This is an optimization exercise on Yosys and OpenROAD, whose aim is small area and a short achievable clock period, not a production implementation.
Where RTL was checked, it was by simulation tests only, not by an equivalence proof against the original.
Not every run is shown, and edits may drop behaviour that the tests do not exercise.
Only the layout flow was run in run 8; the RTL was not checked for function there.

run_1/worst_path.png
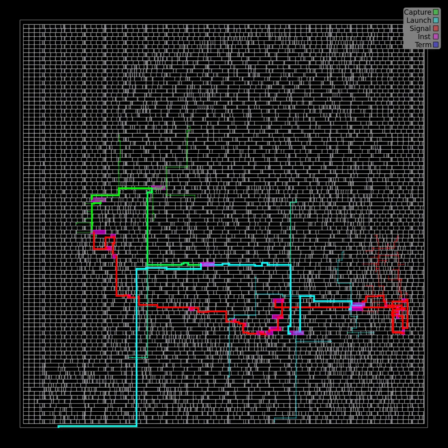
run_1/logic_types.png
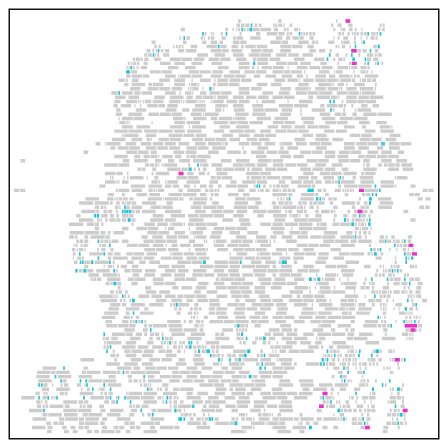
run_1/metal_density.png
The die is cut into 28 by 28 equal tiles; dark purple is low, yellow is high, scaled to the fullest tile. Values are wire area over tile area, all layers added.
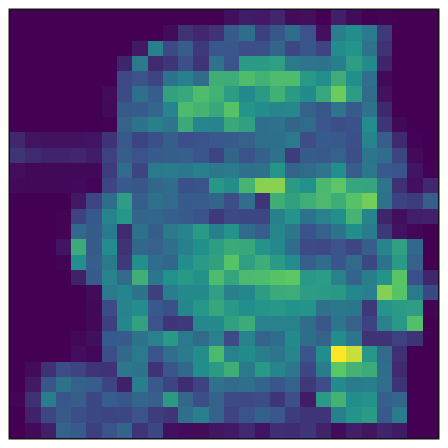
==> run.sh <==
#!/bin/bash
# synth_recipe.tcl (not shown) runs the flow's synth.tcl, then flattens the netlist and writes it again
# the make line also repeats each setting of config.mk as NAME=value (left out here)
make -C /OpenROAD-flow-scripts/flow DESIGN_CONFIG=/design/flow/config.mk WORK_HOME=/design/flow/orfs CLKGATE_MAP_FILE= SYNTH_SCRIPT=/design/flow/synth_recipe.tcl finish
==> config.mk <==
export PLATFORM = sky130hd
export DESIGN_NAME = IIR
export DESIGN_NICKNAME = IIR
export VERILOG_FILES = /design/flow/design.v
export SDC_FILE = /design/flow/constraint.sdc
export NUM_CORES = 4
export LEC_CHECK = 0
export CAP_MARGIN = 20
export CORE_MARGIN = 2
export CORE_UTILIZATION = 40
export SLEW_MARGIN = 20
export SYNTH_HIERARCHICAL = 1
export SYNTH_MINIMUM_KEEP_SIZE = 0
==> constraint.sdc <==
create_clock -name core_clock -period 16.0 [get_ports {clk}]
set_input_delay 3.2000 -clock core_clock [delete_from_list [all_inputs] [get_ports {clk}]]
set_output_delay 3.2000 -clock core_clock [all_outputs]
set_load 0.01 [all_outputs]
==> design.v <==
module IIR(clk, rst, Start, load, DIn, RAddr, data_done, WEN, Yn, WAddr, Finish);
  input clk, rst;
  input Start;
  input data_done;
  input [15:0] DIn;
  output reg WEN, load;
  output reg Finish;
  output [15:0] Yn;
  output reg [19:0] RAddr;
  output reg [19:0] WAddr;
  reg [15:0] x5, x4, yd1, yd2;
  reg [22:0] P1, P2, P3, Y2s, Y2c;
  reg [24:0] Q;
  reg [6:0] xg;
  reg xx0, xx1;
  wire [15:0] s = DIn & {16{load}};
  wire [22:0] Ysum = Y2s + Y2c;
  wire c22 = xg[1] | (xg[0] & (xg[3] | (xg[2] & (xg[5] | (xg[4] & xg[6])))));
  wire xf = c22 ? xx1 : xx0;
  wire [15:0] Y = Ysum[22:7] ^ {xf, 15'd0};
  assign Yn = Y;
  wire nzs_1 = s[15] & (|s[0:0]);
  wire nzs_2 = s[15] & (|s[1:0]);
  wire nzs_3 = s[15] & (|s[2:0]);
  wire nzs_4 = s[15] & (|s[3:0]);
  wire nzs_5 = s[15] & (|s[4:0]);
  wire nzs_6 = s[15] & (|s[5:0]);
  wire nzs_7 = s[15] & (|s[6:0]);
  wire mns_8 = s[15] & ~(|s[14:0]);
  wire nzx5_9 = x5[15] & (|x5[0:0]);
  wire nzx5_10 = x5[15] & (|x5[1:0]);
  wire nzx5_11 = x5[15] & (|x5[2:0]);
  wire nzx5_12 = x5[15] & (|x5[3:0]);
  wire nzx5_13 = x5[15] & (|x5[4:0]);
  wire nzx5_14 = x5[15] & (|x5[5:0]);
  wire nzx5_15 = x5[15] & (|x5[6:0]);
  wire mnx5_16 = x5[15] & ~(|x5[14:0]);
  wire nzx4_17 = x4[15] & (|x4[0:0]);
  wire nzx4_18 = x4[15] & (|x4[1:0]);
  wire nzx4_19 = x4[15] & (|x4[2:0]);
  wire nzx4_20 = x4[15] & (|x4[3:0]);
  wire nzx4_21 = x4[15] & (|x4[4:0]);
  wire nzx4_22 = x4[15] & (|x4[5:0]);
  wire nzx4_23 = x4[15] & (|x4[6:0]);
  wire mnx4_24 = x4[15] & ~(|x4[14:0]);
  wire nzY_25 = Y[15] & (|Y[0:0]);
  wire nzY_26 = Y[15] & (|Y[1:0]);
  wire nzY_27 = Y[15] & (|Y[2:0]);
  wire nzY_28 = Y[15] & (|Y[3:0]);
  wire nzY_29 = Y[15] & (|Y[4:0]);
  wire nzY_30 = Y[15] & (|Y[5:0]);
  wire nzY_31 = Y[15] & (|Y[6:0]);
  wire mnY_32 = Y[15] & ~(|Y[14:0]);
  reg [7:1] yd1_nz; reg yd1_mn, yd1_ov;
  wire nzyd2_33 = yd2[15] & (|yd2[0:0]);
  wire nzyd2_34 = yd2[15] & (|yd2[1:0]);
  wire nzyd2_35 = yd2[15] & (|yd2[2:0]);
  wire nzyd2_36 = yd2[15] & (|yd2[3:0]);
  wire nzyd2_37 = yd2[15] & (|yd2[4:0]);
  wire nzyd2_38 = yd2[15] & (|yd2[5:0]);
  wire nzyd2_39 = yd2[15] & (|yd2[6:0]);
  wire mnyd2_40 = yd2[15] & ~(|yd2[14:0]);
  wire s41, c41;
  FA fa41 (x5[1], x5[3], x5[4], s41, c41);
  wire s42, c42;
  FA fa42 (x5[7], s41, nzx5_9, s42, c42);
  wire s43, c43;
  FA fa43 (nzx5_11, nzx5_12, nzx5_15, s43, c43);
  wire s44, c44;
  FA fa44 (x5[0], x5[2], x5[4], s44, c44);
  wire s45, c45;
  FA fa45 (x5[5], x5[8], c41, s45, c45);
  wire s46, c46;
  FA fa46 (s44, s45, c42, s46, c46);
  wire s47, c47;
  FA fa47 (x5[1], x5[3], x5[5], s47, c47);
  wire s48, c48;
  FA fa48 (x5[6], x5[9], c44, s48, c48);
  wire s49, c49;
  FA fa49 (s47, c45, s48, s49, c49);
  wire s50, c50;
  FA fa50 (x5[2], x5[4], x5[6], s50, c50);
  wire s51, c51;
  FA fa51 (x5[7], x5[10], c47, s51, c51);
  wire s52, c52;
  FA fa52 (s50, c48, s51, s52, c52);
  wire s53, c53;
  FA fa53 (x5[3], x5[5], x5[7], s53, c53);
  wire s54, c54;
  FA fa54 (x5[8], x5[11], c50, s54, c54);
  wire s55, c55;
  FA fa55 (s53, c51, s54, s55, c55);
  wire s56, c56;
  FA fa56 (x5[4], x5[6], x5[8], s56, c56);
  wire s57, c57;
  FA fa57 (x5[9], x5[12], c53, s57, c57);
  wire s58, c58;
  FA fa58 (s56, c54, s57, s58, c58);
  wire s59, c59;
  FA fa59 (x5[5], x5[7], x5[9], s59, c59);
  wire s60, c60;
  FA fa60 (x5[10], x5[13], c56, s60, c60);
  wire s61, c61;
  FA fa61 (s59, c57, s60, s61, c61);
  wire s62, c62;
  FA fa62 (x5[6], x5[8], x5[10], s62, c62);
  wire s63, c63;
  FA fa63 (x5[11], x5[14], c59, s63, c63);
  wire s64, c64;
  FA fa64 (s62, c60, s63, s64, c64);
  wire s65, c65;
  FA fa65 (x5[7], x5[9], x5[11], s65, c65);
  wire s66, c66;
  FA fa66 (x5[12], ~x5[15], c62, s66, c66);
  wire s67, c67;
  FA fa67 (s65, c63, s66, s67, c67);
  wire s68, c68;
  FA fa68 (mnx5_16, c64, s67, s68, c68);
  wire s69, c69;
  FA fa69 (x5[8], x5[10], x5[12], s69, c69);
  wire s70, c70;
  FA fa70 (x5[13], c65, s69, s70, c70);
  wire s71, c71;
  FA fa71 (c66, s70, c67, s71, c71);
  wire s72, c72;
  FA fa72 (x5[9], x5[11], x5[13], s72, c72);
  wire s73, c73;
  FA fa73 (x5[14], c69, s72, s73, c73);
  wire s74, c74;
  HA ha74 (c70, s73, s74, c74);
  wire s75, c75;
  FA fa75 (x5[10], x5[12], x5[14], s75, c75);
  wire s76, c76;
  FA fa76 (~x5[15], c72, s75, s76, c76);
  wire s77, c77;
  FA fa77 (c73, mnx5_16, s76, s77, c77);
  wire s78, c78;
  FA fa78 (x5[11], x5[13], ~x5[15], s78, c78);
  wire s79, c79;
  FA fa79 (c75, s78, c76, s79, c79);
  wire s80, c80;
  FA fa80 (mnx5_16, c77, s79, s80, c80);
  wire s81, c81;
  FA fa81 (x5[12], x5[14], c78, s81, c81);
  wire s82, c82;
  HA ha82 (s81, c79, s82, c82);
  wire s83, c83;
  FA fa83 (x5[13], ~x5[15], c81, s83, c83);
  wire s84, c84;
  HA ha84 (mnx5_16, s83, s84, c84);
  wire s85, c85;
  HA ha85 (x5[14], c83, s85, c85);
  wire s86, c86;
  HA ha86 (~x5[15], mnx5_16, s86, c86);
  wire [22:0] T14_a = {mnx5_16, 1'b0, 1'b0, 1'b0, 1'b0, c86, s86, s85, c82, s82, s80, c74, s74, c68, s68, c61, c58, c55, c52, c49, s49, c43, s42};
  wire [22:0] T14_b = {1'b0, 1'b0, 1'b0, 1'b0, 1'b0, 1'b0, c85, c84, s84, c80, 1'b0, s77, c71, s71, 1'b0, s64, s61, s58, s55, s52, c46, s46, s43};
  wire s87, c87;
  FA fa87 (x5[1], x5[2], x5[4], s87, c87);
  wire s88, c88;
  FA fa88 (x5[7], s87, nzx5_9, s88, c88);
  wire s89, c89;
  FA fa89 (nzx5_10, nzx5_12, nzx5_15, s89, c89);
  wire s90, c90;
  FA fa90 (x5[2], x5[3], x5[5], s90, c90);
  wire s91, c91;
  FA fa91 (x5[8], c87, s90, s91, c91);
  wire s92, c92;
  FA fa92 (s91, c88, c89, s92, c92);
  wire s93, c93;
  FA fa93 (x5[0], x5[3], x5[4], s93, c93);
  wire s94, c94;
  FA fa94 (x5[6], x5[9], c90, s94, c94);
  wire s95, c95;
  FA fa95 (s93, c91, s94, s95, c95);
  wire s96, c96;
  FA fa96 (x5[1], x5[4], x5[5], s96, c96);
  wire s97, c97;
  FA fa97 (x5[7], x5[10], c93, s97, c97);
  wire s98, c98;
  FA fa98 (s96, c94, s97, s98, c98);
  wire s99, c99;
  FA fa99 (x5[2], x5[5], x5[6], s99, c99);
  wire s100, c100;
  FA fa100 (x5[8], x5[11], c96, s100, c100);
  wire s101, c101;
  FA fa101 (s99, c97, s100, s101, c101);
  wire s102, c102;
  FA fa102 (x5[3], x5[6], x5[7], s102, c102);
  wire s103, c103;
  FA fa103 (x5[9], x5[12], c99, s103, c103);
  wire s104, c104;
  FA fa104 (s102, c100, s103, s104, c104);
  wire s105, c105;
  FA fa105 (x5[4], x5[7], x5[8], s105, c105);
  wire s106, c106;
  FA fa106 (x5[10], x5[13], c102, s106, c106);
  wire s107, c107;
  FA fa107 (s105, c103, s106, s107, c107);
  wire s108, c108;
  FA fa108 (x5[5], x5[8], x5[9], s108, c108);
  wire s109, c109;
  FA fa109 (x5[11], x5[14], c105, s109, c109);
  wire s110, c110;
  FA fa110 (s108, c106, s109, s110, c110);
  wire s111, c111;
  FA fa111 (x5[6], x5[9], x5[10], s111, c111);
  wire s112, c112;
  FA fa112 (x5[12], ~x5[15], c108, s112, c112);
  wire s113, c113;
  FA fa113 (s111, c109, s112, s113, c113);
  wire s114, c114;
  FA fa114 (mnx5_16, c110, s113, s114, c114);
  wire s115, c115;
  FA fa115 (x5[7], x5[10], x5[11], s115, c115);
  wire s116, c116;
  FA fa116 (x5[13], c111, s115, s116, c116);
  wire s117, c117;
  FA fa117 (c112, s116, c113, s117, c117);
  wire s118, c118;
  FA fa118 (x5[8], x5[11], x5[12], s118, c118);
  wire s119, c119;
  FA fa119 (x5[14], c115, s118, s119, c119);
  wire s120, c120;
  HA ha120 (c116, s119, s120, c120);
  wire s121, c121;
  FA fa121 (x5[9], x5[12], x5[13], s121, c121);
  wire s122, c122;
  FA fa122 (~x5[15], c118, s121, s122, c122);
  wire s123, c123;
  FA fa123 (c119, mnx5_16, s122, s123, c123);
  wire s124, c124;
  FA fa124 (x5[10], x5[13], x5[14], s124, c124);
  wire s125, c125;
  FA fa125 (c121, s124, c122, s125, c125);
  wire s126, c126;
  FA fa126 (x5[11], x5[14], ~x5[15], s126, c126);
  wire s127, c127;
  FA fa127 (c124, s126, mnx5_16, s127, c127);
  wire s128, c128;
  FA fa128 (x5[12], ~x5[15], c126, s128, c128);
  wire s129, c129;
  HA ha129 (s128, mnx5_16, s129, c129);
  wire s130, c130;
  HA ha130 (x5[13], c128, s130, c130);
  wire [22:0] T23_a = {mnx5_16, 1'b0, 1'b0, 1'b0, 1'b0, ~x5[15], x5[14], s130, s129, c125, c123, c120, s120, c114, s114, c107, c104, c101, c98, c95, s95, s92, s88};
  wire [22:0] T23_b = {1'b0, 1'b0, 1'b0, 1'b0, 1'b0, mnx5_16, c130, c129, c127, s127, s125, s123, c117, s117, 1'b0, s110, s107, s104, s101, s98, c92, 1'b0, s89};
  reg [7:0] H_T05_x4;
  always @(*) begin
    case ({x4[15], x4[5:0]})
      7'd0: H_T05_x4 = 8'd0;
      7'd1: H_T05_x4 = 8'd2;
      7'd2: H_T05_x4 = 8'd4;
      7'd3: H_T05_x4 = 8'd6;
      7'd4: H_T05_x4 = 8'd9;
      7'd5: H_T05_x4 = 8'd11;
      7'd6: H_T05_x4 = 8'd13;
      7'd7: H_T05_x4 = 8'd15;
      7'd8: H_T05_x4 = 8'd19;
      7'd9: H_T05_x4 = 8'd21;
      7'd10: H_T05_x4 = 8'd23;
      7'd11: H_T05_x4 = 8'd25;
      7'd12: H_T05_x4 = 8'd28;
      7'd13: H_T05_x4 = 8'd30;
      7'd14: H_T05_x4 = 8'd32;
      7'd15: H_T05_x4 = 8'd34;
      7'd16: H_T05_x4 = 8'd39;
      7'd17: H_T05_x4 = 8'd41;
      7'd18: H_T05_x4 = 8'd43;
      7'd19: H_T05_x4 = 8'd45;
      7'd20: H_T05_x4 = 8'd48;
      7'd21: H_T05_x4 = 8'd50;
      7'd22: H_T05_x4 = 8'd52;
      7'd23: H_T05_x4 = 8'd54;
      7'd24: H_T05_x4 = 8'd58;
      7'd25: H_T05_x4 = 8'd60;
      7'd26: H_T05_x4 = 8'd62;
      7'd27: H_T05_x4 = 8'd64;
      7'd28: H_T05_x4 = 8'd67;
      7'd29: H_T05_x4 = 8'd69;
      7'd30: H_T05_x4 = 8'd71;
      7'd31: H_T05_x4 = 8'd73;
      7'd32: H_T05_x4 = 8'd79;
      7'd33: H_T05_x4 = 8'd81;
      7'd34: H_T05_x4 = 8'd83;
      7'd35: H_T05_x4 = 8'd85;
      7'd36: H_T05_x4 = 8'd88;
      7'd37: H_T05_x4 = 8'd90;
      7'd38: H_T05_x4 = 8'd92;
      7'd39: H_T05_x4 = 8'd94;
      7'd40: H_T05_x4 = 8'd98;
      7'd41: H_T05_x4 = 8'd100;
      7'd42: H_T05_x4 = 8'd102;
      7'd43: H_T05_x4 = 8'd104;
      7'd44: H_T05_x4 = 8'd107;
      7'd45: H_T05_x4 = 8'd109;
      7'd46: H_T05_x4 = 8'd111;
      7'd47: H_T05_x4 = 8'd113;
      7'd48: H_T05_x4 = 8'd118;
      7'd49: H_T05_x4 = 8'd120;
      7'd50: H_T05_x4 = 8'd122;
      7'd51: H_T05_x4 = 8'd124;
      7'd52: H_T05_x4 = 8'd127;
      7'd53: H_T05_x4 = 8'd129;
      7'd54: H_T05_x4 = 8'd131;
      7'd55: H_T05_x4 = 8'd133;
      7'd56: H_T05_x4 = 8'd137;
      7'd57: H_T05_x4 = 8'd139;
      7'd58: H_T05_x4 = 8'd141;
      7'd59: H_T05_x4 = 8'd143;
      7'd60: H_T05_x4 = 8'd146;
      7'd61: H_T05_x4 = 8'd148;
      7'd62: H_T05_x4 = 8'd150;
      7'd63: H_T05_x4 = 8'd152;
      7'd64: H_T05_x4 = 8'd0;
      7'd65: H_T05_x4 = 8'd7;
      7'd66: H_T05_x4 = 8'd9;
      7'd67: H_T05_x4 = 8'd11;
      7'd68: H_T05_x4 = 8'd13;
      7'd69: H_T05_x4 = 8'd16;
      7'd70: H_T05_x4 = 8'd18;
      7'd71: H_T05_x4 = 8'd20;
      7'd72: H_T05_x4 = 8'd22;
      7'd73: H_T05_x4 = 8'd26;
      7'd74: H_T05_x4 = 8'd28;
      7'd75: H_T05_x4 = 8'd30;
      7'd76: H_T05_x4 = 8'd32;
      7'd77: H_T05_x4 = 8'd35;
      7'd78: H_T05_x4 = 8'd37;
      7'd79: H_T05_x4 = 8'd39;
      7'd80: H_T05_x4 = 8'd41;
      7'd81: H_T05_x4 = 8'd46;
      7'd82: H_T05_x4 = 8'd48;
      7'd83: H_T05_x4 = 8'd50;
      7'd84: H_T05_x4 = 8'd52;
      7'd85: H_T05_x4 = 8'd55;
      7'd86: H_T05_x4 = 8'd57;
      7'd87: H_T05_x4 = 8'd59;
      7'd88: H_T05_x4 = 8'd61;
      7'd89: H_T05_x4 = 8'd65;
      7'd90: H_T05_x4 = 8'd67;
      7'd91: H_T05_x4 = 8'd69;
      7'd92: H_T05_x4 = 8'd71;
      7'd93: H_T05_x4 = 8'd74;
      7'd94: H_T05_x4 = 8'd76;
      7'd95: H_T05_x4 = 8'd78;
      7'd96: H_T05_x4 = 8'd80;
      7'd97: H_T05_x4 = 8'd86;
      7'd98: H_T05_x4 = 8'd88;
      7'd99: H_T05_x4 = 8'd90;
      7'd100: H_T05_x4 = 8'd92;
      7'd101: H_T05_x4 = 8'd95;
      7'd102: H_T05_x4 = 8'd97;
      7'd103: H_T05_x4 = 8'd99;
      7'd104: H_T05_x4 = 8'd101;
      7'd105: H_T05_x4 = 8'd105;
      7'd106: H_T05_x4 = 8'd107;
      7'd107: H_T05_x4 = 8'd109;
      7'd108: H_T05_x4 = 8'd111;
      7'd109: H_T05_x4 = 8'd114;
      7'd110: H_T05_x4 = 8'd116;
      7'd111: H_T05_x4 = 8'd118;
      7'd112: H_T05_x4 = 8'd120;
      7'd113: H_T05_x4 = 8'd125;
      7'd114: H_T05_x4 = 8'd127;
      7'd115: H_T05_x4 = 8'd129;
      7'd116: H_T05_x4 = 8'd131;
      7'd117: H_T05_x4 = 8'd134;
      7'd118: H_T05_x4 = 8'd136;
      7'd119: H_T05_x4 = 8'd138;
      7'd120: H_T05_x4 = 8'd140;
      7'd121: H_T05_x4 = 8'd144;
      7'd122: H_T05_x4 = 8'd146;
      7'd123: H_T05_x4 = 8'd148;
      7'd124: H_T05_x4 = 8'd150;
      7'd125: H_T05_x4 = 8'd153;
      7'd126: H_T05_x4 = 8'd155;
      7'd127: H_T05_x4 = 8'd157;
      default: H_T05_x4 = 8'd0;
    endcase
  end
  wire s131, c131;
  FA fa131 (~x4[6], yd1[1], yd1_nz[1], s131, c131);
  wire s132, c132;
  FA fa132 (yd1[4], yd1_nz[4], yd1[6], s132, c132);
  wire s133, c133;
  FA fa133 (yd1_nz[6], yd1[7], yd1_nz[7], s133, c133);
  wire s134, c134;
  FA fa134 (s131, s132, s133, s134, c134);
  wire s135, c135;
  FA fa135 (H_T05_x4[0], s134, T14_a[0], s135, c135);
  wire s136 = ~(~x4[7] ^ yd1[2]);
  wire c137 = ~x4[7] | yd1[2];
  wire s138, c138;
  FA fa138 (yd1[5], yd1[7], yd1[8], s138, c138);
  wire s139, c139;
  FA fa139 (s136, c131, c132, s139, c139);
  wire s140, c140;
  FA fa140 (c133, s138, c134, s140, c140);
  wire s141, c141;
  FA fa141 (s139, H_T05_x4[1], T14_a[1], s141, c141);
  wire s142, c142;
  FA fa142 (s140, T14_b[1], c135, s142, c142);
  wire s143, c143;
  FA fa143 (~x4[8], yd1[3], yd1[6], s143, c143);
  wire s144, c144;
  FA fa144 (yd1[8], yd1[9], c137, s144, c144);
  wire s145, c145;
  FA fa145 (c138, s143, s144, s145, c145);
  wire s146, c146;
  FA fa146 (c139, H_T05_x4[2], s145, s146, c146);
  wire s147, c147;
  FA fa147 (c140, T14_a[2], s146, s147, c147);
  wire s148, c148;
  FA fa148 (T14_b[2], c141, s147, s148, c148);
  wire s149, c149;
  FA fa149 (~x4[9], yd1[4], yd1[7], s149, c149);
  wire s150, c150;
  FA fa150 (yd1[9], yd1[10], c143, s150, c150);
  wire s151, c151;
  FA fa151 (s149, c144, s150, s151, c151);
  wire s152, c152;
  FA fa152 (H_T05_x4[3], c145, T14_a[3], s152, c152);
  wire s153, c153;
  FA fa153 (T14_b[3], s151, c146, s153, c153);
  wire s154, c154;
  FA fa154 (s152, c147, s153, s154, c154);
  wire s155, c155;
  FA fa155 (~x4[10], yd1[0], yd1[5], s155, c155);
  wire s156, c156;
  FA fa156 (yd1[8], yd1[10], yd1[11], s156, c156);
  wire s157, c157;
  FA fa157 (c149, s155, s156, s157, c157);
  wire s158, c158;
  FA fa158 (c150, H_T05_x4[4], s157, s158, c158);
  wire s159, c159;
  FA fa159 (T14_a[4], c151, T14_b[4], s159, c159);
  wire s160, c160;
  FA fa160 (s158, c152, s159, s160, c160);
  wire s161, c161;
  HA ha161 (c153, s160, s161, c161);
  wire s162, c162;
  FA fa162 (~x4[11], x4[6], yd1[0], s162, c162);
  wire s163, c163;
  FA fa163 (yd1[1], yd1[6], yd1[9], s163, c163);
  wire s164, c164;
  FA fa164 (yd1[11], yd1[12], c155, s164, c164);
  wire s165, c165;
  FA fa165 (c156, s162, s163, s165, c165);
  wire s166, c166;
  FA fa166 (c157, s164, H_T05_x4[5], s166, c166);
  wire s167, c167;
  FA fa167 (s165, T14_a[5], T14_b[5], s167, c167);
  wire s168, c168;
  FA fa168 (c158, s166, c159, s168, c168);
  wire s169, c169;
  FA fa169 (s167, c160, s168, s169, c169);
  wire s170, c170;
  FA fa170 (~x4[12], x4[7], yd1[1], s170, c170);
  wire s171, c171;
  FA fa171 (yd1[2], yd1[7], yd1[10], s171, c171);
  wire s172, c172;
  FA fa172 (yd1[12], yd1[13], c162, s172, c172);
  wire s173, c173;
  FA fa173 (c163, s170, s171, s173, c173);
  wire s174, c174;
  FA fa174 (c164, c165, s172, s174, c174);
  wire s175, c175;
  FA fa175 (H_T05_x4[6], s173, T14_a[6], s175, c175);
  wire s176, c176;
  FA fa176 (T14_b[6], c166, s174, s176, c176);
  wire s177, c177;
  FA fa177 (c167, s175, s176, s177, c177);
  wire s178, c178;
  HA ha178 (c168, s177, s178, c178);
  wire s179, c179;
  FA fa179 (~x4[13], x4[8], x4[6], s179, c179);
  wire s180, c180;
  FA fa180 (yd1[2], yd1[3], yd1[8], s180, c180);
  wire s181, c181;
  FA fa181 (yd1[11], yd1[13], yd1[14], s181, c181);
  wire s182, c182;
  FA fa182 (c170, c171, s179, s182, c182);
  wire s183, c183;
  FA fa183 (s180, s181, c172, s183, c183);
  wire s184, c184;
  FA fa184 (c173, H_T05_x4[7], s182, s184, c184);
  wire s185, c185;
  FA fa185 (T14_a[7], c174, s183, s185, c185);
  wire s186, c186;
  FA fa186 (T14_b[7], s184, c175, s186, c186);
  wire s187, c187;
  FA fa187 (c176, s185, s186, s187, c187);
  wire s188, c188;
  FA fa188 (c177, c178, s187, s188, c188);
  wire s189 = ~(~x4[14] ^ x4[9]);
  wire c190 = ~x4[14] | x4[9];
  wire s191, c191;
  FA fa191 (x4[7], yd1[3], yd1[4], s191, c191);
  wire s192, c192;
  FA fa192 (yd1[9], yd1[12], yd1[14], s192, c192);
  wire s193, c193;
  FA fa193 (~yd1[15], yd1_mn, s189, s193, c193);
  wire s194, c194;
  FA fa194 (c179, c180, c181, s194, c194);
  wire s195, c195;
  FA fa195 (s191, s192, s193, s195, c195);
  wire s196, c196;
  FA fa196 (c182, s194, c183, s196, c196);
  wire s197, c197;
  FA fa197 (s195, c184, c185, s197, c197);
  wire s198, c198;
  FA fa198 (s196, T14_a[8], c186, s198, c198);
  wire s199, c199;
  FA fa199 (s197, c187, s198, s199, c199);
  wire s200, c200;
  FA fa200 (x4[15], x4[10], x4[8], s200, c200);
  wire s201, c201;
  FA fa201 (yd1[4], yd1[5], yd1[10], s201, c201);
  wire s202, c202;
  FA fa202 (yd1[13], ~yd1[15], yd1_mn, s202, c202);
  wire s203, c203;
  FA fa203 (c190, c191, c192, s203, c203);
  wire s204, c204;
  FA fa204 (s200, s201, s202, s204, c204);
  wire s205, c205;
  FA fa205 (c193, c194, s203, s205, c205);
  wire s206, c206;
  FA fa206 (mnx4_24, s204, c195, s206, c206);
  wire s207, c207;
  FA fa207 (s205, c196, s206, s207, c207);
  wire s208, c208;
  FA fa208 (T14_a[9], T14_b[9], c197, s208, c208);
  wire s209, c209;
  FA fa209 (s207, c198, s208, s209, c209);
  wire s210 = ~(x4[11] ^ x4[9]);
  wire c211 = x4[11] | x4[9];
  wire s212, c212;
  FA fa212 (yd1[5], yd1[6], yd1[11], s212, c212);
  wire s213, c213;
  FA fa213 (yd1[14], s210, c200, s213, c213);
  wire s214, c214;
  FA fa214 (c201, c202, s212, s214, c214);
  wire s215, c215;
  FA fa215 (c203, c204, s213, s215, c215);
  wire s216, c216;
  FA fa216 (mnx4_24, s214, T14_a[10], s216, c216);
  wire s217, c217;
  FA fa217 (c205, s215, c206, s217, c217);
  wire s218, c218;
  FA fa218 (T14_b[10], s216, c207, s218, c218);
  wire s219, c219;
  FA fa219 (s217, c208, s218, s219, c219);
  wire s220 = ~(x4[12] ^ x4[10]);
  wire c221 = x4[12] | x4[10];
  wire s222, c222;
  FA fa222 (yd1[6], yd1[7], yd1[12], s222, c222);
  wire s223, c223;
  FA fa223 (~yd1[15], yd1_mn, c211, s223, c223);
  wire s224, c224;
  FA fa224 (s220, c212, s222, s224, c224);
  wire s225, c225;
  FA fa225 (s223, c213, c214, s225, c225);
  wire s226, c226;
  FA fa226 (mnx4_24, s224, T14_a[11], s226, c226);
  wire s227, c227;
  FA fa227 (c215, s225, T14_b[11], s227, c227);
  wire s228, c228;
  FA fa228 (c216, s226, s227, s228, c228);
  wire s229, c229;
  FA fa229 (c217, s228, c218, s229, c229);
  wire s230, c230;
  FA fa230 (x4[13], x4[11], yd1[7], s230, c230);
  wire s231, c231;
  FA fa231 (yd1[8], yd1[13], c221, s231, c231);
  wire s232, c232;
  FA fa232 (c222, s230, c223, s232, c232);
  wire s233, c233;
  FA fa233 (s231, c224, mnx4_24, s233, c233);
  wire s234, c234;
  FA fa234 (s232, c225, s233, s234, c234);
  wire s235, c235;
  FA fa235 (c226, T14_a[12], c227, s235, c235);
  wire s236, c236;
  FA fa236 (s234, c228, s235, s236, c236);
  wire s237 = ~(x4[14] ^ x4[12]);
  wire c238 = x4[14] | x4[12];
  wire s239, c239;
  FA fa239 (yd1[8], yd1[9], yd1[14], s239, c239);
  wire s240, c240;
  FA fa240 (s237, c230, s239, s240, c240);
  wire s241, c241;
  FA fa241 (c231, mnx4_24, s240, s241, c241);
  wire s242, c242;
  FA fa242 (c232, c233, s241, s242, c242);
  wire s243, c243;
  FA fa243 (T14_a[13], T14_b[13], c234, s243, c243);
  wire s244, c244;
  FA fa244 (s242, c235, s243, s244, c244);
  wire s245, c245;
  FA fa245 (~x4[15], x4[13], yd1[9], s245, c245);
  wire s246, c246;
  FA fa246 (yd1[10], ~yd1[15], yd1_mn, s246, c246);
  wire s247, c247;
  FA fa247 (c238, c239, s245, s247, c247);
  wire s248, c248;
  FA fa248 (s246, c240, s247, s248, c248);
  wire s249, c249;
  FA fa249 (c241, s248, T14_a[14], s249, c249);
  wire s250, c250;
  FA fa250 (T14_b[14], c242, s249, s250, c250);
  wire s251, c251;
  HA ha251 (c243, s250, s251, c251);
  wire s252 = ~(x4[14] ^ yd1[10]);
  wire c253 = x4[14] | yd1[10];
  wire s254, c254;
  FA fa254 (yd1[11], s252, c245, s254, c254);
  wire s255, c255;
  FA fa255 (c246, c247, s254, s255, c255);
  wire s256, c256;
  FA fa256 (c248, s255, T14_a[15], s256, c256);
  wire s257, c257;
  FA fa257 (T14_b[15], c249, s256, s257, c257);
  wire s258, c258;
  HA ha258 (c250, s257, s258, c258);
  wire s259 = ~(~x4[15] ^ yd1[11]);
  wire c260 = ~x4[15] | yd1[11];
  wire s261, c261;
  FA fa261 (yd1[12], c253, s259, s261, c261);
  wire s262, c262;
  FA fa262 (s261, c254, mnx4_24, s262, c262);
  wire s263, c263;
  FA fa263 (T14_a[16], c255, s262, s263, c263);
  wire s264, c264;
  FA fa264 (T14_b[16], s263, c256, s264, c264);
  wire s265, c265;
  HA ha265 (c257, s264, s265, c265);
  wire s266, c266;
  FA fa266 (yd1[12], yd1[13], c260, s266, c266);
  wire s267, c267;
  FA fa267 (c261, s266, T14_a[17], s267, c267);
  wire s268, c268;
  FA fa268 (c262, s267, c263, s268, c268);
  wire s269, c269;
  HA ha269 (s268, c264, s269, c269);
  wire s270 = ~(yd1[13] ^ yd1[14]);
  wire c271 = yd1[13] | yd1[14];
  wire s272, c272;
  FA fa272 (s270, c266, c267, s272, c272);
  wire s273, c273;
  HA ha273 (s272, c268, s273, c273);
  wire s274 = ~(yd1[14] ^ ~yd1[15]);
  wire c275 = yd1[14] | ~yd1[15];
  wire s276, c276;
  FA fa276 (yd1_mn, c271, s274, s276, c276);
  wire s277, c277;
  HA ha277 (s276, c272, s277, c277);
  wire s278 = ~(~yd1[15] ^ yd1_mn);
  wire c279 = ~yd1[15] | yd1_mn;
  wire s280, c280;
  FA fa280 (c275, s278, c276, s280, c280);
  wire s281 = ~(yd1_mn ^ T14_a[22]);
  wire c282 = yd1_mn | T14_a[22];
  wire [22:0] P3n_cs_a = {mnx4_24, c279, s280, s277, s273, s269, s265, s258, c244, c236, s236, c219, c209, c199, c188, s188, s178, c161, c154, c148, c142, s141, T14_b[0]};
  wire [22:0] P3n_cs_b = {s281, c280, c277, c273, c269, c265, c258, c251, s251, s244, c229, s229, s219, s209, s199, 1'b0, c169, s169, s161, s154, s148, s142, s135};
  wire [22:0] P3n = P3n_cs_a + P3n_cs_b;
  wire s283, c283;
  FA fa283 (P3[0], T23_a[0], T23_b[0], s283, c283);
  wire s284, c284;
  FA fa284 (P3[1], T23_a[1], c283, s284, c284);
  wire s285, c285;
  FA fa285 (P3[2], T23_a[2], T23_b[2], s285, c285);
  wire s286, c286;
  FA fa286 (P3[3], T23_a[3], T23_b[3], s286, c286);
  wire s287, c287;
  FA fa287 (P3[4], T23_a[4], T23_b[4], s287, c287);
  wire s288, c288;
  FA fa288 (P3[5], T23_a[5], T23_b[5], s288, c288);
  wire s289, c289;
  FA fa289 (P3[6], T23_a[6], T23_b[6], s289, c289);
  wire s290, c290;
  FA fa290 (P3[7], T23_a[7], T23_b[7], s290, c290);
  wire s291, c291;
  FA fa291 (P3[8], c290, T23_a[8], s291, c291);
  wire s292, c292;
  FA fa292 (P3[9], T23_a[9], T23_b[9], s292, c292);
  wire s293, c293;
  FA fa293 (P3[10], T23_a[10], T23_b[10], s293, c293);
  wire s294, c294;
  FA fa294 (P3[11], T23_a[11], T23_b[11], s294, c294);
  wire s295, c295;
  FA fa295 (P3[12], T23_a[12], T23_b[12], s295, c295);
  wire s296, c296;
  FA fa296 (P3[13], T23_a[13], T23_b[13], s296, c296);
  wire s297, c297;
  FA fa297 (P3[14], T23_a[14], T23_b[14], s297, c297);
  wire s298, c298;
  FA fa298 (P3[15], T23_a[15], T23_b[15], s298, c298);
  wire s299, c299;
  FA fa299 (T23_a[16], P3[16], T23_b[16], s299, c299);
  wire s300, c300;
  FA fa300 (T23_a[17], P3[17], T23_b[17], s300, c300);
  wire [22:0] P2n_cs_a = {P3[22], P3[21], P3[20], P3[19], P3[18], s300, s299, s298, c296, c295, c294, s294, c292, c291, s291, c289, c288, c287, c286, s286, c284, s284, s283};
  wire [22:0] P2n_cs_b = {T23_a[22], 1'b0, 1'b0, 1'b0, c300, c299, c298, c297, s297, s296, s295, c293, s293, s292, 1'b0, s290, s289, s288, s287, c285, s285, 1'b0, 1'b0};
  wire [22:0] P2n = P2n_cs_a + P2n_cs_b;
  wire s301, c301;
  FA fa301 (P2[0], T23_a[0], T23_b[0], s301, c301);
  wire s302, c302;
  FA fa302 (P2[1], T23_a[1], c301, s302, c302);
  wire s303, c303;
  FA fa303 (P2[2], T23_a[2], T23_b[2], s303, c303);
  wire s304, c304;
  FA fa304 (P2[3], T23_a[3], T23_b[3], s304, c304);
  wire s305, c305;
  FA fa305 (P2[4], T23_a[4], T23_b[4], s305, c305);
  wire s306, c306;
  FA fa306 (P2[5], T23_a[5], T23_b[5], s306, c306);
  wire s307, c307;
  FA fa307 (P2[6], T23_a[6], T23_b[6], s307, c307);
  wire s308, c308;
  FA fa308 (P2[7], T23_a[7], T23_b[7], s308, c308);
  wire s309, c309;
  FA fa309 (P2[8], c308, T23_a[8], s309, c309);
  wire s310, c310;
  FA fa310 (P2[9], T23_a[9], T23_b[9], s310, c310);
  wire s311, c311;
  FA fa311 (P2[10], T23_a[10], T23_b[10], s311, c311);
  wire s312, c312;
  FA fa312 (P2[11], T23_a[11], T23_b[11], s312, c312);
  wire s313, c313;
  FA fa313 (P2[12], T23_a[12], T23_b[12], s313, c313);
  wire s314, c314;
  FA fa314 (P2[13], T23_a[13], T23_b[13], s314, c314);
  wire s315, c315;
  FA fa315 (P2[14], T23_a[14], T23_b[14], s315, c315);
  wire s316, c316;
  FA fa316 (P2[15], T23_a[15], T23_b[15], s316, c316);
  wire s317, c317;
  FA fa317 (T23_a[16], P2[16], T23_b[16], s317, c317);
  wire s318, c318;
  FA fa318 (T23_a[17], P2[17], T23_b[17], s318, c318);
  wire [22:0] P1n_cs_a = {P2[22], P2[21], P2[20], P2[19], P2[18], s318, s317, s316, c314, c313, c312, s312, c310, c309, s309, c307, c306, c305, c304, s304, c302, s302, s301};
  wire [22:0] P1n_cs_b = {T23_a[22], 1'b0, 1'b0, 1'b0, c318, c317, c316, c315, s315, s314, s313, c311, s311, s310, 1'b0, s308, s307, s306, s305, c303, s303, 1'b0, 1'b0};
  wire [22:0] P1n = P1n_cs_a + P1n_cs_b;
  reg [5:0] H_b1_yd2;
  always @(*) begin
    case ({yd2[15], yd2[5:0]})
      7'd0: H_b1_yd2 = 6'd47;
      7'd1: H_b1_yd2 = 6'd47;
      7'd2: H_b1_yd2 = 6'd46;
      7'd3: H_b1_yd2 = 6'd46;
      7'd4: H_b1_yd2 = 6'd45;
      7'd5: H_b1_yd2 = 6'd45;
      7'd6: H_b1_yd2 = 6'd44;
      7'd7: H_b1_yd2 = 6'd44;
      7'd8: H_b1_yd2 = 6'd42;
      7'd9: H_b1_yd2 = 6'd42;
      7'd10: H_b1_yd2 = 6'd41;
      7'd11: H_b1_yd2 = 6'd41;
      7'd12: H_b1_yd2 = 6'd40;
      7'd13: H_b1_yd2 = 6'd40;
      7'd14: H_b1_yd2 = 6'd39;
      7'd15: H_b1_yd2 = 6'd39;
      7'd16: H_b1_yd2 = 6'd36;
      7'd17: H_b1_yd2 = 6'd36;
      7'd18: H_b1_yd2 = 6'd35;
      7'd19: H_b1_yd2 = 6'd35;
      7'd20: H_b1_yd2 = 6'd34;
      7'd21: H_b1_yd2 = 6'd34;
      7'd22: H_b1_yd2 = 6'd33;
      7'd23: H_b1_yd2 = 6'd33;
      7'd24: H_b1_yd2 = 6'd31;
      7'd25: H_b1_yd2 = 6'd31;
      7'd26: H_b1_yd2 = 6'd30;
      7'd27: H_b1_yd2 = 6'd30;
      7'd28: H_b1_yd2 = 6'd29;
      7'd29: H_b1_yd2 = 6'd29;
      7'd30: H_b1_yd2 = 6'd28;
      7'd31: H_b1_yd2 = 6'd28;
      7'd32: H_b1_yd2 = 6'd24;
      7'd33: H_b1_yd2 = 6'd24;
      7'd34: H_b1_yd2 = 6'd23;
      7'd35: H_b1_yd2 = 6'd23;
      7'd36: H_b1_yd2 = 6'd22;
      7'd37: H_b1_yd2 = 6'd22;
      7'd38: H_b1_yd2 = 6'd21;
      7'd39: H_b1_yd2 = 6'd21;
      7'd40: H_b1_yd2 = 6'd19;
      7'd41: H_b1_yd2 = 6'd19;
      7'd42: H_b1_yd2 = 6'd18;
      7'd43: H_b1_yd2 = 6'd18;
      7'd44: H_b1_yd2 = 6'd17;
      7'd45: H_b1_yd2 = 6'd17;
      7'd46: H_b1_yd2 = 6'd16;
      7'd47: H_b1_yd2 = 6'd16;
      7'd48: H_b1_yd2 = 6'd13;
      7'd49: H_b1_yd2 = 6'd13;
      7'd50: H_b1_yd2 = 6'd12;
      7'd51: H_b1_yd2 = 6'd12;
      7'd52: H_b1_yd2 = 6'd11;
      7'd53: H_b1_yd2 = 6'd11;
      7'd54: H_b1_yd2 = 6'd10;
      7'd55: H_b1_yd2 = 6'd10;
      7'd56: H_b1_yd2 = 6'd8;
      7'd57: H_b1_yd2 = 6'd8;
      7'd58: H_b1_yd2 = 6'd7;
      7'd59: H_b1_yd2 = 6'd7;
      7'd60: H_b1_yd2 = 6'd6;
      7'd61: H_b1_yd2 = 6'd6;
      7'd62: H_b1_yd2 = 6'd5;
      7'd63: H_b1_yd2 = 6'd5;
      7'd64: H_b1_yd2 = 6'd47;
      7'd65: H_b1_yd2 = 6'd42;
      7'd66: H_b1_yd2 = 6'd42;
      7'd67: H_b1_yd2 = 6'd41;
      7'd68: H_b1_yd2 = 6'd41;
      7'd69: H_b1_yd2 = 6'd40;
      7'd70: H_b1_yd2 = 6'd40;
      7'd71: H_b1_yd2 = 6'd39;
      7'd72: H_b1_yd2 = 6'd39;
      7'd73: H_b1_yd2 = 6'd37;
      7'd74: H_b1_yd2 = 6'd37;
      7'd75: H_b1_yd2 = 6'd36;
      7'd76: H_b1_yd2 = 6'd36;
      7'd77: H_b1_yd2 = 6'd35;
      7'd78: H_b1_yd2 = 6'd35;
      7'd79: H_b1_yd2 = 6'd34;
      7'd80: H_b1_yd2 = 6'd34;
      7'd81: H_b1_yd2 = 6'd31;
      7'd82: H_b1_yd2 = 6'd31;
      7'd83: H_b1_yd2 = 6'd30;
      7'd84: H_b1_yd2 = 6'd30;
      7'd85: H_b1_yd2 = 6'd29;
      7'd86: H_b1_yd2 = 6'd29;
      7'd87: H_b1_yd2 = 6'd28;
      7'd88: H_b1_yd2 = 6'd28;
      7'd89: H_b1_yd2 = 6'd26;
      7'd90: H_b1_yd2 = 6'd26;
      7'd91: H_b1_yd2 = 6'd25;
      7'd92: H_b1_yd2 = 6'd25;
      7'd93: H_b1_yd2 = 6'd24;
      7'd94: H_b1_yd2 = 6'd24;
      7'd95: H_b1_yd2 = 6'd23;
      7'd96: H_b1_yd2 = 6'd23;
      7'd97: H_b1_yd2 = 6'd19;
      7'd98: H_b1_yd2 = 6'd19;
      7'd99: H_b1_yd2 = 6'd18;
      7'd100: H_b1_yd2 = 6'd18;
      7'd101: H_b1_yd2 = 6'd17;
      7'd102: H_b1_yd2 = 6'd17;
      7'd103: H_b1_yd2 = 6'd16;
      7'd104: H_b1_yd2 = 6'd16;
      7'd105: H_b1_yd2 = 6'd14;
      7'd106: H_b1_yd2 = 6'd14;
      7'd107: H_b1_yd2 = 6'd13;
      7'd108: H_b1_yd2 = 6'd13;
      7'd109: H_b1_yd2 = 6'd12;
      7'd110: H_b1_yd2 = 6'd12;
      7'd111: H_b1_yd2 = 6'd11;
      7'd112: H_b1_yd2 = 6'd11;
      7'd113: H_b1_yd2 = 6'd8;
      7'd114: H_b1_yd2 = 6'd8;
      7'd115: H_b1_yd2 = 6'd7;
      7'd116: H_b1_yd2 = 6'd7;
      7'd117: H_b1_yd2 = 6'd6;
      7'd118: H_b1_yd2 = 6'd6;
      7'd119: H_b1_yd2 = 6'd5;
      7'd120: H_b1_yd2 = 6'd5;
      7'd121: H_b1_yd2 = 6'd3;
      7'd122: H_b1_yd2 = 6'd3;
      7'd123: H_b1_yd2 = 6'd2;
      7'd124: H_b1_yd2 = 6'd2;
      7'd125: H_b1_yd2 = 6'd1;
      7'd126: H_b1_yd2 = 6'd1;
      7'd127: H_b1_yd2 = 6'd0;
      default: H_b1_yd2 = 6'd0;
    endcase
  end
  wire s319, c319;
  FA fa319 (yd2[6], ~yd2[0], ~yd1[0], s319, c319);
  wire s320, c320;
  FA fa320 (yd1[1], yd1_nz[1], s319, s320, c320);
  wire s321 = ~(yd2[7] ^ ~yd2[0]);
  wire c322 = yd2[7] | ~yd2[0];
  wire s323, c323;
  FA fa323 (~yd2[1], ~yd1[1], yd1[2], s323, c323);
  wire s324, c324;
  FA fa324 (s321, c319, s323, s324, c324);
  wire s325, c325;
  FA fa325 (c320, H_b1_yd2[1], s324, s325, c325);
  wire s326 = ~(yd2[8] ^ ~yd2[1]);
  wire c327 = yd2[8] | ~yd2[1];
  wire s328, c328;
  FA fa328 (~yd2[2], ~yd1[2], yd1[3], s328, c328);
  wire s329, c329;
  FA fa329 (c322, s326, c323, s329, c329);
  wire s330, c330;
  FA fa330 (s328, c324, s329, s330, c330);
  wire s331, c331;
  FA fa331 (H_b1_yd2[2], c325, s330, s331, c331);
  wire s332, c332;
  FA fa332 (yd2[9], ~yd2[2], ~yd2[3], s332, c332);
  wire s333, c333;
  FA fa333 (~yd1[3], yd1[4], c327, s333, c333);
  wire s334, c334;
  FA fa334 (c328, s332, s333, s334, c334);
  wire s335, c335;
  FA fa335 (c329, H_b1_yd2[3], s334, s335, c335);
  wire s336, c336;
  FA fa336 (c330, s335, c331, s336, c336);
  wire s337 = ~(yd2[10] ^ yd2[6]);
  wire c338 = yd2[10] | yd2[6];
  wire s339, c339;
  FA fa339 (~yd2[0], ~yd2[3], ~yd2[4], s339, c339);
  wire s340, c340;
  FA fa340 (~yd1[0], ~yd1[4], yd1[5], s340, c340);
  wire s341, c341;
  FA fa341 (s337, c332, s339, s341, c341);
  wire s342, c342;
  FA fa342 (s340, c333, H_b1_yd2[4], s342, c342);
  wire s343, c343;
  FA fa343 (s341, c334, s342, s343, c343);
  wire s344, c344;
  HA ha344 (c335, s343, s344, c344);
  wire s345 = ~(yd2[11] ^ yd2[7]);
  wire c346 = yd2[11] | yd2[7];
  wire s347, c347;
  FA fa347 (~yd2[1], ~yd2[4], ~yd2[5], s347, c347);
  wire s348, c348;
  FA fa348 (~yd1[1], ~yd1[5], yd1[6], s348, c348);
  wire s349, c349;
  FA fa349 (c338, s345, c339, s349, c349);
  wire s350, c350;
  FA fa350 (c340, s347, s348, s350, c350);
  wire s351, c351;
  FA fa351 (c341, s349, H_b1_yd2[5], s351, c351);
  wire s352, c352;
  FA fa352 (s350, c342, s351, s352, c352);
  wire s353, c353;
  HA ha353 (c343, s352, s353, c353);
  wire s354, c354;
  FA fa354 (yd2[12], yd2[8], ~yd2[6], s354, c354);
  wire s355, c355;
  FA fa355 (~yd2[0], ~yd2[2], ~yd2[5], s355, c355);
  wire s356, c356;
  FA fa356 (~yd2[6], ~yd1[0], ~yd1[2], s356, c356);
  wire s357, c357;
  FA fa357 (~yd1[6], yd1[7], c346, s357, c357);
  wire s358, c358;
  FA fa358 (c347, c348, s354, s358, c358);
  wire s359, c359;
  FA fa359 (s355, s356, s357, s359, c359);
  wire s360, c360;
  FA fa360 (c349, c350, s358, s360, c360);
  wire s361, c361;
  FA fa361 (s359, c351, s360, s361, c361);
  wire s362, c362;
  HA ha362 (c352, s361, s362, c362);
  wire s363, c363;
  FA fa363 (yd2[13], yd2[9], ~yd2[7], s363, c363);
  wire s364, c364;
  FA fa364 (~yd2[0], ~yd2[1], ~yd2[3], s364, c364);
  wire s365, c365;
  FA fa365 (~yd2[6], ~yd2[7], ~yd1[1], s365, c365);
  wire s366, c366;
  FA fa366 (~yd1[3], ~yd1[7], yd1[8], s366, c366);
  wire s367, c367;
  FA fa367 (c354, c355, c356, s367, c367);
  wire s368, c368;
  FA fa368 (s363, s364, s365, s368, c368);
  wire s369, c369;
  FA fa369 (s366, c357, c358, s369, c369);
  wire s370, c370;
  FA fa370 (s367, s368, c359, s370, c370);
  wire s371, c371;
  FA fa371 (c360, s369, s370, s371, c371);
  wire s372, c372;
  FA fa372 (c361, s371, c362, s372, c372);
  wire s373, c373;
  FA fa373 (yd2[14], yd2[10], ~yd2[8], s373, c373);
  wire s374, c374;
  FA fa374 (~yd2[1], ~yd2[2], ~yd2[4], s374, c374);
  wire s375, c375;
  FA fa375 (~yd2[7], ~yd2[8], ~yd1[2], s375, c375);
  wire s376, c376;
  FA fa376 (~yd1[4], ~yd1[8], yd1[9], s376, c376);
  wire s377, c377;
  FA fa377 (c363, c364, c365, s377, c377);
  wire s378, c378;
  FA fa378 (c366, s373, s374, s378, c378);
  wire s379, c379;
  FA fa379 (s375, s376, c367, s379, c379);
  wire s380, c380;
  FA fa380 (c368, s377, s378, s380, c380);
  wire s381, c381;
  FA fa381 (c369, s379, s380, s381, c381);
  wire s382, c382;
  FA fa382 (c370, s381, c371, s382, c382);
  wire s383 = ~(~yd2[15] ^ yd2[11]);
  wire c384 = ~yd2[15] | yd2[11];
  wire s385, c385;
  FA fa385 (~yd2[9], ~yd2[2], ~yd2[3], s385, c385);
  wire s386, c386;
  FA fa386 (~yd2[5], ~yd2[8], ~yd2[9], s386, c386);
  wire s387, c387;
  FA fa387 (yd1[0], ~yd1[3], ~yd1[5], s387, c387);
  wire s388, c388;
  FA fa388 (~yd1[9], yd1[10], s383, s388, c388);
  wire s389, c389;
  FA fa389 (c373, c374, c375, s389, c389);
  wire s390, c390;
  FA fa390 (c376, s385, s386, s390, c390);
  wire s391, c391;
  FA fa391 (s387, s388, c377, s391, c391);
  wire s392, c392;
  FA fa392 (c378, s389, mnyd2_40, s392, c392);
  wire s393, c393;
  FA fa393 (s390, c379, s391, s393, c393);
  wire s394, c394;
  FA fa394 (c380, s392, s393, s394, c394);
  wire s395, c395;
  HA ha395 (c381, s394, s395, c395);
  wire s396, c396;
  FA fa396 (yd2[12], ~yd2[10], ~yd2[3], s396, c396);
  wire s397, c397;
  FA fa397 (~yd2[4], ~yd2[6], ~yd2[9], s397, c397);
  wire s398, c398;
  FA fa398 (~yd2[10], yd1[1], ~yd1[4], s398, c398);
  wire s399, c399;
  FA fa399 (~yd1[6], ~yd1[10], yd1[11], s399, c399);
  wire s400, c400;
  FA fa400 (c384, c385, c386, s400, c400);
  wire s401, c401;
  FA fa401 (c387, s396, s397, s401, c401);
  wire s402, c402;
  FA fa402 (s398, s399, c388, s402, c402);
  wire s403, c403;
  FA fa403 (c389, c390, s400, s403, c403);
  wire s404, c404;
  FA fa404 (s401, s402, c391, s404, c404);
  wire s405, c405;
  FA fa405 (c392, s403, c393, s405, c405);
  wire s406, c406;
  FA fa406 (s404, c394, s405, s406, c406);
  wire s407 = ~(yd2[13] ^ ~yd2[11]);
  wire c408 = yd2[13] | ~yd2[11];
  wire s409, c409;
  FA fa409 (~yd2[4], ~yd2[5], ~yd2[7], s409, c409);
  wire s410, c410;
  FA fa410 (~yd2[10], ~yd2[11], yd1[2], s410, c410);
  wire s411, c411;
  FA fa411 (~yd1[5], ~yd1[7], ~yd1[11], s411, c411);
  wire s412, c412;
  FA fa412 (yd1[12], s407, c396, s412, c412);
  wire s413, c413;
  FA fa413 (c397, c398, c399, s413, c413);
  wire s414, c414;
  FA fa414 (s409, s410, s411, s414, c414);
  wire s415, c415;
  FA fa415 (c400, c401, s412, s415, c415);
  wire s416, c416;
  FA fa416 (s413, s414, c402, s416, c416);
  wire s417, c417;
  FA fa417 (c403, s415, s416, s417, c417);
  wire s418, c418;
  FA fa418 (c404, s417, c405, s418, c418);
  wire s419, c419;
  FA fa419 (yd2[14], ~yd2[12], ~yd2[5], s419, c419);
  wire s420, c420;
  FA fa420 (~yd2[6], ~yd2[8], ~yd2[11], s420, c420);
  wire s421, c421;
  FA fa421 (~yd2[12], yd1[3], ~yd1[6], s421, c421);
  wire s422, c422;
  FA fa422 (~yd1[8], ~yd1[12], yd1[13], s422, c422);
  wire s423, c423;
  FA fa423 (c408, c409, c410, s423, c423);
  wire s424, c424;
  FA fa424 (c411, s419, s420, s424, c424);
  wire s425, c425;
  FA fa425 (s421, s422, c412, s425, c425);
  wire s426, c426;
  FA fa426 (c413, c414, s423, s426, c426);
  wire s427, c427;
  FA fa427 (s424, c415, s425, s427, c427);
  wire s428, c428;
  FA fa428 (s426, c416, s427, s428, c428);
  wire s429, c429;
  HA ha429 (c417, s428, s429, c429);
  wire s430 = ~(~yd2[15] ^ ~yd2[13]);
  wire c431 = ~yd2[15] | ~yd2[13];
  wire s432, c432;
  FA fa432 (~yd2[6], ~yd2[7], ~yd2[9], s432, c432);
  wire s433, c433;
  FA fa433 (~yd2[12], ~yd2[13], yd1[4], s433, c433);
  wire s434, c434;
  FA fa434 (~yd1[7], ~yd1[9], ~yd1[13], s434, c434);
  wire s435, c435;
  FA fa435 (yd1[14], s430, c419, s435, c435);
  wire s436, c436;
  FA fa436 (c420, c421, c422, s436, c436);
  wire s437, c437;
  FA fa437 (s432, s433, s434, s437, c437);
  wire s438, c438;
  FA fa438 (c423, c424, s435, s438, c438);
  wire s439, c439;
  FA fa439 (s436, mnyd2_40, s437, s439, c439);
  wire s440, c440;
  FA fa440 (c425, c426, s438, s440, c440);
  wire s441, c441;
  FA fa441 (s439, c427, s440, s441, c441);
  wire s442, c442;
  HA ha442 (c428, s441, s442, c442);
  wire s443 = ~(~yd2[14] ^ ~yd2[7]);
  wire c444 = ~yd2[14] | ~yd2[7];
  wire s445, c445;
  FA fa445 (~yd2[8], ~yd2[10], ~yd2[13], s445, c445);
  wire s446, c446;
  FA fa446 (~yd2[14], yd1[5], ~yd1[8], s446, c446);
  wire s447, c447;
  FA fa447 (~yd1[10], ~yd1[14], ~yd1[15], s447, c447);
  wire s448, c448;
  FA fa448 (yd1_mn, c431, s443, s448, c448);
  wire s449, c449;
  FA fa449 (c432, c433, c434, s449, c449);
  wire s450, c450;
  FA fa450 (s445, s446, s447, s450, c450);
  wire s451, c451;
  FA fa451 (s448, c435, c436, s451, c451);
  wire s452, c452;
  FA fa452 (c437, s449, s450, s452, c452);
  wire s453, c453;
  FA fa453 (c438, s451, c439, s453, c453);
  wire s454, c454;
  FA fa454 (s452, c440, s453, s454, c454);
  wire s455, c455;
  HA ha455 (c441, s454, s455, c455);
  wire s456 = ~(yd2[15] ^ ~yd2[8]);
  wire c457 = yd2[15] | ~yd2[8];
  wire s458, c458;
  FA fa458 (~yd2[9], ~yd2[11], ~yd2[14], s458, c458);
  wire s459, c459;
  FA fa459 (yd2[15], yd1[6], ~yd1[9], s459, c459);
  wire s460, c460;
  FA fa460 (~yd1[11], yd1[15], yd1_mn, s460, c460);
  wire s461, c461;
  FA fa461 (c444, s456, c445, s461, c461);
  wire s462, c462;
  FA fa462 (c446, c447, s458, s462, c462);
  wire s463, c463;
  FA fa463 (s459, s460, c448, s463, c463);
  wire s464, c464;
  FA fa464 (c449, c450, s461, s464, c464);
  wire s465, c465;
  FA fa465 (s462, s463, c451, s465, c465);
  wire s466, c466;
  FA fa466 (c452, s464, s465, s466, c466);
  wire s467, c467;
  FA fa467 (c453, s466, c454, s467, c467);
  wire s468 = ~(~yd2[9] ^ ~yd2[10]);
  wire c469 = ~yd2[9] | ~yd2[10];
  wire s470, c470;
  FA fa470 (~yd2[12], yd2[15], yd1[7], s470, c470);
  wire s471, c471;
  FA fa471 (~yd1[10], ~yd1[12], yd1_mn, s471, c471);
  wire s472, c472;
  FA fa472 (c457, s468, c458, s472, c472);
  wire s473, c473;
  FA fa473 (c459, c460, s470, s473, c473);
  wire s474, c474;
  FA fa474 (s471, c461, c462, s474, c474);
  wire s475, c475;
  FA fa475 (s472, s473, c463, s475, c475);
  wire s476, c476;
  FA fa476 (c464, s474, s475, s476, c476);
  wire s477, c477;
  FA fa477 (c465, s476, c466, s477, c477);
  wire s478 = ~(~yd2[10] ^ ~yd2[11]);
  wire c479 = ~yd2[10] | ~yd2[11];
  wire s480, c480;
  FA fa480 (~yd2[13], yd1[8], ~yd1[11], s480, c480);
  wire s481, c481;
  FA fa481 (~yd1[13], yd1_mn, c469, s481, c481);
  wire s482, c482;
  FA fa482 (s478, c470, c471, s482, c482);
  wire s483, c483;
  FA fa483 (s480, s481, c472, s483, c483);
  wire s484, c484;
  FA fa484 (c473, s482, mnyd2_40, s484, c484);
  wire s485, c485;
  FA fa485 (c474, s483, s484, s485, c485);
  wire s486, c486;
  FA fa486 (c475, s485, c476, s486, c486);
  wire s487, c487;
  FA fa487 (~yd2[11], ~yd2[12], ~yd2[14], s487, c487);
  wire s488, c488;
  FA fa488 (yd1[9], ~yd1[12], ~yd1[14], s488, c488);
  wire s489, c489;
  FA fa489 (yd1_mn, c479, c480, s489, c489);
  wire s490, c490;
  FA fa490 (s487, s488, c481, s490, c490);
  wire s491, c491;
  FA fa491 (c482, s489, mnyd2_40, s491, c491);
  wire s492, c492;
  FA fa492 (s490, c483, c484, s492, c492);
  wire s493, c493;
  FA fa493 (s491, c485, s492, s493, c493);
  wire s494 = ~(~yd2[12] ^ ~yd2[13]);
  wire c495 = ~yd2[12] | ~yd2[13];
  wire s496, c496;
  FA fa496 (yd2[15], yd1[10], ~yd1[13], s496, c496);
  wire s497, c497;
  FA fa497 (yd1[15], s494, c487, s497, c497);
  wire s498, c498;
  FA fa498 (c488, s496, c489, s498, c498);
  wire s499, c499;
  FA fa499 (s497, c490, s498, s499, c499);
  wire s500, c500;
  FA fa500 (c491, c492, s499, s500, c500);
  wire s501 = ~(~yd2[13] ^ ~yd2[14]);
  wire c502 = ~yd2[13] | ~yd2[14];
  wire s503, c503;
  FA fa503 (yd1[11], ~yd1[14], yd1_mn, s503, c503);
  wire s504, c504;
  FA fa504 (c495, s501, c496, s504, c504);
  wire s505, c505;
  FA fa505 (s503, c497, s504, s505, c505);
  wire s506, c506;
  FA fa506 (mnyd2_40, c498, s505, s506, c506);
  wire s507, c507;
  HA ha507 (c499, s506, s507, c507);
  wire s508 = ~(~yd2[14] ^ yd2[15]);
  wire c509 = ~yd2[14] | yd2[15];
  wire s510, c510;
  FA fa510 (yd1[12], yd1[15], c502, s510, c510);
  wire s511, c511;
  FA fa511 (s508, c503, s510, s511, c511);
  wire s512, c512;
  FA fa512 (c504, s511, c505, s512, c512);
  wire s513, c513;
  HA ha513 (c506, s512, s513, c513);
  wire s514, c514;
  FA fa514 (yd2[15], yd1[13], yd1_mn, s514, c514);
  wire s515, c515;
  FA fa515 (c509, s514, c510, s515, c515);
  wire s516, c516;
  FA fa516 (c511, s515, c512, s516, c516);
  wire s517 = ~(yd1[14] ^ yd1_mn);
  wire c518 = yd1[14] | yd1_mn;
  wire s519, c519;
  FA fa519 (s517, c514, mnyd2_40, s519, c519);
  wire s520, c520;
  HA ha520 (c515, s519, s520, c520);
  wire s521, c521;
  FA fa521 (~yd1[15], yd1_mn, c518, s521, c521);
  wire s522, c522;
  HA ha522 (s521, c519, s522, c522);
  wire [24:0] Qn_cs_a = {s522, s520, c513, s513, s507, c493, s493, s486, s477, c455, c442, c429, c418, c406, c395, c382, s382, s372, c353, c344, c336, s336, s331, s325, H_b1_yd2[0]};
  wire [24:0] Qn_cs_b = {c520, c516, s516, c507, c500, s500, c486, c477, c467, s467, s455, s442, s429, s418, s406, s395, c372, 1'b0, s362, s353, s344, 1'b0, 1'b0, 1'b0, s320};
  wire [24:0] Qn = Qn_cs_a + Qn_cs_b;
  wire s523, c523;
  FA fa523 (~yd1[0], ~yd1[2], ~yd1_nz[2], s523, c523);
  wire s524, c524;
  FA fa524 (~yd1[3], ~yd1_nz[3], ~yd1[5], s524, c524);
  wire s525, c525;
  FA fa525 (~yd1_nz[5], Q[0], s523, s525, c525);
  wire s526, c526;
  FA fa526 (s524, s525, Y[0], s526, c526);
  wire s527, c527;
  FA fa527 (Y[6], Y[7], s526, s527, c527);
  wire s528, c528;
  FA fa528 (nzY_30, nzY_31, s527, s528, c528);
  wire s529, c529;
  FA fa529 (~yd1[1], ~yd1[3], ~yd1[4], s529, c529);
  wire s530, c530;
  FA fa530 (~yd1[6], Q[1], c523, s530, c530);
  wire s531, c531;
  FA fa531 (c524, s529, c525, s531, c531);
  wire s532, c532;
  FA fa532 (s530, s531, Y[1], s532, c532);
  wire s533, c533;
  FA fa533 (Y[7], Y[8], c526, s533, c533);
  wire s534, c534;
  FA fa534 (s532, c527, s533, s534, c534);
  wire s535, c535;
  FA fa535 (~yd1[2], ~yd1[4], ~yd1[5], s535, c535);
  wire s536, c536;
  FA fa536 (~yd1[7], Q[2], c529, s536, c536);
  wire s537, c537;
  FA fa537 (s535, c530, s536, s537, c537);
  wire s538, c538;
  FA fa538 (c531, s537, Y[2], s538, c538);
  wire s539, c539;
  FA fa539 (Y[8], Y[9], c532, s539, c539);
  wire s540, c540;
  FA fa540 (s538, c533, s539, s540, c540);
  wire s541, c541;
  FA fa541 (~yd1[3], ~yd1[5], ~yd1[6], s541, c541);
  wire s542, c542;
  FA fa542 (~yd1[8], Q[3], c535, s542, c542);
  wire s543, c543;
  FA fa543 (s541, c536, s542, s543, c543);
  wire s544, c544;
  FA fa544 (c537, s543, Y[3], s544, c544);
  wire s545, c545;
  FA fa545 (Y[9], Y[10], c538, s545, c545);
  wire s546, c546;
  FA fa546 (s544, c539, s545, s546, c546);
  wire s547, c547;
  FA fa547 (~yd1[4], ~yd1[6], ~yd1[7], s547, c547);
  wire s548, c548;
  FA fa548 (~yd1[9], Q[4], c541, s548, c548);
  wire s549, c549;
  FA fa549 (s547, c542, s548, s549, c549);
  wire s550, c550;
  FA fa550 (c543, s549, Y[4], s550, c550);
  wire s551, c551;
  FA fa551 (Y[10], Y[11], c544, s551, c551);
  wire s552, c552;
  FA fa552 (s550, c545, s551, s552, c552);
  wire s553, c553;
  FA fa553 (~yd1[5], ~yd1[7], ~yd1[8], s553, c553);
  wire s554, c554;
  FA fa554 (~yd1[10], Q[5], c547, s554, c554);
  wire s555, c555;
  FA fa555 (s553, c548, s554, s555, c555);
  wire s556, c556;
  FA fa556 (c549, s555, Y[0], s556, c556);
  wire s557, c557;
  FA fa557 (Y[5], Y[11], Y[12], s557, c557);
  wire s558, c558;
  FA fa558 (c550, s556, s557, s558, c558);
  wire s559, c559;
  HA ha559 (c551, s558, s559, c559);
  wire s560, c560;
  FA fa560 (~yd1[6], ~yd1[8], ~yd1[9], s560, c560);
  wire s561, c561;
  FA fa561 (~yd1[11], Q[6], c553, s561, c561);
  wire s562, c562;
  FA fa562 (s560, c554, s561, s562, c562);
  wire s563, c563;
  FA fa563 (c555, s562, Y[0], s563, c563);
  wire s564, c564;
  FA fa564 (Y[1], Y[6], Y[12], s564, c564);
  wire s565, c565;
  FA fa565 (Y[13], c556, c557, s565, c565);
  wire s566, c566;
  FA fa566 (s563, s564, c558, s566, c566);
  wire s567, c567;
  FA fa567 (s565, c559, s566, s567, c567);
  wire s568, c568;
  FA fa568 (~yd1[7], ~yd1[9], ~yd1[10], s568, c568);
  wire s569, c569;
  FA fa569 (~yd1[12], Q[7], c560, s569, c569);
  wire s570, c570;
  FA fa570 (s568, c561, s569, s570, c570);
  wire s571, c571;
  FA fa571 (c562, s570, Y[1], s571, c571);
  wire s572, c572;
  FA fa572 (Y[2], Y[7], Y[13], s572, c572);
  wire s573, c573;
  FA fa573 (Y[14], c563, c564, s573, c573);
  wire s574, c574;
  FA fa574 (s571, s572, c565, s574, c574);
  wire s575, c575;
  FA fa575 (s573, c566, s574, s575, c575);
  wire s576, c576;
  FA fa576 (~yd1[8], ~yd1[10], ~yd1[11], s576, c576);
  wire s577, c577;
  FA fa577 (~yd1[13], Q[8], c568, s577, c577);
  wire s578, c578;
  FA fa578 (s576, c569, s577, s578, c578);
  wire s579, c579;
  FA fa579 (c570, s578, Y[0], s579, c579);
  wire s580, c580;
  FA fa580 (Y[2], Y[3], Y[8], s580, c580);
  wire s581, c581;
  FA fa581 (Y[14], ~Y[15], c571, s581, c581);
  wire s582, c582;
  FA fa582 (c572, s579, s580, s582, c582);
  wire s583, c583;
  FA fa583 (c573, s581, mnY_32, s583, c583);
  wire s584, c584;
  FA fa584 (s582, c574, s583, s584, c584);
  wire s585, c585;
  FA fa585 (~yd1[0], ~yd1[9], ~yd1[11], s585, c585);
  wire s586, c586;
  FA fa586 (~yd1[12], ~yd1[14], Q[9], s586, c586);
  wire s587, c587;
  FA fa587 (c576, s585, s586, s587, c587);
  wire s588, c588;
  FA fa588 (c577, s587, c578, s588, c588);
  wire s589, c589;
  FA fa589 (s588, Y[1], Y[3], s589, c589);
  wire s590, c590;
  FA fa590 (Y[4], Y[9], ~Y[15], s590, c590);
  wire s591, c591;
  FA fa591 (c579, c580, s589, s591, c591);
  wire s592, c592;
  FA fa592 (s590, c581, c582, s592, c592);
  wire s593, c593;
  FA fa593 (mnY_32, s591, c583, s593, c593);
  wire s594, c594;
  FA fa594 (s592, c584, s593, s594, c594);
  wire s595, c595;
  FA fa595 (~yd1[1], ~yd1[10], ~yd1[12], s595, c595);
  wire s596, c596;
  FA fa596 (~yd1[13], yd1[15], yd1_mn, s596, c596);
  wire s597, c597;
  FA fa597 (Q[10], c585, c586, s597, c597);
  wire s598, c598;
  FA fa598 (s595, s596, c587, s598, c598);
  wire s599, c599;
  FA fa599 (s597, s598, c588, s599, c599);
  wire s600, c600;
  FA fa600 (s599, Y[2], Y[4], s600, c600);
  wire s601, c601;
  FA fa601 (Y[5], Y[10], c589, s601, c601);
  wire s602, c602;
  FA fa602 (c590, s600, c591, s602, c602);
  wire s603, c603;
  FA fa603 (s601, c592, s602, s603, c603);
  wire s604, c604;
  HA ha604 (c593, s603, s604, c604);
  wire s605, c605;
  FA fa605 (~yd1[2], ~yd1[11], ~yd1[13], s605, c605);
  wire s606, c606;
  FA fa606 (~yd1[14], yd1_mn, Q[11], s606, c606);
  wire s607, c607;
  FA fa607 (c595, c596, s605, s607, c607);
  wire s608, c608;
  FA fa608 (s606, c597, s607, s608, c608);
  wire s609, c609;
  FA fa609 (c598, s608, c599, s609, c609);
  wire s610, c610;
  FA fa610 (Y[3], Y[5], Y[6], s610, c610);
  wire s611, c611;
  FA fa611 (Y[11], s609, c600, s611, c611);
  wire s612, c612;
  FA fa612 (s610, c601, s611, s612, c612);
  wire s613, c613;
  FA fa613 (c602, s612, c603, s613, c613);
  wire s614, c614;
  FA fa614 (~yd1[3], ~yd1[12], ~yd1[14], s614, c614);
  wire s615, c615;
  FA fa615 (yd1[15], Q[12], c605, s615, c615);
  wire s616, c616;
  FA fa616 (c606, s614, c607, s616, c616);
  wire s617, c617;
  FA fa617 (s615, c608, s616, s617, c617);
  wire s618, c618;
  FA fa618 (s617, Y[4], Y[6], s618, c618);
  wire s619, c619;
  FA fa619 (Y[7], Y[12], c609, s619, c619);
  wire s620, c620;
  FA fa620 (c610, s618, s619, s620, c620);
  wire s621, c621;
  FA fa621 (c611, s620, c612, s621, c621);
  wire s622, c622;
  FA fa622 (~yd1[4], ~yd1[13], yd1[15], s622, c622);
  wire s623, c623;
  FA fa623 (Q[13], c614, s622, s623, c623);
  wire s624, c624;
  FA fa624 (c615, s623, c616, s624, c624);
  wire s625, c625;
  FA fa625 (c617, s624, Y[5], s625, c625);
  wire s626, c626;
  FA fa626 (Y[7], Y[8], Y[13], s626, c626);
  wire s627, c627;
  FA fa627 (c618, s625, s626, s627, c627);
  wire s628, c628;
  FA fa628 (c619, s627, c620, s628, c628);
  wire s629, c629;
  FA fa629 (~yd1[5], ~yd1[14], yd1_mn, s629, c629);
  wire s630, c630;
  FA fa630 (Q[14], c622, s629, s630, c630);
  wire s631, c631;
  FA fa631 (c623, s630, c624, s631, c631);
  wire s632, c632;
  FA fa632 (s631, Y[6], Y[8], s632, c632);
  wire s633, c633;
  FA fa633 (Y[9], Y[14], c625, s633, c633);
  wire s634, c634;
  FA fa634 (c626, s632, c627, s634, c634);
  wire s635, c635;
  FA fa635 (s633, s634, c628, s635, c635);
  wire s636, c636;
  FA fa636 (~yd1[6], yd1[15], Q[15], s636, c636);
  wire s637, c637;
  FA fa637 (c629, s636, c630, s637, c637);
  wire s638, c638;
  FA fa638 (s637, c631, Y[7], s638, c638);
  wire s639, c639;
  FA fa639 (Y[9], Y[10], ~Y[15], s639, c639);
  wire s640, c640;
  FA fa640 (c632, s638, s639, s640, c640);
  wire s641, c641;
  FA fa641 (c633, mnY_32, s640, s641, c641);
  wire s642, c642;
  HA ha642 (c634, s641, s642, c642);
  wire s643, c643;
  FA fa643 (~yd1[7], yd1_mn, Q[16], s643, c643);
  wire s644, c644;
  FA fa644 (c636, s643, c637, s644, c644);
  wire s645, c645;
  FA fa645 (s644, Y[8], Y[10], s645, c645);
  wire s646, c646;
  FA fa646 (Y[11], c638, c639, s646, c646);
  wire s647, c647;
  FA fa647 (s645, c640, s646, s647, c647);
  wire s648, c648;
  HA ha648 (c641, s647, s648, c648);
  wire s649, c649;
  FA fa649 (~yd1[8], yd1_mn, Q[17], s649, c649);
  wire s650, c650;
  FA fa650 (c643, s649, c644, s650, c650);
  wire s651, c651;
  FA fa651 (s650, Y[9], Y[11], s651, c651);
  wire s652, c652;
  FA fa652 (Y[12], c645, s651, s652, c652);
  wire s653, c653;
  FA fa653 (c646, s652, c647, s653, c653);
  wire s654, c654;
  FA fa654 (~yd1[9], yd1_mn, Q[18], s654, c654);
  wire s655, c655;
  FA fa655 (c649, s654, c650, s655, c655);
  wire s656, c656;
  FA fa656 (Y[10], Y[12], Y[13], s656, c656);
  wire s657, c657;
  FA fa657 (s655, c651, s656, s657, c657);
  wire s658, c658;
  HA ha658 (c652, s657, s658, c658);
  wire s659, c659;
  FA fa659 (~yd1[10], yd1_mn, Q[19], s659, c659);
  wire s660, c660;
  FA fa660 (c654, s659, Y[11], s660, c660);
  wire s661, c661;
  FA fa661 (Y[13], Y[14], c655, s661, c661);
  wire s662, c662;
  FA fa662 (c656, s660, s661, s662, c662);
  wire s663, c663;
  HA ha663 (c657, s662, s663, c663);
  wire s664, c664;
  FA fa664 (~yd1[11], yd1_mn, Q[20], s664, c664);
  wire s665, c665;
  FA fa665 (c659, s664, Y[12], s665, c665);
  wire s666, c666;
  FA fa666 (Y[14], ~Y[15], c660, s666, c666);
  wire s667, c667;
  FA fa667 (s665, c661, s666, s667, c667);
  wire s668, c668;
  FA fa668 (mnY_32, c662, c663, s668, c668);
  wire s669, c669;
  FA fa669 (~yd1[12], yd1_mn, Q[21], s669, c669);
  wire s670, c670;
  FA fa670 (c664, s669, Y[13], s670, c670);
  wire s671, c671;
  FA fa671 (~Y[15], c665, s670, s671, c671);
  wire s672, c672;
  FA fa672 (c666, mnY_32, s671, s672, c672);
  wire s673, c673;
  HA ha673 (c667, s672, s673, c673);
  wire s674, c674;
  FA fa674 (~yd1[13], yd1_mn, Q[22], s674, c674);
  wire s675, c675;
  FA fa675 (c669, s674, Y[14], s675, c675);
  wire s676, c676;
  FA fa676 (c670, s675, c671, s676, c676);
  wire s677, c677;
  HA ha677 (c672, s676, s677, c677);
  wire s678, c678;
  FA fa678 (~yd1[14], yd1_mn, Q[23], s678, c678);
  wire s679, c679;
  FA fa679 (c674, s678, ~Y[15], s679, c679);
  wire s680, c680;
  FA fa680 (c675, s679, mnY_32, s680, c680);
  wire s681, c681;
  HA ha681 (c676, s680, s681, c681);
  wire s682, c682;
  FA fa682 (yd1[15], yd1_mn, yd1_ov, s682, c682);
  wire s683, c683;
  FA fa683 (Q[24], c678, s682, s683, c683);
  wire s684, c684;
  FA fa684 (s683, c679, mnY_32, s684, c684);
  wire s685, c685;
  HA ha685 (c680, s684, s685, c685);
  wire [24:0] B_a = {c681, c677, s677, c668, s667, c658, s658, c648, s648, s642, s635, s628, s621, c604, s604, s594, c575, c567, s567, s559, c546, c540, c534, c528, s528};
  wire [24:0] B_b = {s685, s681, c673, s673, s668, s663, c653, s653, c642, c635, 1'b0, c621, c613, s613, c594, 1'b0, s584, s575, 1'b0, c552, s552, s546, s540, s534, 1'b0};
  wire [7:0] Blow = B_a[6:0] + B_b[6:0];
  wire [24:0] Bp = B_a ^ B_b;
  wire [24:0] Bg = B_a & B_b;
  wire [6:0] Bc0 = B_a[5:0] + B_b[5:0];
  wire [6:0] Bc1 = B_a[11:6] + B_b[11:6];
  wire [5:0] Bc2 = B_a[16:12] + B_b[16:12];
  wire [5:0] Bc3 = B_a[21:17] + B_b[21:17];
  wire [6:0] xgn = {Bc0[6], Bc1[6], &Bp[11:6], Bc2[5], &Bp[16:12], Bc3[5], &Bp[21:17]};
  wire xx0n = Bp[22] ^ Bp[24] ^ (Bg[23] | (Bp[23] & Bg[22]));
  wire xx1n = ~Bp[22] ^ Bp[24] ^ (Bg[23] | (Bp[23] & (Bg[22] | Bp[22])));
  reg [7:0] H_T05_s;
  always @(*) begin
    case ({s[15], s[5:0]})
      7'd0: H_T05_s = 8'd0;
      7'd1: H_T05_s = 8'd2;
      7'd2: H_T05_s = 8'd4;
      7'd3: H_T05_s = 8'd6;
      7'd4: H_T05_s = 8'd9;
      7'd5: H_T05_s = 8'd11;
      7'd6: H_T05_s = 8'd13;
      7'd7: H_T05_s = 8'd15;
      7'd8: H_T05_s = 8'd19;
      7'd9: H_T05_s = 8'd21;
      7'd10: H_T05_s = 8'd23;
      7'd11: H_T05_s = 8'd25;
      7'd12: H_T05_s = 8'd28;
      7'd13: H_T05_s = 8'd30;
      7'd14: H_T05_s = 8'd32;
      7'd15: H_T05_s = 8'd34;
      7'd16: H_T05_s = 8'd39;
      7'd17: H_T05_s = 8'd41;
      7'd18: H_T05_s = 8'd43;
      7'd19: H_T05_s = 8'd45;
      7'd20: H_T05_s = 8'd48;
      7'd21: H_T05_s = 8'd50;
      7'd22: H_T05_s = 8'd52;
      7'd23: H_T05_s = 8'd54;
      7'd24: H_T05_s = 8'd58;
      7'd25: H_T05_s = 8'd60;
      7'd26: H_T05_s = 8'd62;
      7'd27: H_T05_s = 8'd64;
      7'd28: H_T05_s = 8'd67;
      7'd29: H_T05_s = 8'd69;
      7'd30: H_T05_s = 8'd71;
      7'd31: H_T05_s = 8'd73;
      7'd32: H_T05_s = 8'd79;
      7'd33: H_T05_s = 8'd81;
      7'd34: H_T05_s = 8'd83;
      7'd35: H_T05_s = 8'd85;
      7'd36: H_T05_s = 8'd88;
      7'd37: H_T05_s = 8'd90;
      7'd38: H_T05_s = 8'd92;
      7'd39: H_T05_s = 8'd94;
      7'd40: H_T05_s = 8'd98;
      7'd41: H_T05_s = 8'd100;
      7'd42: H_T05_s = 8'd102;
      7'd43: H_T05_s = 8'd104;
      7'd44: H_T05_s = 8'd107;
      7'd45: H_T05_s = 8'd109;
      7'd46: H_T05_s = 8'd111;
      7'd47: H_T05_s = 8'd113;
      7'd48: H_T05_s = 8'd118;
      7'd49: H_T05_s = 8'd120;
      7'd50: H_T05_s = 8'd122;
      7'd51: H_T05_s = 8'd124;
      7'd52: H_T05_s = 8'd127;
      7'd53: H_T05_s = 8'd129;
      7'd54: H_T05_s = 8'd131;
      7'd55: H_T05_s = 8'd133;
      7'd56: H_T05_s = 8'd137;
      7'd57: H_T05_s = 8'd139;
      7'd58: H_T05_s = 8'd141;
      7'd59: H_T05_s = 8'd143;
      7'd60: H_T05_s = 8'd146;
      7'd61: H_T05_s = 8'd148;
      7'd62: H_T05_s = 8'd150;
      7'd63: H_T05_s = 8'd152;
      7'd64: H_T05_s = 8'd0;
      7'd65: H_T05_s = 8'd7;
      7'd66: H_T05_s = 8'd9;
      7'd67: H_T05_s = 8'd11;
      7'd68: H_T05_s = 8'd13;
      7'd69: H_T05_s = 8'd16;
      7'd70: H_T05_s = 8'd18;
      7'd71: H_T05_s = 8'd20;
      7'd72: H_T05_s = 8'd22;
      7'd73: H_T05_s = 8'd26;
      7'd74: H_T05_s = 8'd28;
      7'd75: H_T05_s = 8'd30;
      7'd76: H_T05_s = 8'd32;
      7'd77: H_T05_s = 8'd35;
      7'd78: H_T05_s = 8'd37;
      7'd79: H_T05_s = 8'd39;
      7'd80: H_T05_s = 8'd41;
      7'd81: H_T05_s = 8'd46;
      7'd82: H_T05_s = 8'd48;
      7'd83: H_T05_s = 8'd50;
      7'd84: H_T05_s = 8'd52;
      7'd85: H_T05_s = 8'd55;
      7'd86: H_T05_s = 8'd57;
      7'd87: H_T05_s = 8'd59;
      7'd88: H_T05_s = 8'd61;
      7'd89: H_T05_s = 8'd65;
      7'd90: H_T05_s = 8'd67;
      7'd91: H_T05_s = 8'd69;
      7'd92: H_T05_s = 8'd71;
      7'd93: H_T05_s = 8'd74;
      7'd94: H_T05_s = 8'd76;
      7'd95: H_T05_s = 8'd78;
      7'd96: H_T05_s = 8'd80;
      7'd97: H_T05_s = 8'd86;
      7'd98: H_T05_s = 8'd88;
      7'd99: H_T05_s = 8'd90;
      7'd100: H_T05_s = 8'd92;
      7'd101: H_T05_s = 8'd95;
      7'd102: H_T05_s = 8'd97;
      7'd103: H_T05_s = 8'd99;
      7'd104: H_T05_s = 8'd101;
      7'd105: H_T05_s = 8'd105;
      7'd106: H_T05_s = 8'd107;
      7'd107: H_T05_s = 8'd109;
      7'd108: H_T05_s = 8'd111;
      7'd109: H_T05_s = 8'd114;
      7'd110: H_T05_s = 8'd116;
      7'd111: H_T05_s = 8'd118;
      7'd112: H_T05_s = 8'd120;
      7'd113: H_T05_s = 8'd125;
      7'd114: H_T05_s = 8'd127;
      7'd115: H_T05_s = 8'd129;
      7'd116: H_T05_s = 8'd131;
      7'd117: H_T05_s = 8'd134;
      7'd118: H_T05_s = 8'd136;
      7'd119: H_T05_s = 8'd138;
      7'd120: H_T05_s = 8'd140;
      7'd121: H_T05_s = 8'd144;
      7'd122: H_T05_s = 8'd146;
      7'd123: H_T05_s = 8'd148;
      7'd124: H_T05_s = 8'd150;
      7'd125: H_T05_s = 8'd153;
      7'd126: H_T05_s = 8'd155;
      7'd127: H_T05_s = 8'd157;
      default: H_T05_s = 8'd0;
    endcase
  end
  wire s686, c686;
  FA fa686 (P1[0], T14_a[0], T14_b[0], s686, c686);
  wire s687, c687;
  HA ha687 (s686, ~s[6], s687, c687);
  wire s688, c688;
  FA fa688 (P1[1], T14_a[1], T14_b[1], s688, c688);
  wire s689, c689;
  FA fa689 (c686, s688, ~s[7], s689, c689);
  wire s690, c690;
  HA ha690 (c687, s689, s690, c690);
  wire s691, c691;
  FA fa691 (P1[2], T14_a[2], T14_b[2], s691, c691);
  wire s692, c692;
  FA fa692 (c688, s691, ~s[8], s692, c692);
  wire s693, c693;
  FA fa693 (c689, s692, c690, s693, c693);
  wire s694, c694;
  FA fa694 (P1[3], T14_a[3], T14_b[3], s694, c694);
  wire s695, c695;
  FA fa695 (s694, c691, ~s[9], s695, c695);
  wire s696, c696;
  FA fa696 (c692, s695, H_T05_s[3], s696, c696);
  wire s697, c697;
  FA fa697 (P1[4], T14_a[4], T14_b[4], s697, c697);
  wire s698, c698;
  FA fa698 (c694, s697, ~s[10], s698, c698);
  wire s699, c699;
  FA fa699 (c695, s698, H_T05_s[4], s699, c699);
  wire s700, c700;
  FA fa700 (P1[5], T14_a[5], T14_b[5], s700, c700);
  wire s701, c701;
  FA fa701 (c697, s700, ~s[11], s701, c701);
  wire s702, c702;
  FA fa702 (s[6], c698, s701, s702, c702);
  wire s703, c703;
  HA ha703 (H_T05_s[5], s702, s703, c703);
  wire s704, c704;
  FA fa704 (P1[6], T14_a[6], T14_b[6], s704, c704);
  wire s705, c705;
  FA fa705 (c700, s704, ~s[12], s705, c705);
  wire s706, c706;
  FA fa706 (s[7], c701, s705, s706, c706);
  wire s707, c707;
  FA fa707 (c702, H_T05_s[6], s706, s707, c707);
  wire s708, c708;
  FA fa708 (P1[7], T14_a[7], T14_b[7], s708, c708);
  wire s709, c709;
  FA fa709 (c704, s708, ~s[13], s709, c709);
  wire s710, c710;
  FA fa710 (s[8], s[6], c705, s710, c710);
  wire s711, c711;
  FA fa711 (s709, c706, s710, s711, c711);
  wire s712, c712;
  FA fa712 (H_T05_s[7], B_a[7], B_b[7], s712, c712);
  wire s713, c713;
  FA fa713 (c707, s711, s712, s713, c713);
  wire s714, c714;
  FA fa714 (P1[8], c708, T14_a[8], s714, c714);
  wire s715, c715;
  FA fa715 (s714, ~s[14], s[9], s715, c715);
  wire s716, c716;
  FA fa716 (s[7], c709, s715, s716, c716);
  wire s717, c717;
  FA fa717 (c710, s716, B_a[8], s717, c717);
  wire s718, c718;
  FA fa718 (c711, B_b[8], c712, s718, c718);
  wire s719, c719;
  FA fa719 (s717, c713, s718, s719, c719);
  wire s720, c720;
  FA fa720 (P1[9], T14_a[9], T14_b[9], s720, c720);
  wire s721, c721;
  FA fa721 (c714, s720, s[15], s721, c721);
  wire s722, c722;
  FA fa722 (s[10], s[8], c715, s722, c722);
  wire s723, c723;
  FA fa723 (s721, c716, s722, s723, c723);
  wire s724, c724;
  FA fa724 (mns_8, s723, c717, s724, c724);
  wire s725, c725;
  FA fa725 (B_a[9], c718, s724, s725, c725);
  wire s726, c726;
  FA fa726 (P1[10], T14_a[10], T14_b[10], s726, c726);
  wire s727, c727;
  FA fa727 (c720, s726, s[11], s727, c727);
  wire s728, c728;
  FA fa728 (s[9], c721, s727, s728, c728);
  wire s729, c729;
  FA fa729 (c722, mns_8, s728, s729, c729);
  wire s730, c730;
  FA fa730 (c723, s729, B_a[10], s730, c730);
  wire s731, c731;
  FA fa731 (B_b[10], c724, s730, s731, c731);
  wire s732, c732;
  FA fa732 (P1[11], T14_a[11], T14_b[11], s732, c732);
  wire s733, c733;
  FA fa733 (s732, c726, s[12], s733, c733);
  wire s734, c734;
  FA fa734 (s[10], c727, s733, s734, c734);
  wire s735, c735;
  FA fa735 (c728, mns_8, s734, s735, c735);
  wire s736, c736;
  FA fa736 (c729, s735, B_a[11], s736, c736);
  wire s737, c737;
  FA fa737 (B_b[11], c730, s736, s737, c737);
  wire s738, c738;
  FA fa738 (P1[12], T14_a[12], c732, s738, c738);
  wire s739, c739;
  FA fa739 (s738, s[13], s[11], s739, c739);
  wire s740, c740;
  FA fa740 (c733, s739, c734, s740, c740);
  wire s741, c741;
  FA fa741 (mns_8, B_a[12], c735, s741, c741);
  wire s742, c742;
  FA fa742 (s740, B_b[12], s741, s742, c742);
  wire s743, c743;
  HA ha743 (c736, s742, s743, c743);
  wire s744, c744;
  FA fa744 (P1[13], T14_a[13], T14_b[13], s744, c744);
  wire s745, c745;
  FA fa745 (c738, s744, s[14], s745, c745);
  wire s746, c746;
  FA fa746 (s[12], c739, s745, s746, c746);
  wire s747, c747;
  FA fa747 (mns_8, s746, B_a[13], s747, c747);
  wire s748, c748;
  FA fa748 (B_b[13], c740, s747, s748, c748);
  wire s749, c749;
  FA fa749 (c741, s748, c742, s749, c749);
  wire s750, c750;
  FA fa750 (P1[14], T14_a[14], T14_b[14], s750, c750);
  wire s751, c751;
  FA fa751 (s750, c744, ~s[15], s751, c751);
  wire s752, c752;
  FA fa752 (s[13], c745, s751, s752, c752);
  wire s753, c753;
  FA fa753 (c746, s752, B_a[14], s753, c753);
  wire s754, c754;
  FA fa754 (c747, c748, s753, s754, c754);
  wire s755, c755;
  FA fa755 (P1[15], T14_a[15], T14_b[15], s755, c755);
  wire s756, c756;
  FA fa756 (c750, s755, s[14], s756, c756);
  wire s757, c757;
  FA fa757 (c751, s756, c752, s757, c757);
  wire s758, c758;
  FA fa758 (B_a[15], B_b[15], s757, s758, c758);
  wire s759, c759;
  HA ha759 (c753, s758, s759, c759);
  wire s760, c760;
  FA fa760 (P1[16], T14_a[16], T14_b[16], s760, c760);
  wire s761, c761;
  FA fa761 (c755, s760, ~s[15], s761, c761);
  wire s762, c762;
  FA fa762 (c756, s761, mns_8, s762, c762);
  wire s763, c763;
  FA fa763 (B_a[16], c757, B_b[16], s763, c763);
  wire s764, c764;
  FA fa764 (s762, c758, s763, s764, c764);
  wire s765, c765;
  FA fa765 (P1[17], T14_a[17], c760, s765, c765);
  wire s766, c766;
  FA fa766 (s765, c761, B_a[17], s766, c766);
  wire s767, c767;
  FA fa767 (B_b[17], c762, c763, s767, c767);
  wire s768, c768;
  FA fa768 (s766, c764, s767, s768, c768);
  wire s769, c769;
  FA fa769 (P1[18], c765, B_a[18], s769, c769);
  wire s770, c770;
  FA fa770 (B_b[18], s769, c766, s770, c770);
  wire s771, c771;
  HA ha771 (c767, s770, s771, c771);
  wire s772, c772;
  FA fa772 (P1[19], B_a[19], B_b[19], s772, c772);
  wire s773, c773;
  FA fa773 (c769, s772, c770, s773, c773);
  wire s774, c774;
  FA fa774 (P1[20], B_a[20], c772, s774, c774);
  wire s775, c775;
  HA ha775 (B_b[20], s774, s775, c775);
  wire s776, c776;
  FA fa776 (P1[21], B_a[21], B_b[21], s776, c776);
  wire s777, c777;
  HA ha777 (c774, s776, s777, c777);
  wire s778, c778;
  FA fa778 (P1[22], T14_a[22], mns_8, s778, c778);
  wire s779, c779;
  FA fa779 (B_a[22], B_b[22], s778, s779, c779);
  wire s780, c780;
  HA ha780 (c776, s779, s780, c780);
  wire [22:0] Y2_a = {c777, c775, s775, c771, s771, s768, c759, s759, s754, c743, c737, c731, c725, c719, s719, s713, c703, s703, c696, c693, H_T05_s[2], s690, s687};
  wire [22:0] Y2_b = {s780, s777, c773, s773, c768, 1'b0, s764, c754, c749, s749, s743, s737, s731, s725, 1'b0, 1'b0, s707, c699, s699, s696, s693, H_T05_s[1], H_T05_s[0]};
  always @(posedge clk or posedge rst) begin
    if (rst) begin
      load <= 1'b0; RAddr <= 20'd0; WEN <= 1'b0; WAddr <= 20'd0; Finish <= 1'b0;
      x5 <= 16'd0; x4 <= 16'd0; yd1 <= 16'd0; yd2 <= 16'd0;
      P1 <= 23'd8217857; P2 <= 23'd8059905; P3 <= 23'd7901953; Q <= 25'd5163777;
      Y2s <= 23'd0; Y2c <= 23'd0; xg <= 7'd0; xx0 <= 1'b0; xx1 <= 1'b0;
      yd1_nz <= 7'd0;
      yd1_mn <= 1'b0;
      yd1_ov <= 1'b0;
    end else begin
      load <= load ? ~data_done : Start;
      RAddr <= (load & ~data_done) ? RAddr + 20'd1 : 20'd0;
      WEN <= load;
      WAddr <= RAddr;
      Finish <= WEN & ~load;
      x5 <= s; x4 <= x5; yd1 <= Y; yd2 <= yd1;
      P1 <= P1n; P2 <= P2n; P3 <= P3n; Q <= Qn;
      Y2s <= Y2_a;
      Y2c <= {Y2_b[22:8], Blow[7], Y2_b[6:0]};
      xg <= xgn; xx0 <= xx0n; xx1 <= xx1n;
      yd1_nz <= {Y[15] & (|Y[6:0]), Y[15] & (|Y[5:0]), Y[15] & (|Y[4:0]), Y[15] & (|Y[3:0]), Y[15] & (|Y[2:0]), Y[15] & (|Y[1:0]), Y[15] & (|Y[0:0])};
      yd1_mn <= Y[15] & ~(|Y[14:0]);
      yd1_ov <= (~Y[15] & (Y[14:0] >= 15'h7fa7)) | (Y[15] & (Y[14:0] <= 15'h0059) & (|Y[14:0]));
    end
  end
endmodule
module FA(input a, input b, input c, output s, output co);
  assign s = a ^ b ^ c;
  assign co = (a & b) | (a & c) | (b & c);
endmodule
module HA(input a, input b, output s, output co);
  assign s = a ^ b;
  assign co = a & b;
endmodule
==> flow_summary_export.csv, run 1 <==
group,metric,value,unit
grt,grt_first_pass_wirelength,122000,um
clock_tree,cts_tree,"yes",
synth,async_flop_share,100.0,%
die,row_count,99,
sta,finalMaxSlewViolations,0,
outcome,outcome,"finished clean",
clock_tree,clk_pin_slew,0.06,ns
synth,synthMuxAreaShare,0.5578,%
finish,final_cell_area,32630,sq um
die,dieArea,75640,sq um
die,die_y,275.0,um
drt,routed_wl,73770,um
place,dp_hpwl,58990,um
critical_path,r2r-end,"P3[22]",
clock_tree,clockRootBuffer,"clkbuf_16",
job,cap_violations,0,
hold_path,worstHoldStart,"RAddr[12]",
critical_path,critical_path_buf_inv_count,1,
grt,antenna_found_initial,0,
critical_path,cp.required,16.42,ns
synth,synth-seq-area-share,22.58,%
critical_path,critPathMostFrequentCell,"o21ai_0",
sta,tightestPinTransition,1.031,ns
sta,fmax,127.9,MHz
synth,yosysUniqueCellTypes,80,
die,die_w,275.0,um
critical_path,crit_slowest_cell,"dfrtp_1",
hold_path,hold_depth,0,
clock_tree,clk_latency,0.56,ns
critical_path,crit_family,"compound AO/OA/AOI/OAI gates",
sta,finClkSkew,0.03288,ns
drt,wl_per_cell,21.24,um
die,boundaryPins,79,
sta,fin_crit_sh,48.88,%
sta,hold_violations,0,
drt,viasPerCell,5.463,
critical_path,crit_start,"x4[2]",
critical_path,critPathLaunchType,"register",
drt,drc,0,
grt,grt_pass1_vias,21560,
synth,ys_warn_count,7,
grt,grt_max_degree,134,
critical_path,endpoint_kind,"register",
clock_tree,post-cts-setup-buffers,0,
synth,synth_top_area_share,43.94,%
synth,ys_ff_latch,263,
synth,synth-xor-area-share,3.398,%
place,portBuffers,78,
critical_path,reg2reg_slack,8.18,ns
critical_path,path_depth,21,
finish,area_growth,11.05,%
drt,dr.pass1.iters,5,
synth,synthAdderAreaFrac,53.25,%
finish,finalNetCount,3371,
synth,yosys.area_share.simple,7.716,%
sta,slew_headroom,30.87,%
critical_path,path_class,"register to register",
synth,yosys_most_used_dff,"dfrtp_1",
synth,syn_area,29380,sq um
sta,fin_hold_ws,0.4275,ns
clock_tree,cts_resized,0,
critical_path,cp_max_fo,29,
critical_path,rr_worst_depth,21,
synth,syn_area_per_cell,12.27,sq um
drt,final_antenna_net_count,0,
clock_tree,numCtsBuffers,34,
critical_path,crit_end,"P3[22]",
finish,layout-drive-gt1-share,6.881,%
finish,antenna_cells,0,
critical_path,path_cells,"clkinv_1 -> o21ai_0 -> nand2_1 -> a21oi_1 -> a31oi_1 -> nand2_1 -> o21ai_0 -> o21ai_0 -> fa_1 -> fa_1 -> fa_1 -> ha_1 -> nor2b_1 -> o21a_1 -> o21ai_0 -> a21oi_1 -> a221oi_1 -> o21ai_0 -> o21a_1 -> a31o_2 -> a311oi_1",
drt,first_iter_violations,1220,
place,place_ws,8.413,ns
place,gp_congestion,0.8707,
sta,finalSetupViolCount,0,
grt,grtUsageTotal,20.97,%
grt,grt-ovfl-total,0,
synth,synth_edf_count,0,
synth,syn_inst,2394,
place,post-place-cells,3411,
clock_tree,clockBufferDepth,3,
synth,synth_top_family_by_area,"adder cells",
synth,synth_top_area_cell,"fa_1",
About worst_path.png:
non-filler cells, final: 3473
Final min period: 7.821 ns
setup_tns: 0 ns
Final Core Density: 44.80%
setup ws final: 8.179 ns

About logic_types.png:
legend:
  magenta:
    family: mux cells
    cells: 15
    most_used: mux2i_1
  cyan:
    family: nor cells
    cells: 203
    most_used: nor2_1
    where: widely spread
multi-input gate share of total cell area: 67.22%
commonest non-fill, non-tap cell in the layout: fa_1

About metal_density.png:
densest ninth of the die: center
tiles over half the peak: 16%
nearly empty tiles: 21%
fullest tile: 0.57
emptiest ninth of the die: north-west

## run 1: registers in the layout, summed over array words and instances (netlist names), 7 cells and up
register	cells
yd1_nz	7
yd2	16
Q	25
xg	7
Y2c	21
yd1	16
P1	23
x5	16
P3	23
WAddr	20
RAddr	20
x4	16
Y2s	23
P2	23
## run 1: cells in the mapped netlist, types with 6 or more instances
| master | n |
|---|---|
| a211oi_1 | 20 |
| a21o_1 | 17 |
| a21oi_1 | 124 |
| a22oi_1 | 7 |
| a311oi_1 | 8 |
| a31o_2 | 9 |
| a31oi_1 | 19 |
| and2_1 | 14 |
| and3_1 | 12 |
| buf_1 | 6 |
| clkbuf_1 | 46 |
| dfrtp_1 | 221 |
| dfstp_2 | 42 |
| fa_1 | 645 |
| ha_1 | 217 |
| inv_1 | 165 |
| mux2i_1 | 13 |
| nand2_1 | 121 |
| nand2b_1 | 28 |
| nand3_1 | 47 |
| nand4_1 | 15 |
| nor2_1 | 147 |
| nor2b_1 | 15 |
| nor3_1 | 30 |
| o211ai_1 | 15 |
| o21a_1 | 18 |
| o21ai_0 | 110 |
| o221ai_1 | 7 |
| o311ai_0 | 6 |
| o31a_1 | 6 |
| o31ai_1 | 11 |
| or2_2 | 11 |
| or3_1 | 8 |
| xnor2_1 | 67 |
| xor2_1 | 47 |
## run 1: metal layers
layer,track usage [%],routed length (um),up-vias
met5,0,0,-
li1,-,-,8273
met3,3.133,4129,95
met1,28.73,31440,10090
met4,5.477,1633,0
met2,35.03,36560,513
## run 1: area by class of cell
cell class | count | area [sq um]
repair buffers | 113 | 1064
multi-input cells | 1909 | 21930
clock inverters | 12 | 132.6
fillers | 6645 | 40210
clock buffers | 49 | 1028
inverters | 168 | 638.1
flip-flops and latches | 263 | 6634
well taps | 959 | 1200
## run 1: per-module statistics from Yosys, one instance, submodules excluded
module	flip-flops and latches	times used	cells	area, sq um
FA	0	642	1	20.02
HA	0	46	1	12.51
IIR	263	1	1706	15960
==> run 1 -> run 2 <==
==> flow/run.sh (new file) <==
#!/bin/bash
set -uo pipefail
bash standard.sh SETUP_SLACK_MARGIN=9.5 finish > flow_standard.log 2>&1
status=$?
tail -n 40 flow_standard.log
exit $status
==> standard.sh (new file) <==
#!/bin/bash
# synth_recipe.tcl (not shown) runs the flow's synth.tcl, then flattens the netlist and writes it again
# the make line also repeats each setting of config.mk as NAME=value (left out here)
make -C /OpenROAD-flow-scripts/flow DESIGN_CONFIG=/design/flow/config.mk WORK_HOME=/design/flow/orfs CLKGATE_MAP_FILE= SYNTH_SCRIPT=/design/flow/synth_recipe.tcl "${@:-finish}"
removed: run.sh
==> run 2 against run 1 <==
Synthesized cell count unchanged. Final cell count increased by 1.9%. Utilization increased by 1.2 points. Register-to-register slack improved by 1.5 ns. Global-route usage increased by 0.12 points. Flip-flop and latch count unchanged. Area after synthesis unchanged. Non-clock buffer count increased by 63. Critical path depth decreased by 9.
==> flow_summary_export.csv, run 2 <==
group,metric,value,unit
outcome,outcome,"finished clean",
finish,antenna_cells,0,
synth,synth_edf_count,0,
drt,wl_met2,37820,um
drt,met3_length,4102,um
clock_tree,clk_latency,0.56,ns
grt,grt-ovfl-total,0,
critical_path,path_class,"register to output port",
grt,grtUsageTotal,21.09,%
drt,routed_wl,75130,um
place,post-place-cells,3410,
synth,ys_warn_count,7,
grt,grt_use_met3,3.299,%
die,die_w,275.0,um
sta,finalCriticalPeriod,6.528,ns
finish,largest_reg_flops,25,
grt,antenna_found_initial,2,
critical_path,endpoint_kind,"output port",
sta,finalSetupViolCount,0,
grt,met1_usage,28.89,%
grt,grt_max_degree,158,
drt,wl_met1,31880,um
finish,final_common_cell,"fa_1",
sta,fin_hold_ws,0.4004,ns
synth,synth_top_area_share,43.94,%
critical_path,crit_start,"Y2s[2]",
drt,drc,0,
synth,synth_top_area_cell,"fa_1",
sta,slew_headroom,32.29,%
drt,dr.pass1.iters,5,
critical_path,cp.required,12.80,ns
sta,finClkSkew,0.03822,ns
sta,finalMaxSlewViolations,0,
grt,grt.busiest_layer,"met2",
synth,async_flop_share,100.0,%
clock_tree,clockBufferDepth,3,
clock_tree,cts_tree,"yes",
synth,synth_most_common_cell,"fa_1",
critical_path,rr_worst_depth,19,
place,gp_congestion,0.8686,
finish,finalNetCount,3435,
synth,syn_inst,2394,
drt,viasPerCell,5.421,
sta,fin_setup_tns,0,ns
synth,yosysUniqueCellTypes,80,
drt,first_iter_violations,1274,
finish,multi_input_area,22120,sq um
hold_path,hold_depth,0,
clock_tree,clockRootBuffer,"clkbuf_16",
die,dieArea,75640,sq um
grt,met2_usage,35.53,%
finish,largest_register,"Q",
synth,synth_commonest_cells,"fa_1 (645), dfrtp_1 (221), ha_1 (217)",
sta,hold_violations,0,
finish,final_util,45.98,%
synth,synth-seq-area-share,22.58,%
sta,fin_crit_sh,40.80,%
synth,yosys-top-cells-area,"fa_1 (44%), dfrtp_1 (19%), ha_1 (9.2%)",
sta,fmax,153.2,MHz
finish,layout-drive-gt1-share,11.59,%
synth,ys_ff_latch,263,
finish,seqCellArea,6670,sq um
finish,fillers,6511,
die,boundaryPins,79,
die,die_y,275.0,um
drt,top_layer,"met5",
synth,syn_area_per_cell,12.27,sq um
job,cap_violations,0,
die,row_count,99,
finish,area_growth,13.98,%
critical_path,reg2reg_slack,9.67,ns
grt,grt_first_pass_wirelength,122600,um
critical_path,r2r-end,"P3[22]",
synth,yosys_most_used_dff,"dfrtp_1",
hold_path,worstHoldStart,"RAddr[12]",
drt,wl_per_cell,21.23,um
## run 2: cell counts after synthesis
No cell type changed its count.
## run 2: cell type report
cell class / instances / share of cell area (%)
clock buffer: 51 / 3.101
clock inverter: 13 / 0.5641
inverter: 168 / 2.047
multi-input combinational: 1909 / 66.06
sequential: 263 / 19.92
tap: 959 / 3.583
timing repair buffer: 176 / 4.726
## run 2: how the worst max path moves through the flow
stage | end | slack, ns | cells after the start
2_1_floorplan | Finish | 9.36 | 1
3_3_place_gp | Y2c[13] | 8.41 | 10
3_5_place_dp | Y2c[13] | 8.34 | 10
4_1_cts | Yn[15] | 9.31 | 11
5_1_grt | Yn[15] | 9.36 | 13
6_report | Yn[15] | 9.47 | 12
## run 2: modules after synthesis (local to each module, per instance)
module	flops+latches	cell area (sq um)	copies in the design
IIR	263	15960	1
HA	0	12.51	46
FA	0	20.02	642
## run 2: timing repair
item,4_1_cts,5_1_grt
setup endpoints to repair,37,37
resized for setup,65,56
pin swaps,9,14
cloned,0,0
buffers inserted,29,36
hold endpoints to repair,0,0
## run 2: cells by family (layout without fill, tap and decap cells)
group,count (synthesis),in the layout,synth area share [%]
adder cells (fa/ha/maj),864,864,53.25
AND/OR/NAND/NOR,477,477,7.716
AO/OA/AOI/OAI,439,439,9.632
flip-flops,263,263,22.58
buffers and inverters,222,408,2.866
XOR/XNOR,114,114,3.398
multiplexers,15,15,0.5578
## run 2: metrics by stage
| step | instance area (sq um) | setup slack, ns |
|---|---|---|
| 2_1_floorplan | 29390 | 9.365 |
| 3_3_place_gp | 31440 | 8.409 |
| 3_5_place_dp | 31440 | 8.342 |
| 4_1_cts | 33020 | 9.311 |
| 5_1_grt | 33490 | 9.356 |
| 6_report | 33490 | 9.472 |
## run 2: worst max-delay path, stage by stage, from the launching register on
cell,delay (ns)
dfrtp_1,0.40
ha_4,0.25
a21oi_2,0.14
a21oi_2,0.10
o31a_1,0.31
a211oi_4,0.31
buf_12,0.15
o221ai_4,0.12
o311a_1,0.35
o31a_1,0.34
buf_12,0.14
inv_4,0.05
buf_6,0.10
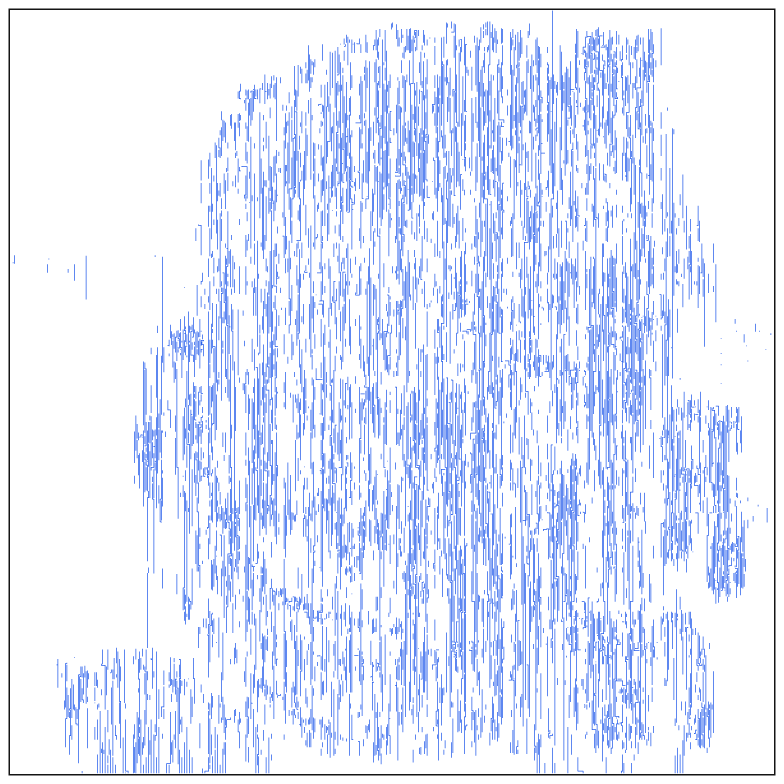
run_2/layer_met2.png
wire length on this layer: 37.8 mm
longest straight run: 89.9 um
share of all routed wire: 50%

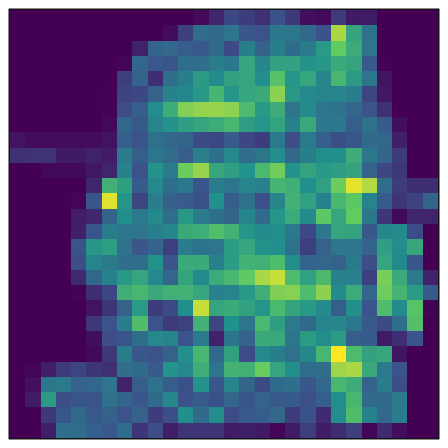
run_2/metal_density.png
The die is cut into 28 by 28 equal tiles; dark purple is low, yellow is high, scaled to the fullest tile. Values are wire area over tile area, all layers added.
mean over tiles: 0.16
tiles over half the peak: 22%
densest ninth of the die: center
fullest tile: 0.52
emptiest ninth of the die: north-west
nearly empty tiles: 23%

## Run 3: files that changed since run 2, shown whole
==> design.v <==
module IIR(clk, rst, Start, load, DIn, RAddr, data_done, WEN, Yn, WAddr, Finish);
  input clk, rst;
  input Start;
  input data_done;
  input [15:0] DIn;
  output reg WEN, load;
  output reg Finish;
  output [15:0] Yn;
  output reg [19:0] RAddr;
  output reg [19:0] WAddr;
  reg [15:0] x5, x4, yd1, yd2;
  reg [22:0] P1, P2, P3, Y2s, Y2c;
  reg [24:0] Q;
  reg [6:0] xg;
  reg xx0, xx1;
  wire [15:0] s = DIn & {16{load}};
  wire [22:0] Ysum = Y2s + Y2c;
  wire c22 = xg[1] | (xg[0] & (xg[3] | (xg[2] & (xg[5] | (xg[4] & xg[6])))));
  wire xf = c22 ? xx1 : xx0;
  wire [15:0] Y = Ysum[22:7] ^ {xf, 15'd0};
  assign Yn = Y;
  wire nzs_1 = s[15] & (|s[0:0]);
  wire nzs_2 = s[15] & (|s[1:0]);
  wire nzs_3 = s[15] & (|s[2:0]);
  wire nzs_4 = s[15] & (|s[3:0]);
  wire nzs_5 = s[15] & (|s[4:0]);
  wire nzs_6 = s[15] & (|s[5:0]);
  wire nzs_7 = s[15] & (|s[6:0]);
  wire mns_8 = s[15] & ~(|s[14:0]);
  wire nzx5_9 = x5[15] & (|x5[0:0]);
  wire nzx5_10 = x5[15] & (|x5[1:0]);
  wire nzx5_11 = x5[15] & (|x5[2:0]);
  wire nzx5_12 = x5[15] & (|x5[3:0]);
  wire nzx5_13 = x5[15] & (|x5[4:0]);
  wire nzx5_14 = x5[15] & (|x5[5:0]);
  wire nzx5_15 = x5[15] & (|x5[6:0]);
  wire mnx5_16 = x5[15] & ~(|x5[14:0]);
  wire nzx4_17 = x4[15] & (|x4[0:0]);
  wire nzx4_18 = x4[15] & (|x4[1:0]);
  wire nzx4_19 = x4[15] & (|x4[2:0]);
  wire nzx4_20 = x4[15] & (|x4[3:0]);
  wire nzx4_21 = x4[15] & (|x4[4:0]);
  wire nzx4_22 = x4[15] & (|x4[5:0]);
  wire nzx4_23 = x4[15] & (|x4[6:0]);
  wire mnx4_24 = x4[15] & ~(|x4[14:0]);
  wire nzY_25 = Y[15] & (|Y[0:0]);
  wire nzY_26 = Y[15] & (|Y[1:0]);
  wire nzY_27 = Y[15] & (|Y[2:0]);
  wire nzY_28 = Y[15] & (|Y[3:0]);
  wire nzY_29 = Y[15] & (|Y[4:0]);
  wire nzY_30 = Y[15] & (|Y[5:0]);
  wire nzY_31 = Y[15] & (|Y[6:0]);
  wire mnY_32 = Y[15] & ~(|Y[14:0]);
  reg [7:1] yd1_nz; reg yd1_mn, yd1_ov;
  reg yd1_sg;
  wire nzyd2_33 = yd2[15] & (|yd2[0:0]);
  wire nzyd2_34 = yd2[15] & (|yd2[1:0]);
  wire nzyd2_35 = yd2[15] & (|yd2[2:0]);
  wire nzyd2_36 = yd2[15] & (|yd2[3:0]);
  wire nzyd2_37 = yd2[15] & (|yd2[4:0]);
  wire nzyd2_38 = yd2[15] & (|yd2[5:0]);
  wire nzyd2_39 = yd2[15] & (|yd2[6:0]);
  wire mnyd2_40 = yd2[15] & ~(|yd2[14:0]);
  wire sgx5_41 = x5[15] & (|x5[14:0]);
  wire s42, c42;
  FA fa42 (x5[1], x5[3], x5[4], s42, c42);
  wire s43, c43;
  FA fa43 (x5[7], s42, nzx5_9, s43, c43);
  wire s44, c44;
  FA fa44 (nzx5_11, nzx5_12, nzx5_15, s44, c44);
  wire s45, c45;
  FA fa45 (x5[0], x5[2], x5[4], s45, c45);
  wire s46, c46;
  FA fa46 (x5[5], x5[8], c42, s46, c46);
  wire s47, c47;
  FA fa47 (s45, s46, c43, s47, c47);
  wire s48, c48;
  FA fa48 (x5[1], x5[3], x5[5], s48, c48);
  wire s49, c49;
  FA fa49 (x5[6], x5[9], c45, s49, c49);
  wire s50, c50;
  FA fa50 (s48, c46, s49, s50, c50);
  wire s51, c51;
  FA fa51 (x5[2], x5[4], x5[6], s51, c51);
  wire s52, c52;
  FA fa52 (x5[7], x5[10], c48, s52, c52);
  wire s53, c53;
  FA fa53 (s51, c49, s52, s53, c53);
  wire s54, c54;
  FA fa54 (x5[3], x5[5], x5[7], s54, c54);
  wire s55, c55;
  FA fa55 (x5[8], x5[11], c51, s55, c55);
  wire s56, c56;
  FA fa56 (s54, c52, s55, s56, c56);
  wire s57, c57;
  FA fa57 (x5[4], x5[6], x5[8], s57, c57);
  wire s58, c58;
  FA fa58 (x5[9], x5[12], c54, s58, c58);
  wire s59, c59;
  FA fa59 (s57, c55, s58, s59, c59);
  wire s60, c60;
  FA fa60 (x5[5], x5[7], x5[9], s60, c60);
  wire s61, c61;
  FA fa61 (x5[10], x5[13], c57, s61, c61);
  wire s62, c62;
  FA fa62 (s60, c58, s61, s62, c62);
  wire s63, c63;
  FA fa63 (x5[6], x5[8], x5[10], s63, c63);
  wire s64, c64;
  FA fa64 (x5[11], x5[14], c60, s64, c64);
  wire s65, c65;
  FA fa65 (s63, c61, s64, s65, c65);
  wire s66, c66;
  FA fa66 (x5[7], x5[9], x5[11], s66, c66);
  wire s67, c67;
  FA fa67 (x5[12], c63, s66, s67, c67);
  wire s68, c68;
  FA fa68 (~sgx5_41, c64, s67, s68, c68);
  wire s69, c69;
  FA fa69 (x5[8], x5[10], x5[12], s69, c69);
  wire s70, c70;
  FA fa70 (x5[13], c66, s69, s70, c70);
  wire s71, c71;
  HA ha71 (c67, s70, s71, c71);
  wire s72, c72;
  FA fa72 (x5[9], x5[11], x5[13], s72, c72);
  wire s73, c73;
  FA fa73 (x5[14], c69, s72, s73, c73);
  wire s74, c74;
  HA ha74 (c70, s73, s74, c74);
  wire s75, c75;
  FA fa75 (x5[10], x5[12], x5[14], s75, c75);
  wire s76, c76;
  FA fa76 (c72, s75, ~sgx5_41, s76, c76);
  wire s77, c77;
  FA fa77 (c73, s76, c74, s77, c77);
  wire s78, c78;
  FA fa78 (x5[11], x5[13], c75, s78, c78);
  wire s79, c79;
  FA fa79 (~sgx5_41, s78, c76, s79, c79);
  wire s80, c80;
  FA fa80 (x5[12], x5[14], c78, s80, c80);
  wire s81, c81;
  HA ha81 (x5[13], ~sgx5_41, s81, c81);
  wire [22:0] T14_a = {mnx5_16, 1'b0, 1'b0, 1'b0, 1'b0, 1'b0, ~sgx5_41, x5[14], s81, s80, s79, s77, c71, s71, c65, c62, c59, c56, c53, c50, s50, c44, s43};
  wire [22:0] T14_b = {1'b0, 1'b0, 1'b0, 1'b0, 1'b0, 1'b0, 1'b0, c81, c80, c79, c77, 1'b0, s74, c68, s68, s65, s62, s59, s56, s53, c47, s47, s44};
  wire s82, c82;
  FA fa82 (x5[1], x5[2], x5[4], s82, c82);
  wire s83, c83;
  FA fa83 (x5[7], s82, nzx5_9, s83, c83);
  wire s84, c84;
  FA fa84 (nzx5_10, nzx5_12, nzx5_15, s84, c84);
  wire s85, c85;
  FA fa85 (x5[2], x5[3], x5[5], s85, c85);
  wire s86, c86;
  FA fa86 (x5[8], c82, s85, s86, c86);
  wire s87, c87;
  FA fa87 (s86, c83, c84, s87, c87);
  wire s88, c88;
  FA fa88 (x5[0], x5[3], x5[4], s88, c88);
  wire s89, c89;
  FA fa89 (x5[6], x5[9], c85, s89, c89);
  wire s90, c90;
  FA fa90 (s88, c86, s89, s90, c90);
  wire s91, c91;
  FA fa91 (x5[1], x5[4], x5[5], s91, c91);
  wire s92, c92;
  FA fa92 (x5[7], x5[10], c88, s92, c92);
  wire s93, c93;
  FA fa93 (s91, c89, s92, s93, c93);
  wire s94, c94;
  FA fa94 (x5[2], x5[5], x5[6], s94, c94);
  wire s95, c95;
  FA fa95 (x5[8], x5[11], c91, s95, c95);
  wire s96, c96;
  FA fa96 (s94, c92, s95, s96, c96);
  wire s97, c97;
  FA fa97 (x5[3], x5[6], x5[7], s97, c97);
  wire s98, c98;
  FA fa98 (x5[9], x5[12], c94, s98, c98);
  wire s99, c99;
  FA fa99 (s97, c95, s98, s99, c99);
  wire s100, c100;
  FA fa100 (x5[4], x5[7], x5[8], s100, c100);
  wire s101, c101;
  FA fa101 (x5[10], x5[13], c97, s101, c101);
  wire s102, c102;
  FA fa102 (s100, c98, s101, s102, c102);
  wire s103, c103;
  FA fa103 (x5[5], x5[8], x5[9], s103, c103);
  wire s104, c104;
  FA fa104 (x5[11], x5[14], c100, s104, c104);
  wire s105, c105;
  FA fa105 (s103, c101, s104, s105, c105);
  wire s106, c106;
  FA fa106 (x5[6], x5[9], x5[10], s106, c106);
  wire s107, c107;
  FA fa107 (x5[12], c103, s106, s107, c107);
  wire s108, c108;
  FA fa108 (~sgx5_41, c104, s107, s108, c108);
  wire s109, c109;
  FA fa109 (x5[7], x5[10], x5[11], s109, c109);
  wire s110, c110;
  FA fa110 (x5[13], c106, s109, s110, c110);
  wire s111, c111;
  HA ha111 (c107, s110, s111, c111);
  wire s112, c112;
  FA fa112 (x5[8], x5[11], x5[12], s112, c112);
  wire s113, c113;
  FA fa113 (x5[14], c109, s112, s113, c113);
  wire s114, c114;
  HA ha114 (c110, s113, s114, c114);
  wire s115, c115;
  FA fa115 (x5[9], x5[12], x5[13], s115, c115);
  wire s116, c116;
  FA fa116 (c112, s115, ~sgx5_41, s116, c116);
  wire s117, c117;
  FA fa117 (c113, s116, c114, s117, c117);
  wire s118, c118;
  FA fa118 (x5[10], x5[13], x5[14], s118, c118);
  wire s119, c119;
  FA fa119 (c115, s118, c116, s119, c119);
  wire s120, c120;
  FA fa120 (x5[11], x5[14], c118, s120, c120);
  wire s121, c121;
  HA ha121 (~sgx5_41, s120, s121, c121);
  wire s122, c122;
  FA fa122 (x5[12], ~sgx5_41, c120, s122, c122);
  wire [22:0] T23_a = {mnx5_16, 1'b0, 1'b0, 1'b0, 1'b0, ~sgx5_41, x5[14], x5[13], c121, s121, s119, s117, c111, s111, c105, c102, c99, c96, c93, c90, s90, s87, s83};
  wire [22:0] T23_b = {1'b0, 1'b0, 1'b0, 1'b0, 1'b0, 1'b0, 1'b0, c122, s122, c119, c117, 1'b0, s114, c108, s108, s105, s102, s99, s96, s93, c87, 1'b0, s84};
  wire sgx4_123 = x4[15] & (|x4[14:0]);
  reg [7:0] H_T05_x4;
  always @(*) begin
    case ({sgx4_123, x4[5:0]})
      7'd0: H_T05_x4 = 8'd0;
      7'd1: H_T05_x4 = 8'd2;
      7'd2: H_T05_x4 = 8'd4;
      7'd3: H_T05_x4 = 8'd6;
      7'd4: H_T05_x4 = 8'd9;
      7'd5: H_T05_x4 = 8'd11;
      7'd6: H_T05_x4 = 8'd13;
      7'd7: H_T05_x4 = 8'd15;
      7'd8: H_T05_x4 = 8'd19;
      7'd9: H_T05_x4 = 8'd21;
      7'd10: H_T05_x4 = 8'd23;
      7'd11: H_T05_x4 = 8'd25;
      7'd12: H_T05_x4 = 8'd28;
      7'd13: H_T05_x4 = 8'd30;
      7'd14: H_T05_x4 = 8'd32;
      7'd15: H_T05_x4 = 8'd34;
      7'd16: H_T05_x4 = 8'd39;
      7'd17: H_T05_x4 = 8'd41;
      7'd18: H_T05_x4 = 8'd43;
      7'd19: H_T05_x4 = 8'd45;
      7'd20: H_T05_x4 = 8'd48;
      7'd21: H_T05_x4 = 8'd50;
      7'd22: H_T05_x4 = 8'd52;
      7'd23: H_T05_x4 = 8'd54;
      7'd24: H_T05_x4 = 8'd58;
      7'd25: H_T05_x4 = 8'd60;
      7'd26: H_T05_x4 = 8'd62;
      7'd27: H_T05_x4 = 8'd64;
      7'd28: H_T05_x4 = 8'd67;
      7'd29: H_T05_x4 = 8'd69;
      7'd30: H_T05_x4 = 8'd71;
      7'd31: H_T05_x4 = 8'd73;
      7'd32: H_T05_x4 = 8'd79;
      7'd33: H_T05_x4 = 8'd81;
      7'd34: H_T05_x4 = 8'd83;
      7'd35: H_T05_x4 = 8'd85;
      7'd36: H_T05_x4 = 8'd88;
      7'd37: H_T05_x4 = 8'd90;
      7'd38: H_T05_x4 = 8'd92;
      7'd39: H_T05_x4 = 8'd94;
      7'd40: H_T05_x4 = 8'd98;
      7'd41: H_T05_x4 = 8'd100;
      7'd42: H_T05_x4 = 8'd102;
      7'd43: H_T05_x4 = 8'd104;
      7'd44: H_T05_x4 = 8'd107;
      7'd45: H_T05_x4 = 8'd109;
      7'd46: H_T05_x4 = 8'd111;
      7'd47: H_T05_x4 = 8'd113;
      7'd48: H_T05_x4 = 8'd118;
      7'd49: H_T05_x4 = 8'd120;
      7'd50: H_T05_x4 = 8'd122;
      7'd51: H_T05_x4 = 8'd124;
      7'd52: H_T05_x4 = 8'd127;
      7'd53: H_T05_x4 = 8'd129;
      7'd54: H_T05_x4 = 8'd131;
      7'd55: H_T05_x4 = 8'd133;
      7'd56: H_T05_x4 = 8'd137;
      7'd57: H_T05_x4 = 8'd139;
      7'd58: H_T05_x4 = 8'd141;
      7'd59: H_T05_x4 = 8'd143;
      7'd60: H_T05_x4 = 8'd146;
      7'd61: H_T05_x4 = 8'd148;
      7'd62: H_T05_x4 = 8'd150;
      7'd63: H_T05_x4 = 8'd152;
      7'd64: H_T05_x4 = 8'd0;
      7'd65: H_T05_x4 = 8'd7;
      7'd66: H_T05_x4 = 8'd9;
      7'd67: H_T05_x4 = 8'd11;
      7'd68: H_T05_x4 = 8'd13;
      7'd69: H_T05_x4 = 8'd16;
      7'd70: H_T05_x4 = 8'd18;
      7'd71: H_T05_x4 = 8'd20;
      7'd72: H_T05_x4 = 8'd22;
      7'd73: H_T05_x4 = 8'd26;
      7'd74: H_T05_x4 = 8'd28;
      7'd75: H_T05_x4 = 8'd30;
      7'd76: H_T05_x4 = 8'd32;
      7'd77: H_T05_x4 = 8'd35;
      7'd78: H_T05_x4 = 8'd37;
      7'd79: H_T05_x4 = 8'd39;
      7'd80: H_T05_x4 = 8'd41;
      7'd81: H_T05_x4 = 8'd46;
      7'd82: H_T05_x4 = 8'd48;
      7'd83: H_T05_x4 = 8'd50;
      7'd84: H_T05_x4 = 8'd52;
      7'd85: H_T05_x4 = 8'd55;
      7'd86: H_T05_x4 = 8'd57;
      7'd87: H_T05_x4 = 8'd59;
      7'd88: H_T05_x4 = 8'd61;
      7'd89: H_T05_x4 = 8'd65;
      7'd90: H_T05_x4 = 8'd67;
      7'd91: H_T05_x4 = 8'd69;
      7'd92: H_T05_x4 = 8'd71;
      7'd93: H_T05_x4 = 8'd74;
      7'd94: H_T05_x4 = 8'd76;
      7'd95: H_T05_x4 = 8'd78;
      7'd96: H_T05_x4 = 8'd80;
      7'd97: H_T05_x4 = 8'd86;
      7'd98: H_T05_x4 = 8'd88;
      7'd99: H_T05_x4 = 8'd90;
      7'd100: H_T05_x4 = 8'd92;
      7'd101: H_T05_x4 = 8'd95;
      7'd102: H_T05_x4 = 8'd97;
      7'd103: H_T05_x4 = 8'd99;
      7'd104: H_T05_x4 = 8'd101;
      7'd105: H_T05_x4 = 8'd105;
      7'd106: H_T05_x4 = 8'd107;
      7'd107: H_T05_x4 = 8'd109;
      7'd108: H_T05_x4 = 8'd111;
      7'd109: H_T05_x4 = 8'd114;
      7'd110: H_T05_x4 = 8'd116;
      7'd111: H_T05_x4 = 8'd118;
      7'd112: H_T05_x4 = 8'd120;
      7'd113: H_T05_x4 = 8'd125;
      7'd114: H_T05_x4 = 8'd127;
      7'd115: H_T05_x4 = 8'd129;
      7'd116: H_T05_x4 = 8'd131;
      7'd117: H_T05_x4 = 8'd134;
      7'd118: H_T05_x4 = 8'd136;
      7'd119: H_T05_x4 = 8'd138;
      7'd120: H_T05_x4 = 8'd140;
      7'd121: H_T05_x4 = 8'd144;
      7'd122: H_T05_x4 = 8'd146;
      7'd123: H_T05_x4 = 8'd148;
      7'd124: H_T05_x4 = 8'd150;
      7'd125: H_T05_x4 = 8'd153;
      7'd126: H_T05_x4 = 8'd155;
      7'd127: H_T05_x4 = 8'd157;
      default: H_T05_x4 = 8'd0;
    endcase
  end
  wire s124, c124;
  FA fa124 (yd1[1], yd1_nz[1], yd1[4], s124, c124);
  wire s125, c125;
  FA fa125 (yd1_nz[4], yd1[6], yd1_nz[6], s125, c125);
  wire s126, c126;
  FA fa126 (yd1[7], yd1_nz[7], s124, s126, c126);
  wire s127, c127;
  FA fa127 (s125, ~x4[6], H_T05_x4[0], s127, c127);
  wire s128, c128;
  FA fa128 (s126, T14_a[0], T14_b[0], s128, c128);
  wire s129 = ~(yd1[2] ^ yd1[5]);
  wire c130 = yd1[2] | yd1[5];
  wire s131, c131;
  FA fa131 (yd1[7], yd1[8], s129, s131, c131);
  wire s132, c132;
  FA fa132 (c124, c125, ~x4[7], s132, c132);
  wire s133, c133;
  FA fa133 (s131, c126, H_T05_x4[1], s133, c133);
  wire s134, c134;
  FA fa134 (s132, T14_a[1], c127, s134, c134);
  wire s135, c135;
  FA fa135 (s133, T14_b[1], c128, s135, c135);
  wire s136, c136;
  FA fa136 (yd1[3], yd1[6], yd1[8], s136, c136);
  wire s137, c137;
  FA fa137 (yd1[9], c130, s136, s137, c137);
  wire s138, c138;
  FA fa138 (~x4[8], c131, H_T05_x4[2], s138, c138);
  wire s139, c139;
  FA fa139 (s137, c132, T14_a[2], s139, c139);
  wire s140, c140;
  FA fa140 (c133, s138, T14_b[2], s140, c140);
  wire s141, c141;
  FA fa141 (c134, s139, c135, s141, c141);
  wire s142, c142;
  FA fa142 (yd1[4], yd1[7], yd1[9], s142, c142);
  wire s143, c143;
  FA fa143 (yd1[10], c136, s142, s143, c143);
  wire s144, c144;
  FA fa144 (~x4[9], c137, H_T05_x4[3], s144, c144);
  wire s145, c145;
  FA fa145 (s143, T14_a[3], T14_b[3], s145, c145);
  wire s146, c146;
  FA fa146 (c138, s144, c139, s146, c146);
  wire s147, c147;
  FA fa147 (s145, c140, s146, s147, c147);
  wire s148, c148;
  FA fa148 (yd1[0], yd1[5], yd1[8], s148, c148);
  wire s149, c149;
  FA fa149 (yd1[10], yd1[11], c142, s149, c149);
  wire s150, c150;
  FA fa150 (s148, ~x4[10], c143, s150, c150);
  wire s151, c151;
  FA fa151 (s149, H_T05_x4[4], T14_a[4], s151, c151);
  wire s152, c152;
  FA fa152 (T14_b[4], c144, s150, s152, c152);
  wire s153, c153;
  FA fa153 (c145, s151, s152, s153, c153);
  wire s154, c154;
  HA ha154 (c146, s153, s154, c154);
  wire s155, c155;
  FA fa155 (yd1[0], yd1[1], yd1[6], s155, c155);
  wire s156, c156;
  FA fa156 (yd1[9], yd1[11], yd1[12], s156, c156);
  wire s157, c157;
  FA fa157 (c148, s155, s156, s157, c157);
  wire s158, c158;
  FA fa158 (~x4[11], x4[6], c149, s158, c158);
  wire s159, c159;
  FA fa159 (H_T05_x4[5], s157, T14_a[5], s159, c159);
  wire s160, c160;
  FA fa160 (c150, s158, T14_b[5], s160, c160);
  wire s161, c161;
  FA fa161 (c151, c152, s159, s161, c161);
  wire s162, c162;
  FA fa162 (s160, c153, s161, s162, c162);
  wire s163, c163;
  FA fa163 (yd1[1], yd1[2], yd1[7], s163, c163);
  wire s164, c164;
  FA fa164 (yd1[10], yd1[12], yd1[13], s164, c164);
  wire s165, c165;
  FA fa165 (c155, c156, s163, s165, c165);
  wire s166, c166;
  FA fa166 (s164, ~x4[12], x4[7], s166, c166);
  wire s167, c167;
  FA fa167 (c157, H_T05_x4[6], s165, s167, c167);
  wire s168, c168;
  FA fa168 (s166, c158, T14_a[6], s168, c168);
  wire s169, c169;
  FA fa169 (T14_b[6], s167, c159, s169, c169);
  wire s170, c170;
  FA fa170 (c160, s168, c161, s170, c170);
  wire s171, c171;
  FA fa171 (s169, c162, s170, s171, c171);
  wire s172, c172;
  FA fa172 (yd1[2], yd1[3], yd1[8], s172, c172);
  wire s173, c173;
  FA fa173 (yd1[11], yd1[13], yd1[14], s173, c173);
  wire s174, c174;
  FA fa174 (c163, c164, s172, s174, c174);
  wire s175, c175;
  FA fa175 (s173, ~x4[13], x4[8], s175, c175);
  wire s176, c176;
  FA fa176 (x4[6], c165, H_T05_x4[7], s176, c176);
  wire s177, c177;
  FA fa177 (s174, c166, s175, s177, c177);
  wire s178, c178;
  FA fa178 (T14_a[7], T14_b[7], c167, s178, c178);
  wire s179, c179;
  FA fa179 (s176, s177, c168, s179, c179);
  wire s180, c180;
  FA fa180 (s178, c169, s179, s180, c180);
  wire s181, c181;
  HA ha181 (c170, s180, s181, c181);
  wire s182 = ~(yd1[3] ^ yd1[4]);
  wire c183 = yd1[3] | yd1[4];
  wire s184, c184;
  FA fa184 (yd1[9], yd1[12], yd1[14], s184, c184);
  wire s185, c185;
  FA fa185 (~yd1_sg, s182, c172, s185, c185);
  wire s186, c186;
  FA fa186 (c173, s184, ~x4[14], s186, c186);
  wire s187, c187;
  FA fa187 (x4[9], x4[7], c174, s187, c187);
  wire s188, c188;
  FA fa188 (s185, c175, s186, s188, c188);
  wire s189, c189;
  FA fa189 (T14_a[8], c176, s187, s189, c189);
  wire s190, c190;
  FA fa190 (T14_b[8], c177, s188, s190, c190);
  wire s191, c191;
  FA fa191 (c178, s189, c179, s191, c191);
  wire s192, c192;
  FA fa192 (s190, c180, s191, s192, c192);
  wire s193, c193;
  FA fa193 (yd1[4], yd1[5], yd1[10], s193, c193);
  wire s194, c194;
  FA fa194 (yd1[13], ~yd1_sg, c183, s194, c194);
  wire s195, c195;
  FA fa195 (c184, s193, sgx4_123, s195, c195);
  wire s196, c196;
  FA fa196 (x4[10], x4[8], s194, s196, c196);
  wire s197, c197;
  FA fa197 (c185, c186, s195, s197, c197);
  wire s198, c198;
  FA fa198 (s196, T14_a[9], c187, s198, c198);
  wire s199, c199;
  FA fa199 (T14_b[9], c188, s197, s199, c199);
  wire s200, c200;
  FA fa200 (c189, s198, c190, s200, c200);
  wire s201, c201;
  FA fa201 (s199, c191, s200, s201, c201);
  wire s202 = ~(yd1[5] ^ yd1[6]);
  wire c203 = yd1[5] | yd1[6];
  wire s204, c204;
  FA fa204 (yd1[11], yd1[14], s202, s204, c204);
  wire s205, c205;
  FA fa205 (c193, x4[11], x4[9], s205, c205);
  wire s206, c206;
  FA fa206 (c194, s204, c195, s206, c206);
  wire s207, c207;
  FA fa207 (s205, c196, T14_a[10], s207, c207);
  wire s208, c208;
  FA fa208 (T14_b[10], c197, s206, s208, c208);
  wire s209, c209;
  FA fa209 (c198, s207, c199, s209, c209);
  wire s210, c210;
  FA fa210 (s208, c200, s209, s210, c210);
  wire s211 = ~(yd1[6] ^ yd1[7]);
  wire c212 = yd1[6] | yd1[7];
  wire s213, c213;
  FA fa213 (yd1[12], ~yd1_sg, c203, s213, c213);
  wire s214, c214;
  FA fa214 (s211, x4[12], x4[10], s214, c214);
  wire s215, c215;
  FA fa215 (c204, s213, c205, s215, c215);
  wire s216, c216;
  FA fa216 (s214, c206, s215, s216, c216);
  wire s217, c217;
  FA fa217 (c207, T14_a[11], c208, s217, c217);
  wire s218, c218;
  FA fa218 (s216, c209, s217, s218, c218);
  wire s219, c219;
  FA fa219 (yd1[7], yd1[8], yd1[13], s219, c219);
  wire s220, c220;
  FA fa220 (c212, s219, x4[13], s220, c220);
  wire s221, c221;
  FA fa221 (x4[11], c213, c214, s221, c221);
  wire s222, c222;
  FA fa222 (s220, c215, T14_a[12], s222, c222);
  wire s223, c223;
  FA fa223 (s221, T14_b[12], c216, s223, c223);
  wire s224, c224;
  FA fa224 (s222, c217, s223, s224, c224);
  wire s225 = ~(yd1[8] ^ yd1[9]);
  wire c226 = yd1[8] | yd1[9];
  wire s227, c227;
  FA fa227 (yd1[14], s225, c219, s227, c227);
  wire s228, c228;
  FA fa228 (x4[14], x4[12], s227, s228, c228);
  wire s229, c229;
  FA fa229 (c220, T14_a[13], s228, s229, c229);
  wire s230, c230;
  FA fa230 (T14_b[13], c221, s229, s230, c230);
  wire s231, c231;
  FA fa231 (c222, s230, c223, s231, c231);
  wire s232, c232;
  FA fa232 (yd1[9], yd1[10], ~yd1_sg, s232, c232);
  wire s233, c233;
  FA fa233 (c226, s232, ~sgx4_123, s233, c233);
  wire s234, c234;
  FA fa234 (x4[13], c227, T14_a[14], s234, c234);
  wire s235, c235;
  FA fa235 (s233, T14_b[14], c228, s235, c235);
  wire s236, c236;
  FA fa236 (s234, c229, s235, s236, c236);
  wire s237, c237;
  HA ha237 (c230, s236, s237, c237);
  wire s238 = ~(T14_a[15] ^ yd1[10]);
  wire c239 = T14_a[15] | yd1[10];
  wire s240, c240;
  FA fa240 (yd1[11], s238, c232, s240, c240);
  wire s241, c241;
  FA fa241 (x4[14], s240, T14_b[15], s241, c241);
  wire s242, c242;
  FA fa242 (c233, c234, s241, s242, c242);
  wire s243, c243;
  FA fa243 (c235, s242, c236, s243, c243);
  wire s244 = ~(yd1[11] ^ yd1[12]);
  wire c245 = yd1[11] | yd1[12];
  wire s246, c246;
  FA fa246 (c239, s244, T14_a[16], s246, c246);
  wire s247, c247;
  FA fa247 (~sgx4_123, c240, s246, s247, c247);
  wire s248, c248;
  FA fa248 (c241, s247, c242, s248, c248);
  wire s249, c249;
  FA fa249 (yd1[12], yd1[13], c245, s249, c249);
  wire s250, c250;
  FA fa250 (s249, c246, c247, s250, c250);
  wire s251 = ~(yd1[13] ^ yd1[14]);
  wire c252 = yd1[13] | yd1[14];
  wire s253, c253;
  HA ha253 (s251, c249, s253, c253);
  wire s254 = ~(yd1[14] ^ ~yd1_sg);
  wire c255 = yd1[14] | ~yd1_sg;
  wire s256, c256;
  HA ha256 (c252, s254, s256, c256);
  wire s257 = ~(~yd1_sg ^ c255);
  wire c258 = ~yd1_sg | c255;
  wire s259 = ~(yd1_mn ^ T14_a[22]);
  wire c260 = yd1_mn | T14_a[22];
  wire [22:0] P3n_cs_a = {mnx4_24, c258, c256, s256, s253, s250, s248, c237, s237, c224, c218, c210, c201, c192, c181, s181, s171, c154, s154, c141, s140, s134, s127};
  wire [22:0] P3n_cs_b = {s259, 1'b0, s257, c253, c250, c248, c243, s243, c231, s231, s224, s218, s210, s201, s192, c171, 1'b0, s162, c147, s147, s141, s135, s128};
  wire [22:0] P3n = P3n_cs_a + P3n_cs_b;
  wire s261, c261;
  FA fa261 (P3[0], T23_a[0], T23_b[0], s261, c261);
  wire s262, c262;
  FA fa262 (P3[1], T23_a[1], c261, s262, c262);
  wire s263, c263;
  FA fa263 (P3[2], T23_a[2], T23_b[2], s263, c263);
  wire s264, c264;
  FA fa264 (P3[3], T23_a[3], T23_b[3], s264, c264);
  wire s265, c265;
  FA fa265 (P3[4], T23_a[4], T23_b[4], s265, c265);
  wire s266, c266;
  FA fa266 (P3[5], T23_a[5], T23_b[5], s266, c266);
  wire s267, c267;
  FA fa267 (P3[6], T23_a[6], T23_b[6], s267, c267);
  wire s268, c268;
  FA fa268 (P3[7], T23_a[7], T23_b[7], s268, c268);
  wire s269, c269;
  FA fa269 (P3[8], T23_a[8], T23_b[8], s269, c269);
  wire s270, c270;
  FA fa270 (P3[9], T23_a[9], T23_b[9], s270, c270);
  wire s271, c271;
  FA fa271 (P3[10], T23_a[10], T23_b[10], s271, c271);
  wire s272, c272;
  FA fa272 (P3[11], c271, T23_a[11], s272, c272);
  wire s273, c273;
  FA fa273 (P3[12], T23_a[12], T23_b[12], s273, c273);
  wire s274, c274;
  FA fa274 (P3[13], T23_a[13], T23_b[13], s274, c274);
  wire s275, c275;
  FA fa275 (P3[14], T23_a[14], T23_b[14], s275, c275);
  wire s276, c276;
  FA fa276 (T23_a[15], P3[15], T23_b[15], s276, c276);
  wire s277, c277;
  HA ha277 (T23_a[16], P3[16], s277, c277);
  wire s278, c278;
  HA ha278 (P3[17], c277, s278, c278);
  wire [22:0] P2n_cs_a = {P3[22], P3[21], P3[20], P3[19], P3[18], s278, s277, c275, s275, s274, c272, s272, s271, c269, c268, c267, c266, c265, c264, s264, c262, s262, s261};
  wire [22:0] P2n_cs_b = {T23_a[22], 1'b0, 1'b0, 1'b0, c278, T23_a[17], c276, s276, c274, c273, s273, 1'b0, c270, s270, s269, s268, s267, s266, s265, c263, s263, 1'b0, 1'b0};
  wire [22:0] P2n = P2n_cs_a + P2n_cs_b;
  wire s279, c279;
  FA fa279 (P2[0], T23_a[0], T23_b[0], s279, c279);
  wire s280, c280;
  FA fa280 (P2[1], T23_a[1], c279, s280, c280);
  wire s281, c281;
  FA fa281 (P2[2], T23_a[2], T23_b[2], s281, c281);
  wire s282, c282;
  FA fa282 (P2[3], T23_a[3], T23_b[3], s282, c282);
  wire s283, c283;
  FA fa283 (P2[4], T23_a[4], T23_b[4], s283, c283);
  wire s284, c284;
  FA fa284 (P2[5], T23_a[5], T23_b[5], s284, c284);
  wire s285, c285;
  FA fa285 (P2[6], T23_a[6], T23_b[6], s285, c285);
  wire s286, c286;
  FA fa286 (P2[7], T23_a[7], T23_b[7], s286, c286);
  wire s287, c287;
  FA fa287 (P2[8], T23_a[8], T23_b[8], s287, c287);
  wire s288, c288;
  FA fa288 (P2[9], T23_a[9], T23_b[9], s288, c288);
  wire s289, c289;
  FA fa289 (P2[10], T23_a[10], T23_b[10], s289, c289);
  wire s290, c290;
  FA fa290 (P2[11], c289, T23_a[11], s290, c290);
  wire s291, c291;
  FA fa291 (P2[12], T23_a[12], T23_b[12], s291, c291);
  wire s292, c292;
  FA fa292 (P2[13], T23_a[13], T23_b[13], s292, c292);
  wire s293, c293;
  FA fa293 (P2[14], T23_a[14], T23_b[14], s293, c293);
  wire s294, c294;
  FA fa294 (T23_a[15], P2[15], T23_b[15], s294, c294);
  wire s295, c295;
  HA ha295 (T23_a[16], P2[16], s295, c295);
  wire s296, c296;
  HA ha296 (P2[17], c295, s296, c296);
  wire [22:0] P1n_cs_a = {P2[22], P2[21], P2[20], P2[19], P2[18], s296, s295, c293, s293, s292, c290, s290, s289, c287, c286, c285, c284, c283, c282, s282, c280, s280, s279};
  wire [22:0] P1n_cs_b = {T23_a[22], 1'b0, 1'b0, 1'b0, c296, T23_a[17], c294, s294, c292, c291, s291, 1'b0, c288, s288, s287, s286, s285, s284, s283, c281, s281, 1'b0, 1'b0};
  wire [22:0] P1n = P1n_cs_a + P1n_cs_b;
  wire sgyd2_297 = yd2[15] & (|yd2[14:0]);
  reg [5:0] H_b1_yd2;
  always @(*) begin
    case ({sgyd2_297, yd2[5:0]})
      7'd0: H_b1_yd2 = 6'd47;
      7'd1: H_b1_yd2 = 6'd47;
      7'd2: H_b1_yd2 = 6'd46;
      7'd3: H_b1_yd2 = 6'd46;
      7'd4: H_b1_yd2 = 6'd45;
      7'd5: H_b1_yd2 = 6'd45;
      7'd6: H_b1_yd2 = 6'd44;
      7'd7: H_b1_yd2 = 6'd44;
      7'd8: H_b1_yd2 = 6'd42;
      7'd9: H_b1_yd2 = 6'd42;
      7'd10: H_b1_yd2 = 6'd41;
      7'd11: H_b1_yd2 = 6'd41;
      7'd12: H_b1_yd2 = 6'd40;
      7'd13: H_b1_yd2 = 6'd40;
      7'd14: H_b1_yd2 = 6'd39;
      7'd15: H_b1_yd2 = 6'd39;
      7'd16: H_b1_yd2 = 6'd36;
      7'd17: H_b1_yd2 = 6'd36;
      7'd18: H_b1_yd2 = 6'd35;
      7'd19: H_b1_yd2 = 6'd35;
      7'd20: H_b1_yd2 = 6'd34;
      7'd21: H_b1_yd2 = 6'd34;
      7'd22: H_b1_yd2 = 6'd33;
      7'd23: H_b1_yd2 = 6'd33;
      7'd24: H_b1_yd2 = 6'd31;
      7'd25: H_b1_yd2 = 6'd31;
      7'd26: H_b1_yd2 = 6'd30;
      7'd27: H_b1_yd2 = 6'd30;
      7'd28: H_b1_yd2 = 6'd29;
      7'd29: H_b1_yd2 = 6'd29;
      7'd30: H_b1_yd2 = 6'd28;
      7'd31: H_b1_yd2 = 6'd28;
      7'd32: H_b1_yd2 = 6'd24;
      7'd33: H_b1_yd2 = 6'd24;
      7'd34: H_b1_yd2 = 6'd23;
      7'd35: H_b1_yd2 = 6'd23;
      7'd36: H_b1_yd2 = 6'd22;
      7'd37: H_b1_yd2 = 6'd22;
      7'd38: H_b1_yd2 = 6'd21;
      7'd39: H_b1_yd2 = 6'd21;
      7'd40: H_b1_yd2 = 6'd19;
      7'd41: H_b1_yd2 = 6'd19;
      7'd42: H_b1_yd2 = 6'd18;
      7'd43: H_b1_yd2 = 6'd18;
      7'd44: H_b1_yd2 = 6'd17;
      7'd45: H_b1_yd2 = 6'd17;
      7'd46: H_b1_yd2 = 6'd16;
      7'd47: H_b1_yd2 = 6'd16;
      7'd48: H_b1_yd2 = 6'd13;
      7'd49: H_b1_yd2 = 6'd13;
      7'd50: H_b1_yd2 = 6'd12;
      7'd51: H_b1_yd2 = 6'd12;
      7'd52: H_b1_yd2 = 6'd11;
      7'd53: H_b1_yd2 = 6'd11;
      7'd54: H_b1_yd2 = 6'd10;
      7'd55: H_b1_yd2 = 6'd10;
      7'd56: H_b1_yd2 = 6'd8;
      7'd57: H_b1_yd2 = 6'd8;
      7'd58: H_b1_yd2 = 6'd7;
      7'd59: H_b1_yd2 = 6'd7;
      7'd60: H_b1_yd2 = 6'd6;
      7'd61: H_b1_yd2 = 6'd6;
      7'd62: H_b1_yd2 = 6'd5;
      7'd63: H_b1_yd2 = 6'd5;
      7'd64: H_b1_yd2 = 6'd47;
      7'd65: H_b1_yd2 = 6'd42;
      7'd66: H_b1_yd2 = 6'd42;
      7'd67: H_b1_yd2 = 6'd41;
      7'd68: H_b1_yd2 = 6'd41;
      7'd69: H_b1_yd2 = 6'd40;
      7'd70: H_b1_yd2 = 6'd40;
      7'd71: H_b1_yd2 = 6'd39;
      7'd72: H_b1_yd2 = 6'd39;
      7'd73: H_b1_yd2 = 6'd37;
      7'd74: H_b1_yd2 = 6'd37;
      7'd75: H_b1_yd2 = 6'd36;
      7'd76: H_b1_yd2 = 6'd36;
      7'd77: H_b1_yd2 = 6'd35;
      7'd78: H_b1_yd2 = 6'd35;
      7'd79: H_b1_yd2 = 6'd34;
      7'd80: H_b1_yd2 = 6'd34;
      7'd81: H_b1_yd2 = 6'd31;
      7'd82: H_b1_yd2 = 6'd31;
      7'd83: H_b1_yd2 = 6'd30;
      7'd84: H_b1_yd2 = 6'd30;
      7'd85: H_b1_yd2 = 6'd29;
      7'd86: H_b1_yd2 = 6'd29;
      7'd87: H_b1_yd2 = 6'd28;
      7'd88: H_b1_yd2 = 6'd28;
      7'd89: H_b1_yd2 = 6'd26;
      7'd90: H_b1_yd2 = 6'd26;
      7'd91: H_b1_yd2 = 6'd25;
      7'd92: H_b1_yd2 = 6'd25;
      7'd93: H_b1_yd2 = 6'd24;
      7'd94: H_b1_yd2 = 6'd24;
      7'd95: H_b1_yd2 = 6'd23;
      7'd96: H_b1_yd2 = 6'd23;
      7'd97: H_b1_yd2 = 6'd19;
      7'd98: H_b1_yd2 = 6'd19;
      7'd99: H_b1_yd2 = 6'd18;
      7'd100: H_b1_yd2 = 6'd18;
      7'd101: H_b1_yd2 = 6'd17;
      7'd102: H_b1_yd2 = 6'd17;
      7'd103: H_b1_yd2 = 6'd16;
      7'd104: H_b1_yd2 = 6'd16;
      7'd105: H_b1_yd2 = 6'd14;
      7'd106: H_b1_yd2 = 6'd14;
      7'd107: H_b1_yd2 = 6'd13;
      7'd108: H_b1_yd2 = 6'd13;
      7'd109: H_b1_yd2 = 6'd12;
      7'd110: H_b1_yd2 = 6'd12;
      7'd111: H_b1_yd2 = 6'd11;
      7'd112: H_b1_yd2 = 6'd11;
      7'd113: H_b1_yd2 = 6'd8;
      7'd114: H_b1_yd2 = 6'd8;
      7'd115: H_b1_yd2 = 6'd7;
      7'd116: H_b1_yd2 = 6'd7;
      7'd117: H_b1_yd2 = 6'd6;
      7'd118: H_b1_yd2 = 6'd6;
      7'd119: H_b1_yd2 = 6'd5;
      7'd120: H_b1_yd2 = 6'd5;
      7'd121: H_b1_yd2 = 6'd3;
      7'd122: H_b1_yd2 = 6'd3;
      7'd123: H_b1_yd2 = 6'd2;
      7'd124: H_b1_yd2 = 6'd2;
      7'd125: H_b1_yd2 = 6'd1;
      7'd126: H_b1_yd2 = 6'd1;
      7'd127: H_b1_yd2 = 6'd0;
      default: H_b1_yd2 = 6'd0;
    endcase
  end
  wire s298, c298;
  FA fa298 (~yd2[0], ~yd1[0], yd1[1], s298, c298);
  wire s299, c299;
  FA fa299 (yd1_nz[1], s298, yd2[6], s299, c299);
  wire s300 = ~(~yd2[0] ^ ~yd2[1]);
  wire c301 = ~yd2[0] | ~yd2[1];
  wire s302, c302;
  FA fa302 (~yd1[1], yd1[2], s300, s302, c302);
  wire s303, c303;
  FA fa303 (c298, yd2[7], s302, s303, c303);
  wire s304, c304;
  HA ha304 (H_b1_yd2[1], c299, s304, c304);
  wire s305 = ~(~yd2[1] ^ ~yd2[2]);
  wire c306 = ~yd2[1] | ~yd2[2];
  wire s307, c307;
  FA fa307 (~yd1[2], yd1[3], c301, s307, c307);
  wire s308, c308;
  FA fa308 (s305, yd2[8], c302, s308, c308);
  wire s309, c309;
  FA fa309 (s307, H_b1_yd2[2], c303, s309, c309);
  wire s310, c310;
  HA ha310 (s308, c304, s310, c310);
  wire s311, c311;
  FA fa311 (~yd2[2], ~yd2[3], ~yd1[3], s311, c311);
  wire s312, c312;
  FA fa312 (yd1[4], c306, s311, s312, c312);
  wire s313, c313;
  FA fa313 (yd2[9], c307, H_b1_yd2[3], s313, c313);
  wire s314, c314;
  FA fa314 (s312, c308, s313, s314, c314);
  wire s315, c315;
  HA ha315 (c309, c310, s315, c315);
  wire s316 = ~(~yd2[0] ^ ~yd2[3]);
  wire c317 = ~yd2[0] | ~yd2[3];
  wire s318, c318;
  FA fa318 (~yd2[4], ~yd1[0], ~yd1[4], s318, c318);
  wire s319, c319;
  FA fa319 (yd1[5], s316, c311, s319, c319);
  wire s320, c320;
  FA fa320 (s318, yd2[10], yd2[6], s320, c320);
  wire s321, c321;
  FA fa321 (c312, s319, H_b1_yd2[4], s321, c321);
  wire s322, c322;
  FA fa322 (s320, c313, s321, s322, c322);
  wire s323, c323;
  FA fa323 (c314, s322, c315, s323, c323);
  wire s324 = ~(~yd2[1] ^ ~yd2[4]);
  wire c325 = ~yd2[1] | ~yd2[4];
  wire s326, c326;
  FA fa326 (~yd2[5], ~yd1[1], ~yd1[5], s326, c326);
  wire s327, c327;
  FA fa327 (yd1[6], c317, s324, s327, c327);
  wire s328, c328;
  FA fa328 (c318, s326, yd2[11], s328, c328);
  wire s329, c329;
  FA fa329 (yd2[7], s327, c319, s329, c329);
  wire s330, c330;
  FA fa330 (H_b1_yd2[5], c320, s328, s330, c330);
  wire s331, c331;
  FA fa331 (s329, c321, s330, s331, c331);
  wire s332, c332;
  HA ha332 (c322, s331, s332, c332);
  wire s333, c333;
  FA fa333 (~yd2[0], ~yd2[2], ~yd2[5], s333, c333);
  wire s334, c334;
  FA fa334 (~yd2[6], ~yd1[0], ~yd1[2], s334, c334);
  wire s335, c335;
  FA fa335 (~yd1[6], yd1[7], c325, s335, c335);
  wire s336, c336;
  FA fa336 (c326, s333, s334, s336, c336);
  wire s337, c337;
  FA fa337 (yd2[12], yd2[8], ~yd2[6], s337, c337);
  wire s338, c338;
  FA fa338 (c327, s335, s336, s338, c338);
  wire s339, c339;
  FA fa339 (c328, s337, c329, s339, c339);
  wire s340, c340;
  FA fa340 (s338, c330, s339, s340, c340);
  wire s341, c341;
  HA ha341 (c331, s340, s341, c341);
  wire s342, c342;
  FA fa342 (~yd2[0], ~yd2[1], ~yd2[3], s342, c342);
  wire s343, c343;
  FA fa343 (~yd2[6], ~yd2[7], ~yd1[1], s343, c343);
  wire s344, c344;
  FA fa344 (~yd1[3], ~yd1[7], yd1[8], s344, c344);
  wire s345, c345;
  FA fa345 (c333, c334, s342, s345, c345);
  wire s346, c346;
  FA fa346 (s343, s344, yd2[13], s346, c346);
  wire s347, c347;
  FA fa347 (yd2[9], ~yd2[7], c335, s347, c347);
  wire s348, c348;
  FA fa348 (c336, s345, c337, s348, c348);
  wire s349, c349;
  FA fa349 (s346, s347, c338, s349, c349);
  wire s350, c350;
  FA fa350 (s348, c339, s349, s350, c350);
  wire s351, c351;
  FA fa351 (c340, s350, c341, s351, c351);
  wire s352, c352;
  FA fa352 (~yd2[1], ~yd2[2], ~yd2[4], s352, c352);
  wire s353, c353;
  FA fa353 (~yd2[7], ~yd2[8], ~yd1[2], s353, c353);
  wire s354, c354;
  FA fa354 (~yd1[4], ~yd1[8], yd1[9], s354, c354);
  wire s355, c355;
  FA fa355 (c342, c343, c344, s355, c355);
  wire s356, c356;
  FA fa356 (s352, s353, s354, s356, c356);
  wire s357, c357;
  FA fa357 (yd2[14], yd2[10], ~yd2[8], s357, c357);
  wire s358, c358;
  FA fa358 (c345, s355, s356, s358, c358);
  wire s359, c359;
  FA fa359 (c346, c347, s357, s359, c359);
  wire s360, c360;
  FA fa360 (s358, c348, s359, s360, c360);
  wire s361, c361;
  FA fa361 (c349, s360, c350, s361, c361);
  wire s362 = ~(~yd2[2] ^ ~yd2[3]);
  wire c363 = ~yd2[2] | ~yd2[3];
  wire s364, c364;
  FA fa364 (~yd2[5], ~yd2[8], ~yd2[9], s364, c364);
  wire s365, c365;
  FA fa365 (yd1[0], ~yd1[3], ~yd1[5], s365, c365);
  wire s366, c366;
  FA fa366 (~yd1[9], yd1[10], s362, s366, c366);
  wire s367, c367;
  FA fa367 (c352, c353, c354, s367, c367);
  wire s368, c368;
  FA fa368 (s364, s365, ~sgyd2_297, s368, c368);
  wire s369, c369;
  FA fa369 (yd2[11], ~yd2[9], s366, s369, c369);
  wire s370, c370;
  FA fa370 (c355, c356, s367, s370, c370);
  wire s371, c371;
  FA fa371 (c357, s368, s369, s371, c371);
  wire s372, c372;
  FA fa372 (c358, s370, c359, s372, c372);
  wire s373, c373;
  FA fa373 (s371, c360, s372, s373, c373);
  wire s374, c374;
  FA fa374 (~yd2[3], ~yd2[4], ~yd2[6], s374, c374);
  wire s375, c375;
  FA fa375 (~yd2[9], ~yd2[10], yd1[1], s375, c375);
  wire s376, c376;
  FA fa376 (~yd1[4], ~yd1[6], ~yd1[10], s376, c376);
  wire s377, c377;
  FA fa377 (yd1[11], c363, c364, s377, c377);
  wire s378, c378;
  FA fa378 (c365, s374, s375, s378, c378);
  wire s379, c379;
  FA fa379 (s376, yd2[12], ~yd2[10], s379, c379);
  wire s380, c380;
  FA fa380 (c366, c367, s377, s380, c380);
  wire s381, c381;
  FA fa381 (s378, c368, s379, s381, c381);
  wire s382, c382;
  FA fa382 (c369, c370, s380, s382, c382);
  wire s383, c383;
  FA fa383 (s381, c371, s382, s383, c383);
  wire s384, c384;
  FA fa384 (c372, s383, c373, s384, c384);
  wire s385 = ~(~yd2[4] ^ ~yd2[5]);
  wire c386 = ~yd2[4] | ~yd2[5];
  wire s387, c387;
  FA fa387 (~yd2[7], ~yd2[10], ~yd2[11], s387, c387);
  wire s388, c388;
  FA fa388 (yd1[2], ~yd1[5], ~yd1[7], s388, c388);
  wire s389, c389;
  FA fa389 (~yd1[11], yd1[12], s385, s389, c389);
  wire s390, c390;
  FA fa390 (c374, c375, c376, s390, c390);
  wire s391, c391;
  FA fa391 (s387, s388, yd2[13], s391, c391);
  wire s392, c392;
  FA fa392 (~yd2[11], s389, c377, s392, c392);
  wire s393, c393;
  FA fa393 (c378, s390, c379, s393, c393);
  wire s394, c394;
  FA fa394 (s391, c380, s392, s394, c394);
  wire s395, c395;
  FA fa395 (c381, s393, c382, s395, c395);
  wire s396, c396;
  FA fa396 (s394, c383, s395, s396, c396);
  wire s397, c397;
  FA fa397 (~yd2[5], ~yd2[6], ~yd2[8], s397, c397);
  wire s398, c398;
  FA fa398 (~yd2[11], ~yd2[12], yd1[3], s398, c398);
  wire s399, c399;
  FA fa399 (~yd1[6], ~yd1[8], ~yd1[12], s399, c399);
  wire s400, c400;
  FA fa400 (yd1[13], c386, c387, s400, c400);
  wire s401, c401;
  FA fa401 (c388, s397, s398, s401, c401);
  wire s402, c402;
  FA fa402 (s399, yd2[14], ~yd2[12], s402, c402);
  wire s403, c403;
  FA fa403 (c389, c390, s400, s403, c403);
  wire s404, c404;
  FA fa404 (s401, c391, s402, s404, c404);
  wire s405, c405;
  FA fa405 (c392, s403, c393, s405, c405);
  wire s406, c406;
  FA fa406 (s404, c394, s405, s406, c406);
  wire s407, c407;
  HA ha407 (c395, s406, s407, c407);
  wire s408 = ~(~yd2[6] ^ ~yd2[7]);
  wire c409 = ~yd2[6] | ~yd2[7];
  wire s410, c410;
  FA fa410 (~yd2[9], ~yd2[12], ~yd2[13], s410, c410);
  wire s411, c411;
  FA fa411 (yd1[4], ~yd1[7], ~yd1[9], s411, c411);
  wire s412, c412;
  FA fa412 (~yd1[13], yd1[14], s408, s412, c412);
  wire s413, c413;
  FA fa413 (c397, c398, c399, s413, c413);
  wire s414, c414;
  FA fa414 (s410, s411, ~sgyd2_297, s414, c414);
  wire s415, c415;
  FA fa415 (~yd2[13], s412, c400, s415, c415);
  wire s416, c416;
  FA fa416 (c401, s413, c402, s416, c416);
  wire s417, c417;
  FA fa417 (s414, c403, s415, s417, c417);
  wire s418, c418;
  FA fa418 (c404, s416, s417, s418, c418);
  wire s419, c419;
  FA fa419 (c405, s418, c406, s419, c419);
  wire s420 = ~(~yd2[7] ^ ~yd2[8]);
  wire c421 = ~yd2[7] | ~yd2[8];
  wire s422, c422;
  FA fa422 (~yd2[10], ~yd2[13], ~yd2[14], s422, c422);
  wire s423, c423;
  FA fa423 (yd1[5], ~yd1[8], ~yd1[10], s423, c423);
  wire s424, c424;
  FA fa424 (~yd1[14], ~yd1_sg, c409, s424, c424);
  wire s425, c425;
  FA fa425 (s420, c410, c411, s425, c425);
  wire s426, c426;
  FA fa426 (s422, s423, ~yd2[14], s426, c426);
  wire s427, c427;
  FA fa427 (c412, s424, c413, s427, c427);
  wire s428, c428;
  FA fa428 (s425, c414, s426, s428, c428);
  wire s429, c429;
  FA fa429 (c415, s427, c416, s429, c429);
  wire s430, c430;
  FA fa430 (s428, c417, s429, s430, c430);
  wire s431, c431;
  HA ha431 (c418, s430, s431, c431);
  wire s432 = ~(~yd2[8] ^ ~yd2[9]);
  wire c433 = ~yd2[8] | ~yd2[9];
  wire s434, c434;
  FA fa434 (~yd2[11], ~yd2[14], yd1[6], s434, c434);
  wire s435, c435;
  FA fa435 (~yd1[9], ~yd1[11], yd1_sg, s435, c435);
  wire s436, c436;
  FA fa436 (c421, s432, c422, s436, c436);
  wire s437, c437;
  FA fa437 (c423, s434, s435, s437, c437);
  wire s438, c438;
  FA fa438 (sgyd2_297, sgyd2_297, c424, s438, c438);
  wire s439, c439;
  FA fa439 (c425, s436, s437, s439, c439);
  wire s440, c440;
  FA fa440 (c426, s438, c427, s440, c440);
  wire s441, c441;
  FA fa441 (s439, c428, s440, s441, c441);
  wire s442, c442;
  FA fa442 (c429, s441, c430, s442, c442);
  wire s443 = ~(~yd2[9] ^ ~yd2[10]);
  wire c444 = ~yd2[9] | ~yd2[10];
  wire s445, c445;
  FA fa445 (~yd2[12], yd1[7], ~yd1[10], s445, c445);
  wire s446, c446;
  FA fa446 (~yd1[12], c433, s443, s446, c446);
  wire s447, c447;
  FA fa447 (c434, c435, s445, s447, c447);
  wire s448, c448;
  FA fa448 (sgyd2_297, s446, c436, s448, c448);
  wire s449, c449;
  FA fa449 (c437, s447, c438, s449, c449);
  wire s450, c450;
  FA fa450 (s448, c439, s449, s450, c450);
  wire s451, c451;
  FA fa451 (c440, s450, c441, s451, c451);
  wire s452 = ~(~yd2[10] ^ ~yd2[11]);
  wire c453 = ~yd2[10] | ~yd2[11];
  wire s454, c454;
  FA fa454 (~yd2[13], yd1[8], ~yd1[11], s454, c454);
  wire s455, c455;
  FA fa455 (~yd1[13], c444, s452, s455, c455);
  wire s456, c456;
  FA fa456 (c445, s454, c446, s456, c456);
  wire s457, c457;
  FA fa457 (s455, c447, s456, s457, c457);
  wire s458, c458;
  FA fa458 (c448, c449, s457, s458, c458);
  wire s459, c459;
  HA ha459 (c450, s458, s459, c459);
  wire s460, c460;
  FA fa460 (~yd2[11], ~yd2[12], ~yd2[14], s460, c460);
  wire s461, c461;
  FA fa461 (yd1[9], ~yd1[12], ~yd1[14], s461, c461);
  wire s462, c462;
  FA fa462 (c453, c454, s460, s462, c462);
  wire s463, c463;
  FA fa463 (s461, c455, s462, s463, c463);
  wire s464, c464;
  FA fa464 (c456, s463, c457, s464, c464);
  wire s465, c465;
  HA ha465 (c458, s464, s465, c465);
  wire s466 = ~(~yd2[12] ^ ~yd2[13]);
  wire c467 = ~yd2[12] | ~yd2[13];
  wire s468, c468;
  FA fa468 (yd1[10], ~yd1[13], yd1_sg, s468, c468);
  wire s469, c469;
  FA fa469 (s466, c460, c461, s469, c469);
  wire s470, c470;
  FA fa470 (s468, sgyd2_297, c462, s470, c470);
  wire s471, c471;
  FA fa471 (s469, c463, s470, s471, c471);
  wire s472, c472;
  HA ha472 (s471, c464, s472, c472);
  wire s473 = ~(~yd2[13] ^ ~yd2[14]);
  wire c474 = ~yd2[13] | ~yd2[14];
  wire s475, c475;
  FA fa475 (yd1[11], ~yd1[14], c467, s475, c475);
  wire s476, c476;
  FA fa476 (s473, c468, s475, s476, c476);
  wire s477, c477;
  FA fa477 (c469, s476, c470, s477, c477);
  wire s478, c478;
  HA ha478 (c471, s477, s478, c478);
  wire s479 = ~(~yd2[14] ^ yd1[12]);
  wire c480 = ~yd2[14] | yd1[12];
  wire s481, c481;
  FA fa481 (yd1_sg, c474, s479, s481, c481);
  wire s482, c482;
  FA fa482 (sgyd2_297, c475, s481, s482, c482);
  wire s483, c483;
  FA fa483 (c476, s482, c477, s483, c483);
  wire s484, c484;
  FA fa484 (yd1[13], c480, sgyd2_297, s484, c484);
  wire s485, c485;
  FA fa485 (c481, s484, c482, s485, c485);
  wire s486 = ~(yd1[14] ^ c484);
  wire c487 = yd1[14] | c484;
  wire s488, c488;
  FA fa488 (~yd1_sg, yd1_mn, mnyd2_40, s488, c488);
  wire [24:0] Qn_cs_a = {c487, s486, s485, c478, s478, s472, s465, s459, s451, c431, s431, c407, c396, s396, s384, s373, s361, s351, c332, c323, s323, s314, s310, s303, H_b1_yd2[0]};
  wire [24:0] Qn_cs_b = {s488, c485, c483, s483, c472, c465, c459, c451, c442, s442, c419, s419, s407, c384, 1'b0, c361, c351, 1'b0, s341, s332, 1'b0, s315, s309, s304, s299};
  wire [24:0] Qn = Qn_cs_a + Qn_cs_b;
  wire sgY_489 = Y[15] & (|Y[14:0]);
  wire s490, c490;
  FA fa490 (~yd1[0], ~yd1[2], ~yd1_nz[2], s490, c490);
  wire s491, c491;
  FA fa491 (~yd1[3], ~yd1_nz[3], ~yd1[5], s491, c491);
  wire s492, c492;
  FA fa492 (~yd1_nz[5], Q[0], s490, s492, c492);
  wire s493, c493;
  FA fa493 (s491, s492, Y[0], s493, c493);
  wire s494, c494;
  FA fa494 (Y[6], Y[7], s493, s494, c494);
  wire s495, c495;
  FA fa495 (nzY_30, nzY_31, s494, s495, c495);
  wire s496, c496;
  FA fa496 (~yd1[1], ~yd1[3], ~yd1[4], s496, c496);
  wire s497, c497;
  FA fa497 (~yd1[6], Q[1], c490, s497, c497);
  wire s498, c498;
  FA fa498 (c491, s496, c492, s498, c498);
  wire s499, c499;
  FA fa499 (s497, s498, Y[1], s499, c499);
  wire s500, c500;
  FA fa500 (Y[7], Y[8], c493, s500, c500);
  wire s501, c501;
  FA fa501 (s499, c494, s500, s501, c501);
  wire s502, c502;
  FA fa502 (~yd1[2], ~yd1[4], ~yd1[5], s502, c502);
  wire s503, c503;
  FA fa503 (~yd1[7], Q[2], c496, s503, c503);
  wire s504, c504;
  FA fa504 (s502, c497, s503, s504, c504);
  wire s505, c505;
  FA fa505 (c498, s504, Y[2], s505, c505);
  wire s506, c506;
  FA fa506 (Y[8], Y[9], c499, s506, c506);
  wire s507, c507;
  FA fa507 (s505, c500, s506, s507, c507);
  wire s508, c508;
  FA fa508 (~yd1[3], ~yd1[5], ~yd1[6], s508, c508);
  wire s509, c509;
  FA fa509 (~yd1[8], Q[3], c502, s509, c509);
  wire s510, c510;
  FA fa510 (s508, c503, s509, s510, c510);
  wire s511, c511;
  FA fa511 (c504, s510, Y[3], s511, c511);
  wire s512, c512;
  FA fa512 (Y[9], Y[10], c505, s512, c512);
  wire s513, c513;
  FA fa513 (s511, c506, s512, s513, c513);
  wire s514, c514;
  FA fa514 (~yd1[4], ~yd1[6], ~yd1[7], s514, c514);
  wire s515, c515;
  FA fa515 (~yd1[9], Q[4], c508, s515, c515);
  wire s516, c516;
  FA fa516 (s514, c509, s515, s516, c516);
  wire s517, c517;
  FA fa517 (c510, s516, Y[4], s517, c517);
  wire s518, c518;
  FA fa518 (Y[10], Y[11], c511, s518, c518);
  wire s519, c519;
  FA fa519 (s517, c512, s518, s519, c519);
  wire s520, c520;
  FA fa520 (~yd1[5], ~yd1[7], ~yd1[8], s520, c520);
  wire s521, c521;
  FA fa521 (~yd1[10], Q[5], c514, s521, c521);
  wire s522, c522;
  FA fa522 (s520, c515, s521, s522, c522);
  wire s523, c523;
  FA fa523 (c516, s522, Y[0], s523, c523);
  wire s524, c524;
  FA fa524 (Y[5], Y[11], Y[12], s524, c524);
  wire s525, c525;
  FA fa525 (c517, s523, s524, s525, c525);
  wire s526, c526;
  HA ha526 (c518, s525, s526, c526);
  wire s527, c527;
  FA fa527 (~yd1[6], ~yd1[8], ~yd1[9], s527, c527);
  wire s528, c528;
  FA fa528 (~yd1[11], Q[6], c520, s528, c528);
  wire s529, c529;
  FA fa529 (s527, c521, s528, s529, c529);
  wire s530, c530;
  FA fa530 (c522, s529, Y[0], s530, c530);
  wire s531, c531;
  FA fa531 (Y[1], Y[6], Y[12], s531, c531);
  wire s532, c532;
  FA fa532 (Y[13], c523, c524, s532, c532);
  wire s533, c533;
  FA fa533 (s530, s531, c525, s533, c533);
  wire s534, c534;
  FA fa534 (s532, c526, s533, s534, c534);
  wire s535, c535;
  FA fa535 (~yd1[7], ~yd1[9], ~yd1[10], s535, c535);
  wire s536, c536;
  FA fa536 (~yd1[12], Q[7], c527, s536, c536);
  wire s537, c537;
  FA fa537 (s535, c528, s536, s537, c537);
  wire s538, c538;
  FA fa538 (c529, s537, Y[1], s538, c538);
  wire s539, c539;
  FA fa539 (Y[2], Y[7], Y[13], s539, c539);
  wire s540, c540;
  FA fa540 (Y[14], c530, c531, s540, c540);
  wire s541, c541;
  FA fa541 (s538, s539, c532, s541, c541);
  wire s542, c542;
  FA fa542 (s540, c533, s541, s542, c542);
  wire s543, c543;
  FA fa543 (~yd1[8], ~yd1[10], ~yd1[11], s543, c543);
  wire s544, c544;
  FA fa544 (~yd1[13], Q[8], c535, s544, c544);
  wire s545, c545;
  FA fa545 (s543, c536, s544, s545, c545);
  wire s546, c546;
  FA fa546 (c537, s545, Y[0], s546, c546);
  wire s547, c547;
  FA fa547 (Y[2], Y[3], Y[8], s547, c547);
  wire s548, c548;
  FA fa548 (Y[14], c538, c539, s548, c548);
  wire s549, c549;
  FA fa549 (s546, s547, ~sgY_489, s549, c549);
  wire s550, c550;
  FA fa550 (c540, s548, s549, s550, c550);
  wire s551, c551;
  FA fa551 (c541, s550, c542, s551, c551);
  wire s552, c552;
  FA fa552 (~yd1[0], ~yd1[9], ~yd1[11], s552, c552);
  wire s553, c553;
  FA fa553 (~yd1[12], ~yd1[14], Q[9], s553, c553);
  wire s554, c554;
  FA fa554 (c543, s552, s553, s554, c554);
  wire s555, c555;
  FA fa555 (c544, s554, c545, s555, c555);
  wire s556, c556;
  FA fa556 (s555, Y[1], Y[3], s556, c556);
  wire s557, c557;
  FA fa557 (Y[4], Y[9], c546, s557, c557);
  wire s558, c558;
  FA fa558 (c547, s556, ~sgY_489, s558, c558);
  wire s559, c559;
  FA fa559 (c548, s557, c549, s559, c559);
  wire s560, c560;
  FA fa560 (s558, c550, s559, s560, c560);
  wire s561, c561;
  FA fa561 (~yd1[1], ~yd1[10], ~yd1[12], s561, c561);
  wire s562, c562;
  FA fa562 (~yd1[13], yd1_sg, Q[10], s562, c562);
  wire s563, c563;
  FA fa563 (c552, c553, s561, s563, c563);
  wire s564, c564;
  FA fa564 (s562, c554, s563, s564, c564);
  wire s565, c565;
  FA fa565 (s564, c555, Y[2], s565, c565);
  wire s566, c566;
  FA fa566 (Y[4], Y[5], Y[10], s566, c566);
  wire s567, c567;
  FA fa567 (c556, s565, s566, s567, c567);
  wire s568, c568;
  FA fa568 (c557, s567, c558, s568, c568);
  wire s569, c569;
  HA ha569 (c559, s568, s569, c569);
  wire s570, c570;
  FA fa570 (~yd1[2], ~yd1[11], ~yd1[13], s570, c570);
  wire s571, c571;
  FA fa571 (~yd1[14], Q[11], c561, s571, c571);
  wire s572, c572;
  FA fa572 (c562, s570, c563, s572, c572);
  wire s573, c573;
  FA fa573 (s571, c564, s572, s573, c573);
  wire s574, c574;
  FA fa574 (s573, Y[3], Y[5], s574, c574);
  wire s575, c575;
  FA fa575 (Y[6], Y[11], c565, s575, c575);
  wire s576, c576;
  FA fa576 (c566, s574, c567, s576, c576);
  wire s577, c577;
  FA fa577 (s575, s576, c568, s577, c577);
  wire s578, c578;
  FA fa578 (~yd1[3], ~yd1[12], ~yd1[14], s578, c578);
  wire s579, c579;
  FA fa579 (yd1_sg, Q[12], c570, s579, c579);
  wire s580, c580;
  FA fa580 (s578, c571, s579, s580, c580);
  wire s581, c581;
  FA fa581 (c572, s580, c573, s581, c581);
  wire s582, c582;
  FA fa582 (s581, Y[4], Y[6], s582, c582);
  wire s583, c583;
  FA fa583 (Y[7], Y[12], c574, s583, c583);
  wire s584, c584;
  FA fa584 (s582, c575, s583, s584, c584);
  wire s585, c585;
  HA ha585 (c576, s584, s585, c585);
  wire s586, c586;
  FA fa586 (~yd1[4], ~yd1[13], yd1_sg, s586, c586);
  wire s587, c587;
  FA fa587 (Q[13], c578, s586, s587, c587);
  wire s588, c588;
  FA fa588 (c579, s587, c580, s588, c588);
  wire s589, c589;
  FA fa589 (s588, c581, Y[5], s589, c589);
  wire s590, c590;
  FA fa590 (Y[7], Y[8], Y[13], s590, c590);
  wire s591, c591;
  FA fa591 (c582, s589, s590, s591, c591);
  wire s592, c592;
  FA fa592 (c583, s591, c584, s592, c592);
  wire s593, c593;
  FA fa593 (~yd1[5], ~yd1[14], Q[14], s593, c593);
  wire s594, c594;
  FA fa594 (c586, s593, c587, s594, c594);
  wire s595, c595;
  FA fa595 (s594, c588, Y[6], s595, c595);
  wire s596, c596;
  FA fa596 (Y[8], Y[9], Y[14], s596, c596);
  wire s597, c597;
  FA fa597 (c589, c590, s595, s597, c597);
  wire s598, c598;
  FA fa598 (s596, c591, s597, s598, c598);
  wire s599, c599;
  FA fa599 (~yd1[6], yd1_sg, Q[15], s599, c599);
  wire s600, c600;
  FA fa600 (c593, s599, c594, s600, c600);
  wire s601, c601;
  FA fa601 (s600, Y[7], Y[9], s601, c601);
  wire s602, c602;
  FA fa602 (Y[10], c595, c596, s602, c602);
  wire s603, c603;
  FA fa603 (s601, ~sgY_489, c597, s603, c603);
  wire s604, c604;
  FA fa604 (s602, c598, s603, s604, c604);
  wire s605, c605;
  FA fa605 (~yd1[7], Q[16], c599, s605, c605);
  wire s606, c606;
  FA fa606 (s605, c600, Y[8], s606, c606);
  wire s607, c607;
  FA fa607 (Y[10], Y[11], c601, s607, c607);
  wire s608, c608;
  FA fa608 (s606, c602, s607, s608, c608);
  wire s609, c609;
  HA ha609 (c603, s608, s609, c609);
  wire s610, c610;
  FA fa610 (~yd1[8], Q[17], c605, s610, c610);
  wire s611, c611;
  FA fa611 (s610, Y[9], Y[11], s611, c611);
  wire s612, c612;
  FA fa612 (Y[12], c606, s611, s612, c612);
  wire s613, c613;
  FA fa613 (c607, s612, c608, s613, c613);
  wire s614, c614;
  FA fa614 (~yd1[9], Q[18], c610, s614, c614);
  wire s615, c615;
  FA fa615 (s614, Y[10], Y[12], s615, c615);
  wire s616, c616;
  FA fa616 (Y[13], c611, s615, s616, c616);
  wire s617, c617;
  HA ha617 (c612, s616, s617, c617);
  wire s618, c618;
  FA fa618 (~yd1[10], Q[19], c614, s618, c618);
  wire s619, c619;
  FA fa619 (s618, Y[11], Y[13], s619, c619);
  wire s620, c620;
  FA fa620 (Y[14], c615, s619, s620, c620);
  wire s621, c621;
  HA ha621 (c616, s620, s621, c621);
  wire s622, c622;
  FA fa622 (~yd1[11], Q[20], c618, s622, c622);
  wire s623, c623;
  FA fa623 (Y[12], Y[14], s622, s623, c623);
  wire s624, c624;
  FA fa624 (c619, s623, ~sgY_489, s624, c624);
  wire s625, c625;
  FA fa625 (c620, s624, c621, s625, c625);
  wire s626, c626;
  FA fa626 (~yd1[12], Q[21], Y[13], s626, c626);
  wire s627, c627;
  FA fa627 (c622, s626, c623, s627, c627);
  wire s628, c628;
  FA fa628 (~sgY_489, s627, c624, s628, c628);
  wire s629, c629;
  FA fa629 (~yd1[13], Q[22], Y[14], s629, c629);
  wire s630, c630;
  FA fa630 (c626, s629, c627, s630, c630);
  wire s631, c631;
  FA fa631 (~yd1[14], Q[23], c629, s631, c631);
  wire s632, c632;
  HA ha632 (~sgY_489, s631, s632, c632);
  wire s633, c633;
  FA fa633 (yd1_sg, yd1_mn, yd1_ov, s633, c633);
  wire s634, c634;
  FA fa634 (Q[24], s633, c631, s634, c634);
  wire s635, c635;
  FA fa635 (mnY_32, c632, s634, s635, c635);
  wire [24:0] B_a = {s635, s632, s630, s628, s625, c617, s617, c609, s609, s604, s598, c585, s585, c569, s569, s560, s551, c534, s534, s526, c513, c507, c501, c495, s495};
  wire [24:0] B_b = {1'b0, c630, c628, c625, 1'b0, s621, c613, s613, c604, 1'b0, c592, s592, c577, s577, c560, c551, 1'b0, s542, 1'b0, c519, s519, s513, s507, s501, 1'b0};
  wire [7:0] Blow = B_a[6:0] + B_b[6:0];
  wire [24:0] Bp = B_a ^ B_b;
  wire [24:0] Bg = B_a & B_b;
  wire [6:0] Bc0 = B_a[5:0] + B_b[5:0];
  wire [6:0] Bc1 = B_a[11:6] + B_b[11:6];
  wire [5:0] Bc2 = B_a[16:12] + B_b[16:12];
  wire [5:0] Bc3 = B_a[21:17] + B_b[21:17];
  wire [6:0] xgn = {Bc0[6], Bc1[6], &Bp[11:6], Bc2[5], &Bp[16:12], Bc3[5], &Bp[21:17]};
  wire xx0n = Bp[22] ^ Bp[24] ^ (Bg[23] | (Bp[23] & Bg[22]));
  wire xx1n = ~Bp[22] ^ Bp[24] ^ (Bg[23] | (Bp[23] & (Bg[22] | Bp[22])));
  wire sgs_636 = s[15] & (|s[14:0]);
  reg [7:0] H_T05_s;
  always @(*) begin
    case ({sgs_636, s[5:0]})
      7'd0: H_T05_s = 8'd0;
      7'd1: H_T05_s = 8'd2;
      7'd2: H_T05_s = 8'd4;
      7'd3: H_T05_s = 8'd6;
      7'd4: H_T05_s = 8'd9;
      7'd5: H_T05_s = 8'd11;
      7'd6: H_T05_s = 8'd13;
      7'd7: H_T05_s = 8'd15;
      7'd8: H_T05_s = 8'd19;
      7'd9: H_T05_s = 8'd21;
      7'd10: H_T05_s = 8'd23;
      7'd11: H_T05_s = 8'd25;
      7'd12: H_T05_s = 8'd28;
      7'd13: H_T05_s = 8'd30;
      7'd14: H_T05_s = 8'd32;
      7'd15: H_T05_s = 8'd34;
      7'd16: H_T05_s = 8'd39;
      7'd17: H_T05_s = 8'd41;
      7'd18: H_T05_s = 8'd43;
      7'd19: H_T05_s = 8'd45;
      7'd20: H_T05_s = 8'd48;
      7'd21: H_T05_s = 8'd50;
      7'd22: H_T05_s = 8'd52;
      7'd23: H_T05_s = 8'd54;
      7'd24: H_T05_s = 8'd58;
      7'd25: H_T05_s = 8'd60;
      7'd26: H_T05_s = 8'd62;
      7'd27: H_T05_s = 8'd64;
      7'd28: H_T05_s = 8'd67;
      7'd29: H_T05_s = 8'd69;
      7'd30: H_T05_s = 8'd71;
      7'd31: H_T05_s = 8'd73;
      7'd32: H_T05_s = 8'd79;
      7'd33: H_T05_s = 8'd81;
      7'd34: H_T05_s = 8'd83;
      7'd35: H_T05_s = 8'd85;
      7'd36: H_T05_s = 8'd88;
      7'd37: H_T05_s = 8'd90;
      7'd38: H_T05_s = 8'd92;
      7'd39: H_T05_s = 8'd94;
      7'd40: H_T05_s = 8'd98;
      7'd41: H_T05_s = 8'd100;
      7'd42: H_T05_s = 8'd102;
      7'd43: H_T05_s = 8'd104;
      7'd44: H_T05_s = 8'd107;
      7'd45: H_T05_s = 8'd109;
      7'd46: H_T05_s = 8'd111;
      7'd47: H_T05_s = 8'd113;
      7'd48: H_T05_s = 8'd118;
      7'd49: H_T05_s = 8'd120;
      7'd50: H_T05_s = 8'd122;
      7'd51: H_T05_s = 8'd124;
      7'd52: H_T05_s = 8'd127;
      7'd53: H_T05_s = 8'd129;
      7'd54: H_T05_s = 8'd131;
      7'd55: H_T05_s = 8'd133;
      7'd56: H_T05_s = 8'd137;
      7'd57: H_T05_s = 8'd139;
      7'd58: H_T05_s = 8'd141;
      7'd59: H_T05_s = 8'd143;
      7'd60: H_T05_s = 8'd146;
      7'd61: H_T05_s = 8'd148;
      7'd62: H_T05_s = 8'd150;
      7'd63: H_T05_s = 8'd152;
      7'd64: H_T05_s = 8'd0;
      7'd65: H_T05_s = 8'd7;
      7'd66: H_T05_s = 8'd9;
      7'd67: H_T05_s = 8'd11;
      7'd68: H_T05_s = 8'd13;
      7'd69: H_T05_s = 8'd16;
      7'd70: H_T05_s = 8'd18;
      7'd71: H_T05_s = 8'd20;
      7'd72: H_T05_s = 8'd22;
      7'd73: H_T05_s = 8'd26;
      7'd74: H_T05_s = 8'd28;
      7'd75: H_T05_s = 8'd30;
      7'd76: H_T05_s = 8'd32;
      7'd77: H_T05_s = 8'd35;
      7'd78: H_T05_s = 8'd37;
      7'd79: H_T05_s = 8'd39;
      7'd80: H_T05_s = 8'd41;
      7'd81: H_T05_s = 8'd46;
      7'd82: H_T05_s = 8'd48;
      7'd83: H_T05_s = 8'd50;
      7'd84: H_T05_s = 8'd52;
      7'd85: H_T05_s = 8'd55;
      7'd86: H_T05_s = 8'd57;
      7'd87: H_T05_s = 8'd59;
      7'd88: H_T05_s = 8'd61;
      7'd89: H_T05_s = 8'd65;
      7'd90: H_T05_s = 8'd67;
      7'd91: H_T05_s = 8'd69;
      7'd92: H_T05_s = 8'd71;
      7'd93: H_T05_s = 8'd74;
      7'd94: H_T05_s = 8'd76;
      7'd95: H_T05_s = 8'd78;
      7'd96: H_T05_s = 8'd80;
      7'd97: H_T05_s = 8'd86;
      7'd98: H_T05_s = 8'd88;
      7'd99: H_T05_s = 8'd90;
      7'd100: H_T05_s = 8'd92;
      7'd101: H_T05_s = 8'd95;
      7'd102: H_T05_s = 8'd97;
      7'd103: H_T05_s = 8'd99;
      7'd104: H_T05_s = 8'd101;
      7'd105: H_T05_s = 8'd105;
      7'd106: H_T05_s = 8'd107;
      7'd107: H_T05_s = 8'd109;
      7'd108: H_T05_s = 8'd111;
      7'd109: H_T05_s = 8'd114;
      7'd110: H_T05_s = 8'd116;
      7'd111: H_T05_s = 8'd118;
      7'd112: H_T05_s = 8'd120;
      7'd113: H_T05_s = 8'd125;
      7'd114: H_T05_s = 8'd127;
      7'd115: H_T05_s = 8'd129;
      7'd116: H_T05_s = 8'd131;
      7'd117: H_T05_s = 8'd134;
      7'd118: H_T05_s = 8'd136;
      7'd119: H_T05_s = 8'd138;
      7'd120: H_T05_s = 8'd140;
      7'd121: H_T05_s = 8'd144;
      7'd122: H_T05_s = 8'd146;
      7'd123: H_T05_s = 8'd148;
      7'd124: H_T05_s = 8'd150;
      7'd125: H_T05_s = 8'd153;
      7'd126: H_T05_s = 8'd155;
      7'd127: H_T05_s = 8'd157;
      default: H_T05_s = 8'd0;
    endcase
  end
  wire s637, c637;
  FA fa637 (P1[0], T14_a[0], T14_b[0], s637, c637);
  wire s638, c638;
  HA ha638 (s637, ~s[6], s638, c638);
  wire s639, c639;
  FA fa639 (P1[1], T14_a[1], T14_b[1], s639, c639);
  wire s640, c640;
  FA fa640 (c637, s639, ~s[7], s640, c640);
  wire s641, c641;
  HA ha641 (H_T05_s[1], c638, s641, c641);
  wire s642, c642;
  FA fa642 (P1[2], T14_a[2], T14_b[2], s642, c642);
  wire s643, c643;
  FA fa643 (c639, s642, ~s[8], s643, c643);
  wire s644, c644;
  FA fa644 (H_T05_s[2], c640, s643, s644, c644);
  wire s645, c645;
  FA fa645 (P1[3], T14_a[3], T14_b[3], s645, c645);
  wire s646, c646;
  FA fa646 (s645, c642, ~s[9], s646, c646);
  wire s647, c647;
  FA fa647 (H_T05_s[3], c643, s646, s647, c647);
  wire s648, c648;
  FA fa648 (P1[4], T14_a[4], T14_b[4], s648, c648);
  wire s649, c649;
  FA fa649 (c645, s648, ~s[10], s649, c649);
  wire s650, c650;
  FA fa650 (H_T05_s[4], c646, s649, s650, c650);
  wire s651, c651;
  FA fa651 (P1[5], T14_a[5], T14_b[5], s651, c651);
  wire s652, c652;
  FA fa652 (c648, s651, ~s[11], s652, c652);
  wire s653, c653;
  FA fa653 (s[6], H_T05_s[5], c649, s653, c653);
  wire s654, c654;
  FA fa654 (s652, c650, s653, s654, c654);
  wire s655, c655;
  FA fa655 (P1[6], T14_a[6], T14_b[6], s655, c655);
  wire s656, c656;
  FA fa656 (c651, s655, ~s[12], s656, c656);
  wire s657, c657;
  FA fa657 (s[7], H_T05_s[6], c652, s657, c657);
  wire s658, c658;
  FA fa658 (s656, c653, s657, s658, c658);
  wire s659, c659;
  FA fa659 (P1[7], T14_a[7], T14_b[7], s659, c659);
  wire s660, c660;
  FA fa660 (c655, s659, ~s[13], s660, c660);
  wire s661, c661;
  FA fa661 (s[8], s[6], H_T05_s[7], s661, c661);
  wire s662, c662;
  FA fa662 (c656, s660, B_a[7], s662, c662);
  wire s663, c663;
  FA fa663 (B_b[7], s661, c657, s663, c663);
  wire s664, c664;
  FA fa664 (s662, c658, s663, s664, c664);
  wire s665, c665;
  FA fa665 (P1[8], T14_a[8], T14_b[8], s665, c665);
  wire s666, c666;
  FA fa666 (c659, s665, ~s[14], s666, c666);
  wire s667, c667;
  FA fa667 (s[9], s[7], c660, s667, c667);
  wire s668, c668;
  FA fa668 (s666, c661, s667, s668, c668);
  wire s669, c669;
  FA fa669 (B_a[8], c662, c663, s669, c669);
  wire s670, c670;
  FA fa670 (s668, c664, s669, s670, c670);
  wire s671, c671;
  FA fa671 (P1[9], T14_a[9], T14_b[9], s671, c671);
  wire s672, c672;
  FA fa672 (c665, s671, sgs_636, s672, c672);
  wire s673, c673;
  FA fa673 (s[10], s[8], c666, s673, c673);
  wire s674, c674;
  FA fa674 (s672, c667, s673, s674, c674);
  wire s675, c675;
  FA fa675 (B_a[9], B_b[9], c668, s675, c675);
  wire s676, c676;
  FA fa676 (s674, c669, s675, s676, c676);
  wire s677, c677;
  FA fa677 (P1[10], T14_a[10], T14_b[10], s677, c677);
  wire s678, c678;
  FA fa678 (s677, c671, s[11], s678, c678);
  wire s679, c679;
  FA fa679 (s[9], c672, s678, s679, c679);
  wire s680, c680;
  FA fa680 (B_a[10], c673, B_b[10], s680, c680);
  wire s681, c681;
  FA fa681 (s679, c674, s680, s681, c681);
  wire s682, c682;
  HA ha682 (c675, s681, s682, c682);
  wire s683, c683;
  FA fa683 (P1[11], c677, T14_a[11], s683, c683);
  wire s684, c684;
  FA fa684 (s683, s[12], s[10], s684, c684);
  wire s685, c685;
  FA fa685 (c678, s684, B_a[11], s685, c685);
  wire s686, c686;
  FA fa686 (B_b[11], c679, s685, s686, c686);
  wire s687, c687;
  FA fa687 (c680, s686, c681, s687, c687);
  wire s688, c688;
  FA fa688 (P1[12], T14_a[12], T14_b[12], s688, c688);
  wire s689, c689;
  FA fa689 (c683, s688, s[13], s689, c689);
  wire s690, c690;
  FA fa690 (s[11], c684, s689, s690, c690);
  wire s691, c691;
  FA fa691 (B_a[12], B_b[12], s690, s691, c691);
  wire s692, c692;
  FA fa692 (c685, s691, c686, s692, c692);
  wire s693, c693;
  FA fa693 (P1[13], T14_a[13], T14_b[13], s693, c693);
  wire s694, c694;
  FA fa694 (s693, c688, s[14], s694, c694);
  wire s695, c695;
  FA fa695 (s[12], c689, s694, s695, c695);
  wire s696, c696;
  FA fa696 (B_a[13], B_b[13], c690, s696, c696);
  wire s697, c697;
  FA fa697 (s695, c691, s696, s697, c697);
  wire s698, c698;
  FA fa698 (P1[14], T14_a[14], T14_b[14], s698, c698);
  wire s699, c699;
  FA fa699 (s698, c693, ~sgs_636, s699, c699);
  wire s700, c700;
  FA fa700 (s[13], B_a[14], c694, s700, c700);
  wire s701, c701;
  FA fa701 (s699, B_b[14], c695, s701, c701);
  wire s702, c702;
  FA fa702 (s700, c696, s701, s702, c702);
  wire s703, c703;
  FA fa703 (T14_a[15], P1[15], T14_b[15], s703, c703);
  wire s704, c704;
  FA fa704 (s703, c698, s[14], s704, c704);
  wire s705, c705;
  FA fa705 (c699, s704, B_a[15], s705, c705);
  wire s706, c706;
  FA fa706 (c700, s705, c701, s706, c706);
  wire s707, c707;
  FA fa707 (P1[16], T14_a[16], c703, s707, c707);
  wire s708, c708;
  FA fa708 (s707, ~sgs_636, c704, s708, c708);
  wire s709, c709;
  FA fa709 (B_a[16], B_b[16], s708, s709, c709);
  wire s710, c710;
  HA ha710 (c705, s709, s710, c710);
  wire s711, c711;
  FA fa711 (P1[17], c707, B_a[17], s711, c711);
  wire s712, c712;
  FA fa712 (B_b[17], c708, s711, s712, c712);
  wire s713, c713;
  HA ha713 (c709, s712, s713, c713);
  wire s714, c714;
  FA fa714 (P1[18], B_a[18], B_b[18], s714, c714);
  wire s715, c715;
  FA fa715 (c711, s714, c712, s715, c715);
  wire s716, c716;
  FA fa716 (P1[19], B_a[19], B_b[19], s716, c716);
  wire s717, c717;
  HA ha717 (s716, c714, s717, c717);
  wire s718, c718;
  FA fa718 (P1[20], c716, B_a[20], s718, c718);
  wire s719, c719;
  FA fa719 (P1[21], B_a[21], B_b[21], s719, c719);
  wire s720, c720;
  FA fa720 (P1[22], T14_a[22], B_a[22], s720, c720);
  wire s721, c721;
  FA fa721 (mns_8, B_b[22], s720, s721, c721);
  wire [22:0] Y2_a = {c719, c718, s718, s717, c713, c710, s710, c702, c697, s697, s692, c682, s682, c670, s670, s664, c654, s654, c647, c644, c641, s640, H_T05_s[0]};
  wire [22:0] Y2_b = {s721, s719, c717, c715, s715, s713, c706, s706, s702, c692, c687, s687, c676, s676, 1'b0, 1'b0, s658, 1'b0, s650, s647, s644, s641, s638};
  always @(posedge clk or posedge rst) begin
    if (rst) begin
      load <= 1'b0; RAddr <= 20'd0; WEN <= 1'b0; WAddr <= 20'd0; Finish <= 1'b0;
      x5 <= 16'd0; x4 <= 16'd0; yd1 <= 16'd0; yd2 <= 16'd0;
      P1 <= 23'd8217857; P2 <= 23'd8059905; P3 <= 23'd7901953; Q <= 25'd5163777;
      Y2s <= 23'd0; Y2c <= 23'd0; xg <= 7'd0; xx0 <= 1'b0; xx1 <= 1'b0;
      yd1_nz <= 7'd0;
      yd1_mn <= 1'b0;
      yd1_sg <= 1'b0;
      yd1_ov <= 1'b0;
    end else begin
      load <= load ? ~data_done : Start;
      RAddr <= (load & ~data_done) ? RAddr + 20'd1 : 20'd0;
      WEN <= load;
      WAddr <= RAddr;
      Finish <= WEN & ~load;
      x5 <= s; x4 <= x5; yd1 <= Y; yd2 <= yd1;
      P1 <= P1n; P2 <= P2n; P3 <= P3n; Q <= Qn;
      Y2s <= Y2_a;
      Y2c <= {Y2_b[22:8], Blow[7], Y2_b[6:0]};
      xg <= xgn; xx0 <= xx0n; xx1 <= xx1n;
      yd1_nz <= {Y[15] & (|Y[6:0]), Y[15] & (|Y[5:0]), Y[15] & (|Y[4:0]), Y[15] & (|Y[3:0]), Y[15] & (|Y[2:0]), Y[15] & (|Y[1:0]), Y[15] & (|Y[0:0])};
      yd1_mn <= Y[15] & ~(|Y[14:0]);
      yd1_sg <= Y[15] & (|Y[14:0]);
      yd1_ov <= (~Y[15] & (Y[14:0] >= 15'h7fa7)) | (Y[15] & (Y[14:0] <= 15'h0059) & (|Y[14:0]));
    end
  end
endmodule
module FA(input a, input b, input c, output s, output co);
  assign s = a ^ b ^ c;
  assign co = (a & b) | (a & c) | (b & c);
endmodule
module HA(input a, input b, output s, output co);
  assign s = a ^ b;
  assign co = a & b;
endmodule
==> config.mk <==
export PLATFORM = sky130hd
export DESIGN_NAME = IIR
export DESIGN_NICKNAME = IIR
export VERILOG_FILES = /design/flow/design.v
export SDC_FILE = /design/flow/constraint.sdc
export NUM_CORES = 4
export LEC_CHECK = 0
export CAP_MARGIN = 20
export CORE_MARGIN = 2
export CORE_UTILIZATION = 55
export SLEW_MARGIN = 20
export SYNTH_HIERARCHICAL = 1
export SYNTH_MINIMUM_KEEP_SIZE = 0
==> run 3 against run 2 <==
Register-to-register slack barely moved. Clock-buffer cell count fell by 1. Maximum frequency rose by 0.22%. Still clean on timing, DRC and antenna. Largest cell class unchanged. Sequential share of layout area rose by 0.84 points. Worst hold slack got worse by 0.041 ns. Die area fell by 30%.
==> flow_summary_export.csv, run 3 <==
group,metric,value,unit
outcome,outcome,"finished clean",
synth,synth_top_area_cell,"fa_1",
synth,ys_warn_count,7,
clock_tree,clk_pin_slew,0.06,ns
finish,finalNetCount,3315,
finish,layout-drive-gt1-share,12.21,%
synth,synth-seq-area-share,23.63,%
critical_path,path_cells,"ha_4 -> nand4_1 -> a31oi_4 -> o311ai_4 -> o21a_2 -> a21o_1 -> xnor2_1 -> buf_6 -> clkdlybuf4s50_1",
clock_tree,clockRootBuffer,"clkbuf_16",
finish,seqCellArea,6675,sq um
drt,viasPerCell,5.921,
synth,yosys_most_used_dff,"dfrtp_1",
synth,syn_inst,2334,
die,dieArea,53070,sq um
grt,grt_pass1_vias,20370,
synth,async_flop_share,100.0,%
sta,tightestPinTransition,1.036,ns
clock_tree,numCtsBuffers,35,
critical_path,critPathMaxStageDelay,0.57,ns
grt,antenna_found_initial,1,
place,postPlaceCellArea,29950,sq um
finish,largest_reg_flops,25,
synth,ys_ff_latch,264,
sta,fmax,153.5,MHz
critical_path,critPathLaunchType,"register",
synth,synth_edf_count,0,
finish,fillers,3953,
finish,area_growth,14.08,%
critical_path,crit_start,"Y2c[2]",
clock_tree,post-cts-setup-buffers,31,
die,boundaryPins,79,
critical_path,cp.required,12.80,ns
synth,synth_top_area_share,41.84,%
sta,hold_violations,0,
clock_tree,clk_latency,0.56,ns
die,die_w,230.4,um
die,row_count,82,
finish,largest_register,"Q",
finish,final_cell_area,32150,sq um
sta,fin_hold_ws,0.3594,ns
critical_path,path_class,"register to output port",
place,dp_hpwl,59620,um
drt,wl_per_cell,24.04,um
job,cap_violations,0,
synth,synth_commonest_cells,"fa_1 (589), dfrtp_1 (222), ha_1 (210)",
sta,finalSetupViolCount,0,
clock_tree,cts_tree,"yes",
synth,syn_area,28180,sq um
synth,yosysUniqueCellTypes,79,
synth,synth_most_common_cell,"fa_1",
critical_path,crit_slowest_cell,"clkdlybuf4s50_1",
critical_path,endpoint_kind,"output port",
finish,final_common_cell,"fa_1",
grt,grtUsageTotal,30.63,%
drt,dr.pass1.iters,5,
finish,antenna_cells,0,
sta,slew_headroom,30.94,%
critical_path,critical_path_buf_inv_count,2,
clock_tree,cts_resized,84,
hold_path,worstHoldStart,"yd1[15]",
sta,fin_setup_tns,0,ns
grt,grt-ovfl-total,0,
sta,fin_crit_sh,40.71,%
## run 3: cell types whose count changed after synthesis, sizes merged, moves of 9 or more
cell / before / now
o21ai: 114 / 105
nand3: 47 / 34
a21o: 17 / 28
nand2b: 28 / 12
nand2: 121 / 135
inv: 165 / 174
o21bai: 3 / 16
fa: 645 / 589
xnor2: 67 / 82
or3: 8 / 17
## run 3: path summary, 6_finish.rpt
path	endpoint	slack (ns)	cells past startpoint
setup / recovery	Yn[10]	9.49	9
hold / removal	yd2[15]	0.36	0
setup reg to reg	Y2s[8]	9.68	13
hold reg to reg	yd2[15]	0.36	0
max in group asynchronous	yd1[14]	11.46	3
min in group asynchronous	load	3.09	2
## run 3: cell type report
class,instances,share of cell area [%]
multi-input combinational,1844,65.61
sequential,264,20.76
timing repair buffer,175,5.032
clock buffer,50,3.117
tap,672,2.615
inverter,176,2.269
clock inverter,14,0.5993
## run 3: per-module statistics from Yosys (local to each module, per instance)
module	cell area, sq um	flops+latches
HA	12.51	0
IIR	15990	264
FA	20.02	0
## run 3: cell families (layout without fill, tap and decap cells)
| group | count (synthesis) | count (layout) | share of synthesized area [%] |
|---|---|---|---|
| compound gates | 450 | 450 | 10.34 |
| buf+inv | 226 | 415 | 3.014 |
| mux | 10 | 10 | 0.3995 |
| flops | 264 | 264 | 23.63 |
| fa+ha+maj | 799 | 799 | 51.16 |
| simple gates | 464 | 464 | 7.702 |
| xor+xnor | 121 | 121 | 3.760 |
## run 3: worst reg2reg max path: cells and delay by family, from the launching register on
kind | cells | cell delay (ns)
buf+inv | 3 | 0.66
flops | 1 | 0.85
fa+ha+maj | 10 | 4.66
## run 3: layer usage
layer	wire length (um)	vias to the layer above	global-route usage, %
li1	-	8229	-
met1	33730	9951	44.99
met4	2131	2	8.387
met2	34830	619	45.75
met3	6099	118	7.782
met5	13	-	0
## run 3: per-stage QoR
stage	cells	util, %	setup WS, ns
after floorplan	2334	-	9.351
after global placement	3073	59.44	7.928
after detailed placement	3073	59.44	7.906
after CTS	3169	62.96	9.424
after global routing	3195	63.82	9.375
final	3195	63.82	9.486
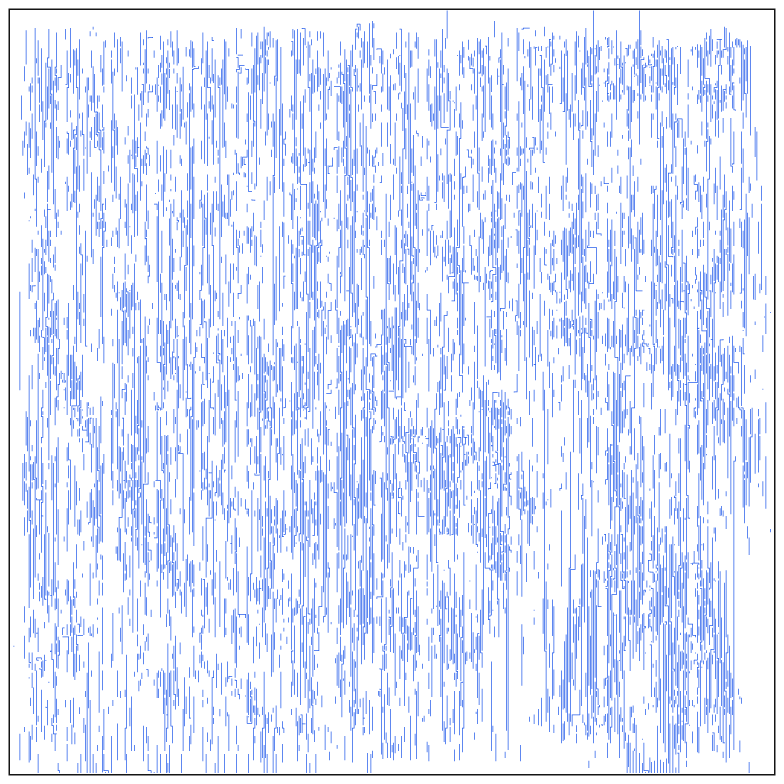
run_3/layer_met2.png
nets with wire on the layer: 2848
main direction: vertical
wire length on this layer: 34.8 mm
longest straight run: 87.0 um
share of all routed wire: 45%
met2 usage: 45.75%
Via Count: 18920
final WL: 76810 um

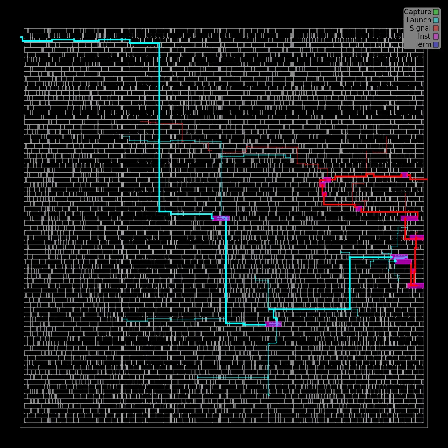
run_3/worst_path.png
setup ws final: 9.486 ns
Final min period: 6.514 ns
Final Core Density: 63.82%
non-filler cells, final: 3195

==> run 3 -> run 4 <==
--- a/config.mk
+++ b/config.mk
@@ -7,7 +7,7 @@
 export LEC_CHECK = 0
 export CAP_MARGIN = 20
 export CORE_MARGIN = 2
-export CORE_UTILIZATION = 55
+export CORE_UTILIZATION = 40
 export SLEW_MARGIN = 20
 export SYNTH_HIERARCHICAL = 1
 export SYNTH_MINIMUM_KEEP_SIZE = 0
==> run 4 against run 3 <==
Die area grew 37%. Clock skew is 0.021 ns higher. Still clean on timing, DRC and antenna. Sequential share of layout area decreased by 0.36 points.
==> flow_summary_export.csv, run 4 <==
group,metric,value,unit
critical_path,rr_worst_depth,14,
critical_path,crit_slowest_cell,"or3_4",
critical_path,cp_max_fo,4,
critical_path,crit_family,"compound AO/OA/AOI/OAI gates",
synth,synth-compound-area-share,10.34,%
critical_path,cp.required,12.80,ns
grt,grt_first_pass_wirelength,124800,um
critical_path,path_cells,"ha_4 -> nand3_4 -> or3_4 -> o211a_4 -> a211oi_4 -> buf_4 -> o21a_1 -> buf_4 -> o311ai_2 -> buf_6 -> clkinvlp_4 -> buf_6",
synth,ys_ff_latch,264,
synth,syn_area_per_cell,12.08,sq um
grt,grt.busiest_layer,"met2",
die,dieArea,72600,sq um
sta,tightestPinTransition,1.034,ns
finish,finalNetCount,3346,
synth,synth_top_area_cell,"fa_1",
sta,slew_headroom,31.10,%
clock_tree,clockBufferDepth,3,
sta,fin_setup_tns,0,ns
drt,wl_per_cell,22.54,um
finish,largest_reg_flops,25,
sta,hold_violations,0,
grt,antenna_found_initial,2,
clock_tree,clockRootBuffer,"clkbuf_16",
drt,routed_wl,78790,um
grt,grt_use_met3,6.786,%
grt,grt_max_degree,70,
sta,finalCriticalPeriod,6.485,ns
finish,layout-drive-gt1-share,13.23,%
finish,largest_register,"Q",
drt,first_iter_violations,1708,
hold_path,hold_depth,0,
place,dp_hpwl,61240,um
synth,async_flop_share,100.0,%
synth,synth_commonest_cells,"fa_1 (589), dfrtp_1 (222), ha_1 (210)",
grt,met1_usage,30.86,%
sta,fmax,154.2,MHz
drt,drc,0,
critical_path,path_class,"register to output port",
synth,ys_warn_count,7,
synth,synthMuxAreaShare,0.3995,%
synth,synth_edf_count,0,
place,portBuffers,78,
grt,grtUsageTotal,22.62,%
sta,finalSetupViolCount,0,
place,gp_congestion,0.9274,
synth,synth_most_common_cell,"fa_1",
die,die_y,269.4,um
outcome,outcome,"finished clean",
sta,finClkSkew,0.04759,ns
grt,met2_usage,34.92,%
hold_path,worstHoldEndpoint,"yd2[15]",
clock_tree,numCtsBuffers,36,
synth,yosysUniqueCellTypes,79,
synth,synthAdderAreaFrac,51.16,%
die,boundaryPins,79,
hold_path,worstHoldStart,"yd1[15]",
synth,synth-xor-area-share,3.760,%
synth,synth_top_family_by_area,"adder cells",
critical_path,path_depth,12,
## run 4: cell counts after synthesis
No cell type changed its count.
## run 4: per-layer routing
metal | vias to the layer above | share of wire, %
met4 | 2 | 3.1
met3 | 126 | 8.8
met2 | 640 | 46
li1 | 8298 | -
met1 | 10010 | 42
met5 | - | 0.016
## run 4: how the worst max path moves through the flow
stage	endpoint	slack [ns]
global route	P3[21]	9.37
global placement	Y2s[8]	8.24
CTS	Yn[15]	9.40
floorplan	Finish	9.35
finish	Yn[15]	9.52
detailed placement	Y2s[8]	8.24
## run 4: cell families after synthesis
logic type	after synthesis
AO/OA/AOI/OAI	450
XOR/XNOR	121
adder cells (fa/ha/maj)	799
buffers and inverters	226
flip-flops	264
multiplexers	10
AND/OR/NAND/NOR	464
## run 4: cell type report
class | count | area [sq um]
fill | 6338 | 37160
multi-input combinational | 1844 | 20990
sequential | 264 | 6681
timing repair buffer | 205 | 1897
tap | 940 | 1176
clock buffer | 47 | 1025
inverter | 176 | 740.7
clock inverter | 19 | 234.0
## run 4: repair_timing
item	in CTS	in global routing
endpoints found under the setup margin	55	35
pin swaps	10	17
resized for setup	84	55
hold endpoints to repair	0	0
cloned	2	2
setup buffers	53	35
## run 4: stage by stage
stage	hold slack, ns	setup slack (ns)	instance area, sq um	cells
floorplan	0.3312	9.351	28200	2334
global placement	0.3383	8.240	30240	3337
detailed placement	0.3433	8.243	30240	3337
CTS	0.3541	9.396	32260	3458
global route	0.3655	9.368	32750	3495
finish	0.3529	9.515	32750	3495
## run 4: worst register-to-register path: stages, from the launching register on
cell        delay [ns]
dfrtp_1           0.82
clkinvlp_4        0.31
buf_4             0.24
buf_4             0.15
fa_1              0.44
fa_1              0.41
fa_1              0.38
fa_1              0.47
fa_1              0.45
fa_1              0.51
fa_1              0.41
ha_1              0.25
fa_1              0.46
fa_1              0.40
fa_1              0.45
## run 4: modules after synthesis, one instance, submodules excluded
module / flip-flops and latches / area (sq um) / cells / copies in the design
FA: 0 / 20.02 / 1 / 585
IIR: 264 / 15990 / 1710 / 1
HA: 0 / 12.51 / 1 / 39
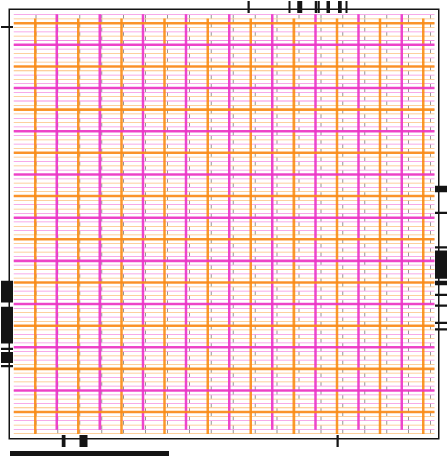
run_4/power_grid.png
Bar = 100 um. Pins as bars on the die edge. Tap cells in gray.
legend:
  orange:
    net: VSS
  magenta:
    net: VDD
met5 straps: 19
met4 straps: 19
signal pins: 79
met1 rails: 98

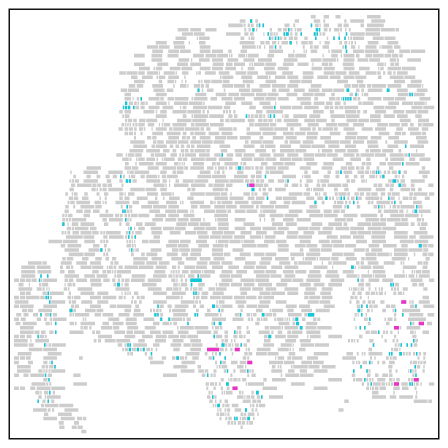
run_4/logic_types.png
legend:
  magenta:
    family: mux cells
    cells: 10
    most_used: mux2i_1
  cyan:
    family: nor cells
    cells: 199
    most_used: nor2_1
    where: widely spread
non-filler cells, final: 3495
multi-input gate share of total cell area: 64.11%

==> run 4 -> run 5 <==
==> flow/run.sh (replaced) <==
#!/bin/bash
set -uo pipefail
bash standard.sh SETUP_SLACK_MARGIN=9.75 finish > flow_standard.log 2>&1
status=$?
tail -n 40 flow_standard.log
exit $status
==> run 5 against run 4 <==
Still clean. Sequential share of layout area down 0.35 points. Global-route usage up 0.28 points. Flip-flop and latch count unchanged. Maximum frequency up 0.75%. Highest routed layer unchanged.
==> flow_summary_export.csv, run 5 <==
group,metric,value,unit
outcome,outcome,"finished clean",
finish,antenna_cells,0,
synth,synth_top_area_cell,"fa_1",
critical_path,path_cells,"ha_4 -> nand3_4 -> or3_4 -> o211a_4 -> a211oi_4 -> o21a_1 -> buf_4 -> o311ai_4 -> buf_6 -> clkinvlp_4 -> buf_6",
die,die_y,269.4,um
drt,vias,19490,
clock_tree,clockBufferDepth,3,
sta,finalMaxSlewViolations,0,
synth,synth_top_area_share,41.84,%
critical_path,critPathMostFrequentCell,"buf_6",
synth,synth_commonest_cells,"fa_1 (589), dfrtp_1 (222), ha_1 (210)",
finish,fillers,6275,
synth,yosys-top-cells-area,"fa_1 (42%), dfrtp_1 (20%), ha_1 (9.3%)",
finish,finalNetCount,3392,
die,die_w,269.4,um
synth,syn_area_per_cell,12.08,sq um
die,row_count,97,
finish,multi_input_area,21280,sq um
drt,dr.pass1.iters,6,
sta,slew_headroom,30.56,%
finish,largest_register,"Q",
clock_tree,clk_pin_slew,0.08,ns
grt,grt_pass1_vias,21220,
critical_path,path_class,"register to output port",
sta,tightestPinTransition,1.042,ns
job,cap_violations,0,
synth,ys_warn_count,7,
sta,hold_violations,0,
drt,viasPerCell,5.504,
place,post-place-cells,3336,
finish,area_growth,18.66,%
critical_path,endpoint_kind,"output port",
synth,yosys_most_used_dff,"dfrtp_1",
sta,finClkSkew,0.05427,ns
synth,ys_ff_latch,264,
grt,grt_first_pass_wirelength,126100,um
sta,fin_setup_tns,0,ns
finish,final_cell_count_no_fill,3541,
finish,layout-drive-gt1-share,17.88,%
sta,fmax,155.4,MHz
synth,synth_edf_count,0,
sta,finalSetupViolCount,0,
grt,grt_max_degree,75,
sta,finalCriticalPeriod,6.436,ns
critical_path,critPathMaxStageDelay,0.40,ns
finish,largest_reg_flops,25,
drt,final_antenna_net_count,0,
critical_path,critPathLaunchType,"register",
grt,grt-ovfl-total,0,
finish,seqCellArea,6708,sq um
critical_path,crit_slowest_cell,"dfrtp_1",
[run 5: cell counts after synthesis]
No cell type changed its count.
[run 5: repair_timing]
| action | CTS | global route |
|---|---|---|
| pin swaps | 21 | 29 |
| setup buffers | 65 | 71 |
| setup endpoints to repair | 75 | 46 |
| resized for setup | 147 | 115 |
| gates cloned | 3 | 0 |
[run 5: final cells by class]
type | count | share of cell area [%]
Inverter | 176 | 2.323
Timing Repair Buffer | 251 | 6.802
Tap cell | 940 | 3.517
Clock inverter | 18 | 0.6360
Sequential cell | 264 | 20.06
Clock buffer | 48 | 3.038
Multi-Input combinational cell | 1844 | 63.63
[run 5: per-layer routing]
layer | track usage, % | share of wire [%] | vias to the layer above
li1 | - | - | 8373
met1 | 31.97 | 43 | 10260
met2 | 35.44 | 46 | 723
met3 | 5.441 | 7.9 | 134
met4 | 7.310 | 3.1 | 2
met5 | 0 | 0.015 | -
[run 5: modules after synthesis, one instance, submodules excluded]
module	area (sq um)	copies in the design
FA	20.02	585
HA	12.51	39
IIR	15990	1
[run 5: final timing paths]
path,from,end,slack (ns),cells past startpoint
min,yd1[15],yd2[15],0.34,0
max,Y2c[7],Yn[15],9.56,11
max reg2reg,Y2c[7],Y2s[8],9.78,19
min in group asynchronous,rst,WAddr[18],3.27,3
min reg2reg,yd1[15],yd2[15],0.34,0
max in group asynchronous,rst,yd1[1],10.45,5
[run 5: cell families after synthesis]
group                      share of synthesized area (%)
AOI/OAI and AO/OA                                  10.34
and+or+nand+nor                                    7.702
buffers and inverters                              3.014
xor gates and xnor gates                           3.760
adders and majority gates                          51.16
DFF                                                23.63
muxes                                             0.3995
[run 5: worst max-delay path, delay by kind of cell (launching register included)]
kind                     cells  cell delay (ns)
adder cells (fa/ha/maj)      1             0.32
flip-flops                   1             0.40
AND/OR/NAND/NOR              2             0.48
AO/OA/AOI/OAI                4             0.93
buffers and inverters        4             0.53
[run 5: through the flow]
step,area [sq um],worst slack (ns)
after floorplan,28240,9.351
after global placement,30270,8.114
after detailed placement,30270,8.072
after CTS,32510,9.552
after global routing,33440,9.467
final,33440,9.564
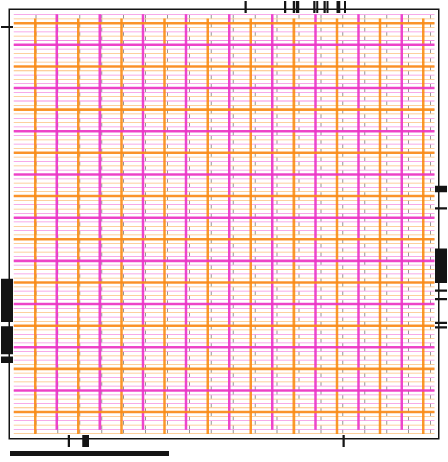
run_5/power_grid.png
Bar = 100 um. Pins as bars on the die edge. Tap cells in gray.
legend:
  orange:
    net: VSS
  magenta:
    net: VDD
met5 straps: 19
tap cells: 940
signal pins: 79
met1 rails: 98

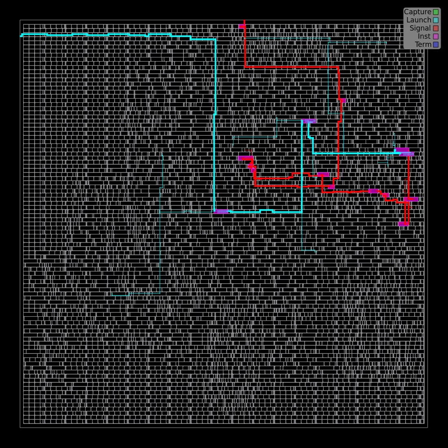
run_5/worst_path.png
setup ws final: 9.564 ns
Final Core Density: 47.84%

==> run 5 -> run 6 <==
==> flow/run.sh (replaced) <==
#!/bin/bash
set -uo pipefail
bash standard.sh SETUP_SLACK_MARGIN=9.5 \
  "BUFFER_PORTS_ARGS=-buffer_cell sky130_fd_sc_hd__buf_2" finish > flow_standard.log 2>&1
status=$?
tail -n 40 flow_standard.log
exit $status
==> run 6 against run 5 <==
Still clean on timing, DRC and antenna. Global-route usage down 0.61 points. Clock-buffer cell count rose by 3. Clock skew shrank 0.0053 ns. Non-clock buffer count shrank 91. Critical path type unchanged. Critical endpoint unchanged.
==> flow_summary_export.csv, run 6 <==
group,metric,value,unit
job,cap_violations,0,
die,boundaryPins,79,
synth,ys_ff_latch,264,
clock_tree,clk_latency,0.57,ns
sta,finalMaxSlewViolations,0,
synth,syn_inst,2334,
finish,largest_register,"Q",
critical_path,rr_startpoint,"yd2[3]",
sta,fmax,155.3,MHz
drt,dr.pass1.iters,9,
critical_path,cp.required,12.80,ns
place,gp_congestion,0.9379,
grt,grt_max_degree,70,
synth,synth_top_area_cell,"fa_1",
finish,antenna_cells,0,
clock_tree,clk_pin_slew,0.06,ns
critical_path,crit_end,"Yn[15]",
die,die_w,269.4,um
hold_path,worstHoldEndpoint,"yd2[15]",
outcome,outcome,"finished clean",
synth,synth_commonest_cells,"fa_1 (589), dfrtp_1 (222), ha_1 (210)",
synth,syn_area_per_cell,12.08,sq um
die,die_y,269.4,um
synth,syn_area,28180,sq um
sta,hold_violations,0,
clock_tree,cts_tree,"yes",
critical_path,path_class,"register to output port",
critical_path,endpoint_kind,"output port",
sta,finClkSkew,0.04899,ns
grt,antenna_found_initial,1,
place,portBuffers,78,
die,dieArea,72600,sq um
grt,grtUsageTotal,22.29,%
-- run 6: cell counts after synthesis --
No cell type changed its count.
-- run 6: layout make-up --
type / instances / area, sq um
multi-input cells: 1844 / 20880
inverters: 176 / 721.9
fillers: 6429 / 37930
well taps: 940 / 1176
clock buffers: 51 / 1080
clock inverters: 17 / 347.8
repair buffers: 160 / 1095
flip-flops and latches: 264 / 6675
-- run 6: timing repair --
action | 4_1_cts | 5_1_grt
setup buffers | 23 | 25
endpoints found under the setup margin | 46 | 35
resized for setup | 32 | 41
pin swaps | 2 | 8
gates cloned | 0 | 0
-- run 6: per-layer routing --
| layer | wire length [um] | global-route usage (%) | vias up |
|---|---|---|---|
| li1 | - | - | 8182 |
| met1 | 34060 | 31.70 | 10040 |
| met2 | 36430 | 35.26 | 643 |
| met3 | 5025 | 3.812 | 130 |
| met4 | 2269 | 6.433 | 0 |
| met5 | 0 | 0 | - |
-- run 6: per-module statistics from Yosys (local to each module, per instance) --
module,area [sq um],cells inside,copies in the design,flops+latches
FA,20.02,1,585,0
HA,12.51,1,39,0
IIR,15990,1710,1,264
-- run 6: worst max-delay path: stages, from the launching register on --
cell	delay (ns)
dfrtp_1	0.36
ha_1	0.33
nand3_2	0.14
or3_4	0.41
o211a_4	0.27
a211oi_4	0.36
o2111ai_2	0.17
o311ai_2	0.15
buf_6	0.18
clkinvlp_4	0.13
buf_2	0.17
-- run 6: through the flow --
step                      util (%)  setup WS, ns  instances  hold WS (ns)
after floorplan                  -         9.351       2334        0.3312
after detailed placement     42.69         8.454       3336        0.3355
after global placement       42.69         8.521       3336        0.3363
after global routing         45.74         9.434       3452        0.3489
final                        45.74         9.562       3452        0.3468
after CTS                    45.17         9.501       3427        0.3475
-- run 6: kinds of logic after synthesis --
logic type	synth area share, %
adders and majority gates	51.16
and+or+nand+nor	7.702
AOI/OAI and AO/OA	10.34
DFF	23.63
buffers and inverters	3.014
xor gates and xnor gates	3.760
muxes	0.3995
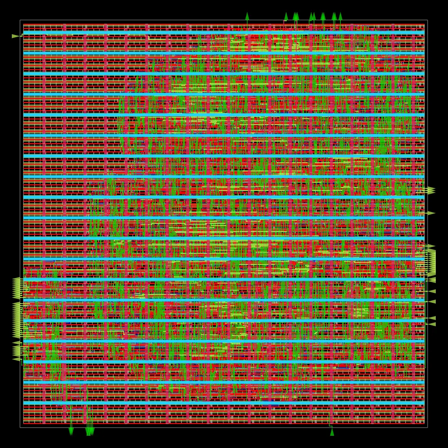
run_6/chip.png
row count: 97
final WL: 77780 um
non-filler cells, final: 3452

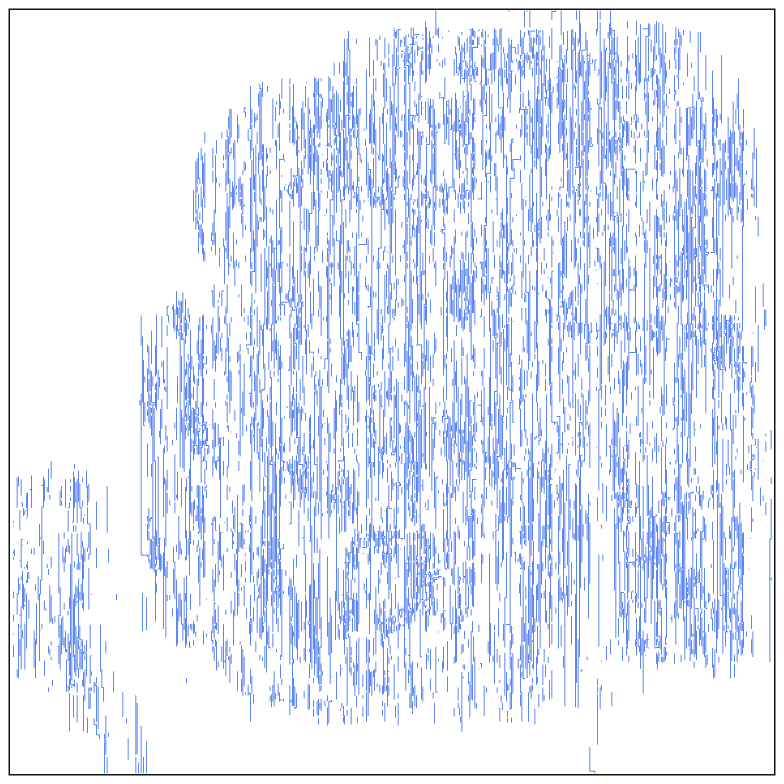
run_6/layer_met2.png
share of all routed wire: 47%
main direction: vertical
met2 usage: 35.26%
Via Count: 18990

==> run 6 -> run 7 <==
--- a/config.mk
+++ b/config.mk
@@ -8,6 +8,8 @@
 export CAP_MARGIN = 20
 export CORE_MARGIN = 2
 export CORE_UTILIZATION = 40
+export CTS_CLUSTER_DIAMETER = 100
+export CTS_CLUSTER_SIZE = 50
 export SLEW_MARGIN = 20
 export SYNTH_HIERARCHICAL = 1
 export SYNTH_MINIMUM_KEEP_SIZE = 0
==> run 7 against run 6 <==
Still clean on timing, DRC and antenna. Die area did not move. Via count fell by 1.3%. Worst setup slack improved by 0.034 ns. Worst hold slack improved by 0.015 ns. Sequential share of layout area rose by 0.46 points. First-iteration DRC count rose by 9.6%. Register-to-register slack improved by 0.06 ns. Utilization fell by 0.95 points. Wire length fell by 0.64%. Highest routed layer unchanged.
==> flow_summary_export.csv, run 7 <==
group,metric,value,unit
synth,syn_area,28180,sq um
outcome,outcome,"finished clean",
finish,largestClassByArea,"multi-input combinational cells",
synth,synth_edf_count,0,
job,cap_violations,0,
finish,nMultiInputCombCells,1844,
synth,yosysUniqueCellTypes,79,
synth,synthMuxAreaShare,0.3995,%
die,dieArea,72600,sq um
finish,area_growth,11.10,%
synth,synth_top_family_by_area,"adder cells",
finish,final_util,44.79,%
finish,largest_register,"Q",
hold_path,hold_depth,0,
clock_tree,numCtsBuffers,19,
synth,synth_commonest_cells,"fa_1 (589), dfrtp_1 (222), ha_1 (210)",
critical_path,rr_worst_depth,16,
finish,layout-drive-gt1-share,13.19,%
critical_path,rr_startpoint,"yd1[2]",
finish,seq_cell_count,264,
synth,syn_area_per_cell,12.08,sq um
drt,first_iter_violations,1543,
critical_path,reg2reg_slack,9.73,ns
synth,synth-xor-area-share,3.760,%
synth,async_flop_share,100.0,%
synth,synth-compound-area-share,10.34,%
hold_path,worstHoldStart,"yd1[15]",
clock_tree,clk_pin_slew,0.11,ns
finish,buffer_area_share,3.436,%
finish,sh_seq_area,21.33,%
place,portBuffers,78,
sta,finalMaxSlewViolations,0,
finish,multi_input_area,20920,sq um
finish,inverters,176,
sta,finClkSkew,0.02596,ns
grt,grt_max_degree,70,
grt,antenna_found_initial,1,
synth,yosys-top-cells-area,"fa_1 (42%), dfrtp_1 (20%), ha_1 (9.3%)",
finish,largest_reg_flops,25,
synth,synth_most_common_cell,"fa_1",
finish,nNonClkBuffers,163,
sta,tightestPinTransition,1.056,ns
critical_path,path_class,"register to output port",
sta,slew_headroom,29.63,%
critical_path,r2r-end,"Q[23]",
critical_path,endpoint_kind,"output port",
grt,grt_pass1_vias,20640,
grt,grt_first_pass_wirelength,123100,um
finish,nClkBuffers,19,
die,die_y,269.4,um
clock_tree,cts_tree,"yes",
sta,hold_violations,0,
synth,yosys.area_share.simple,7.702,%
hold_path,worstHoldEndpoint,"yd2[15]",
place,dp_hpwl,61260,um
sta,fmax,156.1,MHz
sta,finalSetupViolCount,0,
synth,synth_top_area_share,41.84,%
finish,clkCellAreaFrac,2.362,%
die,taps,940,
finish,antenna_cells,0,
clock_tree,clockRootBuffer,"clkbuf_16",
synth,ys_ff_latch,264,
synth,ys_warn_count,7,
sta,fin_setup_tns,0,ns
die,die_w,269.4,um
die,boundaryPins,79,
finish,seqCellArea,6680,sq um
grt,grt-ovfl-total,0,
drt,drc,0,
synth,yosys_most_used_dff,"dfrtp_1",
finish,fillers,6484,
clock_tree,clk_latency,0.56,ns
synth,syn_inst,2334,
drt,final_antenna_net_count,0,
sta,finalCriticalPeriod,6.404,ns
finish,final_common_cell,"fa_1",
synth,synth_top_area_cell,"fa_1",
critical_path,critPathLaunchType,"register",
-- run 7: cell counts after synthesis --
Identical to the previous run, type by type.
-- run 7: through the flow --
step	cells	hold slack, ns	cell area (sq um)	worst slack, ns
after floorplan	2334	0.3312	28200	9.351
after global placement	3336	0.3363	29840	8.521
after detailed placement	3336	0.3355	29840	8.454
after CTS	3391	0.3632	30860	9.500
after global routing	3420	0.3656	31310	9.411
final	3420	0.3618	31310	9.596
-- run 7: cells by family after synthesis --
kind of cell             count (synthesis)
AO/OA/AOI/OAI                          450
XOR/XNOR                               121
adder cells (fa/ha/maj)                799
buffers and inverters                  226
flip-flops                             264
multiplexers                            10
AND/OR/NAND/NOR                        464
-- run 7: layer usage --
layer | track usage (%) | vias to the layer above | wire length (um)
li1 | - | 8127 | -
met1 | 31.59 | 9985 | 34280
met2 | 35.00 | 540 | 36490
met3 | 3.571 | 96 | 4538
met4 | 5.409 | 0 | 1971
met5 | 0 | - | 0
-- run 7: worst max-delay path, cell delays in order (launching register included) --
cell        delay, ns
dfrtp_1          0.42
ha_4             0.32
nand3_4          0.11
or3_4            0.40
o211a_4          0.27
a211oi_4         0.35
o21a_1           0.26
o311ai_4         0.12
buf_6            0.16
clkinvlp_4       0.11
buf_2            0.14
-- run 7: per-module statistics from Yosys, one instance, submodules excluded --
module,copies in the design,area [sq um],cells inside,flops+latches
IIR,1,15990,1710,264
FA,585,20.02,1,0
HA,39,12.51,1,0
-- run 7: repair_timing --
item	in CTS	in global routing
gates resized for setup	32	50
setup endpoints to repair	46	32
pin swaps	2	9
buffers inserted	22	29
-- run 7: worst max path at each step --
| stage | endpoint | slack (ns) | depth (start not counted) |
|---|---|---|---|
| 2_1_floorplan | Finish | 9.35 | 1 |
| 3_3_place_gp | Y2s[8] | 8.52 | 13 |
| 3_5_place_dp | Y2s[8] | 8.45 | 13 |
| 4_1_cts | Yn[15] | 9.50 | 10 |
| 5_1_grt | P3[21] | 9.41 | 25 |
| 6_report | Yn[15] | 9.60 | 10 |
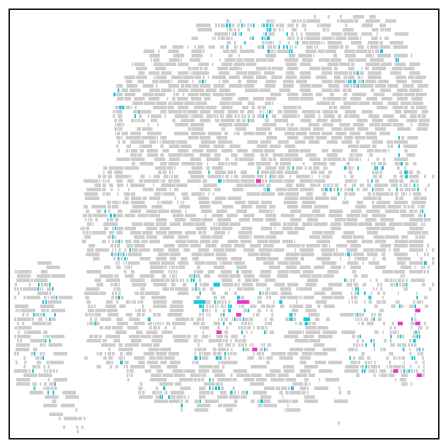
run_7/logic_types.png
legend:
  cyan:
    family: nor cells
    cells: 199
    most_used: nor2_1
    where: widely spread
  magenta:
    family: mux cells
    cells: 10
    most_used: mux2i_1
non-filler cells, final: 3420
multi-input gate share of total cell area: 66.81%

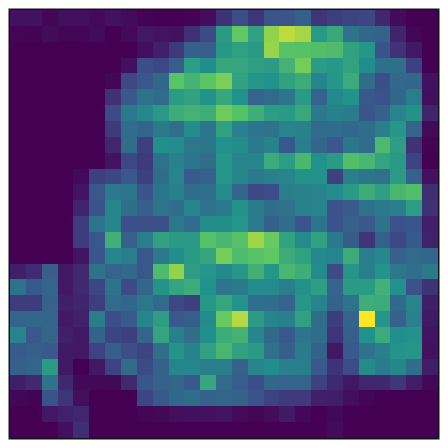
run_7/metal_density.png
The die is cut into 27 by 27 equal tiles; dark purple is low, yellow is high, scaled to the fullest tile. Values are wire area over tile area, all layers added.
Via Count: 18750
drt wl/cell: 22.60 um
final WL: 77280 um
gr usage total: 21.99%

## Run 8: large edit since run 7, in outline
design.v: 1836 -> 1837 lines; modules unchanged: 0
  IIR: edited, 1828 -> 1837 lines
  removed: FA, HA
==> run.sh (new file) <==
#!/bin/bash
# synth_recipe.tcl (not shown) runs the flow's synth.tcl, then flattens the netlist and writes it again
# the make line also repeats each setting of config.mk as NAME=value (left out here)
make -C /OpenROAD-flow-scripts/flow DESIGN_CONFIG=/design/flow/config.mk WORK_HOME=/design/flow/orfs CLKGATE_MAP_FILE= SYNTH_SCRIPT=/design/flow/synth_recipe.tcl finish
--- a/config.mk
+++ b/config.mk
@@ -9,7 +9,3 @@
 export CORE_MARGIN = 2
 export CORE_UTILIZATION = 40
-export CTS_CLUSTER_DIAMETER = 100
-export CTS_CLUSTER_SIZE = 50
 export SLEW_MARGIN = 20
-export SYNTH_HIERARCHICAL = 1
-export SYNTH_MINIMUM_KEEP_SIZE = 0
removed: flow/run.sh
removed: standard.sh
==> run 8 against run 7 <==
Clock skew decreased by 0.0052 ns. Design area is 15% higher. Flip-flop and latch count is 18 lower. Area after synthesis up 15%. Synthesized cell count up 25%. Critical path depth up 16. Clock-buffer cell count increased by 28. First-iteration DRC count shrank 12%. Utilization shrank 0.13 points. Worst setup slack worse by 1.1 ns. Largest cell class unchanged.
==> flow_summary_export.csv, run 8 <==
group,metric,value,unit
die,die_w,288.7,um
job,cap_violations,0,
outcome,outcome,"finished clean",
synth,synth_commonest_cells,"inv_1 (914), fa_1 (748), ha_1 (240)",
drt,first_iter_violations,1354,
grt,grt_max_degree,135,
synth,synth_top_area_cell,"fa_1",
clock_tree,clk_pin_slew,0.06,ns
synth,syn_area_per_cell,11.11,sq um
critical_path,path_class,"register to register",
clock_tree,clk_latency,0.57,ns
synth,synth-seq-area-share,19.13,%
critical_path,rr_startpoint,"yd1[8]",
die,dieArea,83370,sq um
critical_path,cp.required,16.49,ns
critical_path,reg2reg_slack,8.45,ns
sta,hold_violations,0,
synth,syn_inst,2919,
critical_path,r2r-end,"xf",
grt,grt_pass1_vias,21920,
synth,yosysUniqueCellTypes,70,
synth,ys_ff_latch,246,
clock_tree,clockRootBuffer,"clkbuf_16",
hold_path,worstHoldStart,"RAddr[19]",
hold_path,hold_depth,0,
critical_path,endpoint_kind,"register",
finish,finalNetCount,4056,
place,dp_hpwl,68800,um
place,place_ws,8.502,ns
finish,largest_register,"Q",
synth,yosys-top-cells-area,"fa_1 (46%), dfrtp_1 (16%), inv_1 (11%)",
sta,slew_headroom,25.49,%
drt,dr.pass1.iters,5,
die,row_count,104,
clock_tree,cts_resized,0,
sta,finalCriticalPeriod,7.551,ns
grt,grtUsageTotal,20.93,%
synth,ys_warn_count,1,
critical_path,rr_worst_depth,26,
finish,final_common_cell,"inv_1",
grt,grt.busiest_layer,"met2",
grt,grt_first_pass_wirelength,129900,um
critical_path,crit_start,"yd1[8]",
clock_tree,cts_tree,"yes",
synth,synth_top_area_share,46.18,%
finish,multi_input_area,22760,sq um
clock_tree,clockBufferDepth,3,
grt,met1_usage,28.69,%
finish,seqCellArea,6202,sq um
synth,synth_most_common_cell,"inv_1",
finish,area_growth,10.76,%
sta,tightestPinTransition,1.114,ns
sta,fin_setup_tns,0,ns
sta,fin_crit_sh,47.20,%
critical_path,critPathLaunchType,"register",
finish,fillers,7524,
clock_tree,cts_max_level,2,
place,portBuffers,78,
sta,finalSetupViolCount,0,
clock_tree,post-cts-setup-buffers,0,
finish,final_cell_area,35920,sq um
sta,finClkSkew,0.02077,ns
die,die_y,288.7,um
synth,syn_area,32430,sq um
grt,antenna_found_initial,1,
drt,drc,0,
hold_path,worstHoldEndpoint,"WAddr[19]",
synth,yosys_most_used_dff,"dfrtp_1",
finish,largest_reg_flops,25,
grt,grt_use_met3,3.310,%
synth,async_flop_share,100.0,%
drt,wl_per_cell,19.92,um
drt,final_antenna_net_count,0,
finish,antenna_cells,0,
sta,setup_slack,8.449,ns
place,postPlaceCellArea,34720,sq um
finish,layout-drive-gt1-share,4.945,%
sta,fmax,132.4,MHz
finish,final_util,44.66,%
grt,grt-ovfl-total,0,
drt,viasPerCell,4.772,
die,boundaryPins,79,
critical_path,crit_end,"xf",
synth,synth_edf_count,0,
place,gp_congestion,0.9260,
clock_tree,numCtsBuffers,34,
## run 8: changes by cell type in the layout (fill, tap and decap cells not counted), sizes merged, moves of 30 or more
cell,delta
o21ai,-58
ha,+30
buf,-134
fa,+159
inv,+746
nor2,-49
clkdlybuf4s50,+78
a21oi,-59
nand2,-42
## run 8: metrics by stage
stage | hold WS [ns] | std cells
6_report | 0.4194 | 4134
5_1_grt | 0.4356 | 4134
4_1_cts | 0.4220 | 4134
3_5_place_dp | 0.4073 | 4072
3_3_place_gp | 0.4107 | 4072
2_1_floorplan | 0.4330 | 2919
## run 8: layer usage
metal  up-vias  wire (um)
met3        87       4376
met1     10370      35290
met5         -          0
met2       434      40720
met4         0       1972
li1       8842          -
## run 8: critical path, cell delays in order (launching register included)
cell     delay [ns]
dfrtp_1        0.91
inv_1          0.58
ha_1           0.37
nand4_1        0.15
nor3_2         0.06
buf_4          0.24
fa_1           0.37
inv_1          0.08
fa_1           0.45
fa_1           0.56
inv_1          0.07
fa_1           0.47
inv_1          0.05
fa_1           0.47
fa_1           0.49
inv_1          0.06
ha_1           0.33
ha_1           0.33
a21o_1         0.18
a21oi_1        0.14
nor2b_1        0.06
o21ai_0        0.15
a31oi_1        0.15
o21ai_0        0.23
mux2i_1        0.24
xnor2_1        0.15
xnor2_1        0.13
## run 8: cell families (layout without fill, tap and decap cells)
group                      count (synthesis)  in the layout  synth area share [%]
buffers and inverters                    927           1082                 10.73
muxes                                      3              3               0.09260
other                                      1              1               0.01156
DFF                                      246            246                 19.13
adders and majority gates                988            988                 55.44
AOI/OAI and AO/OA                        254            254                 5.294
xor gates and xnor gates                 144            144                 3.889
and+or+nand+nor                          356            356                 5.421
## run 8: final cells by class
type                    instances  share of cell area [%]
clock buffers                  47                   2.756
repair buffers                105                   2.773
well taps                    1060                   3.693
inverters                     915                   9.583
clock inverters                15                  0.5609
multi-input cells            1746                   63.37
flip-flops and latches        246                   17.27
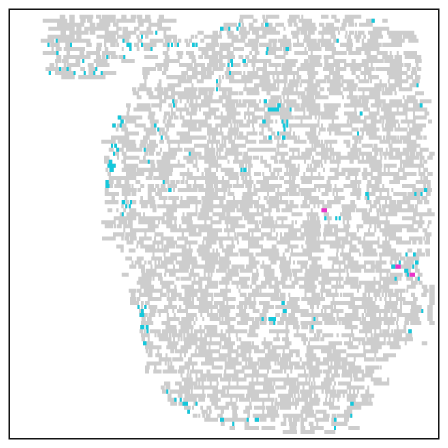
run_8/logic_types.png
legend:
  magenta:
    family: mux cells
    cells: 3
    most_used: mux2i_1
  cyan:
    family: nor cells
    cells: 147
    most_used: nor2_1
    where: widely spread

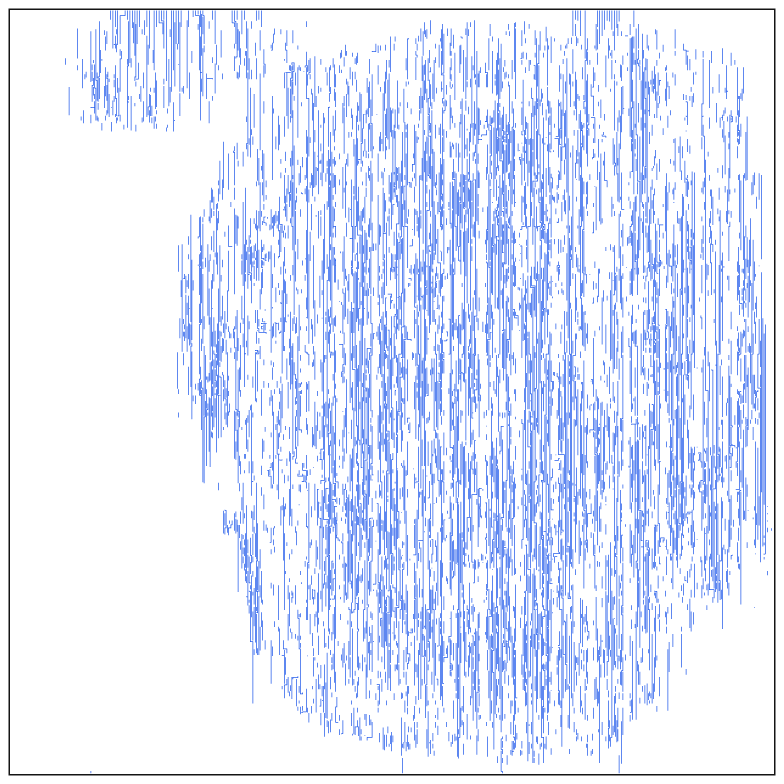
run_8/layer_met2.png
Via Count: 19730
met2 usage: 34.97%
final WL: 82360 um

-- port drivers added, routing unchanged --
How much do the figures lean on ideal ports? The routed layouts below were timed once more, with nothing changed but the port constraints.
Step 1 assumes that a clkbuf_16 drives the clock port and a buf_2 every other input.
Step 2, shift: input delay + t, output delay - t, t = (earliest + latest rising clock arrival at the registers) / 2. This alone moves slack from input paths to output paths.
a / b / c = ideal / step 1 / step 2; a / b = the first two.
run	shift t [ns]	setup WS [ns]	worst setup path after step 2	cell pins on the clock port's net
run 1	0.596	8.179 / 8.179 / 8.179	register to register	1
run 2	0.595	9.472 / 9.419 / 9.201	input to register	1
run 3	0.607	9.486 / 9.426 / 9.017	input to register	1
run 4	0.605	9.515 / 9.455 / 9.048	input to register	1
run 5	0.621	9.564 / 9.502 / 9.159	input to register	1
run 6	0.614	9.562 / 9.498 / 9.061	input to register	1
run 7	0.612	9.596 / 9.534 / 9.064	input to register	1
run 8	0.626	8.449 / 8.449 / 8.449	register to register	1
After both steps every run listed still meets setup and hold. For run 7, which loses most, drivers alone change the setup slack by -0.062 ns; drivers and shift together by -0.532 ns.
